This is an optimization exercise on Yosys and OpenROAD, whose aim is small area, not a production implementation.
In this exercise RTL edits were held to simulation tests only and were not proved equivalent to the original.
Some runs may be left out. An edit can pass the tests and still lose a function that they never use.

<file path="flow/config.mk">
export PLATFORM = sky130hd
export DESIGN_NAME = RiscvTesterUncached
export DESIGN_NICKNAME = RiscvTesterUncached
export VERILOG_FILES = /design/flow/design.v
export SDC_FILE = /design/flow/constraint.sdc
export NUM_CORES = 4
export LEC_CHECK = 0
export CAP_MARGIN = 20
export CORE_MARGIN = 2
export CORE_UTILIZATION = 40
export SLEW_MARGIN = 20
</file>
<file path="flow/constraint.sdc">
create_clock -name core_clock -period 11.0 [get_ports {clk}]
set_input_delay 2.2000 -clock core_clock [delete_from_list [all_inputs] [get_ports {clk}]]
set_output_delay 2.2000 -clock core_clock [all_outputs]
set_load 0.01 [all_outputs]
</file>
<file path="flow/design.v">
module RiscvTesterUncached (
  output              io_i_cmd_valid,
  input               io_i_cmd_ready,
  output     [31:0]   io_i_cmd_payload_pc,
  input               io_i_rsp_valid,
  output              io_i_rsp_ready,
  input      [31:0]   io_i_rsp_payload_instruction,
  input      [31:0]   io_i_rsp_payload_pc,
  output              io_d_cmd_valid,
  input               io_d_cmd_ready,
  output              io_d_cmd_payload_wr,
  output     [31:0]   io_d_cmd_payload_address,
  output     [31:0]   io_d_cmd_payload_data,
  output     [1:0]    io_d_cmd_payload_size,
  input               io_d_rsp_valid,
  output              io_d_rsp_ready,
  input      [31:0]   io_d_rsp_payload,
  output              io_iCheck_valid,
  output     [31:0]   io_iCheck_payload_address,
  output     [31:0]   io_iCheck_payload_data,
  input               io_iCmdDrive,
  input               io_iRspDrive,
  input               io_dCmdDrive,
  input               io_dRspDrive,
  input               io_doCacheFlush,
  output              io_cpuCmdLog_valid,
  output              io_cpuCmdLog_payload_wr,
  output     [31:0]   io_cpuCmdLog_payload_address,
  output     [31:0]   io_cpuCmdLog_payload_data,
  output     [1:0]    io_cpuCmdLog_payload_size,
  output              io_cpuRspLog_valid,
  output     [31:0]   io_cpuRspLog_payload,
  input      [3:0]    io_interrupt,
  input               clk,
  input               reset
);
  wire                _zz_68;
  wire                _zz_69;
  wire                _zz_70;
  wire                _zz_71;
  wire                _zz_72;
  wire                _zz_73;
  wire                _zz_74;
  wire                _zz_75;
  wire                core_io_i_cmd_valid;
  wire       [31:0]   core_io_i_cmd_payload_pc;
  wire                core_io_i_rsp_ready;
  wire                core_io_d_cmd_valid;
  wire                core_io_d_cmd_payload_wr;
  wire       [31:0]   core_io_d_cmd_payload_address;
  wire       [31:0]   core_io_d_cmd_payload_data;
  wire       [1:0]    core_io_d_cmd_payload_size;
  wire                core_io_d_rsp_ready;
  wire                core__zz_32;
  wire       [31:0]   core__zz_33;
  wire       [31:0]   core__zz_34;
  wire                core__zz_35;
  wire                core__zz_36;
  wire                core__zz_37;
  wire       [31:0]   core__zz_38;
  wire       [31:0]   core__zz_39;
  wire       [1:0]    core__zz_40;
  wire                core__zz_41;
  wire       [31:0]   core__zz_42;
  wire                _zz_76;
  wire                _zz_77;
  wire                _zz_78;
  wire                _zz_79;
  wire                _zz_80;
  wire                _zz_81;
  wire                _zz_82;
  wire                _zz_83;
  wire                _zz_84;
  wire                _zz_85;
  wire                _zz_86;
  wire                _zz_87;
  wire                _zz_1;
  wire                _zz_2;
  wire                _zz_3;
  wire       [31:0]   _zz_4;
  wire       [31:0]   _zz_5;
  wire       [1:0]    _zz_6;
  wire                _zz_7;
  wire                _zz_8;
  wire                _zz_9;
  wire       [31:0]   _zz_10;
  wire       [31:0]   _zz_11;
  wire       [1:0]    _zz_12;
  reg                 _zz_13;
  reg                 _zz_14;
  reg        [31:0]   _zz_15;
  reg        [31:0]   _zz_16;
  reg        [1:0]    _zz_17;
  wire                _zz_18;
  wire                _zz_19;
  wire                _zz_20;
  wire       [31:0]   _zz_21;
  wire       [31:0]   _zz_22;
  wire       [1:0]    _zz_23;
  reg                 _zz_24;
  reg                 _zz_25;
  reg        [31:0]   _zz_26;
  reg        [31:0]   _zz_27;
  reg        [1:0]    _zz_28;
  wire                _zz_29;
  wire                _zz_30;
  wire                _zz_31;
  wire       [31:0]   _zz_32;
  wire       [31:0]   _zz_33;
  wire       [1:0]    _zz_34;
  reg                 _zz_35;
  reg                 _zz_36;
  reg        [31:0]   _zz_37;
  reg        [31:0]   _zz_38;
  reg        [1:0]    _zz_39;
  wire                _zz_40;
  wire                _zz_41;
  wire                _zz_42;
  wire       [31:0]   _zz_43;
  wire       [31:0]   _zz_44;
  wire       [1:0]    _zz_45;
  reg                 _zz_46;
  reg                 _zz_47;
  reg        [31:0]   _zz_48;
  reg        [31:0]   _zz_49;
  reg        [1:0]    _zz_50;
  wire                _zz_51;
  wire                _zz_52;
  wire                _zz_53;
  wire       [31:0]   _zz_54;
  wire       [31:0]   _zz_55;
  wire       [1:0]    _zz_56;
  reg                 _zz_57;
  reg                 _zz_58;
  reg        [31:0]   _zz_59;
  reg        [31:0]   _zz_60;
  reg        [1:0]    _zz_61;
  wire                _zz_62;
  reg                 _zz_63;
  reg                 _zz_64;
  reg        [31:0]   _zz_65;
  reg        [31:0]   _zz_66;
  reg        [1:0]    _zz_67;
  wire                io_d_rsp_m2sPipe_valid;
  wire                io_d_rsp_m2sPipe_ready;
  wire       [31:0]   io_d_rsp_m2sPipe_payload;
  reg                 io_d_rsp_m2sPipe_rValid;
  reg        [31:0]   io_d_rsp_m2sPipe_rData;
  wire                io_d_rsp_m2sPipe_s2mPipe_valid;
  wire                io_d_rsp_m2sPipe_s2mPipe_ready;
  wire       [31:0]   io_d_rsp_m2sPipe_s2mPipe_payload;
  reg                 io_d_rsp_m2sPipe_s2mPipe_rValid;
  reg        [31:0]   io_d_rsp_m2sPipe_s2mPipe_rData;
  wire                io_d_rsp_m2sPipe_s2mPipe_s2mPipe_valid;
  wire                io_d_rsp_m2sPipe_s2mPipe_s2mPipe_ready;
  wire       [31:0]   io_d_rsp_m2sPipe_s2mPipe_s2mPipe_payload;
  reg                 io_d_rsp_m2sPipe_s2mPipe_s2mPipe_rValid;
  reg        [31:0]   io_d_rsp_m2sPipe_s2mPipe_s2mPipe_rData;
  wire                io_d_rsp_m2sPipe_s2mPipe_s2mPipe_s2mPipe_valid;
  wire                io_d_rsp_m2sPipe_s2mPipe_s2mPipe_s2mPipe_ready;
  wire       [31:0]   io_d_rsp_m2sPipe_s2mPipe_s2mPipe_s2mPipe_payload;
  reg                 io_d_rsp_m2sPipe_s2mPipe_s2mPipe_s2mPipe_rValid;
  reg        [31:0]   io_d_rsp_m2sPipe_s2mPipe_s2mPipe_s2mPipe_rData;
  wire                io_d_rsp_m2sPipe_s2mPipe_s2mPipe_s2mPipe_s2mPipe_valid;
  wire                io_d_rsp_m2sPipe_s2mPipe_s2mPipe_s2mPipe_s2mPipe_ready;
  wire       [31:0]   io_d_rsp_m2sPipe_s2mPipe_s2mPipe_s2mPipe_s2mPipe_payload;
  reg                 io_d_rsp_m2sPipe_s2mPipe_s2mPipe_s2mPipe_s2mPipe_rValid;
  reg        [31:0]   io_d_rsp_m2sPipe_s2mPipe_s2mPipe_s2mPipe_s2mPipe_rData;
  wire                io_d_rsp_m2sPipe_s2mPipe_s2mPipe_s2mPipe_s2mPipe_s2mPipe_valid;
  wire                io_d_rsp_m2sPipe_s2mPipe_s2mPipe_s2mPipe_s2mPipe_s2mPipe_ready;
  wire       [31:0]   io_d_rsp_m2sPipe_s2mPipe_s2mPipe_s2mPipe_s2mPipe_s2mPipe_payload;
  reg                 io_d_rsp_m2sPipe_s2mPipe_s2mPipe_s2mPipe_s2mPipe_s2mPipe_rValid;
  reg        [31:0]   io_d_rsp_m2sPipe_s2mPipe_s2mPipe_s2mPipe_s2mPipe_s2mPipe_rData;
  wire                io_d_rsp_m2sPipe_s2mPipe_s2mPipe_s2mPipe_s2mPipe_s2mPipe_s2mPipe_valid;
  wire                io_d_rsp_m2sPipe_s2mPipe_s2mPipe_s2mPipe_s2mPipe_s2mPipe_s2mPipe_ready;
  wire       [31:0]   io_d_rsp_m2sPipe_s2mPipe_s2mPipe_s2mPipe_s2mPipe_s2mPipe_s2mPipe_payload;
  reg                 io_d_rsp_m2sPipe_s2mPipe_s2mPipe_s2mPipe_s2mPipe_s2mPipe_s2mPipe_rValid;
  reg        [31:0]   io_d_rsp_m2sPipe_s2mPipe_s2mPipe_s2mPipe_s2mPipe_s2mPipe_s2mPipe_rData;
  assign _zz_76 = (_zz_2 && (! _zz_8));
  assign _zz_77 = (_zz_8 && (! _zz_19));
  assign _zz_78 = (_zz_19 && (! _zz_30));
  assign _zz_79 = (_zz_30 && (! _zz_41));
  assign _zz_80 = (_zz_41 && (! _zz_52));
  assign _zz_81 = (_zz_52 && (! _zz_62));
  assign _zz_82 = (io_d_rsp_m2sPipe_ready && (! io_d_rsp_m2sPipe_s2mPipe_ready));
  assign _zz_83 = (io_d_rsp_m2sPipe_s2mPipe_ready && (! io_d_rsp_m2sPipe_s2mPipe_s2mPipe_ready));
  assign _zz_84 = (io_d_rsp_m2sPipe_s2mPipe_s2mPipe_ready && (! io_d_rsp_m2sPipe_s2mPipe_s2mPipe_s2mPipe_ready));
  assign _zz_85 = (io_d_rsp_m2sPipe_s2mPipe_s2mPipe_s2mPipe_ready && (! io_d_rsp_m2sPipe_s2mPipe_s2mPipe_s2mPipe_s2mPipe_ready));
  assign _zz_86 = (io_d_rsp_m2sPipe_s2mPipe_s2mPipe_s2mPipe_s2mPipe_ready && (! io_d_rsp_m2sPipe_s2mPipe_s2mPipe_s2mPipe_s2mPipe_s2mPipe_ready));
  assign _zz_87 = (io_d_rsp_m2sPipe_s2mPipe_s2mPipe_s2mPipe_s2mPipe_s2mPipe_ready && (! io_d_rsp_m2sPipe_s2mPipe_s2mPipe_s2mPipe_s2mPipe_s2mPipe_s2mPipe_ready));
  RiscvCore core (
    .io_interrupt_1                  (_zz_68                                                                          ),  
    .io_interrupt_0                  (_zz_69                                                                          ),  
    .io_interrupt_3                  (_zz_70                                                                          ),  
    .io_interrupt_2                  (_zz_71                                                                          ),  
    .io_i_cmd_valid                  (core_io_i_cmd_valid                                                             ),  
    .io_i_cmd_ready                  (_zz_72                                                                          ),  
    .io_i_cmd_payload_pc             (core_io_i_cmd_payload_pc[31:0]                                                  ),  
    .io_i_rsp_valid                  (_zz_73                                                                          ),  
    .io_i_rsp_ready                  (core_io_i_rsp_ready                                                             ),  
    .io_i_rsp_payload_instruction    (io_i_rsp_payload_instruction[31:0]                                              ),  
    .io_i_rsp_payload_pc             (io_i_rsp_payload_pc[31:0]                                                       ),  
    .io_d_cmd_valid                  (core_io_d_cmd_valid                                                             ),  
    .io_d_cmd_ready                  (_zz_74                                                                          ),  
    .io_d_cmd_payload_wr             (core_io_d_cmd_payload_wr                                                        ),  
    .io_d_cmd_payload_address        (core_io_d_cmd_payload_address[31:0]                                             ),  
    .io_d_cmd_payload_data           (core_io_d_cmd_payload_data[31:0]                                                ),  
    .io_d_cmd_payload_size           (core_io_d_cmd_payload_size[1:0]                                                 ),  
    .io_d_rsp_valid                  (_zz_75                                                                          ),  
    .io_d_rsp_ready                  (core_io_d_rsp_ready                                                             ),  
    .io_d_rsp_payload                (io_d_rsp_m2sPipe_s2mPipe_s2mPipe_s2mPipe_s2mPipe_s2mPipe_s2mPipe_payload[31:0]  ),  
    ._zz_32                          (core__zz_32                                                                     ),  
    ._zz_33                          (core__zz_33[31:0]                                                               ),  
    ._zz_34                          (core__zz_34[31:0]                                                               ),  
    ._zz_35                          (core__zz_35                                                                     ),  
    ._zz_36                          (core__zz_36                                                                     ),  
    ._zz_37                          (core__zz_37                                                                     ),  
    ._zz_38                          (core__zz_38[31:0]                                                               ),  
    ._zz_39                          (core__zz_39[31:0]                                                               ),  
    ._zz_40                          (core__zz_40[1:0]                                                                ),  
    ._zz_41                          (core__zz_41                                                                     ),  
    ._zz_42                          (core__zz_42[31:0]                                                               ),  
    .clk                             (clk                                                                             ),  
    .reset                           (reset                                                                           )   
  );
  assign _zz_68 = io_interrupt[1];
  assign _zz_69 = io_interrupt[0];
  assign _zz_70 = io_interrupt[3];
  assign _zz_71 = io_interrupt[2];
  assign _zz_72 = (io_i_cmd_ready && io_iCmdDrive);
  assign io_i_cmd_valid = (core_io_i_cmd_valid && io_iCmdDrive);
  assign io_i_cmd_payload_pc = core_io_i_cmd_payload_pc;
  assign _zz_73 = (io_i_rsp_valid && io_iRspDrive);
  assign io_i_rsp_ready = (core_io_i_rsp_ready && io_iRspDrive);
  assign _zz_1 = (core_io_d_cmd_valid && io_dCmdDrive);
  assign _zz_74 = (_zz_2 && io_dCmdDrive);
  assign _zz_3 = core_io_d_cmd_payload_wr;
  assign _zz_4 = core_io_d_cmd_payload_address;
  assign _zz_5 = core_io_d_cmd_payload_data;
  assign _zz_6 = core_io_d_cmd_payload_size;
  assign _zz_7 = (_zz_1 || _zz_13);
  assign _zz_2 = (! _zz_13);
  assign _zz_9 = (_zz_13 ? _zz_14 : _zz_3);
  assign _zz_10 = (_zz_13 ? _zz_15 : _zz_4);
  assign _zz_11 = (_zz_13 ? _zz_16 : _zz_5);
  assign _zz_12 = (_zz_13 ? _zz_17 : _zz_6);
  assign _zz_18 = (_zz_7 || _zz_24);
  assign _zz_8 = (! _zz_24);
  assign _zz_20 = (_zz_24 ? _zz_25 : _zz_9);
  assign _zz_21 = (_zz_24 ? _zz_26 : _zz_10);
  assign _zz_22 = (_zz_24 ? _zz_27 : _zz_11);
  assign _zz_23 = (_zz_24 ? _zz_28 : _zz_12);
  assign _zz_29 = (_zz_18 || _zz_35);
  assign _zz_19 = (! _zz_35);
  assign _zz_31 = (_zz_35 ? _zz_36 : _zz_20);
  assign _zz_32 = (_zz_35 ? _zz_37 : _zz_21);
  assign _zz_33 = (_zz_35 ? _zz_38 : _zz_22);
  assign _zz_34 = (_zz_35 ? _zz_39 : _zz_23);
  assign _zz_40 = (_zz_29 || _zz_46);
  assign _zz_30 = (! _zz_46);
  assign _zz_42 = (_zz_46 ? _zz_47 : _zz_31);
  assign _zz_43 = (_zz_46 ? _zz_48 : _zz_32);
  assign _zz_44 = (_zz_46 ? _zz_49 : _zz_33);
  assign _zz_45 = (_zz_46 ? _zz_50 : _zz_34);
  assign _zz_51 = (_zz_40 || _zz_57);
  assign _zz_41 = (! _zz_57);
  assign _zz_53 = (_zz_57 ? _zz_58 : _zz_42);
  assign _zz_54 = (_zz_57 ? _zz_59 : _zz_43);
  assign _zz_55 = (_zz_57 ? _zz_60 : _zz_44);
  assign _zz_56 = (_zz_57 ? _zz_61 : _zz_45);
  assign _zz_52 = (! _zz_63);
  assign io_d_cmd_valid = (_zz_51 || _zz_63);
  assign _zz_62 = io_d_cmd_ready;
  assign io_d_cmd_payload_wr = (_zz_63 ? _zz_64 : _zz_53);
  assign io_d_cmd_payload_address = (_zz_63 ? _zz_65 : _zz_54);
  assign io_d_cmd_payload_data = (_zz_63 ? _zz_66 : _zz_55);
  assign io_d_cmd_payload_size = (_zz_63 ? _zz_67 : _zz_56);
  assign io_d_rsp_ready = ((1'b1 && (! io_d_rsp_m2sPipe_valid)) || io_d_rsp_m2sPipe_ready);
  assign io_d_rsp_m2sPipe_valid = io_d_rsp_m2sPipe_rValid;
  assign io_d_rsp_m2sPipe_payload = io_d_rsp_m2sPipe_rData;
  assign io_d_rsp_m2sPipe_s2mPipe_valid = (io_d_rsp_m2sPipe_valid || io_d_rsp_m2sPipe_s2mPipe_rValid);
  assign io_d_rsp_m2sPipe_ready = (! io_d_rsp_m2sPipe_s2mPipe_rValid);
  assign io_d_rsp_m2sPipe_s2mPipe_payload = (io_d_rsp_m2sPipe_s2mPipe_rValid ? io_d_rsp_m2sPipe_s2mPipe_rData : io_d_rsp_m2sPipe_payload);
  assign io_d_rsp_m2sPipe_s2mPipe_s2mPipe_valid = (io_d_rsp_m2sPipe_s2mPipe_valid || io_d_rsp_m2sPipe_s2mPipe_s2mPipe_rValid);
  assign io_d_rsp_m2sPipe_s2mPipe_ready = (! io_d_rsp_m2sPipe_s2mPipe_s2mPipe_rValid);
  assign io_d_rsp_m2sPipe_s2mPipe_s2mPipe_payload = (io_d_rsp_m2sPipe_s2mPipe_s2mPipe_rValid ? io_d_rsp_m2sPipe_s2mPipe_s2mPipe_rData : io_d_rsp_m2sPipe_s2mPipe_payload);
  assign io_d_rsp_m2sPipe_s2mPipe_s2mPipe_s2mPipe_valid = (io_d_rsp_m2sPipe_s2mPipe_s2mPipe_valid || io_d_rsp_m2sPipe_s2mPipe_s2mPipe_s2mPipe_rValid);
  assign io_d_rsp_m2sPipe_s2mPipe_s2mPipe_ready = (! io_d_rsp_m2sPipe_s2mPipe_s2mPipe_s2mPipe_rValid);
  assign io_d_rsp_m2sPipe_s2mPipe_s2mPipe_s2mPipe_payload = (io_d_rsp_m2sPipe_s2mPipe_s2mPipe_s2mPipe_rValid ? io_d_rsp_m2sPipe_s2mPipe_s2mPipe_s2mPipe_rData : io_d_rsp_m2sPipe_s2mPipe_s2mPipe_payload);
  assign io_d_rsp_m2sPipe_s2mPipe_s2mPipe_s2mPipe_s2mPipe_valid = (io_d_rsp_m2sPipe_s2mPipe_s2mPipe_s2mPipe_valid || io_d_rsp_m2sPipe_s2mPipe_s2mPipe_s2mPipe_s2mPipe_rValid);
  assign io_d_rsp_m2sPipe_s2mPipe_s2mPipe_s2mPipe_ready = (! io_d_rsp_m2sPipe_s2mPipe_s2mPipe_s2mPipe_s2mPipe_rValid);
  assign io_d_rsp_m2sPipe_s2mPipe_s2mPipe_s2mPipe_s2mPipe_payload = (io_d_rsp_m2sPipe_s2mPipe_s2mPipe_s2mPipe_s2mPipe_rValid ? io_d_rsp_m2sPipe_s2mPipe_s2mPipe_s2mPipe_s2mPipe_rData : io_d_rsp_m2sPipe_s2mPipe_s2mPipe_s2mPipe_payload);
  assign io_d_rsp_m2sPipe_s2mPipe_s2mPipe_s2mPipe_s2mPipe_s2mPipe_valid = (io_d_rsp_m2sPipe_s2mPipe_s2mPipe_s2mPipe_s2mPipe_valid || io_d_rsp_m2sPipe_s2mPipe_s2mPipe_s2mPipe_s2mPipe_s2mPipe_rValid);
  assign io_d_rsp_m2sPipe_s2mPipe_s2mPipe_s2mPipe_s2mPipe_ready = (! io_d_rsp_m2sPipe_s2mPipe_s2mPipe_s2mPipe_s2mPipe_s2mPipe_rValid);
  assign io_d_rsp_m2sPipe_s2mPipe_s2mPipe_s2mPipe_s2mPipe_s2mPipe_payload = (io_d_rsp_m2sPipe_s2mPipe_s2mPipe_s2mPipe_s2mPipe_s2mPipe_rValid ? io_d_rsp_m2sPipe_s2mPipe_s2mPipe_s2mPipe_s2mPipe_s2mPipe_rData : io_d_rsp_m2sPipe_s2mPipe_s2mPipe_s2mPipe_s2mPipe_payload);
  assign io_d_rsp_m2sPipe_s2mPipe_s2mPipe_s2mPipe_s2mPipe_s2mPipe_s2mPipe_valid = (io_d_rsp_m2sPipe_s2mPipe_s2mPipe_s2mPipe_s2mPipe_s2mPipe_valid || io_d_rsp_m2sPipe_s2mPipe_s2mPipe_s2mPipe_s2mPipe_s2mPipe_s2mPipe_rValid);
  assign io_d_rsp_m2sPipe_s2mPipe_s2mPipe_s2mPipe_s2mPipe_s2mPipe_ready = (! io_d_rsp_m2sPipe_s2mPipe_s2mPipe_s2mPipe_s2mPipe_s2mPipe_s2mPipe_rValid);
  assign io_d_rsp_m2sPipe_s2mPipe_s2mPipe_s2mPipe_s2mPipe_s2mPipe_s2mPipe_payload = (io_d_rsp_m2sPipe_s2mPipe_s2mPipe_s2mPipe_s2mPipe_s2mPipe_s2mPipe_rValid ? io_d_rsp_m2sPipe_s2mPipe_s2mPipe_s2mPipe_s2mPipe_s2mPipe_s2mPipe_rData : io_d_rsp_m2sPipe_s2mPipe_s2mPipe_s2mPipe_s2mPipe_s2mPipe_payload);
  assign io_d_rsp_m2sPipe_s2mPipe_s2mPipe_s2mPipe_s2mPipe_s2mPipe_s2mPipe_ready = (core_io_d_rsp_ready && io_dRspDrive);
  assign _zz_75 = (io_d_rsp_m2sPipe_s2mPipe_s2mPipe_s2mPipe_s2mPipe_s2mPipe_s2mPipe_valid && io_dRspDrive);
  assign io_iCheck_valid = core__zz_32;
  assign io_iCheck_payload_address = core__zz_33;
  assign io_iCheck_payload_data = core__zz_34;
  assign io_cpuCmdLog_valid = (core__zz_35 && core__zz_36);
  assign io_cpuCmdLog_payload_wr = core__zz_37;
  assign io_cpuCmdLog_payload_address = core__zz_38;
  assign io_cpuCmdLog_payload_data = core__zz_39;
  assign io_cpuCmdLog_payload_size = core__zz_40;
  assign io_cpuRspLog_valid = core__zz_41;
  assign io_cpuRspLog_payload = core__zz_42;
  always @ (posedge clk or posedge reset) begin
    if (reset) begin
      _zz_13 <= 1'b0;
      _zz_24 <= 1'b0;
      _zz_35 <= 1'b0;
      _zz_46 <= 1'b0;
      _zz_57 <= 1'b0;
      _zz_63 <= 1'b0;
      io_d_rsp_m2sPipe_rValid <= 1'b0;
      io_d_rsp_m2sPipe_s2mPipe_rValid <= 1'b0;
      io_d_rsp_m2sPipe_s2mPipe_s2mPipe_rValid <= 1'b0;
      io_d_rsp_m2sPipe_s2mPipe_s2mPipe_s2mPipe_rValid <= 1'b0;
      io_d_rsp_m2sPipe_s2mPipe_s2mPipe_s2mPipe_s2mPipe_rValid <= 1'b0;
      io_d_rsp_m2sPipe_s2mPipe_s2mPipe_s2mPipe_s2mPipe_s2mPipe_rValid <= 1'b0;
      io_d_rsp_m2sPipe_s2mPipe_s2mPipe_s2mPipe_s2mPipe_s2mPipe_s2mPipe_rValid <= 1'b0;
    end else begin
      if(_zz_8)begin
        _zz_13 <= 1'b0;
      end
      if(_zz_76)begin
        _zz_13 <= _zz_1;
      end
      if(_zz_19)begin
        _zz_24 <= 1'b0;
      end
      if(_zz_77)begin
        _zz_24 <= _zz_7;
      end
      if(_zz_30)begin
        _zz_35 <= 1'b0;
      end
      if(_zz_78)begin
        _zz_35 <= _zz_18;
      end
      if(_zz_41)begin
        _zz_46 <= 1'b0;
      end
      if(_zz_79)begin
        _zz_46 <= _zz_29;
      end
      if(_zz_52)begin
        _zz_57 <= 1'b0;
      end
      if(_zz_80)begin
        _zz_57 <= _zz_40;
      end
      if(_zz_62)begin
        _zz_63 <= 1'b0;
      end
      if(_zz_81)begin
        _zz_63 <= _zz_51;
      end
      if(io_d_rsp_ready)begin
        io_d_rsp_m2sPipe_rValid <= io_d_rsp_valid;
      end
      if(io_d_rsp_m2sPipe_s2mPipe_ready)begin
        io_d_rsp_m2sPipe_s2mPipe_rValid <= 1'b0;
      end
      if(_zz_82)begin
        io_d_rsp_m2sPipe_s2mPipe_rValid <= io_d_rsp_m2sPipe_valid;
      end
      if(io_d_rsp_m2sPipe_s2mPipe_s2mPipe_ready)begin
        io_d_rsp_m2sPipe_s2mPipe_s2mPipe_rValid <= 1'b0;
      end
      if(_zz_83)begin
        io_d_rsp_m2sPipe_s2mPipe_s2mPipe_rValid <= io_d_rsp_m2sPipe_s2mPipe_valid;
      end
      if(io_d_rsp_m2sPipe_s2mPipe_s2mPipe_s2mPipe_ready)begin
        io_d_rsp_m2sPipe_s2mPipe_s2mPipe_s2mPipe_rValid <= 1'b0;
      end
      if(_zz_84)begin
        io_d_rsp_m2sPipe_s2mPipe_s2mPipe_s2mPipe_rValid <= io_d_rsp_m2sPipe_s2mPipe_s2mPipe_valid;
      end
      if(io_d_rsp_m2sPipe_s2mPipe_s2mPipe_s2mPipe_s2mPipe_ready)begin
        io_d_rsp_m2sPipe_s2mPipe_s2mPipe_s2mPipe_s2mPipe_rValid <= 1'b0;
      end
      if(_zz_85)begin
        io_d_rsp_m2sPipe_s2mPipe_s2mPipe_s2mPipe_s2mPipe_rValid <= io_d_rsp_m2sPipe_s2mPipe_s2mPipe_s2mPipe_valid;
      end
      if(io_d_rsp_m2sPipe_s2mPipe_s2mPipe_s2mPipe_s2mPipe_s2mPipe_ready)begin
        io_d_rsp_m2sPipe_s2mPipe_s2mPipe_s2mPipe_s2mPipe_s2mPipe_rValid <= 1'b0;
      end
      if(_zz_86)begin
        io_d_rsp_m2sPipe_s2mPipe_s2mPipe_s2mPipe_s2mPipe_s2mPipe_rValid <= io_d_rsp_m2sPipe_s2mPipe_s2mPipe_s2mPipe_s2mPipe_valid;
      end
      if(io_d_rsp_m2sPipe_s2mPipe_s2mPipe_s2mPipe_s2mPipe_s2mPipe_s2mPipe_ready)begin
        io_d_rsp_m2sPipe_s2mPipe_s2mPipe_s2mPipe_s2mPipe_s2mPipe_s2mPipe_rValid <= 1'b0;
      end
      if(_zz_87)begin
        io_d_rsp_m2sPipe_s2mPipe_s2mPipe_s2mPipe_s2mPipe_s2mPipe_s2mPipe_rValid <= io_d_rsp_m2sPipe_s2mPipe_s2mPipe_s2mPipe_s2mPipe_s2mPipe_valid;
      end
    end
  end
  always @ (posedge clk) begin
    if(_zz_76)begin
      _zz_14 <= _zz_3;
      _zz_15 <= _zz_4;
      _zz_16 <= _zz_5;
      _zz_17 <= _zz_6;
    end
    if(_zz_77)begin
      _zz_25 <= _zz_9;
      _zz_26 <= _zz_10;
      _zz_27 <= _zz_11;
      _zz_28 <= _zz_12;
    end
    if(_zz_78)begin
      _zz_36 <= _zz_20;
      _zz_37 <= _zz_21;
      _zz_38 <= _zz_22;
      _zz_39 <= _zz_23;
    end
    if(_zz_79)begin
      _zz_47 <= _zz_31;
      _zz_48 <= _zz_32;
      _zz_49 <= _zz_33;
      _zz_50 <= _zz_34;
    end
    if(_zz_80)begin
      _zz_58 <= _zz_42;
      _zz_59 <= _zz_43;
      _zz_60 <= _zz_44;
      _zz_61 <= _zz_45;
    end
    if(_zz_81)begin
      _zz_64 <= _zz_53;
      _zz_65 <= _zz_54;
      _zz_66 <= _zz_55;
      _zz_67 <= _zz_56;
    end
    if(io_d_rsp_ready)begin
      io_d_rsp_m2sPipe_rData <= io_d_rsp_payload;
    end
    if(_zz_82)begin
      io_d_rsp_m2sPipe_s2mPipe_rData <= io_d_rsp_m2sPipe_payload;
    end
    if(_zz_83)begin
      io_d_rsp_m2sPipe_s2mPipe_s2mPipe_rData <= io_d_rsp_m2sPipe_s2mPipe_payload;
    end
    if(_zz_84)begin
      io_d_rsp_m2sPipe_s2mPipe_s2mPipe_s2mPipe_rData <= io_d_rsp_m2sPipe_s2mPipe_s2mPipe_payload;
    end
    if(_zz_85)begin
      io_d_rsp_m2sPipe_s2mPipe_s2mPipe_s2mPipe_s2mPipe_rData <= io_d_rsp_m2sPipe_s2mPipe_s2mPipe_s2mPipe_payload;
    end
    if(_zz_86)begin
      io_d_rsp_m2sPipe_s2mPipe_s2mPipe_s2mPipe_s2mPipe_s2mPipe_rData <= io_d_rsp_m2sPipe_s2mPipe_s2mPipe_s2mPipe_s2mPipe_payload;
    end
    if(_zz_87)begin
      io_d_rsp_m2sPipe_s2mPipe_s2mPipe_s2mPipe_s2mPipe_s2mPipe_s2mPipe_rData <= io_d_rsp_m2sPipe_s2mPipe_s2mPipe_s2mPipe_s2mPipe_s2mPipe_payload;
    end
  end
endmodule
module RiscvCore (
  input               io_interrupt_1,
  input               io_interrupt_0,
  input               io_interrupt_3,
  input               io_interrupt_2,
  output              io_i_cmd_valid,
  input               io_i_cmd_ready,
  output     [31:0]   io_i_cmd_payload_pc,
  input               io_i_rsp_valid,
  output              io_i_rsp_ready,
  input      [31:0]   io_i_rsp_payload_instruction,
  input      [31:0]   io_i_rsp_payload_pc,
  output              io_d_cmd_valid,
  input               io_d_cmd_ready,
  output              io_d_cmd_payload_wr,
  output     [31:0]   io_d_cmd_payload_address,
  output     [31:0]   io_d_cmd_payload_data,
  output     [1:0]    io_d_cmd_payload_size,
  input               io_d_rsp_valid,
  output              io_d_rsp_ready,
  input      [31:0]   io_d_rsp_payload,
  output              _zz_32,
  output     [31:0]   _zz_33,
  output     [31:0]   _zz_34,
  output              _zz_35,
  output              _zz_36,
  output              _zz_37,
  output     [31:0]   _zz_38,
  output     [31:0]   _zz_39,
  output     [1:0]    _zz_40,
  output              _zz_41,
  output     [31:0]   _zz_42,
  input               clk,
  input               reset
);
  reg                 _zz_43;
  wire                _zz_44;
  reg                 _zz_45;
  reg        [31:0]   _zz_46;
  reg        [31:0]   _zz_47;
  wire       [31:0]   execute0_alu_io_result;
  wire       [31:0]   execute0_alu_io_adder;
  wire                DivExtension_divider_io_cmd_ready;
  wire                DivExtension_divider_io_rsp_valid;
  wire       [31:0]   DivExtension_divider_io_rsp_payload_quotient;
  wire       [31:0]   DivExtension_divider_io_rsp_payload_remainder;
  wire                DivExtension_divider_io_rsp_payload_error;
  wire                _zz_48;
  wire                _zz_49;
  wire                _zz_50;
  wire                _zz_51;
  wire                _zz_52;
  wire                _zz_53;
  wire                _zz_54;
  wire                _zz_55;
  wire                _zz_56;
  wire                _zz_57;
  wire                _zz_58;
  wire                _zz_59;
  wire                _zz_60;
  wire                _zz_61;
  wire                _zz_62;
  wire                _zz_63;
  wire                _zz_64;
  wire                _zz_65;
  wire                _zz_66;
  wire                _zz_67;
  wire                _zz_68;
  wire                _zz_69;
  wire                _zz_70;
  wire                _zz_71;
  wire       [1:0]    _zz_72;
  wire                _zz_73;
  wire                _zz_74;
  wire                _zz_75;
  wire                _zz_76;
  wire                _zz_77;
  wire                _zz_78;
  wire                _zz_79;
  wire                _zz_80;
  wire       [1:0]    _zz_81;
  wire       [1:0]    _zz_82;
  wire       [2:0]    _zz_83;
  wire       [31:0]   _zz_84;
  wire       [0:0]    _zz_85;
  wire       [1:0]    _zz_86;
  wire       [19:0]   _zz_87;
  wire       [11:0]   _zz_88;
  wire       [31:0]   _zz_89;
  wire       [4:0]    _zz_90;
  wire       [11:0]   _zz_91;
  wire       [11:0]   _zz_92;
  wire       [3:0]    _zz_93;
  wire       [32:0]   _zz_94;
  wire       [2:0]    _zz_95;
  wire       [1:0]    _zz_96;
  wire       [2:0]    _zz_97;
  wire       [1:0]    _zz_98;
  wire       [1:0]    _zz_99;
  wire       [0:0]    _zz_100;
  wire       [1:0]    _zz_101;
  wire       [1:0]    _zz_102;
  wire       [1:0]    _zz_103;
  wire       [1:0]    _zz_104;
  wire       [49:0]   _zz_105;
  wire       [35:0]   _zz_106;
  wire       [49:0]   _zz_107;
  wire       [35:0]   _zz_108;
  wire       [32:0]   _zz_109;
  wire       [35:0]   _zz_110;
  wire       [49:0]   _zz_111;
  wire       [49:0]   _zz_112;
  wire       [65:0]   _zz_113;
  wire       [65:0]   _zz_114;
  wire       [31:0]   _zz_115;
  wire       [31:0]   _zz_116;
  wire       [4:0]    _zz_117;
  wire       [32:0]   _zz_118;
  wire       [31:0]   _zz_119;
  wire       [32:0]   _zz_120;
  wire                _zz_121;
  wire                _zz_122;
  wire       [15:0]   _zz_123;
  wire       [15:0]   _zz_124;
  reg                 _zz_1;
  reg                 _zz_2;
  reg                 iCmd_valid;
  wire                iCmd_ready;
  wire       [31:0]   iCmd_payload_pc;
  wire                iRsp_valid;
  reg                 iRsp_ready;
  wire       [31:0]   iRsp_payload_instruction;
  wire       [31:0]   iRsp_payload_pc;
  wire                dCmd_valid;
  wire                dCmd_ready;
  wire                dCmd_payload_wr;
  wire       [31:0]   dCmd_payload_address;
  wire       [31:0]   dCmd_payload_data;
  wire       [1:0]    dCmd_payload_size;
  wire                dRsp_valid;
  reg                 dRsp_ready;
  wire       [31:0]   dRsp_payload;
  wire                prefetch_halt;
  reg        [31:0]   prefetch_pc;
  reg                 prefetch_inc;
  reg        [31:0]   prefetch_pcNext;
  reg                 prefetch_pcLoad_valid;
  reg        [31:0]   prefetch_pcLoad_payload;
  reg                 prefetch_resetDone;
  wire                fetch_outInst_valid;
  wire                fetch_outInst_ready;
  wire       [31:0]   fetch_outInst_payload_pc;
  wire       [31:0]   fetch_outInst_payload_instruction;
  wire       [13:0]   fetch_outInst_payload_branchCacheLine_pc;
  wire       [1:0]    fetch_outInst_payload_branchCacheLine_history;
  reg                 fetch_throwIt;
  wire                fetch_flush;
  reg                 fetch_pendingPrefetch_incrementIt;
  reg                 fetch_pendingPrefetch_decrementIt;
  wire       [1:0]    fetch_pendingPrefetch_valueNext;
  reg        [1:0]    fetch_pendingPrefetch_value;
  wire                fetch_pendingPrefetch_willOverflowIfInc;
  wire                fetch_pendingPrefetch_willOverflow;
  reg        [1:0]    fetch_pendingPrefetch_finalIncrement;
  reg        [1:0]    fetch_throwRemaining;
  wire                fetch_throwNextIRsp;
  reg                 iRsp_thrown_valid;
  wire                iRsp_thrown_ready;
  wire       [31:0]   iRsp_thrown_payload_instruction;
  wire       [31:0]   iRsp_thrown_payload_pc;
  wire                decode_inInst_valid;
  reg                 decode_inInst_ready;
  wire       [31:0]   decode_inInst_payload_pc;
  wire       [31:0]   decode_inInst_payload_instruction;
  wire       [13:0]   decode_inInst_payload_branchCacheLine_pc;
  wire       [1:0]    decode_inInst_payload_branchCacheLine_history;
  reg                 fetch_outInst_m2sPipe_rValid;
  reg        [31:0]   fetch_outInst_m2sPipe_rData_pc;
  reg        [31:0]   fetch_outInst_m2sPipe_rData_instruction;
  reg        [13:0]   fetch_outInst_m2sPipe_rData_branchCacheLine_pc;
  reg        [1:0]    fetch_outInst_m2sPipe_rData_branchCacheLine_history;
  reg                 decode_ctrl_instVal;
  reg        [3:0] decode_ctrl_br;
  reg                 decode_ctrl_jmp;
  reg        [1:0] decode_ctrl_op0;
  reg        [1:0] decode_ctrl_op1;
  reg        [3:0] decode_ctrl_alu;
  reg        [1:0] decode_ctrl_wb;
  reg                 decode_ctrl_rfen;
  reg                 decode_ctrl_execute0AluBypass;
  reg                 decode_ctrl_execute1AluBypass;
  wire                decode_ctrl_canInternalyStallWriteBack0;
  reg                 decode_ctrl_men;
  reg        [0:0] decode_ctrl_m;
  wire       [1:0] decode_ctrl_msk;
  reg        [1:0] decode_ctrl_csr;
  wire       [2:0] decode_ctrl_mfs;
  reg                 decode_ctrl_useSrc0;
  reg                 decode_ctrl_useSrc1;
  reg        [1:0]    decode_ctrl_extensionTag;
  reg                 decode_ctrl_fencei;
  wire       [1:0] _zz_3;
  wire                _zz_4;
  wire       [3:0] _zz_5;
  wire       [3:0] _zz_6;
  wire       [3:0] _zz_7;
  wire       [1:0] _zz_8;
  wire                decode_hazard;
  reg                 decode_throwIt;
  reg                 decode_halt;
  wire       [4:0]    decode_addr0;
  wire       [4:0]    decode_addr1;
  wire                decode_addr0IsZero;
  wire                decode_addr1IsZero;
  wire       [31:0]   decode_srcInstruction;
  wire       [4:0]    decode_regFileReadAddress0;
  wire       [4:0]    decode_regFileReadAddress1;
  wire       [31:0]   decode_src0;
  wire       [31:0]   decode_src1;
  wire                _zz_9;
  reg        [10:0]   _zz_10;
  wire                _zz_11;
  reg        [18:0]   _zz_12;
  wire       [31:0]   decode_brjmpImm;
  wire       [31:0]   decode_brJumpPc;
  wire                decode_branchCacheHit;
  wire                decode_staticBranchPrediction;
  wire                decode_shouldTakeBranch;
  wire                decode_outInst_valid;
  wire                decode_outInst_ready;
  wire       [31:0]   decode_outInst_payload_pc;
  wire       [31:0]   decode_outInst_payload_instruction;
  wire                decode_outInst_payload_ctrl_instVal;
  wire       [3:0] decode_outInst_payload_ctrl_br;
  wire                decode_outInst_payload_ctrl_jmp;
  wire       [1:0] decode_outInst_payload_ctrl_op0;
  wire       [1:0] decode_outInst_payload_ctrl_op1;
  wire       [3:0] decode_outInst_payload_ctrl_alu;
  wire       [1:0] decode_outInst_payload_ctrl_wb;
  wire                decode_outInst_payload_ctrl_rfen;
  wire                decode_outInst_payload_ctrl_execute0AluBypass;
  wire                decode_outInst_payload_ctrl_execute1AluBypass;
  wire                decode_outInst_payload_ctrl_canInternalyStallWriteBack0;
  wire                decode_outInst_payload_ctrl_men;
  wire       [0:0] decode_outInst_payload_ctrl_m;
  wire       [1:0] decode_outInst_payload_ctrl_msk;
  wire       [1:0] decode_outInst_payload_ctrl_csr;
  wire       [2:0] decode_outInst_payload_ctrl_mfs;
  wire                decode_outInst_payload_ctrl_useSrc0;
  wire                decode_outInst_payload_ctrl_useSrc1;
  wire       [1:0]    decode_outInst_payload_ctrl_extensionTag;
  wire                decode_outInst_payload_ctrl_fencei;
  wire       [31:0]   decode_outInst_payload_src0;
  wire       [31:0]   decode_outInst_payload_src1;
  wire       [31:0]   decode_outInst_payload_alu_op0;
  wire       [31:0]   decode_outInst_payload_alu_op1;
  wire                decode_outInst_payload_doSub;
  wire                decode_outInst_payload_predictorHasBranch;
  wire                decode_outInst_payload_branchHistory_valid;
  wire       [1:0]    decode_outInst_payload_branchHistory_payload;
  wire                decode_pcLoad_valid;
  wire       [31:0]   decode_pcLoad_payload;
  reg                 decode_inInst_thrown_valid;
  wire                decode_inInst_thrown_ready;
  wire       [31:0]   decode_inInst_thrown_payload_pc;
  wire       [31:0]   decode_inInst_thrown_payload_instruction;
  wire       [13:0]   decode_inInst_thrown_payload_branchCacheLine_pc;
  wire       [1:0]    decode_inInst_thrown_payload_branchCacheLine_history;
  wire                _zz_13;
  reg        [31:0]   _zz_14;
  wire                _zz_15;
  reg        [19:0]   _zz_16;
  wire                _zz_17;
  reg        [19:0]   _zz_18;
  reg        [31:0]   _zz_19;
  wire                decode_flush;
  wire                execute0_inInst_valid;
  reg                 execute0_inInst_ready;
  wire       [31:0]   execute0_inInst_payload_pc;
  wire       [31:0]   execute0_inInst_payload_instruction;
  wire                execute0_inInst_payload_ctrl_instVal;
  wire       [3:0] execute0_inInst_payload_ctrl_br;
  wire                execute0_inInst_payload_ctrl_jmp;
  wire       [1:0] execute0_inInst_payload_ctrl_op0;
  wire       [1:0] execute0_inInst_payload_ctrl_op1;
  wire       [3:0] execute0_inInst_payload_ctrl_alu;
  wire       [1:0] execute0_inInst_payload_ctrl_wb;
  wire                execute0_inInst_payload_ctrl_rfen;
  wire                execute0_inInst_payload_ctrl_execute0AluBypass;
  wire                execute0_inInst_payload_ctrl_execute1AluBypass;
  wire                execute0_inInst_payload_ctrl_canInternalyStallWriteBack0;
  wire                execute0_inInst_payload_ctrl_men;
  wire       [0:0] execute0_inInst_payload_ctrl_m;
  wire       [1:0] execute0_inInst_payload_ctrl_msk;
  wire       [1:0] execute0_inInst_payload_ctrl_csr;
  wire       [2:0] execute0_inInst_payload_ctrl_mfs;
  wire                execute0_inInst_payload_ctrl_useSrc0;
  wire                execute0_inInst_payload_ctrl_useSrc1;
  wire       [1:0]    execute0_inInst_payload_ctrl_extensionTag;
  wire                execute0_inInst_payload_ctrl_fencei;
  wire       [31:0]   execute0_inInst_payload_src0;
  wire       [31:0]   execute0_inInst_payload_src1;
  wire       [31:0]   execute0_inInst_payload_alu_op0;
  wire       [31:0]   execute0_inInst_payload_alu_op1;
  wire                execute0_inInst_payload_doSub;
  wire                execute0_inInst_payload_predictorHasBranch;
  wire                execute0_inInst_payload_branchHistory_valid;
  wire       [1:0]    execute0_inInst_payload_branchHistory_payload;
  reg                 decode_outInst_m2sPipe_rValid;
  reg        [31:0]   decode_outInst_m2sPipe_rData_pc;
  reg        [31:0]   decode_outInst_m2sPipe_rData_instruction;
  reg                 decode_outInst_m2sPipe_rData_ctrl_instVal;
  reg        [3:0] decode_outInst_m2sPipe_rData_ctrl_br;
  reg                 decode_outInst_m2sPipe_rData_ctrl_jmp;
  reg        [1:0] decode_outInst_m2sPipe_rData_ctrl_op0;
  reg        [1:0] decode_outInst_m2sPipe_rData_ctrl_op1;
  reg        [3:0] decode_outInst_m2sPipe_rData_ctrl_alu;
  reg        [1:0] decode_outInst_m2sPipe_rData_ctrl_wb;
  reg                 decode_outInst_m2sPipe_rData_ctrl_rfen;
  reg                 decode_outInst_m2sPipe_rData_ctrl_execute0AluBypass;
  reg                 decode_outInst_m2sPipe_rData_ctrl_execute1AluBypass;
  reg                 decode_outInst_m2sPipe_rData_ctrl_canInternalyStallWriteBack0;
  reg                 decode_outInst_m2sPipe_rData_ctrl_men;
  reg        [0:0] decode_outInst_m2sPipe_rData_ctrl_m;
  reg        [1:0] decode_outInst_m2sPipe_rData_ctrl_msk;
  reg        [1:0] decode_outInst_m2sPipe_rData_ctrl_csr;
  reg        [2:0] decode_outInst_m2sPipe_rData_ctrl_mfs;
  reg                 decode_outInst_m2sPipe_rData_ctrl_useSrc0;
  reg                 decode_outInst_m2sPipe_rData_ctrl_useSrc1;
  reg        [1:0]    decode_outInst_m2sPipe_rData_ctrl_extensionTag;
  reg                 decode_outInst_m2sPipe_rData_ctrl_fencei;
  reg        [31:0]   decode_outInst_m2sPipe_rData_src0;
  reg        [31:0]   decode_outInst_m2sPipe_rData_src1;
  reg        [31:0]   decode_outInst_m2sPipe_rData_alu_op0;
  reg        [31:0]   decode_outInst_m2sPipe_rData_alu_op1;
  reg                 decode_outInst_m2sPipe_rData_doSub;
  reg                 decode_outInst_m2sPipe_rData_predictorHasBranch;
  reg                 decode_outInst_m2sPipe_rData_branchHistory_valid;
  reg        [1:0]    decode_outInst_m2sPipe_rData_branchHistory_payload;
  reg                 execute0_throwIt;
  reg                 execute0_halt;
  wire                execute0_haltFromDataRequest;
  wire                execute0_br_signed;
  wire       [32:0]   execute0_br_src0Ext;
  wire       [32:0]   execute0_br_src1Ext;
  wire                execute0_br_ltx;
  wire                execute0_br_eq;
  reg        [1:0] execute0_br_pc_sel;
  wire                execute0_outInst_valid;
  wire                execute0_outInst_ready;
  wire       [31:0]   execute0_outInst_payload_pc;
  wire       [31:0]   execute0_outInst_payload_instruction;
  wire                execute0_outInst_payload_ctrl_instVal;
  wire       [3:0] execute0_outInst_payload_ctrl_br;
  wire                execute0_outInst_payload_ctrl_jmp;
  wire       [1:0] execute0_outInst_payload_ctrl_op0;
  wire       [1:0] execute0_outInst_payload_ctrl_op1;
  wire       [3:0] execute0_outInst_payload_ctrl_alu;
  wire       [1:0] execute0_outInst_payload_ctrl_wb;
  wire                execute0_outInst_payload_ctrl_rfen;
  wire                execute0_outInst_payload_ctrl_execute0AluBypass;
  wire                execute0_outInst_payload_ctrl_execute1AluBypass;
  wire                execute0_outInst_payload_ctrl_canInternalyStallWriteBack0;
  wire                execute0_outInst_payload_ctrl_men;
  wire       [0:0] execute0_outInst_payload_ctrl_m;
  wire       [1:0] execute0_outInst_payload_ctrl_msk;
  wire       [1:0] execute0_outInst_payload_ctrl_csr;
  wire       [2:0] execute0_outInst_payload_ctrl_mfs;
  wire                execute0_outInst_payload_ctrl_useSrc0;
  wire                execute0_outInst_payload_ctrl_useSrc1;
  wire       [1:0]    execute0_outInst_payload_ctrl_extensionTag;
  wire                execute0_outInst_payload_ctrl_fencei;
  wire                execute0_outInst_payload_br_eq;
  wire                execute0_outInst_payload_br_ltx;
  wire       [31:0]   execute0_outInst_payload_src1;
  reg        [31:0]   execute0_outInst_payload_result;
  wire       [31:0]   execute0_outInst_payload_adder;
  wire                execute0_outInst_payload_predictorHasBranch;
  wire                execute0_outInst_payload_branchHistory_valid;
  wire       [1:0]    execute0_outInst_payload_branchHistory_payload;
  wire       [31:0]   execute0_outInst_payload_pcPlus4;
  wire       [1:0] execute0_outInst_payload_pc_sel;
  wire                execute0_outInst_payload_unalignedMemoryAccessException;
  wire                execute0_outInst_payload_needMemRsp;
  wire       [31:0]   execute0_outInst_payload_dCmdAddress;
  reg                 execute0_inInst_thrown_valid;
  wire                execute0_inInst_thrown_ready;
  wire       [31:0]   execute0_inInst_thrown_payload_pc;
  wire       [31:0]   execute0_inInst_thrown_payload_instruction;
  wire                execute0_inInst_thrown_payload_ctrl_instVal;
  wire       [3:0] execute0_inInst_thrown_payload_ctrl_br;
  wire                execute0_inInst_thrown_payload_ctrl_jmp;
  wire       [1:0] execute0_inInst_thrown_payload_ctrl_op0;
  wire       [1:0] execute0_inInst_thrown_payload_ctrl_op1;
  wire       [3:0] execute0_inInst_thrown_payload_ctrl_alu;
  wire       [1:0] execute0_inInst_thrown_payload_ctrl_wb;
  wire                execute0_inInst_thrown_payload_ctrl_rfen;
  wire                execute0_inInst_thrown_payload_ctrl_execute0AluBypass;
  wire                execute0_inInst_thrown_payload_ctrl_execute1AluBypass;
  wire                execute0_inInst_thrown_payload_ctrl_canInternalyStallWriteBack0;
  wire                execute0_inInst_thrown_payload_ctrl_men;
  wire       [0:0] execute0_inInst_thrown_payload_ctrl_m;
  wire       [1:0] execute0_inInst_thrown_payload_ctrl_msk;
  wire       [1:0] execute0_inInst_thrown_payload_ctrl_csr;
  wire       [2:0] execute0_inInst_thrown_payload_ctrl_mfs;
  wire                execute0_inInst_thrown_payload_ctrl_useSrc0;
  wire                execute0_inInst_thrown_payload_ctrl_useSrc1;
  wire       [1:0]    execute0_inInst_thrown_payload_ctrl_extensionTag;
  wire                execute0_inInst_thrown_payload_ctrl_fencei;
  wire       [31:0]   execute0_inInst_thrown_payload_src0;
  wire       [31:0]   execute0_inInst_thrown_payload_src1;
  wire       [31:0]   execute0_inInst_thrown_payload_alu_op0;
  wire       [31:0]   execute0_inInst_thrown_payload_alu_op1;
  wire                execute0_inInst_thrown_payload_doSub;
  wire                execute0_inInst_thrown_payload_predictorHasBranch;
  wire                execute0_inInst_thrown_payload_branchHistory_valid;
  wire       [1:0]    execute0_inInst_thrown_payload_branchHistory_payload;
  wire                _zz_20;
  reg                 _zz_21;
  reg        [1:0]    _zz_22;
  reg        [1:0]    execute0_pendingDataCmd_readCount;
  wire                execute0_pendingDataCmd_readCountInc;
  wire                execute0_pendingDataCmd_readCountDec;
  reg                 execute0_flush;
  wire                execute1_inInst_valid;
  reg                 execute1_inInst_ready;
  wire       [31:0]   execute1_inInst_payload_pc;
  wire       [31:0]   execute1_inInst_payload_instruction;
  wire                execute1_inInst_payload_ctrl_instVal;
  wire       [3:0] execute1_inInst_payload_ctrl_br;
  wire                execute1_inInst_payload_ctrl_jmp;
  wire       [1:0] execute1_inInst_payload_ctrl_op0;
  wire       [1:0] execute1_inInst_payload_ctrl_op1;
  wire       [3:0] execute1_inInst_payload_ctrl_alu;
  wire       [1:0] execute1_inInst_payload_ctrl_wb;
  wire                execute1_inInst_payload_ctrl_rfen;
  wire                execute1_inInst_payload_ctrl_execute0AluBypass;
  wire                execute1_inInst_payload_ctrl_execute1AluBypass;
  wire                execute1_inInst_payload_ctrl_canInternalyStallWriteBack0;
  wire                execute1_inInst_payload_ctrl_men;
  wire       [0:0] execute1_inInst_payload_ctrl_m;
  wire       [1:0] execute1_inInst_payload_ctrl_msk;
  wire       [1:0] execute1_inInst_payload_ctrl_csr;
  wire       [2:0] execute1_inInst_payload_ctrl_mfs;
  wire                execute1_inInst_payload_ctrl_useSrc0;
  wire                execute1_inInst_payload_ctrl_useSrc1;
  wire       [1:0]    execute1_inInst_payload_ctrl_extensionTag;
  wire                execute1_inInst_payload_ctrl_fencei;
  wire                execute1_inInst_payload_br_eq;
  wire                execute1_inInst_payload_br_ltx;
  wire       [31:0]   execute1_inInst_payload_src1;
  wire       [31:0]   execute1_inInst_payload_result;
  reg        [31:0]   execute1_inInst_payload_adder;
  wire                execute1_inInst_payload_predictorHasBranch;
  wire                execute1_inInst_payload_branchHistory_valid;
  wire       [1:0]    execute1_inInst_payload_branchHistory_payload;
  wire       [31:0]   execute1_inInst_payload_pcPlus4;
  reg        [1:0] execute1_inInst_payload_pc_sel;
  wire                execute1_inInst_payload_unalignedMemoryAccessException;
  wire                execute1_inInst_payload_needMemRsp;
  wire       [31:0]   execute1_inInst_payload_dCmdAddress;
  reg                 execute0_outInst_m2sPipe_rValid;
  reg        [31:0]   execute0_outInst_m2sPipe_rData_pc;
  reg        [31:0]   execute0_outInst_m2sPipe_rData_instruction;
  reg                 execute0_outInst_m2sPipe_rData_ctrl_instVal;
  reg        [3:0] execute0_outInst_m2sPipe_rData_ctrl_br;
  reg                 execute0_outInst_m2sPipe_rData_ctrl_jmp;
  reg        [1:0] execute0_outInst_m2sPipe_rData_ctrl_op0;
  reg        [1:0] execute0_outInst_m2sPipe_rData_ctrl_op1;
  reg        [3:0] execute0_outInst_m2sPipe_rData_ctrl_alu;
  reg        [1:0] execute0_outInst_m2sPipe_rData_ctrl_wb;
  reg                 execute0_outInst_m2sPipe_rData_ctrl_rfen;
  reg                 execute0_outInst_m2sPipe_rData_ctrl_execute0AluBypass;
  reg                 execute0_outInst_m2sPipe_rData_ctrl_execute1AluBypass;
  reg                 execute0_outInst_m2sPipe_rData_ctrl_canInternalyStallWriteBack0;
  reg                 execute0_outInst_m2sPipe_rData_ctrl_men;
  reg        [0:0] execute0_outInst_m2sPipe_rData_ctrl_m;
  reg        [1:0] execute0_outInst_m2sPipe_rData_ctrl_msk;
  reg        [1:0] execute0_outInst_m2sPipe_rData_ctrl_csr;
  reg        [2:0] execute0_outInst_m2sPipe_rData_ctrl_mfs;
  reg                 execute0_outInst_m2sPipe_rData_ctrl_useSrc0;
  reg                 execute0_outInst_m2sPipe_rData_ctrl_useSrc1;
  reg        [1:0]    execute0_outInst_m2sPipe_rData_ctrl_extensionTag;
  reg                 execute0_outInst_m2sPipe_rData_ctrl_fencei;
  reg                 execute0_outInst_m2sPipe_rData_br_eq;
  reg                 execute0_outInst_m2sPipe_rData_br_ltx;
  reg        [31:0]   execute0_outInst_m2sPipe_rData_src1;
  reg        [31:0]   execute0_outInst_m2sPipe_rData_result;
  reg        [31:0]   execute0_outInst_m2sPipe_rData_adder;
  reg                 execute0_outInst_m2sPipe_rData_predictorHasBranch;
  reg                 execute0_outInst_m2sPipe_rData_branchHistory_valid;
  reg        [1:0]    execute0_outInst_m2sPipe_rData_branchHistory_payload;
  reg        [31:0]   execute0_outInst_m2sPipe_rData_pcPlus4;
  reg        [1:0] execute0_outInst_m2sPipe_rData_pc_sel;
  reg                 execute0_outInst_m2sPipe_rData_unalignedMemoryAccessException;
  reg                 execute0_outInst_m2sPipe_rData_needMemRsp;
  reg        [31:0]   execute0_outInst_m2sPipe_rData_dCmdAddress;
  reg                 execute1_halt;
  reg                 execute1_throwIt;
  wire                execute1_pcLoad_valid;
  wire       [31:0]   execute1_pcLoad_payload;
  reg                 _zz_23;
  wire       [13:0]   execute1_line_pc;
  reg        [1:0]    execute1_line_history;
  wire       [2:0]    execute1_newHistory;
  wire                execute1_outInst_valid;
  wire                execute1_outInst_ready;
  wire       [31:0]   execute1_outInst_payload_pc;
  wire       [31:0]   execute1_outInst_payload_instruction;
  wire                execute1_outInst_payload_ctrl_instVal;
  wire       [3:0] execute1_outInst_payload_ctrl_br;
  wire                execute1_outInst_payload_ctrl_jmp;
  wire       [1:0] execute1_outInst_payload_ctrl_op0;
  wire       [1:0] execute1_outInst_payload_ctrl_op1;
  wire       [3:0] execute1_outInst_payload_ctrl_alu;
  wire       [1:0] execute1_outInst_payload_ctrl_wb;
  wire                execute1_outInst_payload_ctrl_rfen;
  wire                execute1_outInst_payload_ctrl_execute0AluBypass;
  wire                execute1_outInst_payload_ctrl_execute1AluBypass;
  wire                execute1_outInst_payload_ctrl_canInternalyStallWriteBack0;
  wire                execute1_outInst_payload_ctrl_men;
  wire       [0:0] execute1_outInst_payload_ctrl_m;
  wire       [1:0] execute1_outInst_payload_ctrl_msk;
  wire       [1:0] execute1_outInst_payload_ctrl_csr;
  wire       [2:0] execute1_outInst_payload_ctrl_mfs;
  wire                execute1_outInst_payload_ctrl_useSrc0;
  wire                execute1_outInst_payload_ctrl_useSrc1;
  wire       [1:0]    execute1_outInst_payload_ctrl_extensionTag;
  wire                execute1_outInst_payload_ctrl_fencei;
  reg        [31:0]   execute1_outInst_payload_result;
  wire       [4:0]    execute1_outInst_payload_regFileAddress;
  wire       [31:0]   execute1_outInst_payload_pcPlus4;
  wire                execute1_outInst_payload_unalignedMemoryAccessException;
  wire                execute1_outInst_payload_needMemRsp;
  wire       [31:0]   execute1_outInst_payload_dCmdAddress;
  reg                 execute1_inInst_thrown_valid;
  wire                execute1_inInst_thrown_ready;
  wire       [31:0]   execute1_inInst_thrown_payload_pc;
  wire       [31:0]   execute1_inInst_thrown_payload_instruction;
  wire                execute1_inInst_thrown_payload_ctrl_instVal;
  wire       [3:0] execute1_inInst_thrown_payload_ctrl_br;
  wire                execute1_inInst_thrown_payload_ctrl_jmp;
  wire       [1:0] execute1_inInst_thrown_payload_ctrl_op0;
  wire       [1:0] execute1_inInst_thrown_payload_ctrl_op1;
  wire       [3:0] execute1_inInst_thrown_payload_ctrl_alu;
  wire       [1:0] execute1_inInst_thrown_payload_ctrl_wb;
  wire                execute1_inInst_thrown_payload_ctrl_rfen;
  wire                execute1_inInst_thrown_payload_ctrl_execute0AluBypass;
  wire                execute1_inInst_thrown_payload_ctrl_execute1AluBypass;
  wire                execute1_inInst_thrown_payload_ctrl_canInternalyStallWriteBack0;
  wire                execute1_inInst_thrown_payload_ctrl_men;
  wire       [0:0] execute1_inInst_thrown_payload_ctrl_m;
  wire       [1:0] execute1_inInst_thrown_payload_ctrl_msk;
  wire       [1:0] execute1_inInst_thrown_payload_ctrl_csr;
  wire       [2:0] execute1_inInst_thrown_payload_ctrl_mfs;
  wire                execute1_inInst_thrown_payload_ctrl_useSrc0;
  wire                execute1_inInst_thrown_payload_ctrl_useSrc1;
  wire       [1:0]    execute1_inInst_thrown_payload_ctrl_extensionTag;
  wire                execute1_inInst_thrown_payload_ctrl_fencei;
  wire                execute1_inInst_thrown_payload_br_eq;
  wire                execute1_inInst_thrown_payload_br_ltx;
  wire       [31:0]   execute1_inInst_thrown_payload_src1;
  wire       [31:0]   execute1_inInst_thrown_payload_result;
  wire       [31:0]   execute1_inInst_thrown_payload_adder;
  wire                execute1_inInst_thrown_payload_predictorHasBranch;
  wire                execute1_inInst_thrown_payload_branchHistory_valid;
  wire       [1:0]    execute1_inInst_thrown_payload_branchHistory_payload;
  wire       [31:0]   execute1_inInst_thrown_payload_pcPlus4;
  wire       [1:0] execute1_inInst_thrown_payload_pc_sel;
  wire                execute1_inInst_thrown_payload_unalignedMemoryAccessException;
  wire                execute1_inInst_thrown_payload_needMemRsp;
  wire       [31:0]   execute1_inInst_thrown_payload_dCmdAddress;
  wire                _zz_24;
  reg                 execute1_flush;
  wire                writeBack_inInst_valid;
  reg                 writeBack_inInst_ready;
  wire       [31:0]   writeBack_inInst_payload_pc;
  wire       [31:0]   writeBack_inInst_payload_instruction;
  wire                writeBack_inInst_payload_ctrl_instVal;
  wire       [3:0] writeBack_inInst_payload_ctrl_br;
  wire                writeBack_inInst_payload_ctrl_jmp;
  wire       [1:0] writeBack_inInst_payload_ctrl_op0;
  wire       [1:0] writeBack_inInst_payload_ctrl_op1;
  wire       [3:0] writeBack_inInst_payload_ctrl_alu;
  wire       [1:0] writeBack_inInst_payload_ctrl_wb;
  wire                writeBack_inInst_payload_ctrl_rfen;
  wire                writeBack_inInst_payload_ctrl_execute0AluBypass;
  wire                writeBack_inInst_payload_ctrl_execute1AluBypass;
  wire                writeBack_inInst_payload_ctrl_canInternalyStallWriteBack0;
  wire                writeBack_inInst_payload_ctrl_men;
  wire       [0:0] writeBack_inInst_payload_ctrl_m;
  wire       [1:0] writeBack_inInst_payload_ctrl_msk;
  wire       [1:0] writeBack_inInst_payload_ctrl_csr;
  wire       [2:0] writeBack_inInst_payload_ctrl_mfs;
  wire                writeBack_inInst_payload_ctrl_useSrc0;
  wire                writeBack_inInst_payload_ctrl_useSrc1;
  wire       [1:0]    writeBack_inInst_payload_ctrl_extensionTag;
  wire                writeBack_inInst_payload_ctrl_fencei;
  reg        [31:0]   writeBack_inInst_payload_result;
  wire       [4:0]    writeBack_inInst_payload_regFileAddress;
  wire       [31:0]   writeBack_inInst_payload_pcPlus4;
  wire                writeBack_inInst_payload_unalignedMemoryAccessException;
  wire                writeBack_inInst_payload_needMemRsp;
  wire       [31:0]   writeBack_inInst_payload_dCmdAddress;
  reg                 execute1_outInst_m2sPipe_rValid;
  reg        [31:0]   execute1_outInst_m2sPipe_rData_pc;
  reg        [31:0]   execute1_outInst_m2sPipe_rData_instruction;
  reg                 execute1_outInst_m2sPipe_rData_ctrl_instVal;
  reg        [3:0] execute1_outInst_m2sPipe_rData_ctrl_br;
  reg                 execute1_outInst_m2sPipe_rData_ctrl_jmp;
  reg        [1:0] execute1_outInst_m2sPipe_rData_ctrl_op0;
  reg        [1:0] execute1_outInst_m2sPipe_rData_ctrl_op1;
  reg        [3:0] execute1_outInst_m2sPipe_rData_ctrl_alu;
  reg        [1:0] execute1_outInst_m2sPipe_rData_ctrl_wb;
  reg                 execute1_outInst_m2sPipe_rData_ctrl_rfen;
  reg                 execute1_outInst_m2sPipe_rData_ctrl_execute0AluBypass;
  reg                 execute1_outInst_m2sPipe_rData_ctrl_execute1AluBypass;
  reg                 execute1_outInst_m2sPipe_rData_ctrl_canInternalyStallWriteBack0;
  reg                 execute1_outInst_m2sPipe_rData_ctrl_men;
  reg        [0:0] execute1_outInst_m2sPipe_rData_ctrl_m;
  reg        [1:0] execute1_outInst_m2sPipe_rData_ctrl_msk;
  reg        [1:0] execute1_outInst_m2sPipe_rData_ctrl_csr;
  reg        [2:0] execute1_outInst_m2sPipe_rData_ctrl_mfs;
  reg                 execute1_outInst_m2sPipe_rData_ctrl_useSrc0;
  reg                 execute1_outInst_m2sPipe_rData_ctrl_useSrc1;
  reg        [1:0]    execute1_outInst_m2sPipe_rData_ctrl_extensionTag;
  reg                 execute1_outInst_m2sPipe_rData_ctrl_fencei;
  reg        [31:0]   execute1_outInst_m2sPipe_rData_result;
  reg        [4:0]    execute1_outInst_m2sPipe_rData_regFileAddress;
  reg        [31:0]   execute1_outInst_m2sPipe_rData_pcPlus4;
  reg                 execute1_outInst_m2sPipe_rData_unalignedMemoryAccessException;
  reg                 execute1_outInst_m2sPipe_rData_needMemRsp;
  reg        [31:0]   execute1_outInst_m2sPipe_rData_dCmdAddress;
  reg                 writeBack_throwIt;
  reg                 writeBack_halt;
  reg        [7:0]    writeBack_irq_sources;
  reg        [7:0]    writeBack_irq_mask;
  wire       [7:0]    writeBack_irq_masked;
  wire                writeBack_irq_inhibate;
  reg                 writeBack_pcLoad_valid;
  reg        [31:0]   writeBack_pcLoad_payload;
  reg                 writeBack_flushMemoryResponse;
  wire                _zz_25;
  reg        [31:0]   _zz_26;
  wire                _zz_27;
  reg        [31:0]   _zz_28;
  reg        [31:0]   writeBack_dataRspFormated;
  reg        [31:0]   writeBack_regFileData;
  wire                writeBack_outInst_valid;
  wire                writeBack_outInst_ready;
  wire       [4:0]    writeBack_outInst_payload_addr;
  wire       [31:0]   writeBack_outInst_payload_data;
  reg                 writeBack_inInst_thrown_valid;
  wire                writeBack_inInst_thrown_ready;
  wire       [31:0]   writeBack_inInst_thrown_payload_pc;
  wire       [31:0]   writeBack_inInst_thrown_payload_instruction;
  wire                writeBack_inInst_thrown_payload_ctrl_instVal;
  wire       [3:0] writeBack_inInst_thrown_payload_ctrl_br;
  wire                writeBack_inInst_thrown_payload_ctrl_jmp;
  wire       [1:0] writeBack_inInst_thrown_payload_ctrl_op0;
  wire       [1:0] writeBack_inInst_thrown_payload_ctrl_op1;
  wire       [3:0] writeBack_inInst_thrown_payload_ctrl_alu;
  wire       [1:0] writeBack_inInst_thrown_payload_ctrl_wb;
  wire                writeBack_inInst_thrown_payload_ctrl_rfen;
  wire                writeBack_inInst_thrown_payload_ctrl_execute0AluBypass;
  wire                writeBack_inInst_thrown_payload_ctrl_execute1AluBypass;
  wire                writeBack_inInst_thrown_payload_ctrl_canInternalyStallWriteBack0;
  wire                writeBack_inInst_thrown_payload_ctrl_men;
  wire       [0:0] writeBack_inInst_thrown_payload_ctrl_m;
  wire       [1:0] writeBack_inInst_thrown_payload_ctrl_msk;
  wire       [1:0] writeBack_inInst_thrown_payload_ctrl_csr;
  wire       [2:0] writeBack_inInst_thrown_payload_ctrl_mfs;
  wire                writeBack_inInst_thrown_payload_ctrl_useSrc0;
  wire                writeBack_inInst_thrown_payload_ctrl_useSrc1;
  wire       [1:0]    writeBack_inInst_thrown_payload_ctrl_extensionTag;
  wire                writeBack_inInst_thrown_payload_ctrl_fencei;
  wire       [31:0]   writeBack_inInst_thrown_payload_result;
  wire       [4:0]    writeBack_inInst_thrown_payload_regFileAddress;
  wire       [31:0]   writeBack_inInst_thrown_payload_pcPlus4;
  wire                writeBack_inInst_thrown_payload_unalignedMemoryAccessException;
  wire                writeBack_inInst_thrown_payload_needMemRsp;
  wire       [31:0]   writeBack_inInst_thrown_payload_dCmdAddress;
  wire                _zz_29;
  wire                writeBack_regFileWrite_valid;
  wire       [4:0]    writeBack_regFileWrite_payload_address;
  wire       [31:0]   writeBack_regFileWrite_payload_data;
  wire                writeBack_flush;
  wire                writeBackBuffer_inInst_valid;
  wire                writeBackBuffer_inInst_ready;
  wire       [4:0]    writeBackBuffer_inInst_payload_addr;
  wire       [31:0]   writeBackBuffer_inInst_payload_data;
  reg                 writeBack_outInst_m2sPipe_rValid;
  reg        [4:0]    writeBack_outInst_m2sPipe_rData_addr;
  reg        [31:0]   writeBack_outInst_m2sPipe_rData_data;
  reg                 hazardTracker_src0Hazard;
  reg                 hazardTracker_src1Hazard;
  wire                hazardTracker_W2R_addr0Match;
  wire                hazardTracker_W2R_addr1Match;
  wire                hazardTracker_A_addr0Match;
  wire                hazardTracker_A_addr1Match;
  wire                hazardTracker_E1_addr0Match;
  wire                hazardTracker_E1_addr1Match;
  wire                hazardTracker_E0_addr0Match;
  wire                hazardTracker_E0_addr1Match;
  reg                 MulExtension_s1_aSigned;
  reg                 MulExtension_s1_bSigned;
  wire       [31:0]   MulExtension_s1_a;
  wire       [31:0]   MulExtension_s1_b;
  wire       [15:0]   MulExtension_s1_aULow;
  wire       [15:0]   MulExtension_s1_bULow;
  wire       [16:0]   MulExtension_s1_aSLow;
  wire       [16:0]   MulExtension_s1_bSLow;
  wire       [16:0]   MulExtension_s1_aHigh;
  wire       [16:0]   MulExtension_s1_bHigh;
  wire       [31:0]   MulExtension_s1_mul_ll;
  wire       [33:0]   MulExtension_s1_mul_lh;
  wire       [33:0]   MulExtension_s1_mul_hl;
  wire       [33:0]   MulExtension_s1_mul_hh;
  reg        [31:0]   MulExtension_s2_mul_ll;
  reg        [33:0]   MulExtension_s2_mul_lh;
  reg        [33:0]   MulExtension_s2_mul_hl;
  reg        [33:0]   MulExtension_s2_mul_hh;
  wire       [49:0]   MulExtension_s2_low;
  reg        [49:0]   MulExtension_s3_low;
  reg        [33:0]   MulExtension_s3_mul_hh;
  wire       [65:0]   MulExtension_s3_result;
  reg                 DivExtension_rspReady;
  reg        [31:0]   DivExtension_rsp;
  wire       [4:0]    barrelShifterLight_s1_amplitude;
  wire                barrelShifterLight_s1_isShift;
  reg                 SimpleInterrupExtension_inIrq;
  reg        [31:0]   SimpleInterrupExtension_exitPc;
  reg        [7:0]    SimpleInterrupExtension_irqValue;
  reg                 _zz_30;
  reg                 _zz_31;
  reg [31:0] regFile [0:31];
  assign _zz_48 = (fetch_throwIt || fetch_throwNextIRsp);
  assign _zz_49 = ((decode_inInst_payload_instruction & 32'h00000003) == 32'h00000003);
  assign _zz_50 = ((decode_inInst_payload_instruction & 32'h0000005c) == 32'h0);
  assign _zz_51 = ((decode_inInst_payload_instruction & 32'h0000007c) == 32'h00000014);
  assign _zz_52 = ((decode_inInst_payload_instruction & 32'h0000007c) == 32'h00000034);
  assign _zz_53 = ((decode_inInst_payload_instruction & 32'h0000005c) == 32'h00000010);
  assign _zz_54 = ((decode_inInst_payload_instruction & 32'h00000020) == 32'h0);
  assign _zz_55 = ((! _zz_4) || (((decode_inInst_payload_instruction & 32'hbe000000) == 32'h0) && (! (decode_inInst_payload_instruction[30] && (! decode_inInst_payload_instruction[14])))));
  assign _zz_56 = ((decode_inInst_payload_instruction & 32'hbe000000) == 32'h0);
  assign _zz_57 = (((decode_inInst_payload_instruction[30] == 1'b0) || (decode_inInst_payload_instruction[14 : 12] == 3'b000)) || (decode_inInst_payload_instruction[14 : 12] == 3'b101));
  assign _zz_58 = ((decode_inInst_payload_instruction & 32'h0000007c) == 32'h0000006c);
  assign _zz_59 = ((decode_inInst_payload_instruction & 32'h0000007c) == 32'h00000064);
  assign _zz_60 = ((decode_inInst_payload_instruction & 32'h0000007c) == 32'h00000060);
  assign _zz_61 = ((decode_inInst_payload_instruction & 32'h0000007c) == 32'h00000070);
  assign _zz_62 = ((decode_inInst_payload_instruction & 32'hfe00407f) == 32'h02000033);
  assign _zz_63 = ((decode_inInst_payload_instruction & 32'hfe00407f) == 32'h02004033);
  assign _zz_64 = ((decode_inInst_payload_instruction & 32'hf800007f) == 32'h0000000b);
  assign _zz_65 = ((decode_inInst_payload_instruction & 32'h00000020) == 32'h0);
  assign _zz_66 = ((! SimpleInterrupExtension_inIrq) && (! writeBack_irq_inhibate));
  assign _zz_67 = ((writeBack_irq_masked & 8'h02) != 8'h0);
  assign _zz_68 = (execute0_inInst_valid && (execute0_inInst_payload_ctrl_extensionTag == 2'b10));
  assign _zz_69 = (execute0_inInst_valid && barrelShifterLight_s1_isShift);
  assign _zz_70 = (barrelShifterLight_s1_amplitude != 5'h0);
  assign _zz_71 = (execute1_inInst_payload_ctrl_extensionTag == 2'b11);
  assign _zz_72 = execute1_inInst_payload_instruction[26 : 25];
  assign _zz_73 = (execute1_inInst_valid && (execute1_inInst_payload_ctrl_extensionTag == 2'b10));
  assign _zz_74 = (((decode_inInst_valid && (! execute0_inInst_valid)) && (! execute1_inInst_valid)) && (! writeBack_inInst_valid));
  assign _zz_75 = (writeBack_inInst_valid && writeBack_inInst_payload_ctrl_rfen);
  assign _zz_76 = (1'b1 || (! writeBack_outInst_valid));
  assign _zz_77 = (execute1_inInst_valid && execute1_outInst_payload_ctrl_rfen);
  assign _zz_78 = ((1'b1 || (! execute1_inInst_payload_ctrl_execute1AluBypass)) || (! execute1_outInst_valid));
  assign _zz_79 = (execute0_inInst_valid && execute0_outInst_payload_ctrl_rfen);
  assign _zz_80 = ((1'b1 || (! execute0_inInst_payload_ctrl_execute0AluBypass)) || (! execute0_outInst_valid));
  assign _zz_81 = execute0_inInst_payload_instruction[13 : 12];
  assign _zz_82 = writeBack_inInst_payload_instruction[13 : 12];
  assign _zz_83 = (prefetch_inc ? 3'b100 : 3'b000);
  assign _zz_84 = {29'd0, _zz_83};
  assign _zz_85 = iRsp_valid;
  assign _zz_86 = {1'd0, _zz_85};
  assign _zz_87 = {{{decode_inInst_payload_instruction[31],decode_inInst_payload_instruction[19 : 12]},decode_inInst_payload_instruction[20]},decode_inInst_payload_instruction[30 : 21]};
  assign _zz_88 = {{{decode_inInst_payload_instruction[31],decode_inInst_payload_instruction[7]},decode_inInst_payload_instruction[30 : 25]},decode_inInst_payload_instruction[11 : 8]};
  assign _zz_89 = (decode_inInst_payload_pc + decode_brjmpImm);
  assign _zz_90 = decode_inInst_payload_instruction[19 : 15];
  assign _zz_91 = decode_inInst_payload_instruction[31 : 20];
  assign _zz_92 = {decode_inInst_payload_instruction[31 : 25],decode_inInst_payload_instruction[11 : 7]};
  assign _zz_93 = execute0_inInst_payload_ctrl_br;
  assign _zz_94 = (execute0_br_src0Ext - execute0_br_src1Ext);
  assign _zz_95 = {{1{execute1_inInst_payload_branchHistory_payload[1]}}, execute1_inInst_payload_branchHistory_payload};
  assign _zz_96 = ((execute1_inInst_payload_pc_sel == 2'b00) ? _zz_98 : _zz_99);
  assign _zz_97 = {{1{_zz_96[1]}}, _zz_96};
  assign _zz_98 = 2'b01;
  assign _zz_99 = 2'b11;
  assign _zz_100 = (execute1_inInst_payload_pc_sel != 2'b00);
  assign _zz_101 = execute1_newHistory[2 : 1];
  assign _zz_102 = 2'b10;
  assign _zz_103 = execute1_newHistory[2 : 1];
  assign _zz_104 = 2'b01;
  assign _zz_105 = ($signed(_zz_107) + $signed(_zz_111));
  assign _zz_106 = ($signed(_zz_108) + $signed(_zz_110));
  assign _zz_107 = {{14{_zz_106[35]}}, _zz_106};
  assign _zz_108 = 36'h0;
  assign _zz_109 = {1'b0,MulExtension_s2_mul_ll};
  assign _zz_110 = {{3{_zz_109[32]}}, _zz_109};
  assign _zz_111 = ({16'd0,MulExtension_s2_mul_lh} <<< 16);
  assign _zz_112 = ({16'd0,MulExtension_s2_mul_hl} <<< 16);
  assign _zz_113 = {{16{MulExtension_s3_low[49]}}, MulExtension_s3_low};
  assign _zz_114 = ({32'd0,MulExtension_s3_mul_hh} <<< 32);
  assign _zz_115 = MulExtension_s3_low[31 : 0];
  assign _zz_116 = MulExtension_s3_result[63 : 32];
  assign _zz_117 = (execute0_inInst_payload_alu_op1[4 : 0] - 5'h01);
  assign _zz_118 = ({1'd0,execute0_inInst_payload_alu_op0} <<< 1);
  assign _zz_119 = (_zz_120 >>> 1);
  assign _zz_120 = {((execute0_inInst_payload_ctrl_alu == 4'b1101) && execute0_inInst_payload_alu_op0[31]),execute0_inInst_payload_alu_op0};
  assign _zz_121 = 1'b1;
  assign _zz_122 = 1'b1;
  assign _zz_123 = execute1_inInst_payload_pc[17 : 2];
  assign _zz_124 = {execute1_line_history,execute1_line_pc};
  always @ (posedge clk) begin
    if(_zz_121) begin
      _zz_46 <= regFile[decode_regFileReadAddress0];
    end
  end
  always @ (posedge clk) begin
    if(_zz_122) begin
      _zz_47 <= regFile[decode_regFileReadAddress1];
    end
  end
  always @ (posedge clk) begin
    if(_zz_1) begin
      regFile[writeBack_regFileWrite_payload_address] <= writeBack_regFileWrite_payload_data;
    end
  end
  Alu_1 execute0_alu (
    .io_func      (execute0_inInst_payload_ctrl_alu[3:0]  ),  
    .io_doSub     (execute0_inInst_payload_doSub          ),  
    .io_src0      (execute0_inInst_payload_alu_op0[31:0]  ),  
    .io_src1      (execute0_inInst_payload_alu_op1[31:0]  ),  
    .io_result    (execute0_alu_io_result[31:0]           ),  
    .io_adder     (execute0_alu_io_adder[31:0]            )   
  );
  MixedDivider DivExtension_divider (
    .io_flush                      (execute1_throwIt                                     ),  
    .io_cmd_valid                  (_zz_43                                               ),  
    .io_cmd_ready                  (DivExtension_divider_io_cmd_ready                    ),  
    .io_cmd_payload_numerator      (execute0_inInst_payload_alu_op0[31:0]                ),  
    .io_cmd_payload_denominator    (execute0_inInst_payload_alu_op1[31:0]                ),  
    .io_cmd_payload_signed         (_zz_44                                               ),  
    .io_rsp_valid                  (DivExtension_divider_io_rsp_valid                    ),  
    .io_rsp_ready                  (_zz_45                                               ),  
    .io_rsp_payload_quotient       (DivExtension_divider_io_rsp_payload_quotient[31:0]   ),  
    .io_rsp_payload_remainder      (DivExtension_divider_io_rsp_payload_remainder[31:0]  ),  
    .io_rsp_payload_error          (DivExtension_divider_io_rsp_payload_error            ),  
    .clk                           (clk                                                  ),  
    .reset                         (reset                                                )   
  );
  always @ (*) begin
    _zz_1 = 1'b0;
    if(writeBack_regFileWrite_valid)begin
      _zz_1 = 1'b1;
    end
  end
  always @ (*) begin
    _zz_2 = 1'b0;
    if(((((execute1_inInst_valid && execute1_inInst_ready) && (execute1_inInst_payload_ctrl_br != 4'b0011)) && (execute1_inInst_payload_ctrl_br != 4'b1000)) && (execute1_inInst_payload_ctrl_br != 4'b0010)))begin
      if((($signed(_zz_101) != $signed(_zz_102)) && ($signed(_zz_103) != $signed(_zz_104))))begin
        _zz_2 = 1'b1;
      end
    end
  end
  assign prefetch_halt = 1'b0;
  always @ (*) begin
    prefetch_pcNext = (prefetch_pc + _zz_84);
    if(prefetch_pcLoad_valid)begin
      prefetch_pcNext = prefetch_pcLoad_payload;
    end
  end
  always @ (*) begin
    iCmd_valid = (prefetch_resetDone && (! prefetch_halt));
    if((fetch_pendingPrefetch_value == 2'b11))begin
      iCmd_valid = 1'b0;
    end
  end
  assign iCmd_payload_pc = prefetch_pcNext;
  always @ (*) begin
    fetch_throwIt = 1'b0;
    if(fetch_flush)begin
      fetch_throwIt = 1'b1;
    end
    if(decode_flush)begin
      fetch_throwIt = 1'b1;
    end
    if(execute0_flush)begin
      fetch_throwIt = 1'b1;
    end
    if(execute1_flush)begin
      fetch_throwIt = 1'b1;
    end
    if(writeBack_flush)begin
      fetch_throwIt = 1'b1;
    end
  end
  assign fetch_flush = 1'b0;
  always @ (*) begin
    fetch_pendingPrefetch_incrementIt = 1'b0;
    if((iCmd_valid && iCmd_ready))begin
      fetch_pendingPrefetch_incrementIt = 1'b1;
    end
  end
  always @ (*) begin
    fetch_pendingPrefetch_decrementIt = 1'b0;
    if((iRsp_valid && iRsp_ready))begin
      fetch_pendingPrefetch_decrementIt = 1'b1;
    end
  end
  assign fetch_pendingPrefetch_willOverflowIfInc = ((fetch_pendingPrefetch_value == 2'b11) && (! fetch_pendingPrefetch_decrementIt));
  assign fetch_pendingPrefetch_willOverflow = (fetch_pendingPrefetch_willOverflowIfInc && fetch_pendingPrefetch_incrementIt);
  always @ (*) begin
    if((fetch_pendingPrefetch_incrementIt && (! fetch_pendingPrefetch_decrementIt)))begin
      fetch_pendingPrefetch_finalIncrement = 2'b01;
    end else begin
      if(((! fetch_pendingPrefetch_incrementIt) && fetch_pendingPrefetch_decrementIt))begin
        fetch_pendingPrefetch_finalIncrement = 2'b11;
      end else begin
        fetch_pendingPrefetch_finalIncrement = 2'b00;
      end
    end
  end
  assign fetch_pendingPrefetch_valueNext = (fetch_pendingPrefetch_value + fetch_pendingPrefetch_finalIncrement);
  assign fetch_throwNextIRsp = (fetch_throwRemaining != 2'b00);
  always @ (*) begin
    iRsp_thrown_valid = iRsp_valid;
    if(_zz_48)begin
      iRsp_thrown_valid = 1'b0;
    end
  end
  always @ (*) begin
    iRsp_ready = iRsp_thrown_ready;
    if(_zz_48)begin
      iRsp_ready = 1'b1;
    end
  end
  assign iRsp_thrown_payload_instruction = iRsp_payload_instruction;
  assign iRsp_thrown_payload_pc = iRsp_payload_pc;
  assign fetch_outInst_valid = iRsp_thrown_valid;
  assign iRsp_thrown_ready = fetch_outInst_ready;
  assign fetch_outInst_payload_pc = iRsp_payload_pc;
  assign fetch_outInst_payload_instruction = iRsp_payload_instruction;
  assign fetch_outInst_payload_branchCacheLine_pc = 14'h0;
  assign fetch_outInst_payload_branchCacheLine_history = 2'b00;
  assign fetch_outInst_ready = ((1'b1 && (! decode_inInst_valid)) || decode_inInst_ready);
  assign decode_inInst_valid = fetch_outInst_m2sPipe_rValid;
  assign decode_inInst_payload_pc = fetch_outInst_m2sPipe_rData_pc;
  assign decode_inInst_payload_instruction = fetch_outInst_m2sPipe_rData_instruction;
  assign decode_inInst_payload_branchCacheLine_pc = fetch_outInst_m2sPipe_rData_branchCacheLine_pc;
  assign decode_inInst_payload_branchCacheLine_history = fetch_outInst_m2sPipe_rData_branchCacheLine_history;
  always @ (*) begin
    decode_ctrl_instVal = 1'b0;
    if(_zz_49)begin
      if(_zz_50)begin
        decode_ctrl_instVal = 1'b1;
      end
      if(_zz_51)begin
        decode_ctrl_instVal = 1'b1;
      end
      if(_zz_52)begin
        decode_ctrl_instVal = 1'b1;
      end
      if(_zz_53)begin
        if(_zz_54)begin
          if(_zz_55)begin
            decode_ctrl_instVal = 1'b1;
          end
        end else begin
          if(_zz_56)begin
            if(_zz_57)begin
              decode_ctrl_instVal = 1'b1;
            end
          end
        end
      end
      if(_zz_58)begin
        decode_ctrl_instVal = 1'b1;
      end
      if(_zz_59)begin
        decode_ctrl_instVal = 1'b1;
      end
      if(_zz_60)begin
        decode_ctrl_instVal = 1'b1;
      end
      if(_zz_61)begin
        decode_ctrl_instVal = 1'b1;
      end
    end
    if(_zz_62)begin
      decode_ctrl_instVal = 1'b1;
    end
    if(_zz_63)begin
      decode_ctrl_instVal = 1'b1;
    end
    if(_zz_64)begin
      decode_ctrl_instVal = 1'b1;
    end
  end
  always @ (*) begin
    decode_ctrl_br = 4'b1000;
    if(_zz_49)begin
      if(_zz_58)begin
        decode_ctrl_br = 4'b0010;
      end
      if(_zz_59)begin
        decode_ctrl_br = 4'b0011;
      end
      if(_zz_60)begin
        decode_ctrl_br = _zz_7;
      end
    end
  end
  always @ (*) begin
    decode_ctrl_jmp = 1'b0;
    if(_zz_49)begin
      if(_zz_58)begin
        decode_ctrl_jmp = 1'b1;
      end
      if(_zz_59)begin
        decode_ctrl_jmp = 1'b1;
      end
    end
  end
  always @ (*) begin
    decode_ctrl_op0 = 2'b00;
    if(_zz_49)begin
      if(_zz_50)begin
        decode_ctrl_op0 = 2'b00;
      end
      if(_zz_51)begin
        decode_ctrl_op0 = 2'b01;
      end
      if(_zz_52)begin
        decode_ctrl_op0 = 2'b01;
      end
      if(_zz_53)begin
        if(_zz_54)begin
          if(_zz_55)begin
            decode_ctrl_op0 = 2'b00;
          end
        end else begin
          if(_zz_56)begin
            if(_zz_57)begin
              decode_ctrl_op0 = 2'b00;
            end
          end
        end
      end
      if(_zz_58)begin
        decode_ctrl_op0 = 2'b11;
      end
      if(_zz_59)begin
        decode_ctrl_op0 = 2'b00;
      end
      if(_zz_60)begin
        decode_ctrl_op0 = 2'b11;
      end
      if(_zz_61)begin
        if(((decode_inInst_payload_instruction & 32'h00004000) == 32'h00004000))begin
          decode_ctrl_op0 = 2'b10;
        end else begin
          decode_ctrl_op0 = 2'b00;
        end
      end
    end
    if(_zz_62)begin
      decode_ctrl_op0 = 2'b00;
    end
    if(_zz_63)begin
      decode_ctrl_op0 = 2'b00;
    end
  end
  always @ (*) begin
    decode_ctrl_op1 = 2'b00;
    if(_zz_49)begin
      if(_zz_50)begin
        if(_zz_65)begin
          decode_ctrl_op1 = 2'b01;
        end else begin
          decode_ctrl_op1 = 2'b10;
        end
      end
      if(_zz_51)begin
        decode_ctrl_op1 = 2'b11;
      end
      if(_zz_53)begin
        if(_zz_54)begin
          if(_zz_55)begin
            decode_ctrl_op1 = 2'b01;
          end
        end else begin
          if(_zz_56)begin
            if(_zz_57)begin
              decode_ctrl_op1 = 2'b00;
            end
          end
        end
      end
      if(_zz_58)begin
        decode_ctrl_op1 = 2'b11;
      end
      if(_zz_59)begin
        decode_ctrl_op1 = 2'b01;
      end
      if(_zz_60)begin
        decode_ctrl_op1 = 2'b11;
      end
    end
    if(_zz_62)begin
      decode_ctrl_op1 = 2'b00;
    end
    if(_zz_63)begin
      decode_ctrl_op1 = 2'b00;
    end
  end
  always @ (*) begin
    decode_ctrl_alu = 4'b0000;
    if(_zz_49)begin
      if(_zz_50)begin
        decode_ctrl_alu = 4'b0000;
      end
      if(_zz_51)begin
        decode_ctrl_alu = 4'b0000;
      end
      if(_zz_52)begin
        decode_ctrl_alu = 4'b1111;
      end
      if(_zz_53)begin
        if(_zz_54)begin
          if(_zz_55)begin
            decode_ctrl_alu = _zz_5;
          end
        end else begin
          if(_zz_56)begin
            if(_zz_57)begin
              decode_ctrl_alu = _zz_6;
            end
          end
        end
      end
      if(_zz_58)begin
        decode_ctrl_alu = 4'b0000;
      end
      if(_zz_59)begin
        decode_ctrl_alu = 4'b0000;
      end
      if(_zz_60)begin
        decode_ctrl_alu = 4'b0000;
      end
      if(_zz_61)begin
        decode_ctrl_alu = 4'b1111;
      end
    end
    if(_zz_64)begin
      decode_ctrl_alu = 4'b1111;
    end
  end
  always @ (*) begin
    decode_ctrl_wb = 2'b00;
    if(_zz_49)begin
      if(_zz_50)begin
        if(_zz_65)begin
          decode_ctrl_wb = 2'b01;
        end
      end
      if(_zz_51)begin
        decode_ctrl_wb = 2'b00;
      end
      if(_zz_52)begin
        decode_ctrl_wb = 2'b00;
      end
      if(_zz_53)begin
        if(_zz_54)begin
          if(_zz_55)begin
            decode_ctrl_wb = 2'b00;
          end
        end else begin
          if(_zz_56)begin
            if(_zz_57)begin
              decode_ctrl_wb = 2'b00;
            end
          end
        end
      end
      if(_zz_58)begin
        decode_ctrl_wb = 2'b10;
      end
      if(_zz_59)begin
        decode_ctrl_wb = 2'b10;
      end
      if(_zz_61)begin
        decode_ctrl_wb = 2'b11;
      end
    end
    if(_zz_62)begin
      decode_ctrl_wb = 2'b00;
    end
    if(_zz_63)begin
      decode_ctrl_wb = 2'b00;
    end
    if(_zz_64)begin
      decode_ctrl_wb = 2'b00;
    end
  end
  always @ (*) begin
    decode_ctrl_rfen = 1'b0;
    if(_zz_49)begin
      if(_zz_50)begin
        if(_zz_65)begin
          decode_ctrl_rfen = 1'b1;
        end
      end
      if(_zz_51)begin
        decode_ctrl_rfen = 1'b1;
      end
      if(_zz_52)begin
        decode_ctrl_rfen = 1'b1;
      end
      if(_zz_53)begin
        if(_zz_54)begin
          if(_zz_55)begin
            decode_ctrl_rfen = 1'b1;
          end
        end else begin
          if(_zz_56)begin
            if(_zz_57)begin
              decode_ctrl_rfen = 1'b1;
            end
          end
        end
      end
      if(_zz_58)begin
        decode_ctrl_rfen = 1'b1;
      end
      if(_zz_59)begin
        decode_ctrl_rfen = 1'b1;
      end
      if(_zz_61)begin
        decode_ctrl_rfen = 1'b1;
      end
    end
    if(_zz_62)begin
      decode_ctrl_rfen = 1'b1;
    end
    if(_zz_63)begin
      decode_ctrl_rfen = 1'b1;
    end
    if(_zz_64)begin
      if(decode_inInst_payload_instruction[25])begin
        decode_ctrl_rfen = 1'b1;
      end
    end
  end
  always @ (*) begin
    decode_ctrl_execute0AluBypass = 1'b0;
    if(_zz_49)begin
      if(_zz_51)begin
        decode_ctrl_execute0AluBypass = 1'b1;
      end
      if(_zz_52)begin
        decode_ctrl_execute0AluBypass = 1'b1;
      end
      if(_zz_53)begin
        if(_zz_54)begin
          if(_zz_55)begin
            decode_ctrl_execute0AluBypass = (! _zz_4);
          end
        end else begin
          if(_zz_56)begin
            if(_zz_57)begin
              decode_ctrl_execute0AluBypass = (! _zz_4);
            end
          end
        end
      end
    end
    if(_zz_62)begin
      decode_ctrl_execute0AluBypass = 1'b0;
    end
    if(_zz_63)begin
      decode_ctrl_execute0AluBypass = 1'b0;
    end
  end
  always @ (*) begin
    decode_ctrl_execute1AluBypass = 1'b0;
    if(_zz_49)begin
      if(_zz_51)begin
        decode_ctrl_execute1AluBypass = 1'b1;
      end
      if(_zz_52)begin
        decode_ctrl_execute1AluBypass = 1'b1;
      end
      if(_zz_53)begin
        if(_zz_54)begin
          if(_zz_55)begin
            decode_ctrl_execute1AluBypass = 1'b1;
          end
        end else begin
          if(_zz_56)begin
            if(_zz_57)begin
              decode_ctrl_execute1AluBypass = 1'b1;
            end
          end
        end
      end
    end
    if(_zz_62)begin
      decode_ctrl_execute1AluBypass = 1'b0;
    end
    if(_zz_63)begin
      decode_ctrl_execute1AluBypass = 1'b1;
    end
  end
  assign decode_ctrl_canInternalyStallWriteBack0 = 1'b0;
  always @ (*) begin
    decode_ctrl_men = 1'b0;
    if(_zz_49)begin
      if(_zz_50)begin
        decode_ctrl_men = 1'b1;
      end
    end
  end
  always @ (*) begin
    decode_ctrl_m = 1'b0;
    if(_zz_49)begin
      if(_zz_50)begin
        if(_zz_65)begin
          decode_ctrl_m = 1'b0;
        end else begin
          decode_ctrl_m = 1'b1;
        end
      end
    end
  end
  assign _zz_3 = decode_inInst_payload_instruction[13 : 12];
  assign decode_ctrl_msk = _zz_3;
  always @ (*) begin
    decode_ctrl_csr = 2'b00;
    if(_zz_49)begin
      if(_zz_61)begin
        decode_ctrl_csr = _zz_8;
      end
    end
  end
  assign decode_ctrl_mfs = 3'b000;
  always @ (*) begin
    decode_ctrl_useSrc0 = 1'b0;
    if(_zz_49)begin
      if(_zz_50)begin
        decode_ctrl_useSrc0 = 1'b1;
      end
      if(_zz_53)begin
        if(_zz_54)begin
          if(_zz_55)begin
            decode_ctrl_useSrc0 = 1'b1;
          end
        end else begin
          if(_zz_56)begin
            if(_zz_57)begin
              decode_ctrl_useSrc0 = 1'b1;
            end
          end
        end
      end
      if(_zz_59)begin
        decode_ctrl_useSrc0 = 1'b1;
      end
      if(_zz_60)begin
        decode_ctrl_useSrc0 = 1'b1;
      end
    end
    if(_zz_62)begin
      decode_ctrl_useSrc0 = 1'b1;
    end
    if(_zz_63)begin
      decode_ctrl_useSrc0 = 1'b1;
    end
  end
  always @ (*) begin
    decode_ctrl_useSrc1 = 1'b0;
    if(_zz_49)begin
      if(_zz_50)begin
        if(! _zz_65) begin
          decode_ctrl_useSrc1 = 1'b1;
        end
      end
      if(_zz_53)begin
        if(! _zz_54) begin
          if(_zz_56)begin
            if(_zz_57)begin
              decode_ctrl_useSrc1 = 1'b1;
            end
          end
        end
      end
      if(_zz_60)begin
        decode_ctrl_useSrc1 = 1'b1;
      end
    end
    if(_zz_62)begin
      decode_ctrl_useSrc1 = 1'b1;
    end
    if(_zz_63)begin
      decode_ctrl_useSrc1 = 1'b1;
    end
  end
  always @ (*) begin
    decode_ctrl_extensionTag = 2'b00;
    if(_zz_62)begin
      decode_ctrl_extensionTag = 2'b01;
    end
    if(_zz_63)begin
      decode_ctrl_extensionTag = 2'b10;
    end
    if(_zz_64)begin
      decode_ctrl_extensionTag = 2'b11;
    end
  end
  always @ (*) begin
    decode_ctrl_fencei = 1'b0;
    if(_zz_49)begin
      decode_ctrl_fencei = ((decode_inInst_payload_instruction & 32'hfffffffc) == 32'h0000100c);
    end
  end
  assign _zz_4 = ((decode_inInst_payload_instruction & 32'h00003000) == 32'h00001000);
  assign _zz_5 = {(_zz_4 && decode_inInst_payload_instruction[30]),decode_inInst_payload_instruction[14 : 12]};
  assign _zz_6 = {decode_inInst_payload_instruction[30],decode_inInst_payload_instruction[14 : 12]};
  assign _zz_7 = {1'b0,decode_inInst_payload_instruction[14 : 12]};
  assign _zz_8 = decode_inInst_payload_instruction[13 : 12];
  always @ (*) begin
    decode_throwIt = 1'b0;
    if(decode_flush)begin
      decode_throwIt = 1'b1;
    end
    if(execute0_flush)begin
      decode_throwIt = 1'b1;
    end
    if(execute1_flush)begin
      decode_throwIt = 1'b1;
    end
    if(writeBack_flush)begin
      decode_throwIt = 1'b1;
    end
  end
  always @ (*) begin
    decode_halt = 1'b0;
    if(decode_hazard)begin
      decode_halt = 1'b1;
    end
    if(_zz_66)begin
      if(! _zz_67) begin
        if(_zz_31)begin
          decode_halt = 1'b1;
        end
      end
    end
  end
  assign decode_addr0 = decode_inInst_payload_instruction[19 : 15];
  assign decode_addr1 = decode_inInst_payload_instruction[24 : 20];
  assign decode_addr0IsZero = (decode_addr0 == 5'h0);
  assign decode_addr1IsZero = (decode_addr1 == 5'h0);
  assign decode_srcInstruction = ((decode_inInst_valid && (! decode_inInst_ready)) ? decode_inInst_payload_instruction : fetch_outInst_payload_instruction);
  assign decode_regFileReadAddress0 = decode_srcInstruction[19 : 15];
  assign decode_regFileReadAddress1 = decode_srcInstruction[24 : 20];
  assign decode_src0 = _zz_46;
  assign decode_src1 = _zz_47;
  assign _zz_9 = _zz_87[19];
  always @ (*) begin
    _zz_10[10] = _zz_9;
    _zz_10[9] = _zz_9;
    _zz_10[8] = _zz_9;
    _zz_10[7] = _zz_9;
    _zz_10[6] = _zz_9;
    _zz_10[5] = _zz_9;
    _zz_10[4] = _zz_9;
    _zz_10[3] = _zz_9;
    _zz_10[2] = _zz_9;
    _zz_10[1] = _zz_9;
    _zz_10[0] = _zz_9;
  end
  assign _zz_11 = _zz_88[11];
  always @ (*) begin
    _zz_12[18] = _zz_11;
    _zz_12[17] = _zz_11;
    _zz_12[16] = _zz_11;
    _zz_12[15] = _zz_11;
    _zz_12[14] = _zz_11;
    _zz_12[13] = _zz_11;
    _zz_12[12] = _zz_11;
    _zz_12[11] = _zz_11;
    _zz_12[10] = _zz_11;
    _zz_12[9] = _zz_11;
    _zz_12[8] = _zz_11;
    _zz_12[7] = _zz_11;
    _zz_12[6] = _zz_11;
    _zz_12[5] = _zz_11;
    _zz_12[4] = _zz_11;
    _zz_12[3] = _zz_11;
    _zz_12[2] = _zz_11;
    _zz_12[1] = _zz_11;
    _zz_12[0] = _zz_11;
  end
  assign decode_brjmpImm = (decode_ctrl_jmp ? {{_zz_10,{{{decode_inInst_payload_instruction[31],decode_inInst_payload_instruction[19 : 12]},decode_inInst_payload_instruction[20]},decode_inInst_payload_instruction[30 : 21]}},1'b0} : {{_zz_12,{{{decode_inInst_payload_instruction[31],decode_inInst_payload_instruction[7]},decode_inInst_payload_instruction[30 : 25]},decode_inInst_payload_instruction[11 : 8]}},1'b0});
  assign decode_brJumpPc = _zz_89;
  assign decode_branchCacheHit = (decode_inInst_payload_branchCacheLine_pc == decode_inInst_payload_pc[31 : 18]);
  assign decode_staticBranchPrediction = (decode_brjmpImm[31] || (decode_ctrl_br == 4'b0010));
  assign decode_shouldTakeBranch = 1'b0;
  assign decode_pcLoad_valid = ((((((decode_inInst_valid && (! decode_throwIt)) && (! decode_hazard)) && decode_outInst_ready) && ((decode_ctrl_br != 4'b0011) && (decode_ctrl_br != 4'b1000))) && decode_ctrl_instVal) && decode_shouldTakeBranch);
  assign decode_pcLoad_payload = decode_brJumpPc;
  always @ (*) begin
    decode_inInst_thrown_valid = decode_inInst_valid;
    if(decode_throwIt)begin
      decode_inInst_thrown_valid = 1'b0;
    end
  end
  always @ (*) begin
    decode_inInst_ready = decode_inInst_thrown_ready;
    if(decode_throwIt)begin
      decode_inInst_ready = 1'b1;
    end
  end
  assign decode_inInst_thrown_payload_pc = decode_inInst_payload_pc;
  assign decode_inInst_thrown_payload_instruction = decode_inInst_payload_instruction;
  assign decode_inInst_thrown_payload_branchCacheLine_pc = decode_inInst_payload_branchCacheLine_pc;
  assign decode_inInst_thrown_payload_branchCacheLine_history = decode_inInst_payload_branchCacheLine_history;
  assign _zz_13 = (! decode_halt);
  assign decode_inInst_thrown_ready = (decode_outInst_ready && _zz_13);
  assign decode_outInst_valid = (decode_inInst_thrown_valid && _zz_13);
  assign decode_outInst_payload_pc = decode_inInst_payload_pc;
  assign decode_outInst_payload_instruction = decode_inInst_payload_instruction;
  assign decode_outInst_payload_ctrl_instVal = decode_ctrl_instVal;
  assign decode_outInst_payload_ctrl_br = decode_ctrl_br;
  assign decode_outInst_payload_ctrl_jmp = decode_ctrl_jmp;
  assign decode_outInst_payload_ctrl_op0 = decode_ctrl_op0;
  assign decode_outInst_payload_ctrl_op1 = decode_ctrl_op1;
  assign decode_outInst_payload_ctrl_alu = decode_ctrl_alu;
  assign decode_outInst_payload_ctrl_wb = decode_ctrl_wb;
  assign decode_outInst_payload_ctrl_rfen = decode_ctrl_rfen;
  assign decode_outInst_payload_ctrl_execute0AluBypass = decode_ctrl_execute0AluBypass;
  assign decode_outInst_payload_ctrl_execute1AluBypass = decode_ctrl_execute1AluBypass;
  assign decode_outInst_payload_ctrl_canInternalyStallWriteBack0 = decode_ctrl_canInternalyStallWriteBack0;
  assign decode_outInst_payload_ctrl_men = decode_ctrl_men;
  assign decode_outInst_payload_ctrl_m = decode_ctrl_m;
  assign decode_outInst_payload_ctrl_msk = decode_ctrl_msk;
  assign decode_outInst_payload_ctrl_csr = decode_ctrl_csr;
  assign decode_outInst_payload_ctrl_mfs = decode_ctrl_mfs;
  assign decode_outInst_payload_ctrl_useSrc0 = decode_ctrl_useSrc0;
  assign decode_outInst_payload_ctrl_useSrc1 = decode_ctrl_useSrc1;
  assign decode_outInst_payload_ctrl_extensionTag = decode_ctrl_extensionTag;
  assign decode_outInst_payload_ctrl_fencei = decode_ctrl_fencei;
  assign decode_outInst_payload_doSub = (decode_outInst_payload_ctrl_alu != 4'b0000);
  assign decode_outInst_payload_src0 = ((! decode_addr0IsZero) ? decode_src0 : 32'h0);
  assign decode_outInst_payload_src1 = ((! decode_addr1IsZero) ? decode_src1 : 32'h0);
  always @ (*) begin
    case(decode_outInst_payload_ctrl_op0)
      2'b01 : begin
        _zz_14 = {decode_inInst_payload_instruction[31 : 12],12'h0};
      end
      2'b10 : begin
        _zz_14 = {27'd0, _zz_90};
      end
      2'b11 : begin
        _zz_14 = decode_brjmpImm;
      end
      default : begin
        _zz_14 = decode_outInst_payload_src0;
      end
    endcase
  end
  assign decode_outInst_payload_alu_op0 = _zz_14;
  assign _zz_15 = _zz_91[11];
  always @ (*) begin
    _zz_16[19] = _zz_15;
    _zz_16[18] = _zz_15;
    _zz_16[17] = _zz_15;
    _zz_16[16] = _zz_15;
    _zz_16[15] = _zz_15;
    _zz_16[14] = _zz_15;
    _zz_16[13] = _zz_15;
    _zz_16[12] = _zz_15;
    _zz_16[11] = _zz_15;
    _zz_16[10] = _zz_15;
    _zz_16[9] = _zz_15;
    _zz_16[8] = _zz_15;
    _zz_16[7] = _zz_15;
    _zz_16[6] = _zz_15;
    _zz_16[5] = _zz_15;
    _zz_16[4] = _zz_15;
    _zz_16[3] = _zz_15;
    _zz_16[2] = _zz_15;
    _zz_16[1] = _zz_15;
    _zz_16[0] = _zz_15;
  end
  assign _zz_17 = _zz_92[11];
  always @ (*) begin
    _zz_18[19] = _zz_17;
    _zz_18[18] = _zz_17;
    _zz_18[17] = _zz_17;
    _zz_18[16] = _zz_17;
    _zz_18[15] = _zz_17;
    _zz_18[14] = _zz_17;
    _zz_18[13] = _zz_17;
    _zz_18[12] = _zz_17;
    _zz_18[11] = _zz_17;
    _zz_18[10] = _zz_17;
    _zz_18[9] = _zz_17;
    _zz_18[8] = _zz_17;
    _zz_18[7] = _zz_17;
    _zz_18[6] = _zz_17;
    _zz_18[5] = _zz_17;
    _zz_18[4] = _zz_17;
    _zz_18[3] = _zz_17;
    _zz_18[2] = _zz_17;
    _zz_18[1] = _zz_17;
    _zz_18[0] = _zz_17;
  end
  always @ (*) begin
    case(decode_outInst_payload_ctrl_op1)
      2'b01 : begin
        _zz_19 = {_zz_16,decode_inInst_payload_instruction[31 : 20]};
      end
      2'b10 : begin
        _zz_19 = {_zz_18,{decode_inInst_payload_instruction[31 : 25],decode_inInst_payload_instruction[11 : 7]}};
      end
      2'b11 : begin
        _zz_19 = decode_inInst_payload_pc;
      end
      default : begin
        _zz_19 = decode_outInst_payload_src1;
      end
    endcase
  end
  assign decode_outInst_payload_alu_op1 = _zz_19;
  assign decode_outInst_payload_predictorHasBranch = decode_pcLoad_valid;
  assign decode_outInst_payload_branchHistory_valid = decode_branchCacheHit;
  assign decode_outInst_payload_branchHistory_payload = decode_inInst_payload_branchCacheLine_history;
  assign decode_flush = 1'b0;
  assign decode_outInst_ready = ((1'b0 && (! execute0_inInst_valid)) || execute0_inInst_ready);
  assign execute0_inInst_valid = decode_outInst_m2sPipe_rValid;
  assign execute0_inInst_payload_pc = decode_outInst_m2sPipe_rData_pc;
  assign execute0_inInst_payload_instruction = decode_outInst_m2sPipe_rData_instruction;
  assign execute0_inInst_payload_ctrl_instVal = decode_outInst_m2sPipe_rData_ctrl_instVal;
  assign execute0_inInst_payload_ctrl_br = decode_outInst_m2sPipe_rData_ctrl_br;
  assign execute0_inInst_payload_ctrl_jmp = decode_outInst_m2sPipe_rData_ctrl_jmp;
  assign execute0_inInst_payload_ctrl_op0 = decode_outInst_m2sPipe_rData_ctrl_op0;
  assign execute0_inInst_payload_ctrl_op1 = decode_outInst_m2sPipe_rData_ctrl_op1;
  assign execute0_inInst_payload_ctrl_alu = decode_outInst_m2sPipe_rData_ctrl_alu;
  assign execute0_inInst_payload_ctrl_wb = decode_outInst_m2sPipe_rData_ctrl_wb;
  assign execute0_inInst_payload_ctrl_rfen = decode_outInst_m2sPipe_rData_ctrl_rfen;
  assign execute0_inInst_payload_ctrl_execute0AluBypass = decode_outInst_m2sPipe_rData_ctrl_execute0AluBypass;
  assign execute0_inInst_payload_ctrl_execute1AluBypass = decode_outInst_m2sPipe_rData_ctrl_execute1AluBypass;
  assign execute0_inInst_payload_ctrl_canInternalyStallWriteBack0 = decode_outInst_m2sPipe_rData_ctrl_canInternalyStallWriteBack0;
  assign execute0_inInst_payload_ctrl_men = decode_outInst_m2sPipe_rData_ctrl_men;
  assign execute0_inInst_payload_ctrl_m = decode_outInst_m2sPipe_rData_ctrl_m;
  assign execute0_inInst_payload_ctrl_msk = decode_outInst_m2sPipe_rData_ctrl_msk;
  assign execute0_inInst_payload_ctrl_csr = decode_outInst_m2sPipe_rData_ctrl_csr;
  assign execute0_inInst_payload_ctrl_mfs = decode_outInst_m2sPipe_rData_ctrl_mfs;
  assign execute0_inInst_payload_ctrl_useSrc0 = decode_outInst_m2sPipe_rData_ctrl_useSrc0;
  assign execute0_inInst_payload_ctrl_useSrc1 = decode_outInst_m2sPipe_rData_ctrl_useSrc1;
  assign execute0_inInst_payload_ctrl_extensionTag = decode_outInst_m2sPipe_rData_ctrl_extensionTag;
  assign execute0_inInst_payload_ctrl_fencei = decode_outInst_m2sPipe_rData_ctrl_fencei;
  assign execute0_inInst_payload_src0 = decode_outInst_m2sPipe_rData_src0;
  assign execute0_inInst_payload_src1 = decode_outInst_m2sPipe_rData_src1;
  assign execute0_inInst_payload_alu_op0 = decode_outInst_m2sPipe_rData_alu_op0;
  assign execute0_inInst_payload_alu_op1 = decode_outInst_m2sPipe_rData_alu_op1;
  assign execute0_inInst_payload_doSub = decode_outInst_m2sPipe_rData_doSub;
  assign execute0_inInst_payload_predictorHasBranch = decode_outInst_m2sPipe_rData_predictorHasBranch;
  assign execute0_inInst_payload_branchHistory_valid = decode_outInst_m2sPipe_rData_branchHistory_valid;
  assign execute0_inInst_payload_branchHistory_payload = decode_outInst_m2sPipe_rData_branchHistory_payload;
  always @ (*) begin
    execute0_throwIt = 1'b0;
    if(execute0_flush)begin
      execute0_throwIt = 1'b1;
    end
    if(execute1_flush)begin
      execute0_throwIt = 1'b1;
    end
    if(writeBack_flush)begin
      execute0_throwIt = 1'b1;
    end
  end
  always @ (*) begin
    execute0_halt = 1'b0;
    if((((execute0_inInst_valid && execute0_inInst_payload_ctrl_men) && (execute0_inInst_payload_ctrl_m == 1'b0)) && (execute0_pendingDataCmd_readCount == 2'b10)))begin
      execute0_halt = 1'b1;
    end
    if(((execute0_inInst_valid && execute0_inInst_payload_ctrl_men) && (execute0_inInst_payload_ctrl_m == 1'b0)))begin
      if((execute1_inInst_valid && execute1_inInst_payload_ctrl_canInternalyStallWriteBack0))begin
        execute0_halt = 1'b1;
      end
      if(((writeBack_inInst_valid && (! writeBack_inInst_ready)) && writeBack_inInst_payload_ctrl_canInternalyStallWriteBack0))begin
        execute0_halt = 1'b1;
      end
    end
    if(_zz_68)begin
      if((! DivExtension_divider_io_cmd_ready))begin
        execute0_halt = 1'b1;
      end
    end
    if(_zz_69)begin
      if(_zz_70)begin
        execute0_halt = 1'b1;
      end
    end
  end
  assign execute0_haltFromDataRequest = ((execute0_inInst_valid && execute0_inInst_payload_ctrl_men) && (! dCmd_ready));
  assign execute0_br_signed = (! _zz_93[1]);
  assign execute0_br_src0Ext = {(execute0_inInst_payload_src0[31] && execute0_br_signed),execute0_inInst_payload_src0};
  assign execute0_br_src1Ext = {(execute0_inInst_payload_src1[31] && execute0_br_signed),execute0_inInst_payload_src1};
  assign execute0_br_ltx = _zz_94[32];
  assign execute0_br_eq = (execute0_inInst_payload_src0 == execute0_inInst_payload_src1);
  always @ (*) begin
    case(execute0_inInst_payload_ctrl_br)
      4'b0001 : begin
        execute0_br_pc_sel = ((! execute0_br_eq) ? 2'b01 : 2'b00);
      end
      4'b0000 : begin
        execute0_br_pc_sel = (execute0_br_eq ? 2'b01 : 2'b00);
      end
      4'b0101, 4'b0111 : begin
        execute0_br_pc_sel = ((! execute0_br_ltx) ? 2'b01 : 2'b00);
      end
      4'b0100, 4'b0110 : begin
        execute0_br_pc_sel = (execute0_br_ltx ? 2'b01 : 2'b00);
      end
      4'b0010 : begin
        execute0_br_pc_sel = 2'b10;
      end
      4'b0011 : begin
        execute0_br_pc_sel = 2'b11;
      end
      default : begin
        execute0_br_pc_sel = 2'b00;
      end
    endcase
  end
  always @ (*) begin
    execute0_inInst_thrown_valid = execute0_inInst_valid;
    if(execute0_throwIt)begin
      execute0_inInst_thrown_valid = 1'b0;
    end
  end
  always @ (*) begin
    execute0_inInst_ready = execute0_inInst_thrown_ready;
    if(execute0_throwIt)begin
      execute0_inInst_ready = 1'b1;
    end
  end
  assign execute0_inInst_thrown_payload_pc = execute0_inInst_payload_pc;
  assign execute0_inInst_thrown_payload_instruction = execute0_inInst_payload_instruction;
  assign execute0_inInst_thrown_payload_ctrl_instVal = execute0_inInst_payload_ctrl_instVal;
  assign execute0_inInst_thrown_payload_ctrl_br = execute0_inInst_payload_ctrl_br;
  assign execute0_inInst_thrown_payload_ctrl_jmp = execute0_inInst_payload_ctrl_jmp;
  assign execute0_inInst_thrown_payload_ctrl_op0 = execute0_inInst_payload_ctrl_op0;
  assign execute0_inInst_thrown_payload_ctrl_op1 = execute0_inInst_payload_ctrl_op1;
  assign execute0_inInst_thrown_payload_ctrl_alu = execute0_inInst_payload_ctrl_alu;
  assign execute0_inInst_thrown_payload_ctrl_wb = execute0_inInst_payload_ctrl_wb;
  assign execute0_inInst_thrown_payload_ctrl_rfen = execute0_inInst_payload_ctrl_rfen;
  assign execute0_inInst_thrown_payload_ctrl_execute0AluBypass = execute0_inInst_payload_ctrl_execute0AluBypass;
  assign execute0_inInst_thrown_payload_ctrl_execute1AluBypass = execute0_inInst_payload_ctrl_execute1AluBypass;
  assign execute0_inInst_thrown_payload_ctrl_canInternalyStallWriteBack0 = execute0_inInst_payload_ctrl_canInternalyStallWriteBack0;
  assign execute0_inInst_thrown_payload_ctrl_men = execute0_inInst_payload_ctrl_men;
  assign execute0_inInst_thrown_payload_ctrl_m = execute0_inInst_payload_ctrl_m;
  assign execute0_inInst_thrown_payload_ctrl_msk = execute0_inInst_payload_ctrl_msk;
  assign execute0_inInst_thrown_payload_ctrl_csr = execute0_inInst_payload_ctrl_csr;
  assign execute0_inInst_thrown_payload_ctrl_mfs = execute0_inInst_payload_ctrl_mfs;
  assign execute0_inInst_thrown_payload_ctrl_useSrc0 = execute0_inInst_payload_ctrl_useSrc0;
  assign execute0_inInst_thrown_payload_ctrl_useSrc1 = execute0_inInst_payload_ctrl_useSrc1;
  assign execute0_inInst_thrown_payload_ctrl_extensionTag = execute0_inInst_payload_ctrl_extensionTag;
  assign execute0_inInst_thrown_payload_ctrl_fencei = execute0_inInst_payload_ctrl_fencei;
  assign execute0_inInst_thrown_payload_src0 = execute0_inInst_payload_src0;
  assign execute0_inInst_thrown_payload_src1 = execute0_inInst_payload_src1;
  assign execute0_inInst_thrown_payload_alu_op0 = execute0_inInst_payload_alu_op0;
  assign execute0_inInst_thrown_payload_alu_op1 = execute0_inInst_payload_alu_op1;
  assign execute0_inInst_thrown_payload_doSub = execute0_inInst_payload_doSub;
  assign execute0_inInst_thrown_payload_predictorHasBranch = execute0_inInst_payload_predictorHasBranch;
  assign execute0_inInst_thrown_payload_branchHistory_valid = execute0_inInst_payload_branchHistory_valid;
  assign execute0_inInst_thrown_payload_branchHistory_payload = execute0_inInst_payload_branchHistory_payload;
  assign _zz_20 = (! (execute0_halt || execute0_haltFromDataRequest));
  assign execute0_inInst_thrown_ready = (execute0_outInst_ready && _zz_20);
  assign execute0_outInst_valid = (execute0_inInst_thrown_valid && _zz_20);
  assign execute0_outInst_payload_pc = execute0_inInst_payload_pc;
  assign execute0_outInst_payload_instruction = execute0_inInst_payload_instruction;
  assign execute0_outInst_payload_predictorHasBranch = execute0_inInst_payload_predictorHasBranch;
  assign execute0_outInst_payload_branchHistory_valid = execute0_inInst_payload_branchHistory_valid;
  assign execute0_outInst_payload_branchHistory_payload = execute0_inInst_payload_branchHistory_payload;
  assign execute0_outInst_payload_ctrl_instVal = execute0_inInst_payload_ctrl_instVal;
  assign execute0_outInst_payload_ctrl_br = execute0_inInst_payload_ctrl_br;
  assign execute0_outInst_payload_ctrl_jmp = execute0_inInst_payload_ctrl_jmp;
  assign execute0_outInst_payload_ctrl_op0 = execute0_inInst_payload_ctrl_op0;
  assign execute0_outInst_payload_ctrl_op1 = execute0_inInst_payload_ctrl_op1;
  assign execute0_outInst_payload_ctrl_alu = execute0_inInst_payload_ctrl_alu;
  assign execute0_outInst_payload_ctrl_wb = execute0_inInst_payload_ctrl_wb;
  assign execute0_outInst_payload_ctrl_rfen = execute0_inInst_payload_ctrl_rfen;
  assign execute0_outInst_payload_ctrl_execute0AluBypass = execute0_inInst_payload_ctrl_execute0AluBypass;
  assign execute0_outInst_payload_ctrl_execute1AluBypass = execute0_inInst_payload_ctrl_execute1AluBypass;
  assign execute0_outInst_payload_ctrl_canInternalyStallWriteBack0 = execute0_inInst_payload_ctrl_canInternalyStallWriteBack0;
  assign execute0_outInst_payload_ctrl_men = execute0_inInst_payload_ctrl_men;
  assign execute0_outInst_payload_ctrl_m = execute0_inInst_payload_ctrl_m;
  assign execute0_outInst_payload_ctrl_msk = execute0_inInst_payload_ctrl_msk;
  assign execute0_outInst_payload_ctrl_csr = execute0_inInst_payload_ctrl_csr;
  assign execute0_outInst_payload_ctrl_mfs = execute0_inInst_payload_ctrl_mfs;
  assign execute0_outInst_payload_ctrl_useSrc0 = execute0_inInst_payload_ctrl_useSrc0;
  assign execute0_outInst_payload_ctrl_useSrc1 = execute0_inInst_payload_ctrl_useSrc1;
  assign execute0_outInst_payload_ctrl_extensionTag = execute0_inInst_payload_ctrl_extensionTag;
  assign execute0_outInst_payload_ctrl_fencei = execute0_inInst_payload_ctrl_fencei;
  assign execute0_outInst_payload_br_eq = execute0_br_eq;
  assign execute0_outInst_payload_br_ltx = execute0_br_ltx;
  assign execute0_outInst_payload_pc_sel = execute0_br_pc_sel;
  assign execute0_outInst_payload_src1 = execute0_inInst_payload_src1;
  always @ (*) begin
    execute0_outInst_payload_result = execute0_alu_io_result;
    if(_zz_69)begin
      execute0_outInst_payload_result = execute0_inInst_payload_alu_op0;
    end
  end
  assign execute0_outInst_payload_adder = execute0_alu_io_adder;
  assign execute0_outInst_payload_pcPlus4 = (execute0_inInst_payload_pc + 32'h00000004);
  assign execute0_outInst_payload_needMemRsp = (execute0_inInst_payload_ctrl_men && (execute0_inInst_payload_ctrl_m == 1'b0));
  assign execute0_outInst_payload_dCmdAddress = dCmd_payload_address;
  always @ (*) begin
    case(execute0_outInst_payload_ctrl_msk)
      2'b01 : begin
        _zz_21 = dCmd_payload_address[0];
      end
      2'b10 : begin
        _zz_21 = (dCmd_payload_address[0] || dCmd_payload_address[1]);
      end
      default : begin
        _zz_21 = 1'b0;
      end
    endcase
  end
  assign execute0_outInst_payload_unalignedMemoryAccessException = (execute0_inInst_payload_ctrl_men && _zz_21);
  assign dCmd_valid = (((((execute0_inInst_valid && execute0_inInst_payload_ctrl_men) && (! execute0_outInst_payload_unalignedMemoryAccessException)) && (! execute0_halt)) && (! execute0_throwIt)) && execute0_outInst_ready);
  assign dCmd_payload_wr = (execute0_inInst_payload_ctrl_m == 1'b1);
  assign dCmd_payload_address = execute0_outInst_payload_adder;
  assign dCmd_payload_data = execute0_inInst_payload_src1;
  always @ (*) begin
    case(execute0_inInst_payload_ctrl_msk)
      2'b00 : begin
        _zz_22 = 2'b00;
      end
      2'b01 : begin
        _zz_22 = 2'b01;
      end
      default : begin
        _zz_22 = 2'b10;
      end
    endcase
  end
  assign dCmd_payload_size = _zz_22;
  assign execute0_pendingDataCmd_readCountInc = ((dCmd_valid && dCmd_ready) && (! dCmd_payload_wr));
  assign execute0_pendingDataCmd_readCountDec = (dRsp_valid && dRsp_ready);
  always @ (*) begin
    execute0_flush = 1'b0;
    if(execute1_pcLoad_valid)begin
      execute0_flush = 1'b1;
    end
  end
  assign execute0_outInst_ready = ((1'b0 && (! execute1_inInst_valid)) || execute1_inInst_ready);
  assign execute1_inInst_valid = execute0_outInst_m2sPipe_rValid;
  assign execute1_inInst_payload_pc = execute0_outInst_m2sPipe_rData_pc;
  assign execute1_inInst_payload_instruction = execute0_outInst_m2sPipe_rData_instruction;
  assign execute1_inInst_payload_ctrl_instVal = execute0_outInst_m2sPipe_rData_ctrl_instVal;
  assign execute1_inInst_payload_ctrl_br = execute0_outInst_m2sPipe_rData_ctrl_br;
  assign execute1_inInst_payload_ctrl_jmp = execute0_outInst_m2sPipe_rData_ctrl_jmp;
  assign execute1_inInst_payload_ctrl_op0 = execute0_outInst_m2sPipe_rData_ctrl_op0;
  assign execute1_inInst_payload_ctrl_op1 = execute0_outInst_m2sPipe_rData_ctrl_op1;
  assign execute1_inInst_payload_ctrl_alu = execute0_outInst_m2sPipe_rData_ctrl_alu;
  assign execute1_inInst_payload_ctrl_wb = execute0_outInst_m2sPipe_rData_ctrl_wb;
  assign execute1_inInst_payload_ctrl_rfen = execute0_outInst_m2sPipe_rData_ctrl_rfen;
  assign execute1_inInst_payload_ctrl_execute0AluBypass = execute0_outInst_m2sPipe_rData_ctrl_execute0AluBypass;
  assign execute1_inInst_payload_ctrl_execute1AluBypass = execute0_outInst_m2sPipe_rData_ctrl_execute1AluBypass;
  assign execute1_inInst_payload_ctrl_canInternalyStallWriteBack0 = execute0_outInst_m2sPipe_rData_ctrl_canInternalyStallWriteBack0;
  assign execute1_inInst_payload_ctrl_men = execute0_outInst_m2sPipe_rData_ctrl_men;
  assign execute1_inInst_payload_ctrl_m = execute0_outInst_m2sPipe_rData_ctrl_m;
  assign execute1_inInst_payload_ctrl_msk = execute0_outInst_m2sPipe_rData_ctrl_msk;
  assign execute1_inInst_payload_ctrl_csr = execute0_outInst_m2sPipe_rData_ctrl_csr;
  assign execute1_inInst_payload_ctrl_mfs = execute0_outInst_m2sPipe_rData_ctrl_mfs;
  assign execute1_inInst_payload_ctrl_useSrc0 = execute0_outInst_m2sPipe_rData_ctrl_useSrc0;
  assign execute1_inInst_payload_ctrl_useSrc1 = execute0_outInst_m2sPipe_rData_ctrl_useSrc1;
  assign execute1_inInst_payload_ctrl_extensionTag = execute0_outInst_m2sPipe_rData_ctrl_extensionTag;
  assign execute1_inInst_payload_ctrl_fencei = execute0_outInst_m2sPipe_rData_ctrl_fencei;
  assign execute1_inInst_payload_br_eq = execute0_outInst_m2sPipe_rData_br_eq;
  assign execute1_inInst_payload_br_ltx = execute0_outInst_m2sPipe_rData_br_ltx;
  assign execute1_inInst_payload_src1 = execute0_outInst_m2sPipe_rData_src1;
  assign execute1_inInst_payload_result = execute0_outInst_m2sPipe_rData_result;
  always @ (*) begin
    execute1_inInst_payload_adder = execute0_outInst_m2sPipe_rData_adder;
    if(execute1_inInst_valid)begin
      if(_zz_71)begin
        case(_zz_72)
          2'b00 : begin
            execute1_inInst_payload_adder = SimpleInterrupExtension_exitPc;
          end
          2'b01 : begin
          end
          2'b10 : begin
          end
          default : begin
          end
        endcase
      end
    end
  end
  assign execute1_inInst_payload_predictorHasBranch = execute0_outInst_m2sPipe_rData_predictorHasBranch;
  assign execute1_inInst_payload_branchHistory_valid = execute0_outInst_m2sPipe_rData_branchHistory_valid;
  assign execute1_inInst_payload_branchHistory_payload = execute0_outInst_m2sPipe_rData_branchHistory_payload;
  assign execute1_inInst_payload_pcPlus4 = execute0_outInst_m2sPipe_rData_pcPlus4;
  always @ (*) begin
    execute1_inInst_payload_pc_sel = execute0_outInst_m2sPipe_rData_pc_sel;
    if(execute1_inInst_valid)begin
      if(_zz_71)begin
        case(_zz_72)
          2'b00 : begin
            execute1_inInst_payload_pc_sel = 2'b10;
          end
          2'b01 : begin
          end
          2'b10 : begin
          end
          default : begin
          end
        endcase
      end
    end
  end
  assign execute1_inInst_payload_unalignedMemoryAccessException = execute0_outInst_m2sPipe_rData_unalignedMemoryAccessException;
  assign execute1_inInst_payload_needMemRsp = execute0_outInst_m2sPipe_rData_needMemRsp;
  assign execute1_inInst_payload_dCmdAddress = execute0_outInst_m2sPipe_rData_dCmdAddress;
  always @ (*) begin
    execute1_halt = 1'b0;
    if(_zz_73)begin
      if((! DivExtension_rspReady))begin
        execute1_halt = 1'b1;
      end
    end
  end
  always @ (*) begin
    execute1_throwIt = 1'b0;
    if(execute1_flush)begin
      execute1_throwIt = 1'b1;
    end
    if(writeBack_flush)begin
      execute1_throwIt = 1'b1;
    end
  end
  always @ (*) begin
    case(execute1_inInst_payload_pc_sel)
      2'b00 : begin
        _zz_23 = execute1_inInst_payload_predictorHasBranch;
      end
      default : begin
        _zz_23 = (! execute1_inInst_payload_predictorHasBranch);
      end
    endcase
  end
  assign execute1_pcLoad_valid = (((! execute1_throwIt) && (execute1_inInst_valid && execute1_inInst_ready)) && _zz_23);
  assign execute1_pcLoad_payload = execute1_inInst_payload_adder;
  assign execute1_newHistory = ($signed(_zz_95) + $signed(_zz_97));
  assign execute1_line_pc = execute1_inInst_payload_pc[31 : 18];
  always @ (*) begin
    if(execute1_inInst_payload_branchHistory_valid)begin
      execute1_line_history = execute1_newHistory[1:0];
    end else begin
      execute1_line_history = {{1{_zz_100[0]}}, _zz_100};
    end
  end
  always @ (*) begin
    execute1_inInst_thrown_valid = execute1_inInst_valid;
    if(execute1_throwIt)begin
      execute1_inInst_thrown_valid = 1'b0;
    end
  end
  always @ (*) begin
    execute1_inInst_ready = execute1_inInst_thrown_ready;
    if(execute1_throwIt)begin
      execute1_inInst_ready = 1'b1;
    end
  end
  assign execute1_inInst_thrown_payload_pc = execute1_inInst_payload_pc;
  assign execute1_inInst_thrown_payload_instruction = execute1_inInst_payload_instruction;
  assign execute1_inInst_thrown_payload_ctrl_instVal = execute1_inInst_payload_ctrl_instVal;
  assign execute1_inInst_thrown_payload_ctrl_br = execute1_inInst_payload_ctrl_br;
  assign execute1_inInst_thrown_payload_ctrl_jmp = execute1_inInst_payload_ctrl_jmp;
  assign execute1_inInst_thrown_payload_ctrl_op0 = execute1_inInst_payload_ctrl_op0;
  assign execute1_inInst_thrown_payload_ctrl_op1 = execute1_inInst_payload_ctrl_op1;
  assign execute1_inInst_thrown_payload_ctrl_alu = execute1_inInst_payload_ctrl_alu;
  assign execute1_inInst_thrown_payload_ctrl_wb = execute1_inInst_payload_ctrl_wb;
  assign execute1_inInst_thrown_payload_ctrl_rfen = execute1_inInst_payload_ctrl_rfen;
  assign execute1_inInst_thrown_payload_ctrl_execute0AluBypass = execute1_inInst_payload_ctrl_execute0AluBypass;
  assign execute1_inInst_thrown_payload_ctrl_execute1AluBypass = execute1_inInst_payload_ctrl_execute1AluBypass;
  assign execute1_inInst_thrown_payload_ctrl_canInternalyStallWriteBack0 = execute1_inInst_payload_ctrl_canInternalyStallWriteBack0;
  assign execute1_inInst_thrown_payload_ctrl_men = execute1_inInst_payload_ctrl_men;
  assign execute1_inInst_thrown_payload_ctrl_m = execute1_inInst_payload_ctrl_m;
  assign execute1_inInst_thrown_payload_ctrl_msk = execute1_inInst_payload_ctrl_msk;
  assign execute1_inInst_thrown_payload_ctrl_csr = execute1_inInst_payload_ctrl_csr;
  assign execute1_inInst_thrown_payload_ctrl_mfs = execute1_inInst_payload_ctrl_mfs;
  assign execute1_inInst_thrown_payload_ctrl_useSrc0 = execute1_inInst_payload_ctrl_useSrc0;
  assign execute1_inInst_thrown_payload_ctrl_useSrc1 = execute1_inInst_payload_ctrl_useSrc1;
  assign execute1_inInst_thrown_payload_ctrl_extensionTag = execute1_inInst_payload_ctrl_extensionTag;
  assign execute1_inInst_thrown_payload_ctrl_fencei = execute1_inInst_payload_ctrl_fencei;
  assign execute1_inInst_thrown_payload_br_eq = execute1_inInst_payload_br_eq;
  assign execute1_inInst_thrown_payload_br_ltx = execute1_inInst_payload_br_ltx;
  assign execute1_inInst_thrown_payload_src1 = execute1_inInst_payload_src1;
  assign execute1_inInst_thrown_payload_result = execute1_inInst_payload_result;
  assign execute1_inInst_thrown_payload_adder = execute1_inInst_payload_adder;
  assign execute1_inInst_thrown_payload_predictorHasBranch = execute1_inInst_payload_predictorHasBranch;
  assign execute1_inInst_thrown_payload_branchHistory_valid = execute1_inInst_payload_branchHistory_valid;
  assign execute1_inInst_thrown_payload_branchHistory_payload = execute1_inInst_payload_branchHistory_payload;
  assign execute1_inInst_thrown_payload_pcPlus4 = execute1_inInst_payload_pcPlus4;
  assign execute1_inInst_thrown_payload_pc_sel = execute1_inInst_payload_pc_sel;
  assign execute1_inInst_thrown_payload_unalignedMemoryAccessException = execute1_inInst_payload_unalignedMemoryAccessException;
  assign execute1_inInst_thrown_payload_needMemRsp = execute1_inInst_payload_needMemRsp;
  assign execute1_inInst_thrown_payload_dCmdAddress = execute1_inInst_payload_dCmdAddress;
  assign _zz_24 = (! execute1_halt);
  assign execute1_inInst_thrown_ready = (execute1_outInst_ready && _zz_24);
  assign execute1_outInst_valid = (execute1_inInst_thrown_valid && _zz_24);
  assign execute1_outInst_payload_pc = execute1_inInst_payload_pc;
  always @ (*) begin
    execute1_outInst_payload_result = execute1_inInst_payload_result;
    if(_zz_73)begin
      execute1_outInst_payload_result = DivExtension_rsp;
    end
    if(execute1_inInst_valid)begin
      if(_zz_71)begin
        case(_zz_72)
          2'b00 : begin
          end
          2'b01 : begin
            execute1_outInst_payload_result = {24'd0, SimpleInterrupExtension_irqValue};
          end
          2'b10 : begin
          end
          default : begin
            execute1_outInst_payload_result = {24'd0, writeBack_irq_mask};
          end
        endcase
      end
    end
  end
  assign execute1_outInst_payload_regFileAddress = execute1_inInst_payload_instruction[11 : 7];
  assign execute1_outInst_payload_ctrl_instVal = execute1_inInst_payload_ctrl_instVal;
  assign execute1_outInst_payload_ctrl_br = execute1_inInst_payload_ctrl_br;
  assign execute1_outInst_payload_ctrl_jmp = execute1_inInst_payload_ctrl_jmp;
  assign execute1_outInst_payload_ctrl_op0 = execute1_inInst_payload_ctrl_op0;
  assign execute1_outInst_payload_ctrl_op1 = execute1_inInst_payload_ctrl_op1;
  assign execute1_outInst_payload_ctrl_alu = execute1_inInst_payload_ctrl_alu;
  assign execute1_outInst_payload_ctrl_wb = execute1_inInst_payload_ctrl_wb;
  assign execute1_outInst_payload_ctrl_rfen = execute1_inInst_payload_ctrl_rfen;
  assign execute1_outInst_payload_ctrl_execute0AluBypass = execute1_inInst_payload_ctrl_execute0AluBypass;
  assign execute1_outInst_payload_ctrl_execute1AluBypass = execute1_inInst_payload_ctrl_execute1AluBypass;
  assign execute1_outInst_payload_ctrl_canInternalyStallWriteBack0 = execute1_inInst_payload_ctrl_canInternalyStallWriteBack0;
  assign execute1_outInst_payload_ctrl_men = execute1_inInst_payload_ctrl_men;
  assign execute1_outInst_payload_ctrl_m = execute1_inInst_payload_ctrl_m;
  assign execute1_outInst_payload_ctrl_msk = execute1_inInst_payload_ctrl_msk;
  assign execute1_outInst_payload_ctrl_csr = execute1_inInst_payload_ctrl_csr;
  assign execute1_outInst_payload_ctrl_mfs = execute1_inInst_payload_ctrl_mfs;
  assign execute1_outInst_payload_ctrl_useSrc0 = execute1_inInst_payload_ctrl_useSrc0;
  assign execute1_outInst_payload_ctrl_useSrc1 = execute1_inInst_payload_ctrl_useSrc1;
  assign execute1_outInst_payload_ctrl_extensionTag = execute1_inInst_payload_ctrl_extensionTag;
  assign execute1_outInst_payload_ctrl_fencei = execute1_inInst_payload_ctrl_fencei;
  assign execute1_outInst_payload_instruction = execute1_inInst_payload_instruction;
  assign execute1_outInst_payload_pcPlus4 = execute1_inInst_payload_pcPlus4;
  assign execute1_outInst_payload_unalignedMemoryAccessException = execute1_inInst_payload_unalignedMemoryAccessException;
  assign execute1_outInst_payload_needMemRsp = execute1_inInst_payload_needMemRsp;
  assign execute1_outInst_payload_dCmdAddress = execute1_inInst_payload_dCmdAddress;
  always @ (*) begin
    execute1_flush = 1'b0;
    if(writeBack_pcLoad_valid)begin
      execute1_flush = 1'b1;
    end
  end
  assign execute1_outInst_ready = ((1'b0 && (! writeBack_inInst_valid)) || writeBack_inInst_ready);
  assign writeBack_inInst_valid = execute1_outInst_m2sPipe_rValid;
  assign writeBack_inInst_payload_pc = execute1_outInst_m2sPipe_rData_pc;
  assign writeBack_inInst_payload_instruction = execute1_outInst_m2sPipe_rData_instruction;
  assign writeBack_inInst_payload_ctrl_instVal = execute1_outInst_m2sPipe_rData_ctrl_instVal;
  assign writeBack_inInst_payload_ctrl_br = execute1_outInst_m2sPipe_rData_ctrl_br;
  assign writeBack_inInst_payload_ctrl_jmp = execute1_outInst_m2sPipe_rData_ctrl_jmp;
  assign writeBack_inInst_payload_ctrl_op0 = execute1_outInst_m2sPipe_rData_ctrl_op0;
  assign writeBack_inInst_payload_ctrl_op1 = execute1_outInst_m2sPipe_rData_ctrl_op1;
  assign writeBack_inInst_payload_ctrl_alu = execute1_outInst_m2sPipe_rData_ctrl_alu;
  assign writeBack_inInst_payload_ctrl_wb = execute1_outInst_m2sPipe_rData_ctrl_wb;
  assign writeBack_inInst_payload_ctrl_rfen = execute1_outInst_m2sPipe_rData_ctrl_rfen;
  assign writeBack_inInst_payload_ctrl_execute0AluBypass = execute1_outInst_m2sPipe_rData_ctrl_execute0AluBypass;
  assign writeBack_inInst_payload_ctrl_execute1AluBypass = execute1_outInst_m2sPipe_rData_ctrl_execute1AluBypass;
  assign writeBack_inInst_payload_ctrl_canInternalyStallWriteBack0 = execute1_outInst_m2sPipe_rData_ctrl_canInternalyStallWriteBack0;
  assign writeBack_inInst_payload_ctrl_men = execute1_outInst_m2sPipe_rData_ctrl_men;
  assign writeBack_inInst_payload_ctrl_m = execute1_outInst_m2sPipe_rData_ctrl_m;
  assign writeBack_inInst_payload_ctrl_msk = execute1_outInst_m2sPipe_rData_ctrl_msk;
  assign writeBack_inInst_payload_ctrl_csr = execute1_outInst_m2sPipe_rData_ctrl_csr;
  assign writeBack_inInst_payload_ctrl_mfs = execute1_outInst_m2sPipe_rData_ctrl_mfs;
  assign writeBack_inInst_payload_ctrl_useSrc0 = execute1_outInst_m2sPipe_rData_ctrl_useSrc0;
  assign writeBack_inInst_payload_ctrl_useSrc1 = execute1_outInst_m2sPipe_rData_ctrl_useSrc1;
  assign writeBack_inInst_payload_ctrl_extensionTag = execute1_outInst_m2sPipe_rData_ctrl_extensionTag;
  assign writeBack_inInst_payload_ctrl_fencei = execute1_outInst_m2sPipe_rData_ctrl_fencei;
  always @ (*) begin
    writeBack_inInst_payload_result = execute1_outInst_m2sPipe_rData_result;
    if((writeBack_inInst_payload_ctrl_extensionTag == 2'b01))begin
      case(_zz_82)
        2'b00 : begin
          writeBack_inInst_payload_result = _zz_115;
        end
        default : begin
          writeBack_inInst_payload_result = _zz_116;
        end
      endcase
    end
  end
  assign writeBack_inInst_payload_regFileAddress = execute1_outInst_m2sPipe_rData_regFileAddress;
  assign writeBack_inInst_payload_pcPlus4 = execute1_outInst_m2sPipe_rData_pcPlus4;
  assign writeBack_inInst_payload_unalignedMemoryAccessException = execute1_outInst_m2sPipe_rData_unalignedMemoryAccessException;
  assign writeBack_inInst_payload_needMemRsp = execute1_outInst_m2sPipe_rData_needMemRsp;
  assign writeBack_inInst_payload_dCmdAddress = execute1_outInst_m2sPipe_rData_dCmdAddress;
  always @ (*) begin
    writeBack_throwIt = (! writeBack_inInst_payload_ctrl_rfen);
    if(writeBack_flush)begin
      writeBack_throwIt = 1'b1;
    end
    if(_zz_66)begin
      if(_zz_67)begin
        writeBack_throwIt = 1'b1;
      end
    end
  end
  always @ (*) begin
    writeBack_halt = 1'b0;
    if((((writeBack_irq_sources & (~ writeBack_irq_mask)) & 8'h02) != 8'h0))begin
      writeBack_halt = 1'b1;
    end
    if((writeBack_inInst_valid && writeBack_inInst_payload_needMemRsp))begin
      if((! dRsp_valid))begin
        writeBack_halt = 1'b1;
      end
    end
    if(writeBack_flushMemoryResponse)begin
      writeBack_halt = 1'b1;
    end
  end
  always @ (*) begin
    writeBack_irq_sources = 8'h0;
    if(writeBack_inInst_valid)begin
      if((! writeBack_inInst_payload_ctrl_instVal))begin
        writeBack_irq_sources[0] = 1'b1;
      end
      if(writeBack_inInst_payload_unalignedMemoryAccessException)begin
        writeBack_irq_sources[1] = 1'b1;
      end
    end
    writeBack_irq_sources[5] = io_interrupt_1;
    writeBack_irq_sources[4] = io_interrupt_0;
    writeBack_irq_sources[7] = io_interrupt_3;
    writeBack_irq_sources[6] = io_interrupt_2;
  end
  assign writeBack_irq_masked = (writeBack_irq_sources & writeBack_irq_mask);
  assign writeBack_irq_inhibate = 1'b0;
  always @ (*) begin
    writeBack_pcLoad_valid = 1'b0;
    if(_zz_66)begin
      if(_zz_67)begin
        writeBack_pcLoad_valid = 1'b1;
      end else begin
        if(_zz_31)begin
          if(_zz_74)begin
            writeBack_pcLoad_valid = 1'b1;
          end
        end
      end
    end
  end
  always @ (*) begin
    writeBack_pcLoad_payload = 32'h0;
    if(_zz_66)begin
      if(_zz_67)begin
        writeBack_pcLoad_payload = 32'h0;
      end else begin
        if(_zz_31)begin
          if(_zz_74)begin
            writeBack_pcLoad_payload = 32'h0;
          end
        end
      end
    end
  end
  always @ (*) begin
    dRsp_ready = 1'b1;
    if(writeBack_flushMemoryResponse)begin
      dRsp_ready = 1'b1;
    end
  end
  assign _zz_25 = (dRsp_payload[7] && (! writeBack_inInst_payload_instruction[14]));
  always @ (*) begin
    _zz_26[31] = _zz_25;
    _zz_26[30] = _zz_25;
    _zz_26[29] = _zz_25;
    _zz_26[28] = _zz_25;
    _zz_26[27] = _zz_25;
    _zz_26[26] = _zz_25;
    _zz_26[25] = _zz_25;
    _zz_26[24] = _zz_25;
    _zz_26[23] = _zz_25;
    _zz_26[22] = _zz_25;
    _zz_26[21] = _zz_25;
    _zz_26[20] = _zz_25;
    _zz_26[19] = _zz_25;
    _zz_26[18] = _zz_25;
    _zz_26[17] = _zz_25;
    _zz_26[16] = _zz_25;
    _zz_26[15] = _zz_25;
    _zz_26[14] = _zz_25;
    _zz_26[13] = _zz_25;
    _zz_26[12] = _zz_25;
    _zz_26[11] = _zz_25;
    _zz_26[10] = _zz_25;
    _zz_26[9] = _zz_25;
    _zz_26[8] = _zz_25;
    _zz_26[7 : 0] = dRsp_payload[7 : 0];
  end
  assign _zz_27 = (dRsp_payload[15] && (! writeBack_inInst_payload_instruction[14]));
  always @ (*) begin
    _zz_28[31] = _zz_27;
    _zz_28[30] = _zz_27;
    _zz_28[29] = _zz_27;
    _zz_28[28] = _zz_27;
    _zz_28[27] = _zz_27;
    _zz_28[26] = _zz_27;
    _zz_28[25] = _zz_27;
    _zz_28[24] = _zz_27;
    _zz_28[23] = _zz_27;
    _zz_28[22] = _zz_27;
    _zz_28[21] = _zz_27;
    _zz_28[20] = _zz_27;
    _zz_28[19] = _zz_27;
    _zz_28[18] = _zz_27;
    _zz_28[17] = _zz_27;
    _zz_28[16] = _zz_27;
    _zz_28[15 : 0] = dRsp_payload[15 : 0];
  end
  always @ (*) begin
    case(writeBack_inInst_payload_ctrl_msk)
      2'b00 : begin
        writeBack_dataRspFormated = _zz_26;
      end
      2'b01 : begin
        writeBack_dataRspFormated = _zz_28;
      end
      default : begin
        writeBack_dataRspFormated = dRsp_payload;
      end
    endcase
  end
  always @ (*) begin
    case(writeBack_inInst_payload_ctrl_wb)
      2'b00 : begin
        writeBack_regFileData = writeBack_inInst_payload_result;
      end
      2'b01 : begin
        writeBack_regFileData = writeBack_dataRspFormated;
      end
      2'b10 : begin
        writeBack_regFileData = writeBack_inInst_payload_pcPlus4;
      end
      default : begin
        writeBack_regFileData = 32'h0;
      end
    endcase
  end
  always @ (*) begin
    writeBack_inInst_thrown_valid = writeBack_inInst_valid;
    if(writeBack_throwIt)begin
      writeBack_inInst_thrown_valid = 1'b0;
    end
  end
  always @ (*) begin
    writeBack_inInst_ready = writeBack_inInst_thrown_ready;
    if(writeBack_throwIt)begin
      writeBack_inInst_ready = 1'b1;
    end
  end
  assign writeBack_inInst_thrown_payload_pc = writeBack_inInst_payload_pc;
  assign writeBack_inInst_thrown_payload_instruction = writeBack_inInst_payload_instruction;
  assign writeBack_inInst_thrown_payload_ctrl_instVal = writeBack_inInst_payload_ctrl_instVal;
  assign writeBack_inInst_thrown_payload_ctrl_br = writeBack_inInst_payload_ctrl_br;
  assign writeBack_inInst_thrown_payload_ctrl_jmp = writeBack_inInst_payload_ctrl_jmp;
  assign writeBack_inInst_thrown_payload_ctrl_op0 = writeBack_inInst_payload_ctrl_op0;
  assign writeBack_inInst_thrown_payload_ctrl_op1 = writeBack_inInst_payload_ctrl_op1;
  assign writeBack_inInst_thrown_payload_ctrl_alu = writeBack_inInst_payload_ctrl_alu;
  assign writeBack_inInst_thrown_payload_ctrl_wb = writeBack_inInst_payload_ctrl_wb;
  assign writeBack_inInst_thrown_payload_ctrl_rfen = writeBack_inInst_payload_ctrl_rfen;
  assign writeBack_inInst_thrown_payload_ctrl_execute0AluBypass = writeBack_inInst_payload_ctrl_execute0AluBypass;
  assign writeBack_inInst_thrown_payload_ctrl_execute1AluBypass = writeBack_inInst_payload_ctrl_execute1AluBypass;
  assign writeBack_inInst_thrown_payload_ctrl_canInternalyStallWriteBack0 = writeBack_inInst_payload_ctrl_canInternalyStallWriteBack0;
  assign writeBack_inInst_thrown_payload_ctrl_men = writeBack_inInst_payload_ctrl_men;
  assign writeBack_inInst_thrown_payload_ctrl_m = writeBack_inInst_payload_ctrl_m;
  assign writeBack_inInst_thrown_payload_ctrl_msk = writeBack_inInst_payload_ctrl_msk;
  assign writeBack_inInst_thrown_payload_ctrl_csr = writeBack_inInst_payload_ctrl_csr;
  assign writeBack_inInst_thrown_payload_ctrl_mfs = writeBack_inInst_payload_ctrl_mfs;
  assign writeBack_inInst_thrown_payload_ctrl_useSrc0 = writeBack_inInst_payload_ctrl_useSrc0;
  assign writeBack_inInst_thrown_payload_ctrl_useSrc1 = writeBack_inInst_payload_ctrl_useSrc1;
  assign writeBack_inInst_thrown_payload_ctrl_extensionTag = writeBack_inInst_payload_ctrl_extensionTag;
  assign writeBack_inInst_thrown_payload_ctrl_fencei = writeBack_inInst_payload_ctrl_fencei;
  assign writeBack_inInst_thrown_payload_result = writeBack_inInst_payload_result;
  assign writeBack_inInst_thrown_payload_regFileAddress = writeBack_inInst_payload_regFileAddress;
  assign writeBack_inInst_thrown_payload_pcPlus4 = writeBack_inInst_payload_pcPlus4;
  assign writeBack_inInst_thrown_payload_unalignedMemoryAccessException = writeBack_inInst_payload_unalignedMemoryAccessException;
  assign writeBack_inInst_thrown_payload_needMemRsp = writeBack_inInst_payload_needMemRsp;
  assign writeBack_inInst_thrown_payload_dCmdAddress = writeBack_inInst_payload_dCmdAddress;
  assign _zz_29 = (! writeBack_halt);
  assign writeBack_inInst_thrown_ready = (writeBack_outInst_ready && _zz_29);
  assign writeBack_outInst_valid = (writeBack_inInst_thrown_valid && _zz_29);
  assign writeBack_outInst_payload_addr = writeBack_inInst_payload_regFileAddress;
  assign writeBack_outInst_payload_data = writeBack_regFileData;
  assign writeBack_regFileWrite_valid = (writeBack_outInst_valid && writeBack_outInst_ready);
  assign writeBack_regFileWrite_payload_address = writeBack_outInst_payload_addr;
  assign writeBack_regFileWrite_payload_data = writeBack_regFileData;
  assign writeBack_flush = 1'b0;
  assign writeBack_outInst_ready = ((1'b0 && (! writeBackBuffer_inInst_valid)) || writeBackBuffer_inInst_ready);
  assign writeBackBuffer_inInst_valid = writeBack_outInst_m2sPipe_rValid;
  assign writeBackBuffer_inInst_payload_addr = writeBack_outInst_m2sPipe_rData_addr;
  assign writeBackBuffer_inInst_payload_data = writeBack_outInst_m2sPipe_rData_data;
  assign writeBackBuffer_inInst_ready = 1'b1;
  always @ (*) begin
    prefetch_pcLoad_valid = execute1_pcLoad_valid;
    if(writeBack_pcLoad_valid)begin
      prefetch_pcLoad_valid = 1'b1;
    end
  end
  always @ (*) begin
    prefetch_pcLoad_payload = execute1_pcLoad_payload;
    if(writeBack_pcLoad_valid)begin
      prefetch_pcLoad_payload = writeBack_pcLoad_payload;
    end
  end
  always @ (*) begin
    hazardTracker_src0Hazard = 1'b0;
    if(writeBackBuffer_inInst_valid)begin
      if(hazardTracker_W2R_addr0Match)begin
        hazardTracker_src0Hazard = 1'b1;
      end
    end
    if(_zz_75)begin
      if(_zz_76)begin
        if(hazardTracker_A_addr0Match)begin
          hazardTracker_src0Hazard = 1'b1;
        end
      end
    end
    if(_zz_77)begin
      if(_zz_78)begin
        if(hazardTracker_E1_addr0Match)begin
          hazardTracker_src0Hazard = 1'b1;
        end
      end
    end
    if(_zz_79)begin
      if(_zz_80)begin
        if(hazardTracker_E0_addr0Match)begin
          hazardTracker_src0Hazard = 1'b1;
        end
      end
    end
    if((decode_addr0IsZero || (! decode_ctrl_useSrc0)))begin
      hazardTracker_src0Hazard = 1'b0;
    end
  end
  always @ (*) begin
    hazardTracker_src1Hazard = 1'b0;
    if(writeBackBuffer_inInst_valid)begin
      if(hazardTracker_W2R_addr1Match)begin
        hazardTracker_src1Hazard = 1'b1;
      end
    end
    if(_zz_75)begin
      if(_zz_76)begin
        if(hazardTracker_A_addr1Match)begin
          hazardTracker_src1Hazard = 1'b1;
        end
      end
    end
    if(_zz_77)begin
      if(_zz_78)begin
        if(hazardTracker_E1_addr1Match)begin
          hazardTracker_src1Hazard = 1'b1;
        end
      end
    end
    if(_zz_79)begin
      if(_zz_80)begin
        if(hazardTracker_E0_addr1Match)begin
          hazardTracker_src1Hazard = 1'b1;
        end
      end
    end
    if((decode_addr1IsZero || (! decode_ctrl_useSrc1)))begin
      hazardTracker_src1Hazard = 1'b0;
    end
  end
  assign decode_hazard = (hazardTracker_src0Hazard || hazardTracker_src1Hazard);
  assign hazardTracker_W2R_addr0Match = (writeBackBuffer_inInst_payload_addr == decode_addr0);
  assign hazardTracker_W2R_addr1Match = (writeBackBuffer_inInst_payload_addr == decode_addr1);
  assign hazardTracker_A_addr0Match = (writeBack_outInst_payload_addr == decode_addr0);
  assign hazardTracker_A_addr1Match = (writeBack_outInst_payload_addr == decode_addr1);
  assign hazardTracker_E1_addr0Match = (execute1_outInst_payload_instruction[11 : 7] == decode_addr0);
  assign hazardTracker_E1_addr1Match = (execute1_outInst_payload_instruction[11 : 7] == decode_addr1);
  assign hazardTracker_E0_addr0Match = (execute0_outInst_payload_instruction[11 : 7] == decode_addr0);
  assign hazardTracker_E0_addr1Match = (execute0_outInst_payload_instruction[11 : 7] == decode_addr1);
  assign MulExtension_s1_a = execute0_inInst_payload_alu_op0;
  assign MulExtension_s1_b = execute0_inInst_payload_alu_op1;
  always @ (*) begin
    case(_zz_81)
      2'b01 : begin
        MulExtension_s1_aSigned = 1'b1;
      end
      2'b10 : begin
        MulExtension_s1_aSigned = 1'b1;
      end
      default : begin
        MulExtension_s1_aSigned = 1'b0;
      end
    endcase
  end
  always @ (*) begin
    case(_zz_81)
      2'b01 : begin
        MulExtension_s1_bSigned = 1'b1;
      end
      2'b10 : begin
        MulExtension_s1_bSigned = 1'b0;
      end
      default : begin
        MulExtension_s1_bSigned = 1'b0;
      end
    endcase
  end
  assign MulExtension_s1_aULow = MulExtension_s1_a[15 : 0];
  assign MulExtension_s1_bULow = MulExtension_s1_b[15 : 0];
  assign MulExtension_s1_aSLow = {1'b0,MulExtension_s1_a[15 : 0]};
  assign MulExtension_s1_bSLow = {1'b0,MulExtension_s1_b[15 : 0]};
  assign MulExtension_s1_aHigh = {(MulExtension_s1_aSigned && MulExtension_s1_a[31]),MulExtension_s1_a[31 : 16]};
  assign MulExtension_s1_bHigh = {(MulExtension_s1_bSigned && MulExtension_s1_b[31]),MulExtension_s1_b[31 : 16]};
  assign MulExtension_s1_mul_ll = (MulExtension_s1_aULow * MulExtension_s1_bULow);
  assign MulExtension_s1_mul_lh = ($signed(MulExtension_s1_aSLow) * $signed(MulExtension_s1_bHigh));
  assign MulExtension_s1_mul_hl = ($signed(MulExtension_s1_aHigh) * $signed(MulExtension_s1_bSLow));
  assign MulExtension_s1_mul_hh = ($signed(MulExtension_s1_aHigh) * $signed(MulExtension_s1_bHigh));
  assign MulExtension_s2_low = ($signed(_zz_105) + $signed(_zz_112));
  assign MulExtension_s3_result = ($signed(_zz_113) + $signed(_zz_114));
  always @ (*) begin
    _zz_43 = 1'b0;
    if(_zz_68)begin
      _zz_43 = execute0_outInst_valid;
    end
  end
  assign _zz_44 = (! execute0_inInst_payload_instruction[12]);
  always @ (*) begin
    _zz_45 = 1'b0;
    if(_zz_73)begin
      _zz_45 = (execute1_inInst_ready && DivExtension_rspReady);
    end
  end
  assign barrelShifterLight_s1_amplitude = execute0_inInst_payload_alu_op1[4 : 0];
  assign barrelShifterLight_s1_isShift = (((execute0_inInst_payload_ctrl_alu == 4'b0001) || (execute0_inInst_payload_ctrl_alu == 4'b0101)) || (execute0_inInst_payload_ctrl_alu == 4'b1101));
  always @ (*) begin
    SimpleInterrupExtension_irqValue = 8'h0;
    SimpleInterrupExtension_irqValue[5] = writeBack_irq_masked[5];
    SimpleInterrupExtension_irqValue[4] = writeBack_irq_masked[4];
    SimpleInterrupExtension_irqValue[7] = writeBack_irq_masked[7];
    SimpleInterrupExtension_irqValue[1] = _zz_30;
    SimpleInterrupExtension_irqValue[6] = writeBack_irq_masked[6];
  end
  assign io_i_cmd_valid = iCmd_valid;
  assign iCmd_ready = io_i_cmd_ready;
  assign io_i_cmd_payload_pc = iCmd_payload_pc;
  assign iRsp_valid = io_i_rsp_valid;
  assign io_i_rsp_ready = iRsp_ready;
  assign iRsp_payload_instruction = io_i_rsp_payload_instruction;
  assign iRsp_payload_pc = io_i_rsp_payload_pc;
  assign io_d_cmd_valid = dCmd_valid;
  assign dCmd_ready = io_d_cmd_ready;
  assign io_d_cmd_payload_wr = dCmd_payload_wr;
  assign io_d_cmd_payload_address = dCmd_payload_address;
  assign io_d_cmd_payload_data = dCmd_payload_data;
  assign io_d_cmd_payload_size = dCmd_payload_size;
  assign dRsp_valid = io_d_rsp_valid;
  assign io_d_rsp_ready = dRsp_ready;
  assign dRsp_payload = io_d_rsp_payload;
  assign _zz_32 = execute0_outInst_valid;
  assign _zz_33 = execute0_outInst_payload_pc;
  assign _zz_34 = execute0_outInst_payload_instruction;
  assign _zz_35 = dCmd_valid;
  assign _zz_36 = dCmd_ready;
  assign _zz_37 = dCmd_payload_wr;
  assign _zz_38 = dCmd_payload_address;
  assign _zz_39 = dCmd_payload_data;
  assign _zz_40 = dCmd_payload_size;
  assign _zz_41 = dRsp_valid;
  assign _zz_42 = writeBack_dataRspFormated;
  always @ (posedge clk or posedge reset) begin
    if (reset) begin
      prefetch_pc <= 32'h00000200;
      prefetch_inc <= 1'b0;
      prefetch_resetDone <= 1'b0;
      fetch_pendingPrefetch_value <= 2'b00;
      fetch_throwRemaining <= 2'b00;
      fetch_outInst_m2sPipe_rValid <= 1'b0;
      decode_outInst_m2sPipe_rValid <= 1'b0;
      execute0_pendingDataCmd_readCount <= 2'b00;
      execute0_outInst_m2sPipe_rValid <= 1'b0;
      execute1_outInst_m2sPipe_rValid <= 1'b0;
      writeBack_irq_mask <= 8'h0;
      writeBack_flushMemoryResponse <= 1'b0;
      writeBack_outInst_m2sPipe_rValid <= 1'b0;
      DivExtension_rspReady <= 1'b0;
      SimpleInterrupExtension_inIrq <= 1'b0;
    end else begin
      prefetch_resetDone <= 1'b1;
      if(((iCmd_valid && iCmd_ready) || prefetch_pcLoad_valid))begin
        prefetch_pc <= prefetch_pcNext;
      end
      if((iCmd_valid && iCmd_ready))begin
        prefetch_inc <= 1'b1;
      end else begin
        if(prefetch_pcLoad_valid)begin
          prefetch_inc <= 1'b0;
        end
      end
      fetch_pendingPrefetch_value <= fetch_pendingPrefetch_valueNext;
      if((fetch_throwNextIRsp && (iRsp_valid && iRsp_ready)))begin
        fetch_throwRemaining <= (fetch_throwRemaining - 2'b01);
      end
      if(fetch_throwIt)begin
        fetch_throwRemaining <= (fetch_pendingPrefetch_value - _zz_86);
      end
      if(fetch_outInst_ready)begin
        fetch_outInst_m2sPipe_rValid <= fetch_outInst_valid;
      end
      if(decode_outInst_ready)begin
        decode_outInst_m2sPipe_rValid <= decode_outInst_valid;
      end
      if((execute0_pendingDataCmd_readCountInc != execute0_pendingDataCmd_readCountDec))begin
        execute0_pendingDataCmd_readCount <= (execute0_pendingDataCmd_readCount + (execute0_pendingDataCmd_readCountInc ? 2'b01 : 2'b11));
      end
      if(execute0_outInst_ready)begin
        execute0_outInst_m2sPipe_rValid <= execute0_outInst_valid;
      end
      if(execute1_outInst_ready)begin
        execute1_outInst_m2sPipe_rValid <= execute1_outInst_valid;
      end
      if((execute0_pendingDataCmd_readCount == 2'b00))begin
        writeBack_flushMemoryResponse <= 1'b0;
      end
      if(writeBack_outInst_ready)begin
        writeBack_outInst_m2sPipe_rValid <= writeBack_outInst_valid;
      end
      if(_zz_73)begin
        DivExtension_rspReady <= (DivExtension_divider_io_rsp_valid && (! execute1_inInst_ready));
      end
      if(execute1_throwIt)begin
        DivExtension_rspReady <= 1'b0;
      end
      if(_zz_66)begin
        if(_zz_67)begin
          writeBack_flushMemoryResponse <= 1'b1;
          SimpleInterrupExtension_inIrq <= 1'b1;
        end else begin
          if(_zz_31)begin
            if(_zz_74)begin
              SimpleInterrupExtension_inIrq <= 1'b1;
            end
          end
        end
      end
      if(execute1_inInst_valid)begin
        if(_zz_71)begin
          case(_zz_72)
            2'b00 : begin
              if((execute1_outInst_valid && execute1_outInst_ready))begin
                SimpleInterrupExtension_inIrq <= 1'b0;
              end
            end
            2'b01 : begin
            end
            2'b10 : begin
              writeBack_irq_mask <= execute1_inInst_payload_result[7:0];
            end
            default : begin
            end
          endcase
        end
      end
    end
  end
  always @ (posedge clk) begin
    if(fetch_outInst_ready)begin
      fetch_outInst_m2sPipe_rData_pc <= fetch_outInst_payload_pc;
      fetch_outInst_m2sPipe_rData_instruction <= fetch_outInst_payload_instruction;
      fetch_outInst_m2sPipe_rData_branchCacheLine_pc <= fetch_outInst_payload_branchCacheLine_pc;
      fetch_outInst_m2sPipe_rData_branchCacheLine_history <= fetch_outInst_payload_branchCacheLine_history;
    end
    if(decode_outInst_ready)begin
      decode_outInst_m2sPipe_rData_pc <= decode_outInst_payload_pc;
      decode_outInst_m2sPipe_rData_instruction <= decode_outInst_payload_instruction;
      decode_outInst_m2sPipe_rData_ctrl_instVal <= decode_outInst_payload_ctrl_instVal;
      decode_outInst_m2sPipe_rData_ctrl_br <= decode_outInst_payload_ctrl_br;
      decode_outInst_m2sPipe_rData_ctrl_jmp <= decode_outInst_payload_ctrl_jmp;
      decode_outInst_m2sPipe_rData_ctrl_op0 <= decode_outInst_payload_ctrl_op0;
      decode_outInst_m2sPipe_rData_ctrl_op1 <= decode_outInst_payload_ctrl_op1;
      decode_outInst_m2sPipe_rData_ctrl_alu <= decode_outInst_payload_ctrl_alu;
      decode_outInst_m2sPipe_rData_ctrl_wb <= decode_outInst_payload_ctrl_wb;
      decode_outInst_m2sPipe_rData_ctrl_rfen <= decode_outInst_payload_ctrl_rfen;
      decode_outInst_m2sPipe_rData_ctrl_execute0AluBypass <= decode_outInst_payload_ctrl_execute0AluBypass;
      decode_outInst_m2sPipe_rData_ctrl_execute1AluBypass <= decode_outInst_payload_ctrl_execute1AluBypass;
      decode_outInst_m2sPipe_rData_ctrl_canInternalyStallWriteBack0 <= decode_outInst_payload_ctrl_canInternalyStallWriteBack0;
      decode_outInst_m2sPipe_rData_ctrl_men <= decode_outInst_payload_ctrl_men;
      decode_outInst_m2sPipe_rData_ctrl_m <= decode_outInst_payload_ctrl_m;
      decode_outInst_m2sPipe_rData_ctrl_msk <= decode_outInst_payload_ctrl_msk;
      decode_outInst_m2sPipe_rData_ctrl_csr <= decode_outInst_payload_ctrl_csr;
      decode_outInst_m2sPipe_rData_ctrl_mfs <= decode_outInst_payload_ctrl_mfs;
      decode_outInst_m2sPipe_rData_ctrl_useSrc0 <= decode_outInst_payload_ctrl_useSrc0;
      decode_outInst_m2sPipe_rData_ctrl_useSrc1 <= decode_outInst_payload_ctrl_useSrc1;
      decode_outInst_m2sPipe_rData_ctrl_extensionTag <= decode_outInst_payload_ctrl_extensionTag;
      decode_outInst_m2sPipe_rData_ctrl_fencei <= decode_outInst_payload_ctrl_fencei;
      decode_outInst_m2sPipe_rData_src0 <= decode_outInst_payload_src0;
      decode_outInst_m2sPipe_rData_src1 <= decode_outInst_payload_src1;
      decode_outInst_m2sPipe_rData_alu_op0 <= decode_outInst_payload_alu_op0;
      decode_outInst_m2sPipe_rData_alu_op1 <= decode_outInst_payload_alu_op1;
      decode_outInst_m2sPipe_rData_doSub <= decode_outInst_payload_doSub;
      decode_outInst_m2sPipe_rData_predictorHasBranch <= decode_outInst_payload_predictorHasBranch;
      decode_outInst_m2sPipe_rData_branchHistory_valid <= decode_outInst_payload_branchHistory_valid;
      decode_outInst_m2sPipe_rData_branchHistory_payload <= decode_outInst_payload_branchHistory_payload;
    end
    if(execute0_outInst_ready)begin
      execute0_outInst_m2sPipe_rData_pc <= execute0_outInst_payload_pc;
      execute0_outInst_m2sPipe_rData_instruction <= execute0_outInst_payload_instruction;
      execute0_outInst_m2sPipe_rData_ctrl_instVal <= execute0_outInst_payload_ctrl_instVal;
      execute0_outInst_m2sPipe_rData_ctrl_br <= execute0_outInst_payload_ctrl_br;
      execute0_outInst_m2sPipe_rData_ctrl_jmp <= execute0_outInst_payload_ctrl_jmp;
      execute0_outInst_m2sPipe_rData_ctrl_op0 <= execute0_outInst_payload_ctrl_op0;
      execute0_outInst_m2sPipe_rData_ctrl_op1 <= execute0_outInst_payload_ctrl_op1;
      execute0_outInst_m2sPipe_rData_ctrl_alu <= execute0_outInst_payload_ctrl_alu;
      execute0_outInst_m2sPipe_rData_ctrl_wb <= execute0_outInst_payload_ctrl_wb;
      execute0_outInst_m2sPipe_rData_ctrl_rfen <= execute0_outInst_payload_ctrl_rfen;
      execute0_outInst_m2sPipe_rData_ctrl_execute0AluBypass <= execute0_outInst_payload_ctrl_execute0AluBypass;
      execute0_outInst_m2sPipe_rData_ctrl_execute1AluBypass <= execute0_outInst_payload_ctrl_execute1AluBypass;
      execute0_outInst_m2sPipe_rData_ctrl_canInternalyStallWriteBack0 <= execute0_outInst_payload_ctrl_canInternalyStallWriteBack0;
      execute0_outInst_m2sPipe_rData_ctrl_men <= execute0_outInst_payload_ctrl_men;
      execute0_outInst_m2sPipe_rData_ctrl_m <= execute0_outInst_payload_ctrl_m;
      execute0_outInst_m2sPipe_rData_ctrl_msk <= execute0_outInst_payload_ctrl_msk;
      execute0_outInst_m2sPipe_rData_ctrl_csr <= execute0_outInst_payload_ctrl_csr;
      execute0_outInst_m2sPipe_rData_ctrl_mfs <= execute0_outInst_payload_ctrl_mfs;
      execute0_outInst_m2sPipe_rData_ctrl_useSrc0 <= execute0_outInst_payload_ctrl_useSrc0;
      execute0_outInst_m2sPipe_rData_ctrl_useSrc1 <= execute0_outInst_payload_ctrl_useSrc1;
      execute0_outInst_m2sPipe_rData_ctrl_extensionTag <= execute0_outInst_payload_ctrl_extensionTag;
      execute0_outInst_m2sPipe_rData_ctrl_fencei <= execute0_outInst_payload_ctrl_fencei;
      execute0_outInst_m2sPipe_rData_br_eq <= execute0_outInst_payload_br_eq;
      execute0_outInst_m2sPipe_rData_br_ltx <= execute0_outInst_payload_br_ltx;
      execute0_outInst_m2sPipe_rData_src1 <= execute0_outInst_payload_src1;
      execute0_outInst_m2sPipe_rData_result <= execute0_outInst_payload_result;
      execute0_outInst_m2sPipe_rData_adder <= execute0_outInst_payload_adder;
      execute0_outInst_m2sPipe_rData_predictorHasBranch <= execute0_outInst_payload_predictorHasBranch;
      execute0_outInst_m2sPipe_rData_branchHistory_valid <= execute0_outInst_payload_branchHistory_valid;
      execute0_outInst_m2sPipe_rData_branchHistory_payload <= execute0_outInst_payload_branchHistory_payload;
      execute0_outInst_m2sPipe_rData_pcPlus4 <= execute0_outInst_payload_pcPlus4;
      execute0_outInst_m2sPipe_rData_pc_sel <= execute0_outInst_payload_pc_sel;
      execute0_outInst_m2sPipe_rData_unalignedMemoryAccessException <= execute0_outInst_payload_unalignedMemoryAccessException;
      execute0_outInst_m2sPipe_rData_needMemRsp <= execute0_outInst_payload_needMemRsp;
      execute0_outInst_m2sPipe_rData_dCmdAddress <= execute0_outInst_payload_dCmdAddress;
    end
    if(execute1_outInst_ready)begin
      execute1_outInst_m2sPipe_rData_pc <= execute1_outInst_payload_pc;
      execute1_outInst_m2sPipe_rData_instruction <= execute1_outInst_payload_instruction;
      execute1_outInst_m2sPipe_rData_ctrl_instVal <= execute1_outInst_payload_ctrl_instVal;
      execute1_outInst_m2sPipe_rData_ctrl_br <= execute1_outInst_payload_ctrl_br;
      execute1_outInst_m2sPipe_rData_ctrl_jmp <= execute1_outInst_payload_ctrl_jmp;
      execute1_outInst_m2sPipe_rData_ctrl_op0 <= execute1_outInst_payload_ctrl_op0;
      execute1_outInst_m2sPipe_rData_ctrl_op1 <= execute1_outInst_payload_ctrl_op1;
      execute1_outInst_m2sPipe_rData_ctrl_alu <= execute1_outInst_payload_ctrl_alu;
      execute1_outInst_m2sPipe_rData_ctrl_wb <= execute1_outInst_payload_ctrl_wb;
      execute1_outInst_m2sPipe_rData_ctrl_rfen <= execute1_outInst_payload_ctrl_rfen;
      execute1_outInst_m2sPipe_rData_ctrl_execute0AluBypass <= execute1_outInst_payload_ctrl_execute0AluBypass;
      execute1_outInst_m2sPipe_rData_ctrl_execute1AluBypass <= execute1_outInst_payload_ctrl_execute1AluBypass;
      execute1_outInst_m2sPipe_rData_ctrl_canInternalyStallWriteBack0 <= execute1_outInst_payload_ctrl_canInternalyStallWriteBack0;
      execute1_outInst_m2sPipe_rData_ctrl_men <= execute1_outInst_payload_ctrl_men;
      execute1_outInst_m2sPipe_rData_ctrl_m <= execute1_outInst_payload_ctrl_m;
      execute1_outInst_m2sPipe_rData_ctrl_msk <= execute1_outInst_payload_ctrl_msk;
      execute1_outInst_m2sPipe_rData_ctrl_csr <= execute1_outInst_payload_ctrl_csr;
      execute1_outInst_m2sPipe_rData_ctrl_mfs <= execute1_outInst_payload_ctrl_mfs;
      execute1_outInst_m2sPipe_rData_ctrl_useSrc0 <= execute1_outInst_payload_ctrl_useSrc0;
      execute1_outInst_m2sPipe_rData_ctrl_useSrc1 <= execute1_outInst_payload_ctrl_useSrc1;
      execute1_outInst_m2sPipe_rData_ctrl_extensionTag <= execute1_outInst_payload_ctrl_extensionTag;
      execute1_outInst_m2sPipe_rData_ctrl_fencei <= execute1_outInst_payload_ctrl_fencei;
      execute1_outInst_m2sPipe_rData_result <= execute1_outInst_payload_result;
      execute1_outInst_m2sPipe_rData_regFileAddress <= execute1_outInst_payload_regFileAddress;
      execute1_outInst_m2sPipe_rData_pcPlus4 <= execute1_outInst_payload_pcPlus4;
      execute1_outInst_m2sPipe_rData_unalignedMemoryAccessException <= execute1_outInst_payload_unalignedMemoryAccessException;
      execute1_outInst_m2sPipe_rData_needMemRsp <= execute1_outInst_payload_needMemRsp;
      execute1_outInst_m2sPipe_rData_dCmdAddress <= execute1_outInst_payload_dCmdAddress;
    end
    if(writeBack_outInst_ready)begin
      writeBack_outInst_m2sPipe_rData_addr <= writeBack_outInst_payload_addr;
      writeBack_outInst_m2sPipe_rData_data <= writeBack_outInst_payload_data;
    end
    if(execute0_outInst_ready)begin
      MulExtension_s2_mul_ll <= MulExtension_s1_mul_ll;
    end
    if(execute0_outInst_ready)begin
      MulExtension_s2_mul_lh <= MulExtension_s1_mul_lh;
    end
    if(execute0_outInst_ready)begin
      MulExtension_s2_mul_hl <= MulExtension_s1_mul_hl;
    end
    if(execute0_outInst_ready)begin
      MulExtension_s2_mul_hh <= MulExtension_s1_mul_hh;
    end
    if(execute1_outInst_ready)begin
      MulExtension_s3_low <= MulExtension_s2_low;
    end
    if(execute1_outInst_ready)begin
      MulExtension_s3_mul_hh <= MulExtension_s2_mul_hh;
    end
    DivExtension_rsp <= (execute1_inInst_payload_instruction[13] ? DivExtension_divider_io_rsp_payload_remainder : DivExtension_divider_io_rsp_payload_quotient);
    if(_zz_69)begin
      if(_zz_70)begin
        decode_outInst_m2sPipe_rData_alu_op1[4 : 0] <= _zz_117;
        case(execute0_inInst_payload_ctrl_alu)
          4'b0001 : begin
            decode_outInst_m2sPipe_rData_alu_op0 <= _zz_118[31:0];
          end
          4'b0101, 4'b1101 : begin
            decode_outInst_m2sPipe_rData_alu_op0 <= _zz_119;
          end
          default : begin
          end
        endcase
      end
    end
    if((! SimpleInterrupExtension_inIrq))begin
      _zz_30 <= writeBack_irq_masked[1];
    end
    if(_zz_66)begin
      if(_zz_67)begin
        SimpleInterrupExtension_exitPc <= writeBack_inInst_payload_pc;
      end else begin
        if(_zz_31)begin
          if(_zz_74)begin
            SimpleInterrupExtension_exitPc <= decode_inInst_payload_pc;
          end
        end
      end
    end
  end
  always @ (posedge clk) begin
    _zz_31 <= ((writeBack_irq_masked & (~ 8'h02)) != 8'h0);
  end
endmodule
module MixedDivider (
  input               io_flush,
  input               io_cmd_valid,
  output              io_cmd_ready,
  input      [31:0]   io_cmd_payload_numerator,
  input      [31:0]   io_cmd_payload_denominator,
  input               io_cmd_payload_signed,
  output              io_rsp_valid,
  input               io_rsp_ready,
  output     [31:0]   io_rsp_payload_quotient,
  output     [31:0]   io_rsp_payload_remainder,
  output              io_rsp_payload_error,
  input               clk,
  input               reset
);
  wire       [31:0]   _zz_5;
  wire       [31:0]   _zz_6;
  reg        [1:0]    _zz_7;
  wire                divider_io_cmd_ready;
  wire                divider_io_rsp_valid;
  wire       [31:0]   divider_io_rsp_payload_quotient;
  wire       [31:0]   divider_io_rsp_payload_remainder;
  wire                divider_io_rsp_payload_error;
  wire       [1:0]    divider_io_rsp_payload_context;
  wire       [31:0]   _zz_8;
  wire       [31:0]   _zz_9;
  wire       [0:0]    _zz_10;
  wire       [31:0]   _zz_11;
  wire       [31:0]   _zz_12;
  wire       [31:0]   _zz_13;
  wire       [0:0]    _zz_14;
  wire       [31:0]   _zz_15;
  wire       [32:0]   _zz_16;
  wire       [32:0]   _zz_17;
  wire       [32:0]   _zz_18;
  wire       [0:0]    _zz_19;
  wire       [32:0]   _zz_20;
  wire       [32:0]   _zz_21;
  wire       [32:0]   _zz_22;
  wire       [32:0]   _zz_23;
  wire       [0:0]    _zz_24;
  wire       [32:0]   _zz_25;
  wire       [31:0]   _zz_1;
  wire       [31:0]   _zz_2;
  wire                _zz_3;
  wire                _zz_4;
  assign _zz_8 = ((_zz_1[31] && io_cmd_payload_signed) ? _zz_9 : _zz_1);
  assign _zz_9 = (~ _zz_1);
  assign _zz_10 = (_zz_1[31] && io_cmd_payload_signed);
  assign _zz_11 = {31'd0, _zz_10};
  assign _zz_12 = ((_zz_2[31] && io_cmd_payload_signed) ? _zz_13 : _zz_2);
  assign _zz_13 = (~ _zz_2);
  assign _zz_14 = (_zz_2[31] && io_cmd_payload_signed);
  assign _zz_15 = {31'd0, _zz_14};
  assign _zz_16 = _zz_17;
  assign _zz_17 = _zz_18;
  assign _zz_18 = ({_zz_3,(_zz_3 ? (~ divider_io_rsp_payload_quotient) : divider_io_rsp_payload_quotient)} + _zz_20);
  assign _zz_19 = _zz_3;
  assign _zz_20 = {32'd0, _zz_19};
  assign _zz_21 = _zz_22;
  assign _zz_22 = _zz_23;
  assign _zz_23 = ({_zz_4,(_zz_4 ? (~ divider_io_rsp_payload_remainder) : divider_io_rsp_payload_remainder)} + _zz_25);
  assign _zz_24 = _zz_4;
  assign _zz_25 = {32'd0, _zz_24};
  UnsignedDivider divider (
    .io_flush                      (io_flush                                ),  
    .io_cmd_valid                  (io_cmd_valid                            ),  
    .io_cmd_ready                  (divider_io_cmd_ready                    ),  
    .io_cmd_payload_numerator      (_zz_5[31:0]                             ),  
    .io_cmd_payload_denominator    (_zz_6[31:0]                             ),  
    .io_cmd_payload_context        (_zz_7[1:0]                              ),  
    .io_rsp_valid                  (divider_io_rsp_valid                    ),  
    .io_rsp_ready                  (io_rsp_ready                            ),  
    .io_rsp_payload_quotient       (divider_io_rsp_payload_quotient[31:0]   ),  
    .io_rsp_payload_remainder      (divider_io_rsp_payload_remainder[31:0]  ),  
    .io_rsp_payload_error          (divider_io_rsp_payload_error            ),  
    .io_rsp_payload_context        (divider_io_rsp_payload_context[1:0]     ),  
    .clk                           (clk                                     ),  
    .reset                         (reset                                   )   
  );
  assign io_cmd_ready = divider_io_cmd_ready;
  assign _zz_1 = io_cmd_payload_numerator;
  assign _zz_5 = (_zz_8 + _zz_11);
  assign _zz_2 = io_cmd_payload_denominator;
  assign _zz_6 = (_zz_12 + _zz_15);
  always @ (*) begin
    _zz_7[0] = (io_cmd_payload_signed && (io_cmd_payload_numerator[31] ^ io_cmd_payload_denominator[31]));
    _zz_7[1] = (io_cmd_payload_signed && io_cmd_payload_numerator[31]);
  end
  assign io_rsp_valid = divider_io_rsp_valid;
  assign _zz_3 = divider_io_rsp_payload_context[0];
  assign io_rsp_payload_quotient = _zz_16[31:0];
  assign _zz_4 = divider_io_rsp_payload_context[1];
  assign io_rsp_payload_remainder = _zz_21[31:0];
  assign io_rsp_payload_error = divider_io_rsp_payload_error;
endmodule
module Alu_1 (
  input      [3:0] io_func,
  input               io_doSub,
  input      [31:0]   io_src0,
  input      [31:0]   io_src1,
  output     [31:0]   io_result,
  output     [31:0]   io_adder
);
  wire       [31:0]   _zz_2;
  wire       [31:0]   _zz_3;
  wire       [31:0]   _zz_4;
  wire       [31:0]   _zz_5;
  wire       [1:0]    _zz_6;
  wire       [31:0]   _zz_7;
  wire       [1:0]    _zz_8;
  wire       [1:0]    _zz_9;
  wire       [0:0]    _zz_10;
  wire       [31:0]   addSub;
  reg        [31:0]   bitwise;
  wire                less;
  reg        [31:0]   _zz_1;
  assign _zz_2 = ($signed(_zz_3) + $signed(_zz_7));
  assign _zz_3 = ($signed(_zz_4) + $signed(_zz_5));
  assign _zz_4 = io_src0;
  assign _zz_5 = (io_doSub ? (~ io_src1) : io_src1);
  assign _zz_6 = (io_doSub ? _zz_8 : _zz_9);
  assign _zz_7 = {{30{_zz_6[1]}}, _zz_6};
  assign _zz_8 = 2'b01;
  assign _zz_9 = 2'b00;
  assign _zz_10 = less;
  assign addSub = _zz_2;
  always @ (*) begin
    case(io_func)
      4'b0111 : begin
        bitwise = (io_src0 & io_src1);
      end
      4'b0110 : begin
        bitwise = (io_src0 | io_src1);
      end
      4'b0100 : begin
        bitwise = (io_src0 ^ io_src1);
      end
      default : begin
        bitwise = io_src0;
      end
    endcase
  end
  assign less = ((io_src0[31] == io_src1[31]) ? addSub[31] : ((io_func == 4'b0011) ? io_src1[31] : io_src0[31]));
  always @ (*) begin
    case(io_func)
      4'b0010, 4'b0011 : begin
        _zz_1 = {31'd0, _zz_10};
      end
      4'b0000, 4'b1000 : begin
        _zz_1 = addSub;
      end
      default : begin
        _zz_1 = bitwise;
      end
    endcase
  end
  assign io_result = _zz_1;
  assign io_adder = addSub;
endmodule
module UnsignedDivider (
  input               io_flush,
  input               io_cmd_valid,
  output reg          io_cmd_ready,
  input      [31:0]   io_cmd_payload_numerator,
  input      [31:0]   io_cmd_payload_denominator,
  input      [1:0]    io_cmd_payload_context,
  output              io_rsp_valid,
  input               io_rsp_ready,
  output     [31:0]   io_rsp_payload_quotient,
  output     [31:0]   io_rsp_payload_remainder,
  output              io_rsp_payload_error,
  output     [1:0]    io_rsp_payload_context,
  input               clk,
  input               reset
);
  wire                _zz_1;
  wire       [0:0]    _zz_2;
  wire       [4:0]    _zz_3;
  wire       [32:0]   _zz_4;
  wire       [32:0]   _zz_5;
  reg                 done;
  reg                 waitRsp;
  reg                 counter_willIncrement;
  reg                 counter_willClear;
  reg        [4:0]    counter_valueNext;
  reg        [4:0]    counter_value;
  wire                counter_willOverflowIfInc;
  wire                counter_willOverflow;
  reg        [31:0]   numerator;
  reg        [31:0]   denominator;
  reg        [1:0]    context_1;
  reg        [31:0]   remainder;
  wire       [32:0]   remainderShifted;
  wire       [32:0]   remainderMinusDenominator;
  assign _zz_1 = ((! waitRsp) || io_rsp_ready);
  assign _zz_2 = counter_willIncrement;
  assign _zz_3 = {4'd0, _zz_2};
  assign _zz_4 = {1'd0, denominator};
  assign _zz_5 = {numerator,(! remainderMinusDenominator[32])};
  always @ (*) begin
    counter_willIncrement = 1'b0;
    if(! done) begin
      counter_willIncrement = 1'b1;
    end
  end
  always @ (*) begin
    counter_willClear = 1'b0;
    if(done)begin
      if(_zz_1)begin
        counter_willClear = 1'b1;
      end
    end
  end
  assign counter_willOverflowIfInc = (counter_value == 5'h1f);
  assign counter_willOverflow = (counter_willOverflowIfInc && counter_willIncrement);
  always @ (*) begin
    counter_valueNext = (counter_value + _zz_3);
    if(counter_willClear)begin
      counter_valueNext = 5'h0;
    end
  end
  assign remainderShifted = {remainder,numerator[31]};
  assign remainderMinusDenominator = (remainderShifted - _zz_4);
  always @ (*) begin
    io_cmd_ready = 1'b0;
    if(done)begin
      if(_zz_1)begin
        io_cmd_ready = 1'b1;
      end
    end else begin
      if(counter_willOverflowIfInc)begin
        io_cmd_ready = 1'b1;
      end
    end
  end
  assign io_rsp_valid = waitRsp;
  assign io_rsp_payload_quotient = numerator;
  assign io_rsp_payload_remainder = remainder;
  assign io_rsp_payload_context = context_1;
  assign io_rsp_payload_error = (denominator == 32'h0);
  always @ (posedge clk or posedge reset) begin
    if (reset) begin
      done <= 1'b1;
      waitRsp <= 1'b0;
      counter_value <= 5'h0;
    end else begin
      counter_value <= counter_valueNext;
      if(io_rsp_ready)begin
        waitRsp <= 1'b0;
      end
      if(done)begin
        if(_zz_1)begin
          done <= (! io_cmd_valid);
        end
      end else begin
        if(counter_willOverflowIfInc)begin
          done <= 1'b1;
          waitRsp <= 1'b1;
        end
      end
      if(io_flush)begin
        done <= 1'b1;
        waitRsp <= 1'b0;
      end
    end
  end
  always @ (posedge clk) begin
    if(done)begin
      if(_zz_1)begin
        remainder <= 32'h0;
        numerator <= io_cmd_payload_numerator;
        denominator <= io_cmd_payload_denominator;
        context_1 <= io_cmd_payload_context;
      end
    end else begin
      remainder <= remainderShifted[31:0];
      numerator <= _zz_5[31:0];
      if((! remainderMinusDenominator[32]))begin
        remainder <= remainderMinusDenominator[31:0];
      end
    end
  end
endmodule
</file>
<file path="flow/run.sh">
#!/bin/bash
# synth_recipe.tcl (not shown) runs the flow's synth.tcl, then flattens the netlist and writes it again
# the make line also repeats each setting of config.mk as NAME=value (left out here)
make -C /OpenROAD-flow-scripts/flow DESIGN_CONFIG=/design/flow/config.mk WORK_HOME=/design/flow/orfs CLKGATE_MAP_FILE= SYNTH_SCRIPT=/design/flow/synth_recipe.tcl finish
</file>
**Run 1: worst path highlighted**

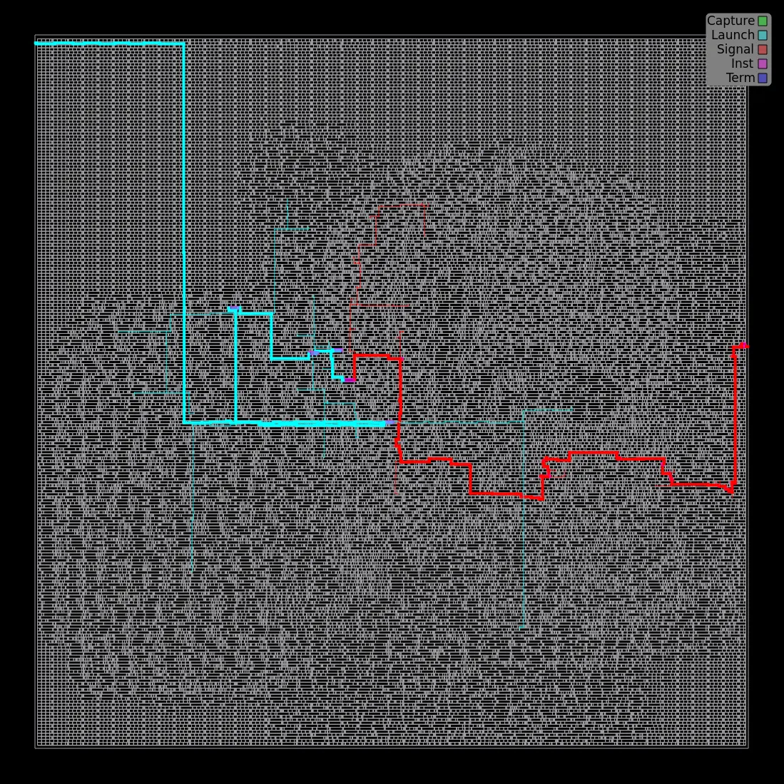
post-layout min period: 9155 ps
Final WS setup: 1845 ps
TNS Setup: 0 ps
Non-Filler Instances: 20960

**Run 1: placed cells, one colour a class**

Scale bar: 200 um. Fill, decap, tap and diode cells in grey.
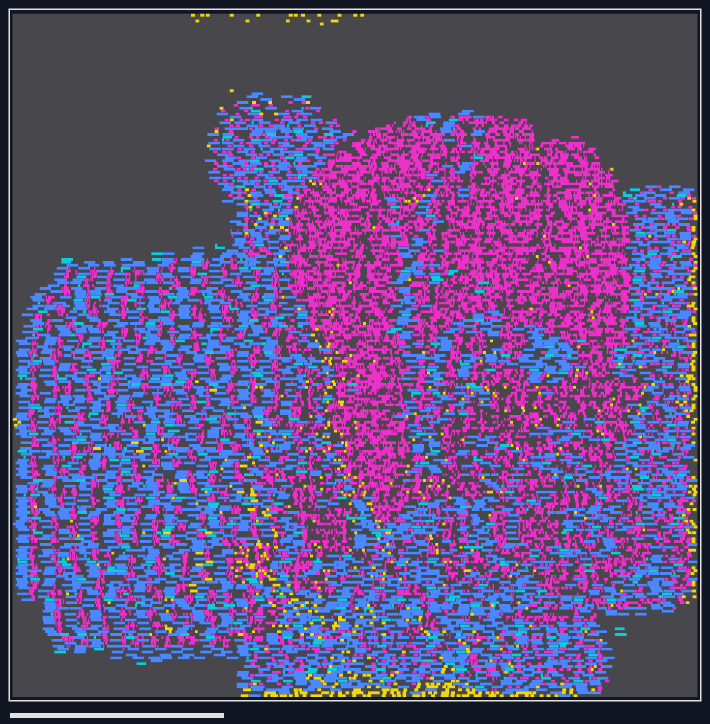
legend:
  flops:
    colour: blue
    cells: 2702
    share_of_their_area: 44%
  combinational and other logic:
    colour: magenta
    cells: 11470
    share_of_their_area: 46%
  other buffers and delay cells:
    colour: yellow
    cells: 760
    share_of_their_area: 3.9%
  clock drivers and dummy loads:
    colour: cyan
    cells: 546
    share_of_their_area: 5.4%
Core ar.: 409600 um^2
cell area after layout: 185400 um^2

**Run 1: port wiring**

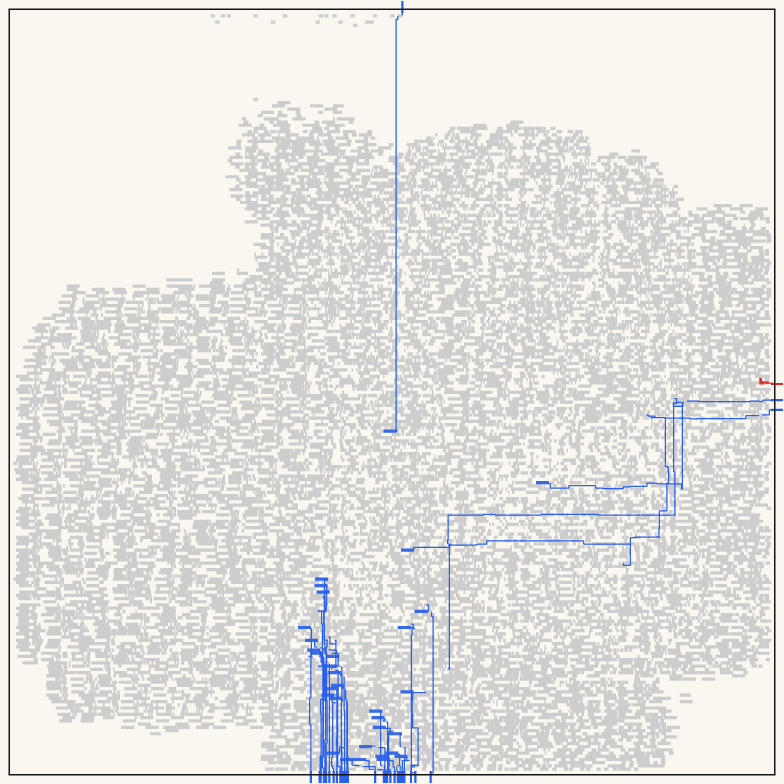
legend:
  io_d_cmd_ready:
    colour: red
    direction: input
    edge: right
    end_cells: 2
    wire: 18.1 um
  io_iCheck_payload_data:
    colour: blue
    direction: output
    edge: 29 bottom, 2 right, 1 top
    end_cells: 32
    wire: 3930 um

==> flow_summary.json, run 1 <==
{
  "status": "no timing/DRC/antenna violations",
  "row_count": 235,
  "totalWireLength_mm": 595.8,
  "htreeDepth": 5,
  "slowest_delay_ps": 970,
  "top_register": "core.regFile",
  "postCtsHoldBufs": 0,
  "yosysUniqueCellTypes": 93,
  "cp_max_fo": 17,
  "utilization_pct": 45.27,
  "layout_commonest_cell": "edfxtp_1",
  "synth_area_leaders": "edfxtp_1, fa_1, nand2_1",
  "synthAdderAreaFrac_pct": 16.99,
  "die_x_um": 645.4,
  "antenna_found_initial": 51,
  "holdCritStartpoint": "core.MulExtension_s2_mul_hh[24]",
  "skew_ps": 85.82,
  "routedWlPerCell_um": 28.43,
  "grt_pass1_wl_mm": 844.9,
  "num_vias": 122900,
  "rsz0062_at_grt": "no",
  "holdPathEnd": "core.MulExtension_s3_mul_hh[24]",
  "die_area_um2": 416600,
  "dpl-instance-area_um2": 175600,
  "drc": 0,
  "cpMostUsedCell": "o21ai_0",
  "largest_register_ff_count": 1024,
  "crit_type": "reg2out",
  "synth-main-ff-cell": "edfxtp_1",
  "pre_cts_slack_ps": 2057,
  "endpoint_kind": "primary output",
  "synth.most_common_cell": "edfxtp_1",
  "crit_chain": "buf_4 > xor2_1 > ha_1 > nand3_1 > nor3_1 > a21oi_1 > a211o_1 > a21boi_0 > o21ai_0 > and2_1 > xnor2_1 > o21ai_0 > o21ai_0 > inv_1 > a21boi_0 > o21ai_0 > mux2_2 > clkdlybuf4s50_1",
  "layout_common_cells": "edfxtp_1, nand2_1, a21oi_1",
  "initial_core_util_pct": 40.18,
  "r2r-end": "core.MulExtension_s2_mul_hl[33]",
  "finalHoldViolations": 0,
  "hpwl_mm": 408.8,
  "clkLatencyLatePin_ps": 1010,
  "slowest_stage": "edfxtp_1",
  "clockBufferDepth": 4,
  "ys_seq_elements": 2702,
  "async_flop_share_pct": 2.813,
  "worstReg2RegStart": "core.decode_outInst_m2sPipe_rData_alu_op1[3]",
  "synthSimpleGateAreaFrac_pct": 10.74,
  "grt_pass1_vias": 119100,
  "nNetsFinal": 16990,
  "relSlewSlack_pct": 15.82,
  "worst_ep_arrival_time_ps": 6960,
  "track_usage_pct": 28.01,
  "worstSetupStartpoint": "core.decode_outInst_m2sPipe_rData_alu_op1[8]",
  "drt-initial-drc-count": 15820,
  "worstHoldPathCells": 0,
  "n_fill_cell": 37500,
  "gp_congestion": 1.008,
  "grt_remaining_overflow": 0,
  "required_ps": 8800,
  "drive_gt1_share_pct": 9.846,
  "synth_enable_flop_cells": 2487,
  "syn_inst": 15110,
  "final.period_utilization_pct": 83.23,
  "r2r_setup_slack_ps": 2190,
  "reg_top3": "core.regFile x1024, core.MulExtension_s3_low x50",
  "synth.cell_area_um2": 164600,
  "grt_max_degree": 164,
  "synth_warnings": 5,
  "muxShareOfSynthArea_pct": 4.265,
  "startpoint_type": "flop",
  "timing.fmax_ghz": 0.1092,
  "avgSynthCellArea_um2": 10.89,
  "maxCapViolCount": 0,
  "finalSetupViolCount": 0,
  "cts_tree": "done",
  "tightest_slew_ps": 1254,
  "drt-pass1-iter-count": 7,
  "cts_setup_buffers": 0,
  "die_y_um": 645.4,
  "hold_path.class": "reg2reg",
  "synthXorXnorAreaFrac_pct": 2.815,
  "cts_made_buffers": 298,
  "drv_slew": 0,
  "post_cts_resized": 0,
  "synth_top_family_by_area": "adder cells",
  "synth_nets": 16860,
  "crit_cells": 18,
  "synth_top_area_cell": "edfxtp_1",
  "synth_top_area_share_pct": 45.38,
  "placedCellCount": 20380,
  "synth_compound_area_share_pct": 11.52
}
[run 1: cell families after synthesis]
group                      after synthesis
xor gates and xnor gates               529
AOI/OAI and AO/OA                     3052
adders and majority gates             1645
other                                    1
buffers and inverters                 2318
DFF                                   2702
muxes                                  636
and+or+nand+nor                       4225
[run 1: per-layer routing]
metal	GRT usage, %	part of all wire (%)	vias up
li1	-	-	52820
met1	35.63	37	61370
met2	43.24	44	7100
met3	6.594	11	1618
met4	17.34	7.3	26
met5	0	0.057	-
[run 1: final cells by class]
type / instances / area [um^2] / share of cell area (%)
flip-flops and latches: 2702 / 79390 / 42.81
multi-input cells: 10090 / 77270 / 41.67
clock buffers: 397 / 8085 / 4.360
repair buffers: 760 / 6954 / 3.750
well taps: 5451 / 6820 / 3.678
inverters: 1382 / 5204 / 2.806
clock inverters: 149 / 1625 / 0.8765
diodes: 32 / 80.08 / 0.04319
**Run 1: clock network drawn from the DEF**

Scale bar: 200 um.
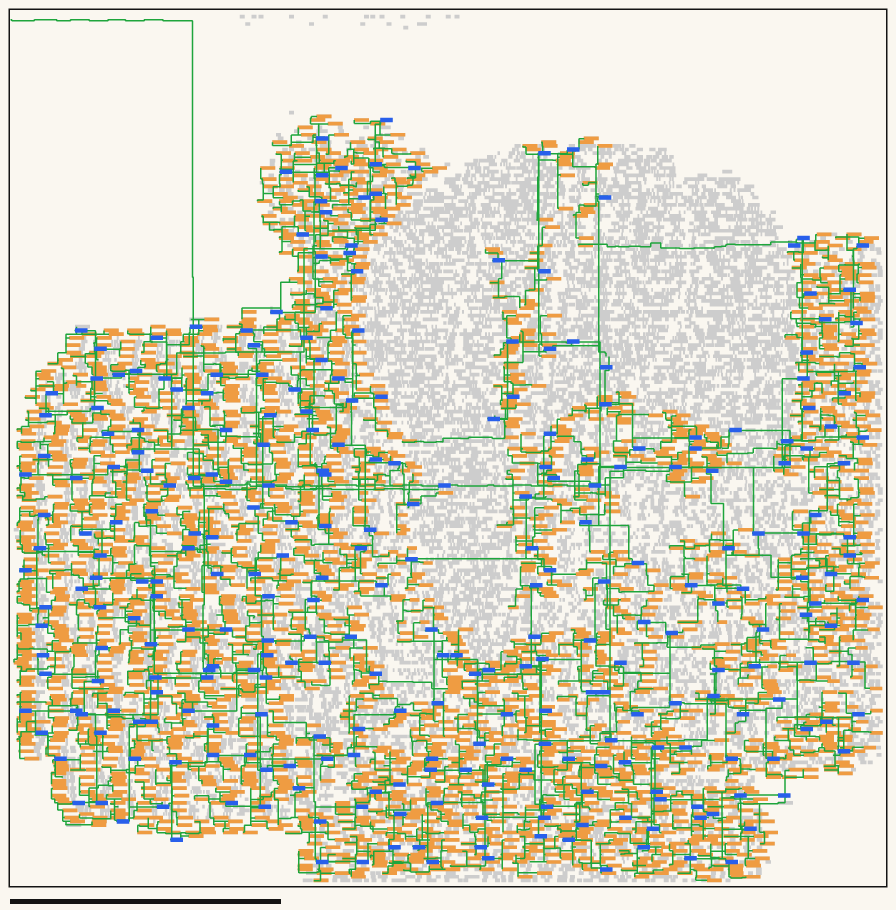

--- run 2 (changed files replaced; the others as in run 1) ---
==> flow/design.v <==
module RvDecode (
  input      [31:0] i,
  output            instVal,
  output     [3:0]  br,
  output            jmp,
  output     [1:0]  op0,
  output     [1:0]  op1,
  output     [3:0]  alu,
  output     [1:0]  wb,
  output            rfen,
  output            men,
  output            mwr,
  output     [1:0]  extTag,
  output            useSrc0,
  output            useSrc1
);
  wire z49 = (i[1:0] == 2'b11);
  wire z50 = ((i & 32'h0000005c) == 32'h0);
  wire z51 = ((i & 32'h0000007c) == 32'h00000014);
  wire z52 = ((i & 32'h0000007c) == 32'h00000034);
  wire z53 = ((i & 32'h0000005c) == 32'h00000010);
  wire z54 = ~i[5];
  wire z4  = (i[13:12] == 2'b01);
  wire z56 = ((i & 32'hbe000000) == 32'h0);
  wire z55 = (~z4) | (z56 & ~(i[30] & ~i[14]));
  wire z57 = (~i[30]) | (i[14:12] == 3'b000) | (i[14:12] == 3'b101);
  wire z58 = ((i & 32'h0000007c) == 32'h0000006c);
  wire z59 = ((i & 32'h0000007c) == 32'h00000064);
  wire z60 = ((i & 32'h0000007c) == 32'h00000060);
  wire z61 = ((i & 32'h0000007c) == 32'h00000070);
  wire z62 = ((i & 32'hfe00407f) == 32'h02000033);
  wire z63 = ((i & 32'hfe00407f) == 32'h02004033);
  wire z64 = ((i & 32'hf800007f) == 32'h0000000b);
  wire z65 = ~i[5];
  wire opimm = z53 & z54 & z55;
  wire opreg = z53 & ~z54 & z56 & z57;
  assign instVal = (z49 & (z50 | z51 | z52 | opimm | opreg | z58 | z59 | z60 | z61)) | z62 | z63 | z64;
  assign br  = (z49 & z60) ? {1'b0, i[14:12]} :
               (z49 & z59) ? 4'b0011 :
               (z49 & z58) ? 4'b0010 : 4'b1000;
  assign jmp = z49 & (z58 | z59);
  assign op0 = (z49 & (z51 | z52)) ? 2'b01 :
               (z49 & (z58 | z60)) ? 2'b11 :
               (z49 & z61 & i[14]) ? 2'b10 : 2'b00;
  assign op1 = (z49 & ((z50 & z65) | opimm | z59)) ? 2'b01 :
               (z49 & z50 & ~z65) ? 2'b10 :
               (z49 & (z51 | z58 | z60)) ? 2'b11 : 2'b00;
  assign alu = ((z49 & (z52 | z61)) | z64) ? 4'b1111 :
               (z49 & opimm) ? {z4 & i[30], i[14:12]} :
               (z49 & opreg) ? {i[30], i[14:12]} : 4'b0000;
  assign wb  = (z49 & z50 & z65) ? 2'b01 :
               (z49 & (z58 | z59)) ? 2'b10 :
               (z49 & z61) ? 2'b11 : 2'b00;
  assign rfen = (z49 & ((z50 & z65) | z51 | z52 | opimm | opreg | z58 | z59 | z61)) | z62 | z63 | (z64 & i[25]);
  assign men = z49 & z50;
  assign mwr = z49 & z50 & ~z65;
  assign extTag = z64 ? 2'b11 : z63 ? 2'b10 : z62 ? 2'b01 : 2'b00;
  assign useSrc0 = (z49 & (z50 | opimm | opreg | z59 | z60)) | z62 | z63;
  assign useSrc1 = (z49 & ((z50 & ~z65) | opreg | z60)) | z62 | z63;
endmodule
module RiscvTesterUncached (
  output              io_i_cmd_valid,
  input               io_i_cmd_ready,
  output     [31:0]   io_i_cmd_payload_pc,
  input               io_i_rsp_valid,
  output              io_i_rsp_ready,
  input      [31:0]   io_i_rsp_payload_instruction,
  input      [31:0]   io_i_rsp_payload_pc,
  output              io_d_cmd_valid,
  input               io_d_cmd_ready,
  output              io_d_cmd_payload_wr,
  output     [31:0]   io_d_cmd_payload_address,
  output     [31:0]   io_d_cmd_payload_data,
  output     [1:0]    io_d_cmd_payload_size,
  input               io_d_rsp_valid,
  output              io_d_rsp_ready,
  input      [31:0]   io_d_rsp_payload,
  output              io_iCheck_valid,
  output     [31:0]   io_iCheck_payload_address,
  output     [31:0]   io_iCheck_payload_data,
  input               io_iCmdDrive,
  input               io_iRspDrive,
  input               io_dCmdDrive,
  input               io_dRspDrive,
  input               io_doCacheFlush,
  output              io_cpuCmdLog_valid,
  output              io_cpuCmdLog_payload_wr,
  output     [31:0]   io_cpuCmdLog_payload_address,
  output     [31:0]   io_cpuCmdLog_payload_data,
  output     [1:0]    io_cpuCmdLog_payload_size,
  output              io_cpuRspLog_valid,
  output     [31:0]   io_cpuRspLog_payload,
  input      [3:0]    io_interrupt,
  input               clk,
  input               reset
);
  integer k;
  wire        c_icmd_valid;
  wire [31:0] c_icmd_pc;
  wire        c_icmd_ready = io_i_cmd_ready & io_iCmdDrive;
  wire        c_irsp_valid = io_i_rsp_valid & io_iRspDrive;
  wire        c_irsp_ready;
  assign io_i_cmd_valid = c_icmd_valid & io_iCmdDrive;
  assign io_i_cmd_payload_pc = c_icmd_pc;
  assign io_i_rsp_ready = c_irsp_ready & io_iRspDrive;
  wire        c_dcmd_valid;
  wire        c_dcmd_wr;
  wire [31:0] c_dcmd_addr;
  wire [31:0] c_dcmd_data;
  wire [1:0]  c_dcmd_size;
  wire        c_drsp_valid;
  wire [31:0] c_drsp_data;
  reg  [6:1]  cv;            
  reg  [5:0]  cwp, crp;      
  reg  [66:0] cmem [0:5];
  wire        cin1 = c_dcmd_valid & io_dCmdDrive;
  wire        c_dcmd_ready = ~cv[1] & io_dCmdDrive;
  wire        cany = |cv;
  reg  [6:1]  cin;
  reg  [6:1]  cv_next;
  always @(*) begin
    cin[1] = cin1;
    for (k = 2; k <= 6; k = k + 1) cin[k] = cin[k-1] | cv[k-1];
    for (k = 1; k <= 5; k = k + 1) cv_next[k] = cv[k+1] & (cv[k] | cin[k]);
    cv_next[6] = ~io_d_cmd_ready & (cv[6] | cin[6]);
  end
  wire        cpush = cin1 & ~cv[1] & (cany | ~io_d_cmd_ready);
  wire        cpop  = cany & io_d_cmd_ready;
  wire [66:0] cin_data = {c_dcmd_wr, c_dcmd_size, c_dcmd_data, c_dcmd_addr};
  reg  [66:0] cout_mem;
  always @(*) begin
    cout_mem = 67'd0;
    for (k = 0; k < 6; k = k + 1) cout_mem = cout_mem | (cmem[k] & {67{crp[k]}});
  end
  wire [66:0] cout = cany ? cout_mem : cin_data;
  always @(posedge clk or posedge reset) begin
    if (reset) begin
      cv  <= 6'd0;
      cwp <= 6'b000001;
      crp <= 6'b000001;
    end else begin
      cv <= cv_next;
      if (cpush) cwp <= {cwp[4:0], cwp[5]};
      if (cpop)  crp <= {crp[4:0], crp[5]};
    end
  end
  always @(posedge clk) begin
    for (k = 0; k < 6; k = k + 1)
      if (cpush & cwp[k]) cmem[k] <= cin_data;
  end
  assign io_d_cmd_valid = cin1 | cany;
  assign io_d_cmd_payload_address = cout[31:0];
  assign io_d_cmd_payload_data    = cout[63:32];
  assign io_d_cmd_payload_size    = cout[65:64];
  assign io_d_cmd_payload_wr      = cout[66];
  reg         r0;
  reg  [6:1]  sv;
  reg  [6:0]  rwp, rrp;
  reg  [31:0] rmem [0:6];
  assign io_d_rsp_ready = ~r0 | ~sv[1];
  reg  [6:1]  sin;
  reg  [6:1]  sv_next;
  always @(*) begin
    sin[1] = r0;
    for (k = 2; k <= 6; k = k + 1) sin[k] = sin[k-1] | sv[k-1];
    for (k = 1; k <= 5; k = k + 1) sv_next[k] = sv[k+1] & (sv[k] | sin[k]);
    sv_next[6] = ~io_dRspDrive & (sv[6] | sin[6]);
  end
  wire        rany = r0 | (|sv);
  wire        rpush = io_d_rsp_valid & io_d_rsp_ready;
  wire        rpop  = rany & io_dRspDrive;
  reg  [31:0] rout;
  always @(*) begin
    rout = 32'd0;
    for (k = 0; k < 7; k = k + 1) rout = rout | (rmem[k] & {32{rrp[k]}});
  end
  always @(posedge clk or posedge reset) begin
    if (reset) begin
      r0  <= 1'b0;
      sv  <= 6'd0;
      rwp <= 7'b0000001;
      rrp <= 7'b0000001;
    end else begin
      if (io_d_rsp_ready) r0 <= io_d_rsp_valid;
      sv <= sv_next;
      if (rpush) rwp <= {rwp[5:0], rwp[6]};
      if (rpop)  rrp <= {rrp[5:0], rrp[6]};
    end
  end
  always @(posedge clk) begin
    for (k = 0; k < 7; k = k + 1)
      if (rpush & rwp[k]) rmem[k] <= io_d_rsp_payload;
  end
  assign c_drsp_valid = rany & io_dRspDrive;
  assign c_drsp_data  = rout;
  reg  [31:0] pf_pc;
  reg         pf_inc;
  reg         pf_resetDone;
  reg  [1:0]  pendPf;
  reg  [1:0]  throwRem;
  reg         d_valid;
  reg  [31:0] d_pc;
  reg  [31:0] d_instr;
  reg         e0_valid;
  reg  [31:0] e0_pc;
  reg  [31:0] e0_instr;
  reg  [31:0] e0_src0;       
  reg  [4:0]  sh_amp;
  reg         sh_started;
  reg  [1:0]  readCount;
  reg         e1_valid;
  reg  [31:0] e1_adder;
  reg  [31:0] e1_result;
  reg         e1_taken;
  reg         e1_unaligned;
  reg         e1_needMemRsp;
  reg  [1:0]  e1_extTag;
  reg         e1_rfen;
  reg  [1:0]  e1_wb;
  reg  [2:0]  e1_f3;
  reg  [4:0]  e1_rd;
  reg  [1:0]  e1_f7;
  reg         e1_instVal;
  reg         wb_valid;
  reg  [31:0] wb_result;
  reg  [4:0]  wb_rd;
  reg  [1:0]  wb_wb;
  reg  [2:0]  wb_f3;
  reg         wb_needMemRsp;
  reg         wb_unaligned;
  reg         wb_instVal;
  reg         wb_rfen;
  reg         w2r_valid;
  reg         rf_wen;
  reg  [4:0]  rf_waddr;
  reg  [31:0] rf_wdata;
  reg  [7:0]  irq_mask;
  reg         flushMemResp;
  reg         inIrq;
  reg  [31:0] exitPc;
  reg         irqUnalignedSeen;
  reg         irqPending;
  reg         rspReady;
  reg         dv_done;
  reg         dv_waitRsp;
  reg  [4:0]  dv_counter;
  reg  [31:0] dv_num;
  reg  [31:0] dv_den;
  reg         dv_denNeg;
  reg  [31:0] dv_rem;
  reg  [1:0]  dv_ctx;
  reg  [31:0] rf [1:31];
  function [31:0] rfRead;
    input [4:0] a;
    integer j;
    begin
      rfRead = 32'h0;
      for (j = 1; j < 32; j = j + 1)
        rfRead = rfRead | (rf[j] & {32{a == j[4:0]}});
    end
  endfunction
  wire        e1_pcLoad_valid;
  wire [31:0] e1_pcLoad_payload;
  wire        wb_pcLoad_valid;
  wire        pcLoad_valid = e1_pcLoad_valid | wb_pcLoad_valid;
  wire [31:0] pcLoad_payload = wb_pcLoad_valid ? 32'h0 : e1_pcLoad_payload;
  wire [31:0] pf_pcNext = pcLoad_valid ? pcLoad_payload : (pf_pc + {29'd0, pf_inc, 2'b00});
  assign c_icmd_valid = pf_resetDone & (pendPf != 2'b11);
  assign c_icmd_pc = pf_pcNext;
  wire        icmd_fire = c_icmd_valid & c_icmd_ready;
  wire        irsp_fire = c_irsp_valid & c_irsp_ready;
  wire        throwNext = (throwRem != 2'b00);
  wire        fetchThrow = pcLoad_valid | throwNext;
  wire        decode_ready;
  wire        fetch_out_ready = ~d_valid | decode_ready;
  assign c_irsp_ready = fetchThrow | fetch_out_ready;
  wire        fetch_out_valid = c_irsp_valid & ~fetchThrow;
  always @(posedge clk or posedge reset) begin
    if (reset) begin
      pf_pc <= 32'h00000200;
      pf_inc <= 1'b0;
      pf_resetDone <= 1'b0;
      pendPf <= 2'b00;
      throwRem <= 2'b00;
      d_valid <= 1'b0;
    end else begin
      pf_resetDone <= 1'b1;
      if (icmd_fire | pcLoad_valid) pf_pc <= pf_pcNext;
      if (icmd_fire) pf_inc <= 1'b1;
      else if (pcLoad_valid) pf_inc <= 1'b0;
      if (icmd_fire & ~irsp_fire) pendPf <= pendPf + 2'b01;
      else if (~icmd_fire & irsp_fire) pendPf <= pendPf - 2'b01;
      if (throwNext & irsp_fire) throwRem <= throwRem - 2'b01;
      if (pcLoad_valid) throwRem <= pendPf - {1'b0, c_irsp_valid};
      if (fetch_out_ready) d_valid <= fetch_out_valid;
    end
  end
  always @(posedge clk) begin
    if (fetch_out_ready) begin
      d_pc <= io_i_rsp_payload_pc;
      d_instr <= io_i_rsp_payload_instruction;
    end
  end
  wire        dd_useSrc0, dd_useSrc1;
  RvDecode dec_d (
    .i(d_instr), .instVal(), .br(), .jmp(), .op0(), .op1(), .alu(), .wb(),
    .rfen(), .men(), .mwr(), .extTag(), .useSrc0(dd_useSrc0), .useSrc1(dd_useSrc1)
  );
  wire [4:0]  d_a0 = d_instr[19:15];
  wire [4:0]  d_a1 = d_instr[24:20];
  wire [31:0] d_src0 = rfRead(d_a0);
  wire        e0_rfen;
  wire        h0 = ((w2r_valid & (rf_waddr == d_a0)) |
                    (wb_valid & wb_rfen & (wb_rd == d_a0)) |
                    (e1_valid & e1_rfen & (e1_rd == d_a0)) |
                    (e0_valid & e0_rfen & (e0_instr[11:7] == d_a0))) &
                   ~((d_a0 == 5'd0) | ~dd_useSrc0);
  wire        h1 = ((w2r_valid & (rf_waddr == d_a1)) |
                    (wb_valid & wb_rfen & (wb_rd == d_a1)) |
                    (e1_valid & e1_rfen & (e1_rd == d_a1)) |
                    (e0_valid & e0_rfen & (e0_instr[11:7] == d_a1))) &
                   ~((d_a1 == 5'd0) | ~dd_useSrc1);
  wire [7:0]  irq_sources;
  wire [7:0]  irq_masked = irq_sources & irq_mask;
  wire        noIrq = ~inIrq;
  wire        irqUnaligned = irq_masked[1];
  wire        decode_halt = h0 | h1 | (noIrq & ~irqUnaligned & irqPending);
  wire        e0_ready;
  assign decode_ready = pcLoad_valid | (e0_ready & ~decode_halt);
  wire        decode_out_valid = d_valid & ~pcLoad_valid & ~decode_halt;
  wire        x_instVal, x_jmp, x_men, x_mwr, x_useSrc0, x_useSrc1;
  wire [3:0]  x_br, x_alu;
  wire [1:0]  x_op0, x_op1, x_wb, x_extTag;
  RvDecode dec_e0 (
    .i(e0_instr), .instVal(x_instVal), .br(x_br), .jmp(x_jmp), .op0(x_op0), .op1(x_op1),
    .alu(x_alu), .wb(x_wb), .rfen(e0_rfen), .men(x_men), .mwr(x_mwr), .extTag(x_extTag),
    .useSrc0(x_useSrc0), .useSrc1(x_useSrc1)
  );
  wire [31:0] ei = e0_instr;
  wire [4:0]  e0_a1 = ei[24:20];
  wire [31:0] e0_src1 = rfRead(e0_a1);
  wire [31:0] brjmpImm = x_jmp ? {{12{ei[31]}}, ei[19:12], ei[20], ei[30:21], 1'b0}
                               : {{20{ei[31]}}, ei[7], ei[30:25], ei[11:8], 1'b0};
  wire [31:0] immI = {{20{ei[31]}}, ei[31:20]};
  wire [31:0] immS = {{20{ei[31]}}, ei[31:25], ei[11:7]};
  wire [31:0] op0v = (x_op0 == 2'b01) ? {ei[31:12], 12'h0} :
                     (x_op0 == 2'b10) ? {27'd0, ei[19:15]} :
                     (x_op0 == 2'b11) ? brjmpImm : e0_src0;
  wire [31:0] op1v = (x_op1 == 2'b01) ? immI :
                     (x_op1 == 2'b10) ? immS :
                     (x_op1 == 2'b11) ? e0_pc : e0_src1;
  wire        doSub = (x_alu != 4'b0000);
  wire [31:0] addSub = op0v + (doSub ? ~op1v : op1v) + {31'd0, doSub};
  wire [31:0] bitwise = (x_alu == 4'b0111) ? (op0v & op1v) :
                        (x_alu == 4'b0110) ? (op0v | op1v) :
                        (x_alu == 4'b0100) ? (op0v ^ op1v) : op0v;
  wire        less = (op0v[31] == op1v[31]) ? addSub[31] :
                     ((x_alu == 4'b0011) ? op1v[31] : op0v[31]);
  wire [31:0] aluRes = ((x_alu == 4'b0010) | (x_alu == 4'b0011)) ? {31'd0, less} :
                       ((x_alu == 4'b0000) | (x_alu == 4'b1000)) ? addSub : bitwise;
  wire        brSigned = ~x_br[1];
  wire [32:0] brDiff = {e0_src0[31] & brSigned, e0_src0} - {e0_src1[31] & brSigned, e0_src1};
  wire        br_ltx = brDiff[32];
  wire        br_eq = (e0_src0 == e0_src1);
  reg         taken;
  always @(*) begin
    case (x_br)
      4'b0001: taken = ~br_eq;
      4'b0000: taken = br_eq;
      4'b0101, 4'b0111: taken = ~br_ltx;
      4'b0100, 4'b0110: taken = br_ltx;
      4'b0010, 4'b0011: taken = 1'b1;
      default: taken = 1'b0;
    endcase
  end
  wire        isShift = (x_alu == 4'b0001) | (x_alu == 4'b0101) | (x_alu == 4'b1101);
  wire        shifting = e0_valid & isShift;
  wire [4:0]  ampCur = sh_started ? sh_amp : op1v[4:0];
  wire        ampNz = (ampCur != 5'd0);
  wire        shiftStep = shifting & ampNz;
  wire [31:0] shifted = (x_alu == 4'b0001) ? {e0_src0[30:0], 1'b0}
                                            : {(x_alu == 4'b1101) & e0_src0[31], e0_src0[31:1]};
  wire        e0_isLoad = e0_valid & x_men & ~x_mwr;
  wire        isDiv0 = e0_valid & (x_extTag == 2'b10);
  wire        dv_cmd_ready;
  wire        e0_halt = (e0_isLoad & (readCount == 2'b10)) | (isDiv0 & ~dv_cmd_ready) | shiftStep;
  wire        e0_haltData = e0_valid & x_men & ~c_dcmd_ready;
  wire        e0_go = ~(e0_halt | e0_haltData);
  wire        e1_ready;
  assign e0_ready = pcLoad_valid | (e1_ready & e0_go);
  wire        e0_out_valid = e0_valid & ~pcLoad_valid & e0_go;
  wire [31:0] dAddr = addSub;
  wire        misal = (ei[13:12] == 2'b01) ? dAddr[0] :
                      (ei[13:12] == 2'b10) ? (dAddr[0] | dAddr[1]) : 1'b0;
  wire        e0_unaligned = x_men & misal;
  assign c_dcmd_valid = e0_valid & x_men & ~e0_unaligned & ~e0_halt & ~pcLoad_valid & e1_ready;
  assign c_dcmd_wr = x_mwr;
  assign c_dcmd_addr = dAddr;
  assign c_dcmd_data = e0_src1;
  assign c_dcmd_size = (ei[13:12] == 2'b00) ? 2'b00 : (ei[13:12] == 2'b01) ? 2'b01 : 2'b10;
  wire        readInc = c_dcmd_valid & c_dcmd_ready & ~x_mwr;
  wire        readDec = c_drsp_valid;
  wire [31:0] e0_result = (x_extTag == 2'b01) ? op1v :
                          x_men ? e0_pc :
                          (x_wb == 2'b10) ? (e0_pc + 32'd4) :
                          shifting ? e0_src0 : aluRes;
  always @(posedge clk or posedge reset) begin
    if (reset) begin
      e0_valid <= 1'b0;
      readCount <= 2'b00;
    end else begin
      if (e0_ready) e0_valid <= decode_out_valid;
      if (readInc != readDec) readCount <= readCount + (readInc ? 2'b01 : 2'b11);
    end
  end
  always @(posedge clk) begin
    if (e0_ready) begin
      e0_pc <= d_pc;
      e0_instr <= d_instr;
    end
    if (shiftStep) begin
      e0_src0 <= shifted;
      sh_amp <= ampCur - 5'd1;
      sh_started <= 1'b1;
    end else if (e0_ready) begin
      e0_src0 <= d_src0;
      sh_started <= 1'b0;
    end
  end
  wire        isDiv1 = e1_valid & (e1_extTag == 2'b10);
  wire        dv_rsp_ready = isDiv1 & e1_ready & rspReady;
  wire        dv_accept = ~dv_waitRsp | dv_rsp_ready;
  wire        dv_last = (dv_counter == 5'h1f);
  assign dv_cmd_ready = dv_done ? dv_accept : dv_last;
  wire        dv_cmd_valid = isDiv0 & e0_out_valid;
  wire        dv_signed = ~ei[12];
  wire        numNeg = dv_signed & op0v[31];
  wire [31:0] numAbs = numNeg ? (~op0v + 32'd1) : op0v;
  wire [32:0] dv_remShifted = {dv_rem, dv_num[31]};
  wire [32:0] dv_rmd = dv_remShifted + {1'b1, dv_den ^ {32{~dv_denNeg}}} + {32'd0, ~dv_denNeg};
  wire        e1_throw = wb_pcLoad_valid;
  always @(posedge clk or posedge reset) begin
    if (reset) begin
      dv_done <= 1'b1;
      dv_waitRsp <= 1'b0;
      dv_counter <= 5'd0;
    end else begin
      if (dv_done) begin
        if (dv_accept) dv_counter <= 5'd0;
      end else begin
        dv_counter <= dv_counter + 5'd1;
      end
      if (dv_rsp_ready) dv_waitRsp <= 1'b0;
      if (dv_done) begin
        if (dv_accept) dv_done <= ~dv_cmd_valid;
      end else if (dv_last) begin
        dv_done <= 1'b1;
        dv_waitRsp <= 1'b1;
      end
      if (e1_throw) begin
        dv_done <= 1'b1;
        dv_waitRsp <= 1'b0;
      end
    end
  end
  always @(posedge clk) begin
    if (dv_done) begin
      if (dv_accept) begin
        dv_rem <= 32'h0;
        dv_num <= numAbs;
        dv_den <= op1v;
        dv_denNeg <= dv_signed & op1v[31];
        dv_ctx <= {numNeg, dv_signed & (op0v[31] ^ op1v[31])};
      end
    end else begin
      dv_rem <= dv_rmd[32] ? dv_remShifted[31:0] : dv_rmd[31:0];
      dv_num <= {dv_num[30:0], ~dv_rmd[32]};
    end
  end
  wire [31:0] dv_sel = e1_f3[1] ? dv_rem : dv_num;
  wire        dv_neg = e1_f3[1] ? dv_ctx[1] : dv_ctx[0];
  wire [31:0] divRsp = dv_neg ? (~dv_sel + 32'd1) : dv_sel;
  wire        ext1 = e1_valid & (e1_extTag == 2'b11);
  wire        extRet = ext1 & (e1_f7 == 2'b00);
  wire        wb_ready;
  wire        e1_halt = isDiv1 & ~rspReady;
  assign e1_ready = e1_throw | (wb_ready & ~e1_halt);
  wire        e1_out_valid = e1_valid & ~e1_throw & ~e1_halt;
  assign e1_pcLoad_valid = ~e1_throw & e1_valid & e1_ready & (extRet | e1_taken);
  assign e1_pcLoad_payload = extRet ? exitPc : e1_adder;
  wire        mulASigned = (e1_f3[1:0] == 2'b01) | (e1_f3[1:0] == 2'b10);
  wire        mulBSigned = (e1_f3[1:0] == 2'b01);
  wire signed [32:0] mulA = {mulASigned & e1_adder[31], e1_adder};
  wire signed [32:0] mulB = {mulBSigned & e1_result[31], e1_result};
  wire signed [65:0] mulP = mulA * mulB;
  wire [31:0] mulRes = (e1_f3[1:0] == 2'b00) ? mulP[31:0] : mulP[63:32];
  wire        isMul1 = (e1_extTag == 2'b01);
  wire [7:0]  irqValue = {irq_masked[7:4], 2'b00, irqUnalignedSeen, 1'b0};
  wire [31:0] e1_out_result = (ext1 & (e1_f7 == 2'b01)) ? {24'd0, irqValue} :
                              (ext1 & (e1_f7 == 2'b11)) ? {24'd0, irq_mask} :
                              isDiv1 ? divRsp : isMul1 ? mulRes : e1_result;
  always @(posedge clk or posedge reset) begin
    if (reset) begin
      e1_valid <= 1'b0;
      rspReady <= 1'b0;
    end else begin
      if (e1_ready) e1_valid <= e0_out_valid;
      if (isDiv1) rspReady <= dv_waitRsp & ~e1_ready;
      if (e1_throw) rspReady <= 1'b0;
    end
  end
  always @(posedge clk) begin
    if (e1_ready) begin
      e1_adder <= (x_extTag == 2'b01) ? op0v : addSub;
      e1_result <= e0_result;
      e1_taken <= taken;
      e1_unaligned <= e0_unaligned;
      e1_needMemRsp <= x_men & ~x_mwr;
      e1_extTag <= x_extTag;
      e1_rfen <= e0_rfen;
      e1_wb <= x_wb;
      e1_f3 <= ei[14:12];
      e1_rd <= ei[11:7];
      e1_f7 <= ei[26:25];
      e1_instVal <= x_instVal;
    end
  end
  assign irq_sources = {io_interrupt[3], io_interrupt[2], io_interrupt[1], io_interrupt[0],
                        2'b00, wb_valid & wb_unaligned, wb_valid & ~wb_instVal};
  wire        takeUnaligned = noIrq & irqUnaligned;
  wire        wb_throw = ~wb_rfen | takeUnaligned;
  wire        pipeEmpty = d_valid & ~e0_valid & ~e1_valid & ~wb_valid;
  wire        takeExt = noIrq & ~irqUnaligned & irqPending & pipeEmpty;
  assign wb_pcLoad_valid = takeUnaligned | takeExt;
  wire        wb_halt = (irq_sources[1] & ~irq_mask[1]) |
                        (wb_valid & wb_needMemRsp & ~c_drsp_valid) | flushMemResp;
  assign wb_ready = ~wb_halt | wb_throw;
  wire        wb_out_valid = wb_valid & ~wb_throw & ~wb_halt;
  wire        ldSign = ~wb_f3[2];
  wire [31:0] dataRsp = (wb_f3[1:0] == 2'b00) ? {{24{c_drsp_data[7] & ldSign}}, c_drsp_data[7:0]} :
                        (wb_f3[1:0] == 2'b01) ? {{16{c_drsp_data[15] & ldSign}}, c_drsp_data[15:0]} :
                        c_drsp_data;
  wire [31:0] rfData = (wb_wb == 2'b01) ? dataRsp : (wb_wb == 2'b11) ? 32'h0 : wb_result;
  always @(posedge clk or posedge reset) begin
    if (reset) begin
      wb_valid <= 1'b0;
      w2r_valid <= 1'b0;
      irq_mask <= 8'h0;
      flushMemResp <= 1'b0;
      inIrq <= 1'b0;
    end else begin
      if (wb_ready) wb_valid <= e1_out_valid;
      w2r_valid <= wb_out_valid;
      if (readCount == 2'b00) flushMemResp <= 1'b0;
      if (takeUnaligned) begin
        flushMemResp <= 1'b1;
        inIrq <= 1'b1;
      end else if (takeExt) begin
        inIrq <= 1'b1;
      end
      if (ext1 & (e1_f7 == 2'b00) & e1_out_valid & wb_ready) inIrq <= 1'b0;
      if (ext1 & (e1_f7 == 2'b10)) irq_mask <= e1_result[7:0];
    end
  end
  always @(posedge clk) begin
    if (wb_ready) begin
      wb_result <= e1_out_result;
      wb_rd <= e1_rd;
      wb_wb <= e1_wb;
      wb_f3 <= e1_f3;
      wb_needMemRsp <= e1_needMemRsp;
      wb_unaligned <= e1_unaligned;
      wb_instVal <= e1_instVal;
      wb_rfen <= e1_rfen;
    end
    rf_wen <= wb_out_valid;
    rf_waddr <= wb_rd;
    rf_wdata <= rfData;
    if (rf_wen & (rf_waddr != 5'd0)) rf[rf_waddr] <= rf_wdata;
    if (noIrq) irqUnalignedSeen <= irqUnaligned;
    irqPending <= ((irq_masked & ~8'h02) != 8'h0);
    if (takeUnaligned) exitPc <= wb_result;
    else if (takeExt) exitPc <= d_pc;
  end
  assign io_iCheck_valid = e0_out_valid;
  assign io_iCheck_payload_address = e0_pc;
  assign io_iCheck_payload_data = e0_instr;
  assign io_cpuCmdLog_valid = c_dcmd_valid & c_dcmd_ready;
  assign io_cpuCmdLog_payload_wr = c_dcmd_wr;
  assign io_cpuCmdLog_payload_address = c_dcmd_addr;
  assign io_cpuCmdLog_payload_data = c_dcmd_data;
  assign io_cpuCmdLog_payload_size = c_dcmd_size;
  assign io_cpuRspLog_valid = c_drsp_valid;
  assign io_cpuRspLog_payload = dataRsp;
endmodule
**Run 2: clock network drawn from the DEF**

Scale bar: 200 um.
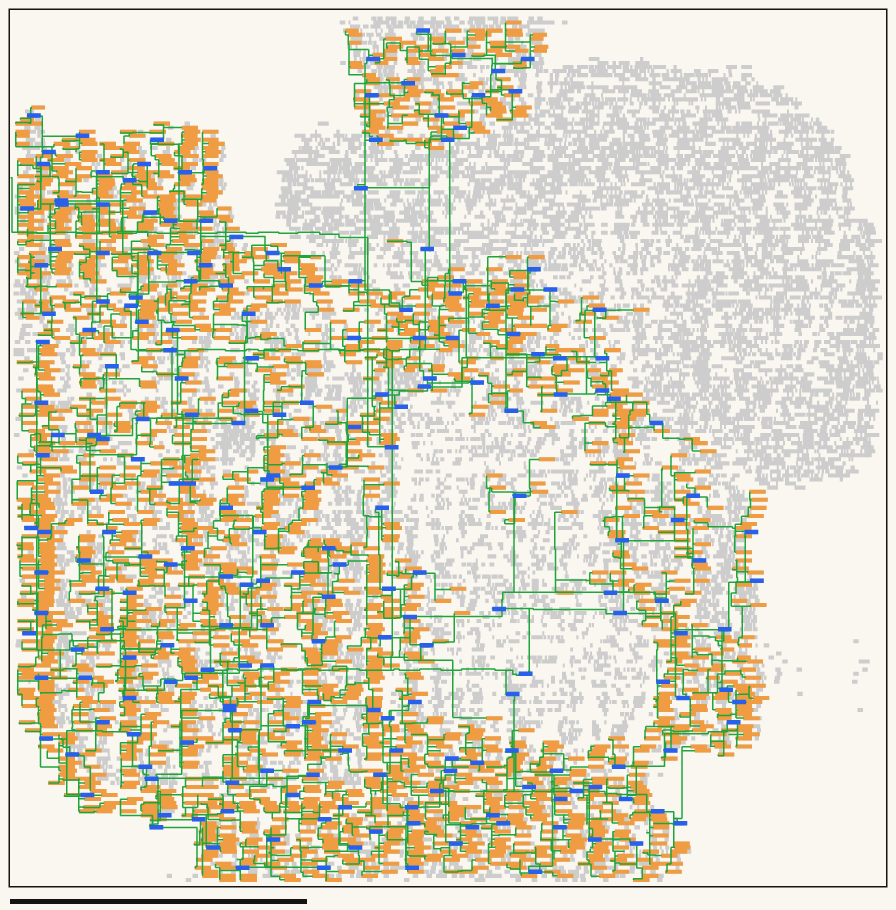
legend:
  flip-flops:
    colour: orange
    count: 2186
  clock wires:
    colour: green
    length: 27.4 mm
  clock drivers:
    colour: blue
    count: 230
routed clock nets: 231
flops lie: widely spread

**Run 2: port wiring**

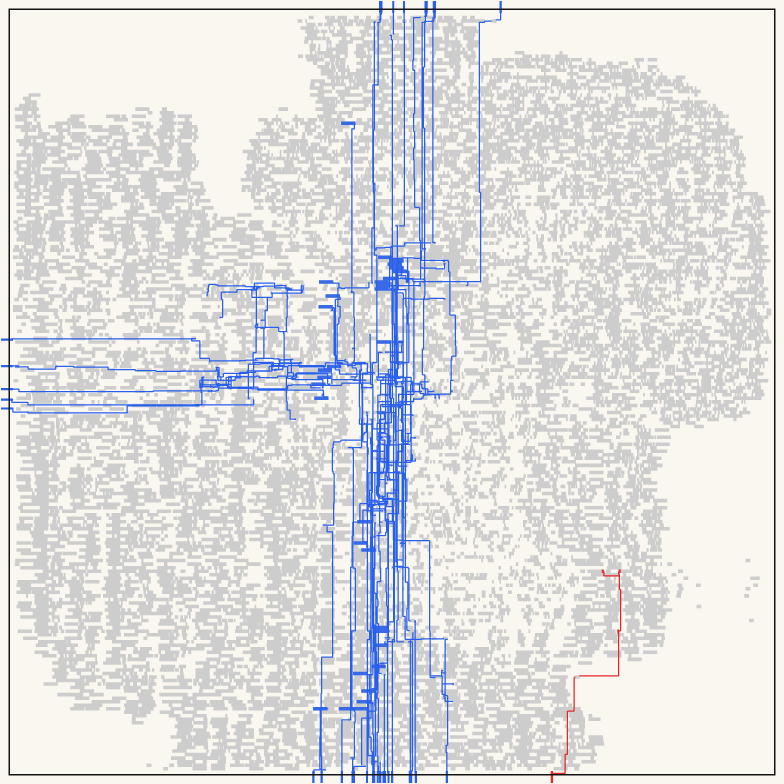
legend:
  io_iCheck_payload_data:
    colour: blue
    direction: output
    edge: 18 bottom, 9 top, 5 left
    end_cells: 32
    wire: 13900 um
  io_d_cmd_ready:
    colour: red
    direction: input
    edge: bottom
    end_cells: 3
    wire: 221 um

**Run 2: placed cells, one colour a class**

Scale bar: 200 um. Fill, decap, tap and diode cells in grey.
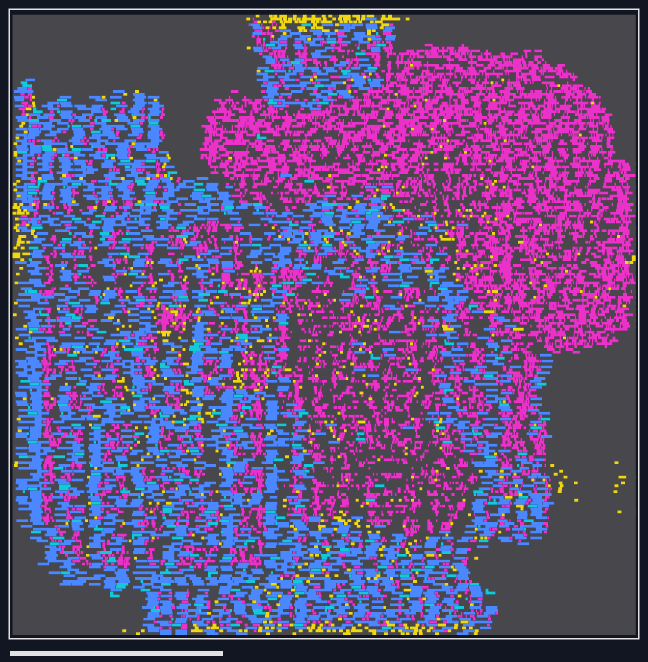
legend:
  clock drivers and dummy loads:
    colour: cyan
    cells: 423
    share_of_their_area: 5.1%
  flops:
    colour: blue
    cells: 2186
    share_of_their_area: 43%
  other buffers and delay cells:
    colour: yellow
    cells: 875
    share_of_their_area: 5.1%
  combinational and other logic:
    colour: magenta
    cells: 8687
    share_of_their_area: 47%
Final Util: 45.92%
fraction of area in registers: 41.43%
cell area after layout: 156300 um^2
Core ar.: 340300 um^2
Core Rows: 214

**Run 2: routed metal, one colour a layer**

Scale bar: 200 um. Only two layers are drawn.
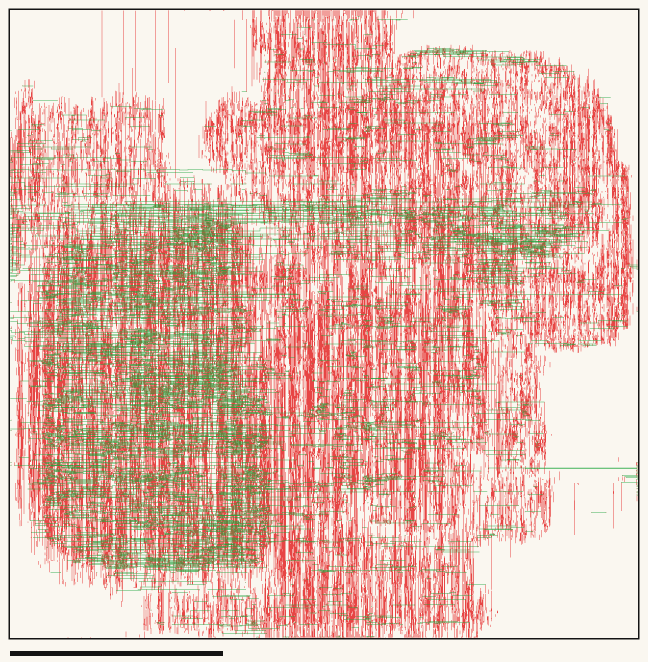
legend:
  metal 2:
    colour: red
    wire_length: 263 mm
  metal 3:
    colour: green
    wire_length: 71.3 mm
via count: 106700
routed wire length per instance: 35.92 um
DRT Wirelength: 601.8 mm
gr usage total: 33.90%

==> run 2 against run 1 <==
Net effect: via count is 13% lower; critical path depth increased by 7; critical endpoint is now io_cpuCmdLog_payload_address[31]; worst setup slack got worse by 1700 ps; still clean; largest cell class is now multi-input gates; hold slack got worse by 6.5 ps; synthesized area down 17%; flip-flop and latch count shrank 516.
==> flow_summary.json, run 2 <==
{
  "rsz0062_at_grt": "no",
  "pre_cts_slack_ps": 535.5,
  "period_needed_ps": 10870,
  "layout_commonest_cell": "edfxtp_1",
  "relSlewSlack_pct": 9.809,
  "holdPathEnd": "wb_wb[0]",
  "required_ps": 8800,
  "worstReg2RegStart": "e1_f3[0]",
  "placedCellCount": 16240,
  "cp_max_fo": 14,
  "crit_cells": 25,
  "ys_seq_elements": 2186,
  "n_fill_cell": 30720,
  "signal_buffers": 875,
  "finalSetupViolCount": 0,
  "n_all_inverters": 1173,
  "multiInputCombCellCount": 7514,
  "htreeDepth": 4,
  "die_x_um": 589.2,
  "met1_usage_pct": 41.53,
  "area_dominant_class": "multi-input gates",
  "gp_congestion": 1.015,
  "synth_nets": 13230,
  "cts_made_buffers": 230,
  "diodes": 47,
  "grt_remaining_overflow": 0,
  "tightest_slew_ps": 1350,
  "crit_type": "reg2out",
  "grt_max_degree": 70,
  "status": "no timing/DRC/antenna violations",
  "reg_top3": "rf x992, cmem x402, rmem x224",
  "drt-initial-drc-count": 17440,
  "buffer_area_share_pct": 4.955,
  "multi_input_area_um2": 65990,
  "avgSynthCellArea_um2": 11.80,
  "synth.most_common_cell": "edfxtp_1",
  "largest_register_ff_count": 992,
  "slowest_stage": "nor2_4",
  "initial_core_util_pct": 40.24,
  "clockBufferDepth": 4,
  "worstHoldPathCells": 0,
  "grt.busiest_layer": "met2",
  "final_cell_count_no_fill": 16750,
  "drt-pass1-iter-count": 10,
  "holdCritStartpoint": "e1_wb[0]",
  "dpl-instance-area_um2": 148100,
  "synth.cell_area_um2": 137000,
  "fin_ws_ps": 127.7,
  "antenna_found_initial": 60,
  "async_flop_share_pct": 4.666,
  "synth_top_area_share_pct": 44.82,
  "synth_warnings": 3,
  "hold_path.class": "reg2reg",
  "synth-main-ff-cell": "edfxtp_1",
  "yosysUniqueCellTypes": 105,
  "tap-cell-count": 4536,
  "synth_top_area_cell": "edfxtp_1",
  "final-seq-area_um2": 64750,
  "drive_gt1_share_pct": 10.02,
  "timing.fmax_ghz": 0.09198,
  "clk_share_pct": 4.864,
  "die_y_um": 589.2,
  "endpoint_kind": "primary output",
  "grt_use_met2_pct": 51.23,
  "clkbuf_count": 279,
  "gr-usage-met3_pct": 9.968,
  "synth_area_leaders": "edfxtp_1, fa_1, a22oi_1",
  "r2r-end": "wb_result[31]",
  "worstSetupStartpoint": "e0_instr[24]",
  "clkLatencyLatePin_ps": 960,
  "maxCapViolCount": 0,
  "drv_slew": 0,
  "nNetsFinal": 13600,
  "skew_ps": 134.6,
  "syn_inst": 11610,
  "tns_ps": 0,
  "final.period_utilization_pct": 98.84,
  "grt_pass1_wl_mm": 826.2,
  "r2r_setup_slack_ps": 1040,
  "finalHoldViolations": 0,
  "slowest_delay_ps": 830,
  "top_register": "rf"
}
[run 2: repair_timing]
| item | 4_1_cts | 5_1_grt |
|---|---|---|
| setup buffers | 25 | 14 |
| hold buffers | 0 | 0 |
| setup endpoints to repair | 19 | 16 |
| pin swaps | 7 | 4 |
| gates cloned | 0 | 0 |
| gates resized for setup | 3 | 4 |
[run 2: cell families (layout without fill, tap and decap cells)]
| logic type | after synthesis | after routing | synth area share [%] |
|---|---|---|---|
| other | 1 | 48 | 0.002738 |
| muxes | 282 | 282 | 2.167 |
| and+or+nand+nor | 2913 | 2913 | 9.906 |
| adders and majority gates | 1510 | 1510 | 19.97 |
| buffers and inverters | 1911 | 2471 | 5.277 |
| DFF | 2186 | 2186 | 47.27 |
| AOI/OAI and AO/OA | 2473 | 2473 | 13.26 |
| xor gates and xnor gates | 335 | 335 | 2.142 |
[run 2: routing by layer]
metal | share of wire (%) | vias to the layer above
met5 | 0.086 | -
met4 | 8.8 | 38
met3 | 12 | 2132
met2 | 44 | 8021
met1 | 36 | 53870
li1 | - | 42600
**Run 2: worst path highlighted**

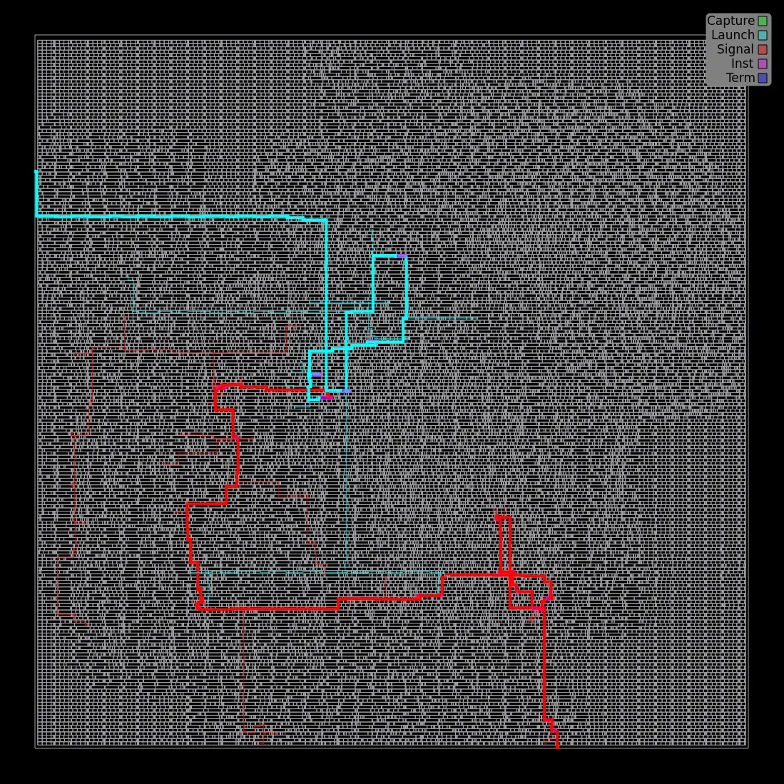

## Run 3: large edit since run 2, in outline
flow/design.v: 595 -> 3730 lines; modules unchanged: 0
  RiscvTesterUncached: edited, 535 -> 610 lines
  IncChain: new, 12 lines
  MulBWI: new, 3100 lines
  FA3: new, 4 lines
  HA2: new, 4 lines
  removed: RvDecode
==> module IncChain as of run 3 <==
module IncChain #(parameter W = 32) (
  input  [W-1:0] a,
  input          cin,
  output [W-1:0] s
);
  wire [W:0] c;
  assign c[0] = cin;
  genvar i;
  generate for (i = 0; i < W; i = i + 1) begin : g
    HA2 u_ha (.a(a[i]), .b(c[i]), .s(s[i]), .co(c[i+1]));
  end endgenerate
endmodule
==> module HA2 as of run 3 <==
module HA2 (input a, input b, output s, output co);
  assign s = a ^ b;
  assign co = a & b;
endmodule
==> module FA3 as of run 3 <==
module FA3 (input a, input b, input c, output s, output co);
  assign s = a ^ b ^ c;
  assign co = (a & b) | (a & c) | (b & c);
endmodule
--- a/flow/config.mk
+++ b/flow/config.mk
@@ -10,2 +10,4 @@
 export CORE_UTILIZATION = 40
 export SLEW_MARGIN = 20
+export SYNTH_HIERARCHICAL = 1
+export SYNTH_MINIMUM_KEEP_SIZE = 0
**Run 3: worst path highlighted**

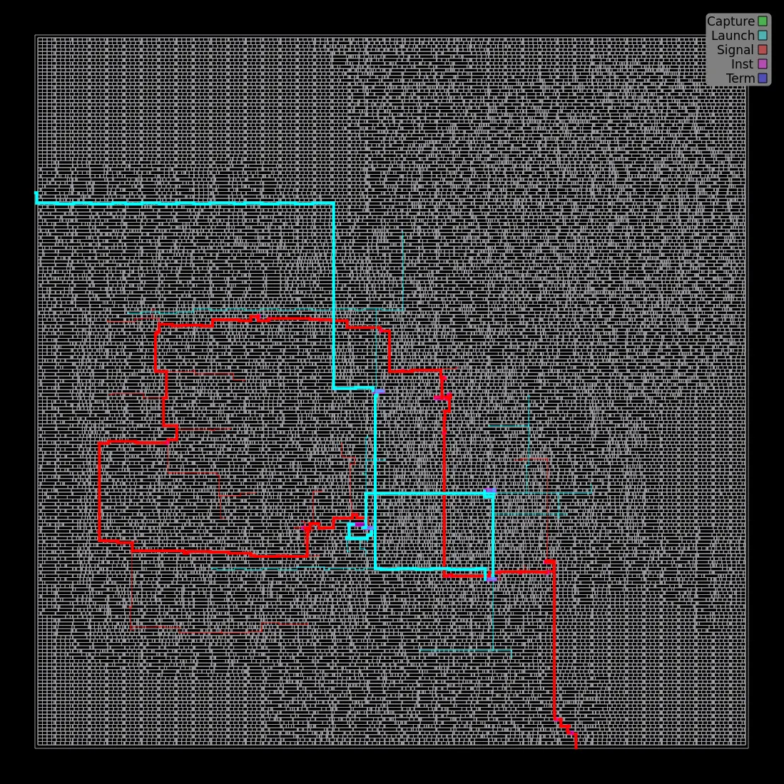
Non-Filler Instances: 14770
Final Util: 46.13%

**Run 3: placed cells, one colour a class**

Scale bar: 200 um. Fill, decap, tap and diode cells in grey.
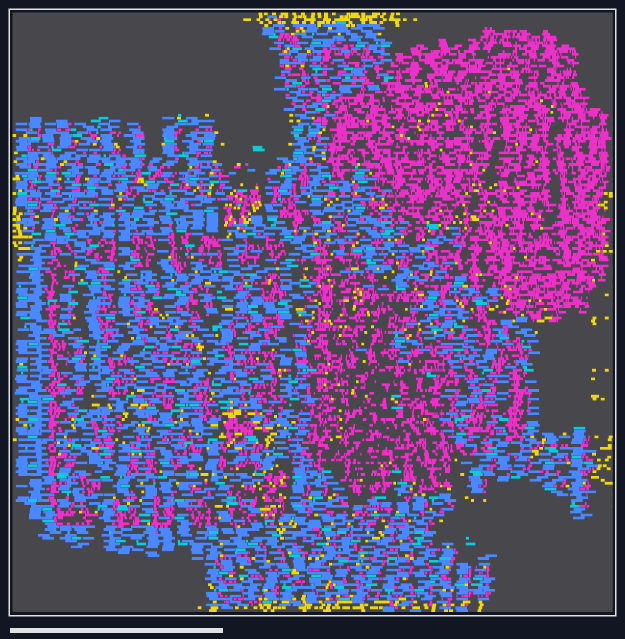
legend:
  clock drivers and dummy loads:
    colour: cyan
    cells: 436
    share_of_their_area: 5.7%
  flops:
    colour: blue
    cells: 2186
    share_of_their_area: 46%
  combinational and other logic:
    colour: magenta
    cells: 7100
    share_of_their_area: 43%
  other buffers and delay cells:
    colour: yellow
    cells: 815
    share_of_their_area: 5.3%
Core ar.: 317300 um^2
Core Rows: 207
fraction of area in registers: 44.24%

==> run 3 against run 2 <==
Net effect: wire length down 4.6%; cell count fell by 12%; via count is 7.2% lower; non-clock buffer count decreased by 60; flip-flop and latch count unchanged; still clean on timing, DRC and antenna; critical path depth decreased by 2; clock skew shrank 17 ps; global-route usage increased by 0.77 points; worst setup slack improved by 44 ps; utilization is 0.21 points higher.
==> flow_summary.json, run 3 <==
{
  "critical-path-top-delay-family": "compound AO/OA/AOI/OAI gates",
  "finalSetupViolCount": 0,
  "cts_made_buffers": 233,
  "synth_top_area_cell": "edfxtp_1",
  "clk_pin_slew_ps": 60,
  "worst_ep_arrival_time_ps": 8630,
  "synth_enable_flop_cells": 2044,
  "holdPathEnd": "e0_instr[9]",
  "cts_tree": "done",
  "synth-main-ff-cell": "edfxtp_1",
  "m1WireLength_mm": 196.7,
  "r2r_setup_slack_ps": 1450,
  "rsz0062_at_grt": "no",
  "grt_pass1_vias": 98030,
  "viasPerCell": 6.699,
  "r2r-end": "wb_result[2]",
  "die_area_um2": 322700,
  "totalWireLength_mm": 574.1,
  "crit_chain": "or3_1 > nor2_4 > buf_4 > a22oi_1 > nand4_1 > nor2_1 > a31oi_1 > a21oi_1 > xor2_1 > fa_1 > a21o_1 > a21oi_1 > o21ai_0 > a21o_1 > o21ai_0 > a21oi_1 > nor2_1 > o211ai_1 > nand2_1 > xor2_1 > buf_4 > a21oi_1 > clkdlybuf4s50_1",
  "cpMostUsedCell": "a21oi_1",
  "setup.worst_path.end": "io_d_cmd_payload_address[28]",
  "met1_usage_pct": 41.68,
  "drt-initial-drc-count": 17770,
  "final.period_utilization_pct": 98.44,
  "antenna_found_initial": 55,
  "multiInputCombCellCount": 6805,
  "num_vias": 98960,
  "layout_commonest_cell": "edfxtp_1",
  "die_y_um": 568.0,
  "placedCellCount": 14270,
  "root_buffer": "clkbuf_16",
  "synth-seq-area-share_pct": 50.88,
  "worstSetupStartpoint": "e0_instr[24]",
  "dpl-instance-area_um2": 137900,
  "grt_pass1_wl_mm": 781.9,
  "portBuffers": 378,
  "die_x_um": 568.0,
  "crit_type": "reg2out",
  "period_needed_ps": 10830,
  "worst_r2r_path_depth": 21,
  "largest_register_ff_count": 992,
  "tns_ps": 0,
  "worstHoldPathCells": 0,
  "drv_slew": 0,
  "drt-pass1-iter-count": 13,
  "cp_num_buf_inv": 3,
  "final-seq-area_um2": 64760,
  "synth.cell_area_um2": 127200,
  "synth_top_area_share_pct": 48.24,
  "clk_share_pct": 5.479,
  "grt.busiest_layer": "met2",
  "track_usage_pct": 34.67,
  "ant_nets": 0,
  "gr-usage-met3_pct": 12.14,
  "startpoint_type": "flop",
  "diodes": 55,
  "relSlewSlack_pct": 13.85,
  "drc": 0,
  "ys_seq_elements": 2186,
  "hold_path.class": "reg2reg",
  "top_register": "rf",
  "cp_max_fo": 16,
  "signal_buffers": 815,
  "nNetsFinal": 11820,
  "multi_input_area_share_pct": 40.77,
  "finalHoldViolations": 0,
  "n_all_inverters": 295,
  "yosysUniqueCellTypes": 112,
  "hpwl_mm": 375.3,
  "worstReg2RegStart": "e1_result[17]",
  "routedWlPerCell_um": 38.86,
  "area_dominant_class": "registers",
  "grt_use_met2_pct": 50.43,
  "avgSynthCellArea_um2": 12.72,
  "gp_congestion": 0.9903,
  "status": "no timing/DRC/antenna violations",
  "met2WireLength_mm": 242.4,
  "buffer_area_share_pct": 5.077,
  "n_fill_cell": 27980,
  "slowest_stage": "xor2_1",
  "synth_warnings": 10,
  "maxCapViolCount": 0,
  "drive_gt1_share_pct": 11.35,
  "required_ps": 8800,
  "synth_nets": 11490,
  "whs_ps": 416.9,
  "reg_top3": "rf x992, cmem x402, rmem x224",
  "dr_wl_met3_mm": 77.87,
  "dr.max_layer_used": "met5",
  "tightest_slew_ps": 1292,
  "syn_inst": 10000,
  "fin_ws_ps": 171.9,
  "stdcell_area_um2": 146400,
  "clock-sinks": 2186,
  "synth_area_leaders": "edfxtp_1, fa_1, a22oi_1",
  "initial_core_util_pct": 40.11,
  "crit_cells": 23,
  "slowest_delay_ps": 760,
  "holdCritStartpoint": "d_instr[9]",
  "multi_input_area_um2": 59680,
  "ios": 380,
  "syn2layout_area_growth_pct": 15.03,
  "htreeDepth": 4,
  "endpoint_kind": "primary output",
  "tap-cell-count": 4180,
  "clockBufferDepth": 4,
  "synth_commonest_cells": "edfxtp_1, nand2_1, fa_1, a22oi_1, clkbuf_1",
  "pre_cts_slack_ps": 696.4,
  "nFlopsAndLatches": 2186,
  "layout_common_cells": "edfxtp_1, nand2_1, fa_1",
  "grt_remaining_overflow": 0,
  "async_flop_share_pct": 4.666,
  "clkbuf_count": 297,
  "timing.fmax_ghz": 0.09235,
  "synth.most_common_cell": "edfxtp_1",
  "grt_max_degree": 75
}
**Run 3: clock network drawn from the DEF**

Scale bar: 200 um.
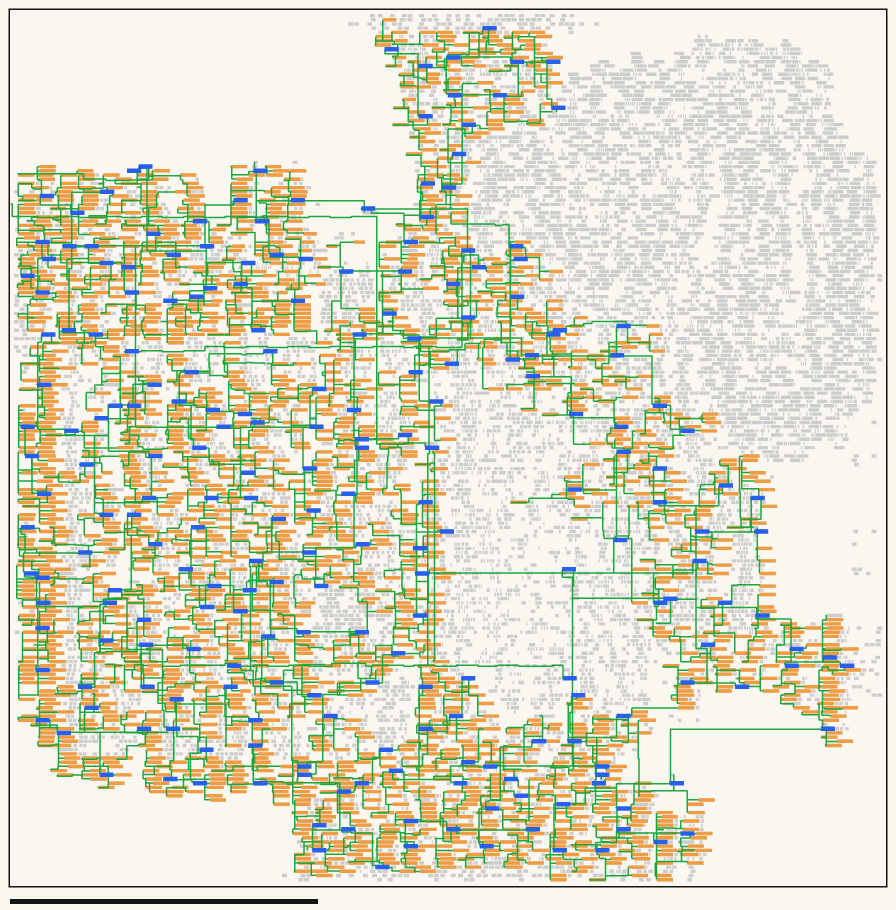
legend:
  flip-flops:
    colour: orange
    count: 2186
  clock wires:
    colour: green
    length: 27.2 mm
  clock drivers:
    colour: blue
    count: 233
flops lie: widely spread
worst skew pair latency: 960 ps
Worst Skew: 117.9 ps

**Run 3: routed metal, one colour a layer**

Scale bar: 200 um. Only two layers are drawn.
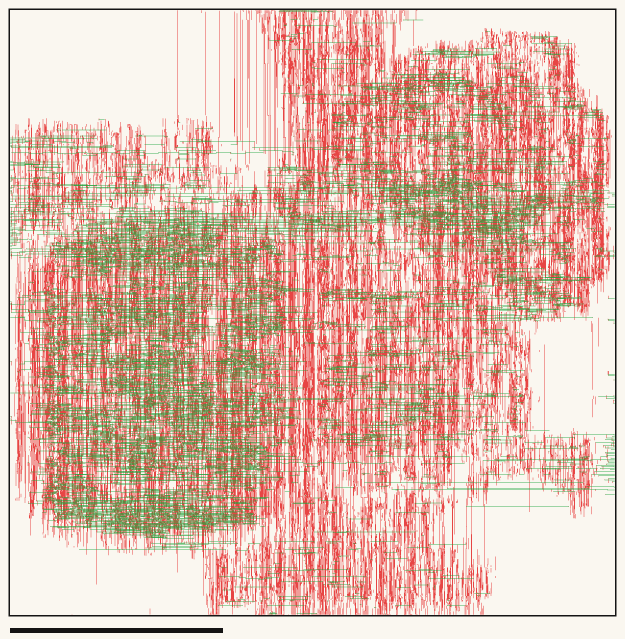
legend:
  metal 3:
    colour: green
    wire_length: 77.9 mm
  metal 2:
    colour: red
    wire_length: 242 mm

[run 3: cell count changes in the layout (fill, tap and decap cells not counted), sizes merged, moves of 86 or more]
cell | before | now
fa | 1127 | 993
nand2 | 1272 | 1395
inv | 1181 | 305
nor3 | 144 | 58
and2 | 285 | 95
nor2 | 491 | 386
a22oi | 641 | 740
[run 3: kinds of logic after synthesis]
| family | count (synthesis) | share of synthesized area (%) |
|---|---|---|
| DFF | 2186 | 50.88 |
| and+or+nand+nor | 2632 | 9.330 |
| other | 1 | 0.002947 |
| xor gates and xnor gates | 272 | 1.878 |
| buffers and inverters | 1013 | 3.034 |
| adders and majority gates | 1374 | 19.37 |
| muxes | 310 | 2.571 |
| AOI/OAI and AO/OA | 2216 | 12.94 |
[run 3: what timing repair did]
action,CTS,global route
hold endpoints to repair,0,0
pin swaps,1,3
buffers inserted,3,12
endpoints found under the setup margin,7,14
resized for setup,1,4
hold buffers,0,0
**Run 3: port wiring**

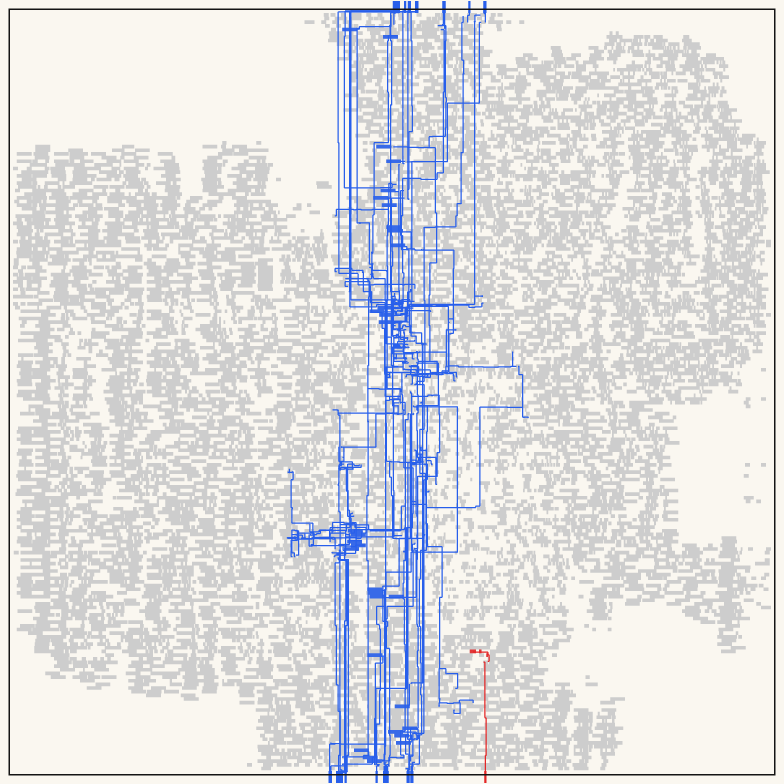

==> run 4: changes to the inputs <==
--- a/flow/design.v
+++ b/flow/design.v
@@ -175,3 +175,3 @@
   reg  [4:0]  rf_waddr;
-  reg  [31:0] rf_wdata;
+  reg  [7:0]  rf_wdata;
   reg  [7:0]  irq_mask;
@@ -592,4 +592,5 @@
     rf_waddr <= wb_rd;
-    rf_wdata <= rfData;
-    if (rf_wen & (rf_waddr != 5'd0)) rf[rf_waddr] <= rf_wdata;
+    rf_wdata <= rfData[7:0];
+    if (wb_out_valid & (wb_rd != 5'd0)) rf[wb_rd][31:8] <= rfData[31:8];
+    if (rf_wen & (rf_waddr != 5'd0)) rf[rf_waddr][7:0] <= rf_wdata;
     if (noIrq) irqUnalignedSeen <= irqUnaligned;
--- a/flow/config.mk
+++ b/flow/config.mk
@@ -10,2 +10,5 @@
 export CORE_UTILIZATION = 40
+export CTS_BUF_LIST = sky130_fd_sc_hd__clkbuf_16
+export CTS_CLUSTER_DIAMETER = 80
+export CTS_CLUSTER_SIZE = 26
 export SLEW_MARGIN = 20
**Run 4: port wiring**

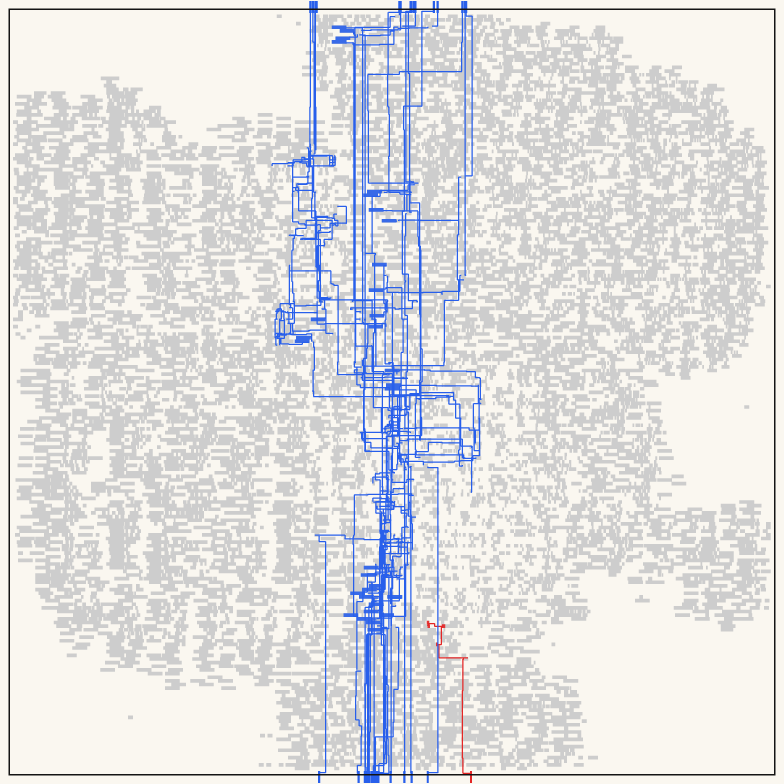
legend:
  io_iCheck_payload_data:
    colour: blue
    direction: output
    edge: 17 bottom, 15 top
    end_cells: 32
    wire: 13000 um
  io_d_cmd_ready:
    colour: red
    direction: input
    edge: bottom
    end_cells: 4
    wire: 156 um

**Run 4: routed metal, one colour a layer**

Scale bar: 200 um. Only two layers are drawn.
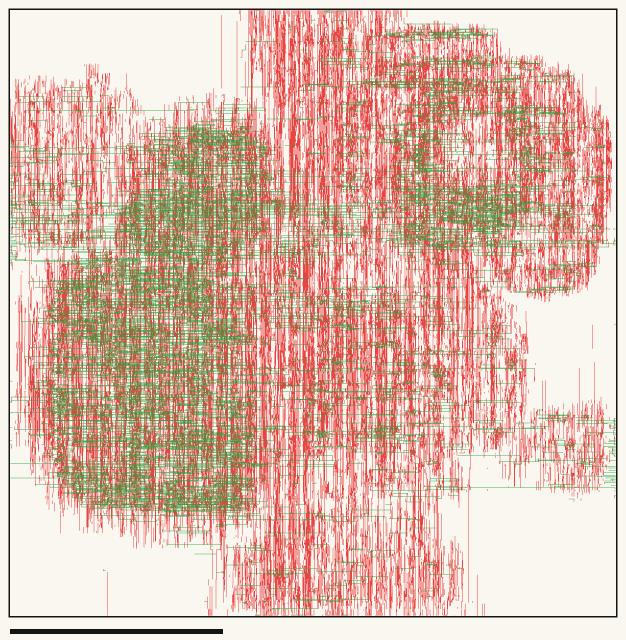
legend:
  metal 2:
    colour: red
    wire_length: 247 mm
  metal 3:
    colour: green
    wire_length: 78.8 mm

**Run 4: placed cells, one colour a class**

Scale bar: 200 um. Fill, decap, tap and diode cells in grey.
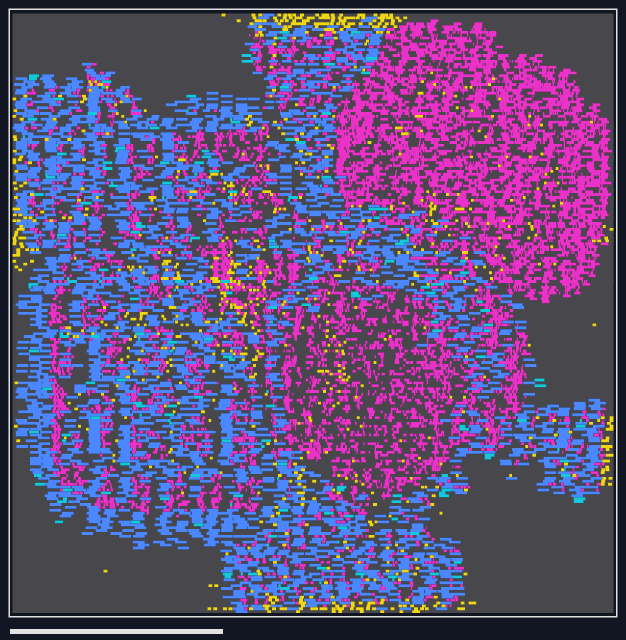
legend:
  clock drivers and dummy loads:
    colour: cyan
    cells: 203
    share_of_their_area: 2.8%
  flops:
    colour: blue
    cells: 2162
    share_of_their_area: 47%
  combinational and other logic:
    colour: magenta
    cells: 7249
    share_of_their_area: 45%
  other buffers and delay cells:
    colour: yellow
    cells: 893
    share_of_their_area: 5.8%
Core ar.: 317800 um^2
fraction of area in registers: 44.91%
Final Util: 45.03%

**Run 4: worst path highlighted**

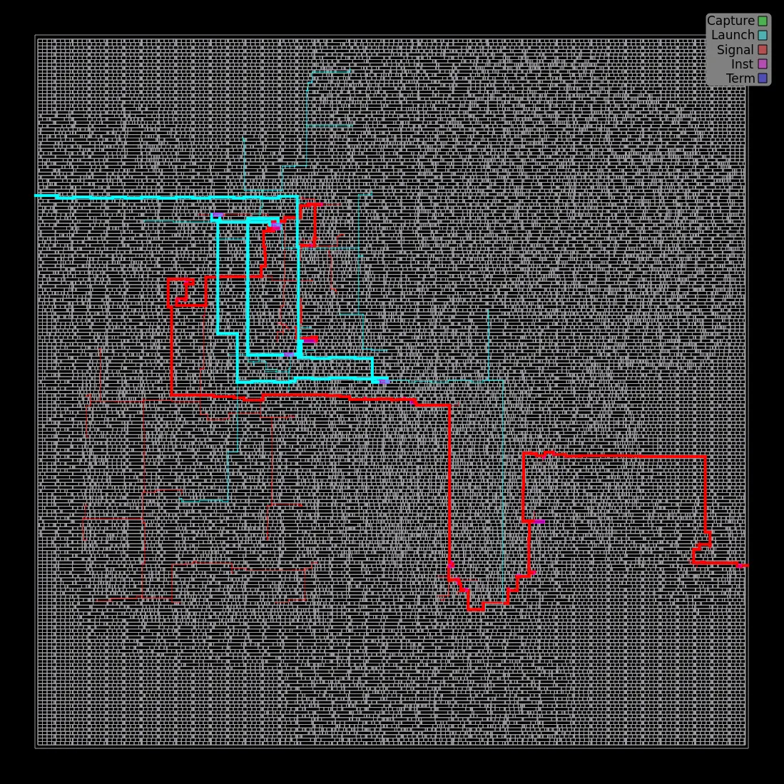
post-layout min period: 10760 ps
Non-Filler Instances: 14710
Final WS setup: 235.6 ps

==> run 4 against run 3 <==
Net effect: still clean; synthesized area increased by 0.38%; register-to-register slack lost 40 ps; worst setup slack better by 64 ps; critical path depth grew 2; die area grew 0.38%; wire length is 0.97% higher; clock-buffer cell count fell by 175; first-iteration DRC count grew 2.2%; fmax rose by 0.59%; global-route usage up 0.084 points; cell count decreased by 0.40%.
==> flow_summary.json, run 4 <==
{
  "clkLatencyLatePin_ps": 990,
  "initial_core_util_pct": 40.19,
  "synth_top_area_cell": "edfxtp_1",
  "totalWireLength_mm": 579.7,
  "crit_type": "reg2out",
  "grt_pass1_wl_mm": 785.6,
  "synth_commonest_cells": "edfxtp_1, nand2_1, fa_1, a22oi_1, clkbuf_1",
  "row_count": 207,
  "grt_remaining_overflow": 0,
  "dr_wl_met3_mm": 78.81,
  "worst_ep_arrival_time_ps": 8560,
  "postCtsHoldBufs": 0,
  "finalSetupViolCount": 0,
  "tightest_slew_ps": 1326,
  "synth_area_leaders": "edfxtp_1, fa_1, a22oi_1",
  "synth_enable_flop_cells": 2044,
  "avgSynthCellArea_um2": 12.57,
  "die_y_um": 569.1,
  "hold_path.class": "reg2reg",
  "rsz0062_at_grt": "no",
  "synth_warnings": 10,
  "synth-seq-area-share_pct": 50.31,
  "gr-usage-met3_pct": 12.04,
  "num_vias": 99960,
  "antenna_found_initial": 41,
  "async_flop_share_pct": 4.718,
  "nNetsFinal": 11910,
  "viasPerCell": 6.794,
  "cts_setup_buffers": 21,
  "startpoint_type": "flop",
  "hpwl_mm": 388.4,
  "synth_nets": 11650,
  "die_x_um": 569.1,
  "required_ps": 8800,
  "m1WireLength_mm": 199.1,
  "endpoint_kind": "primary output",
  "whs_ps": 368.9,
  "ios": 380,
  "cpMostUsedCell": "nand2_1",
  "drt-initial-drc-count": 18160,
  "clock-sinks": 2162,
  "final.period_utilization_pct": 97.86,
  "met2WireLength_mm": 247.4,
  "top_register": "rf",
  "finalHoldViolations": 0,
  "post_cts_resized": 3,
  "synth.most_common_cell": "edfxtp_1",
  "gp_congestion": 1.026,
  "drive_gt1_share_pct": 10.50,
  "slowest_delay_ps": 580,
  "root_buffer": "clkbuf_16",
  "final-seq-area_um2": 64270,
  "portBuffers": 378,
  "timing.fmax_ghz": 0.09290,
  "layout_commonest_cell": "edfxtp_1",
  "cts_tree": "done",
  "placedCellCount": 14440,
  "slowest_stage": "clkdlybuf4s50_1",
  "drv_slew": 0,
  "grt.busiest_layer": "met2",
  "dr.max_layer_used": "met5",
  "cp_max_fo": 28,
  "relSlewSlack_pct": 11.57,
  "drc": 0,
  "grt_max_degree": 85,
  "die_area_um2": 323900,
  "pre_cts_slack_ps": 802.3,
  "synth_top_area_share_pct": 48.05,
  "met1_usage_pct": 42.12,
  "routedWlPerCell_um": 39.40,
  "syn2layout_area_growth_pct": 12.03,
  "track_usage_pct": 34.76,
  "dpl-instance-area_um2": 138500,
  "syn_inst": 10170,
  "cp_num_buf_inv": 6,
  "grt_pass1_vias": 97410,
  "reg_top3": "rf x992, cmem x402, rmem x224",
  "synth.cell_area_um2": 127700,
  "synth-main-ff-cell": "edfxtp_1",
  "clockBufferDepth": 4,
  "status": "no timing/DRC/antenna violations",
  "largest_register_ff_count": 992,
  "cts_made_buffers": 118,
  "critical-path-top-delay-family": "simple AND/OR/NAND/NOR gates",
  "skew_ps": 174.1,
  "maxCapViolCount": 0,
  "drt-pass1-iter-count": 13,
  "n_fill_cell": 28410,
  "stdcell_area_um2": 143100,
  "yosysUniqueCellTypes": 121,
  "htreeDepth": 3,
  "multi_input_area_um2": 60580,
  "layout_common_cells": "edfxtp_1, nand2_1, fa_1",
  "grt_use_met2_pct": 51.31
}
[run 4: worst paths after layout]
path,startpoint,end,slack (ps),cells past startpoint
max in group asynchronous,reset,crp[1],7880,3
max,e0_instr[20],io_cpuCmdLog_payload_address[27],240,25
max reg2reg,e1_adder[7],wb_result[5],1410,26
min reg2reg,d_pc[18],e0_pc[18],370,0
min,d_pc[18],e0_pc[18],370,0
min in group asynchronous,reset,pf_resetDone,1660,2
[run 4: cells by family after synthesis]
group	after synthesis	share of synthesized area [%]
flops	2162	50.31
other cells	1	0.002936
fa+ha+maj	1374	19.30
buf+inv	1053	3.191
mux	252	2.095
xor+xnor	261	1.796
compound gates	2313	13.55
simple gates	2749	9.763
[run 4: Yosys stat by module (local to each module, per instance), a selection]
module,copies in the design,flip-flops and latches,cells
FA3,960,0,1
HA2,123,0,1
MulBWI,1,0,1734
RiscvTesterUncached,1,2162,7348
[run 4: layout make-up]
cell class                      count  area share [%]
Tap cell                         4180           3.655
Timing Repair Buffer              893           5.554
Multi-Input combinational cell   6950           42.33
Antenna cell                       26         0.04547
Sequential cell                  2162           44.91
Clock inverter                     81          0.5719
Clock buffer                      122           2.134
Inverter                          299          0.7931

afterwards: timing with drivers on the ports:
Ports are ideal in the flow. The routed layouts listed here were re-timed in OpenROAD.
Step 1: set_driving_cell puts a clkbuf_16 on clk and a buf_2 on each other input, an assumption about the parent block.
Step 2 moves the port delays by t, midway between the first and last clock arrival at a register: inputs arrive t later, outputs are due t later. That takes back most of the time a late clock gives input paths.
Slacks: ideal / step 1 / step 2; pairs: ideal / step 1.
| run | t, ns | setup WS [ns] | hold WS [ns] | worst setup path at the end | clock arrival spread, ns |
|---|---|---|---|---|---|
| run 1 | 1.067 | 1.845 / 1.746 / 2.186 | 0.405 / 0.405 / 0.405 | register to register | 0.087 / 0.087 |
| run 2 | 0.988 | 0.128 / 0.033 / 1.021 | 0.398 / 0.398 / 0.398 | register to output | 0.148 / 0.148 |
| run 3 | 1.000 | 0.172 / 0.076 / 1.075 | 0.417 / 0.417 / 0.417 | register to output | 0.121 / 0.121 |
| run 4 | 1.009 | 0.236 / 0.131 / 1.140 | 0.369 / 0.369 / 0.369 | register to output | 0.176 / 0.175 |
After both steps every run listed still meets setup and hold.
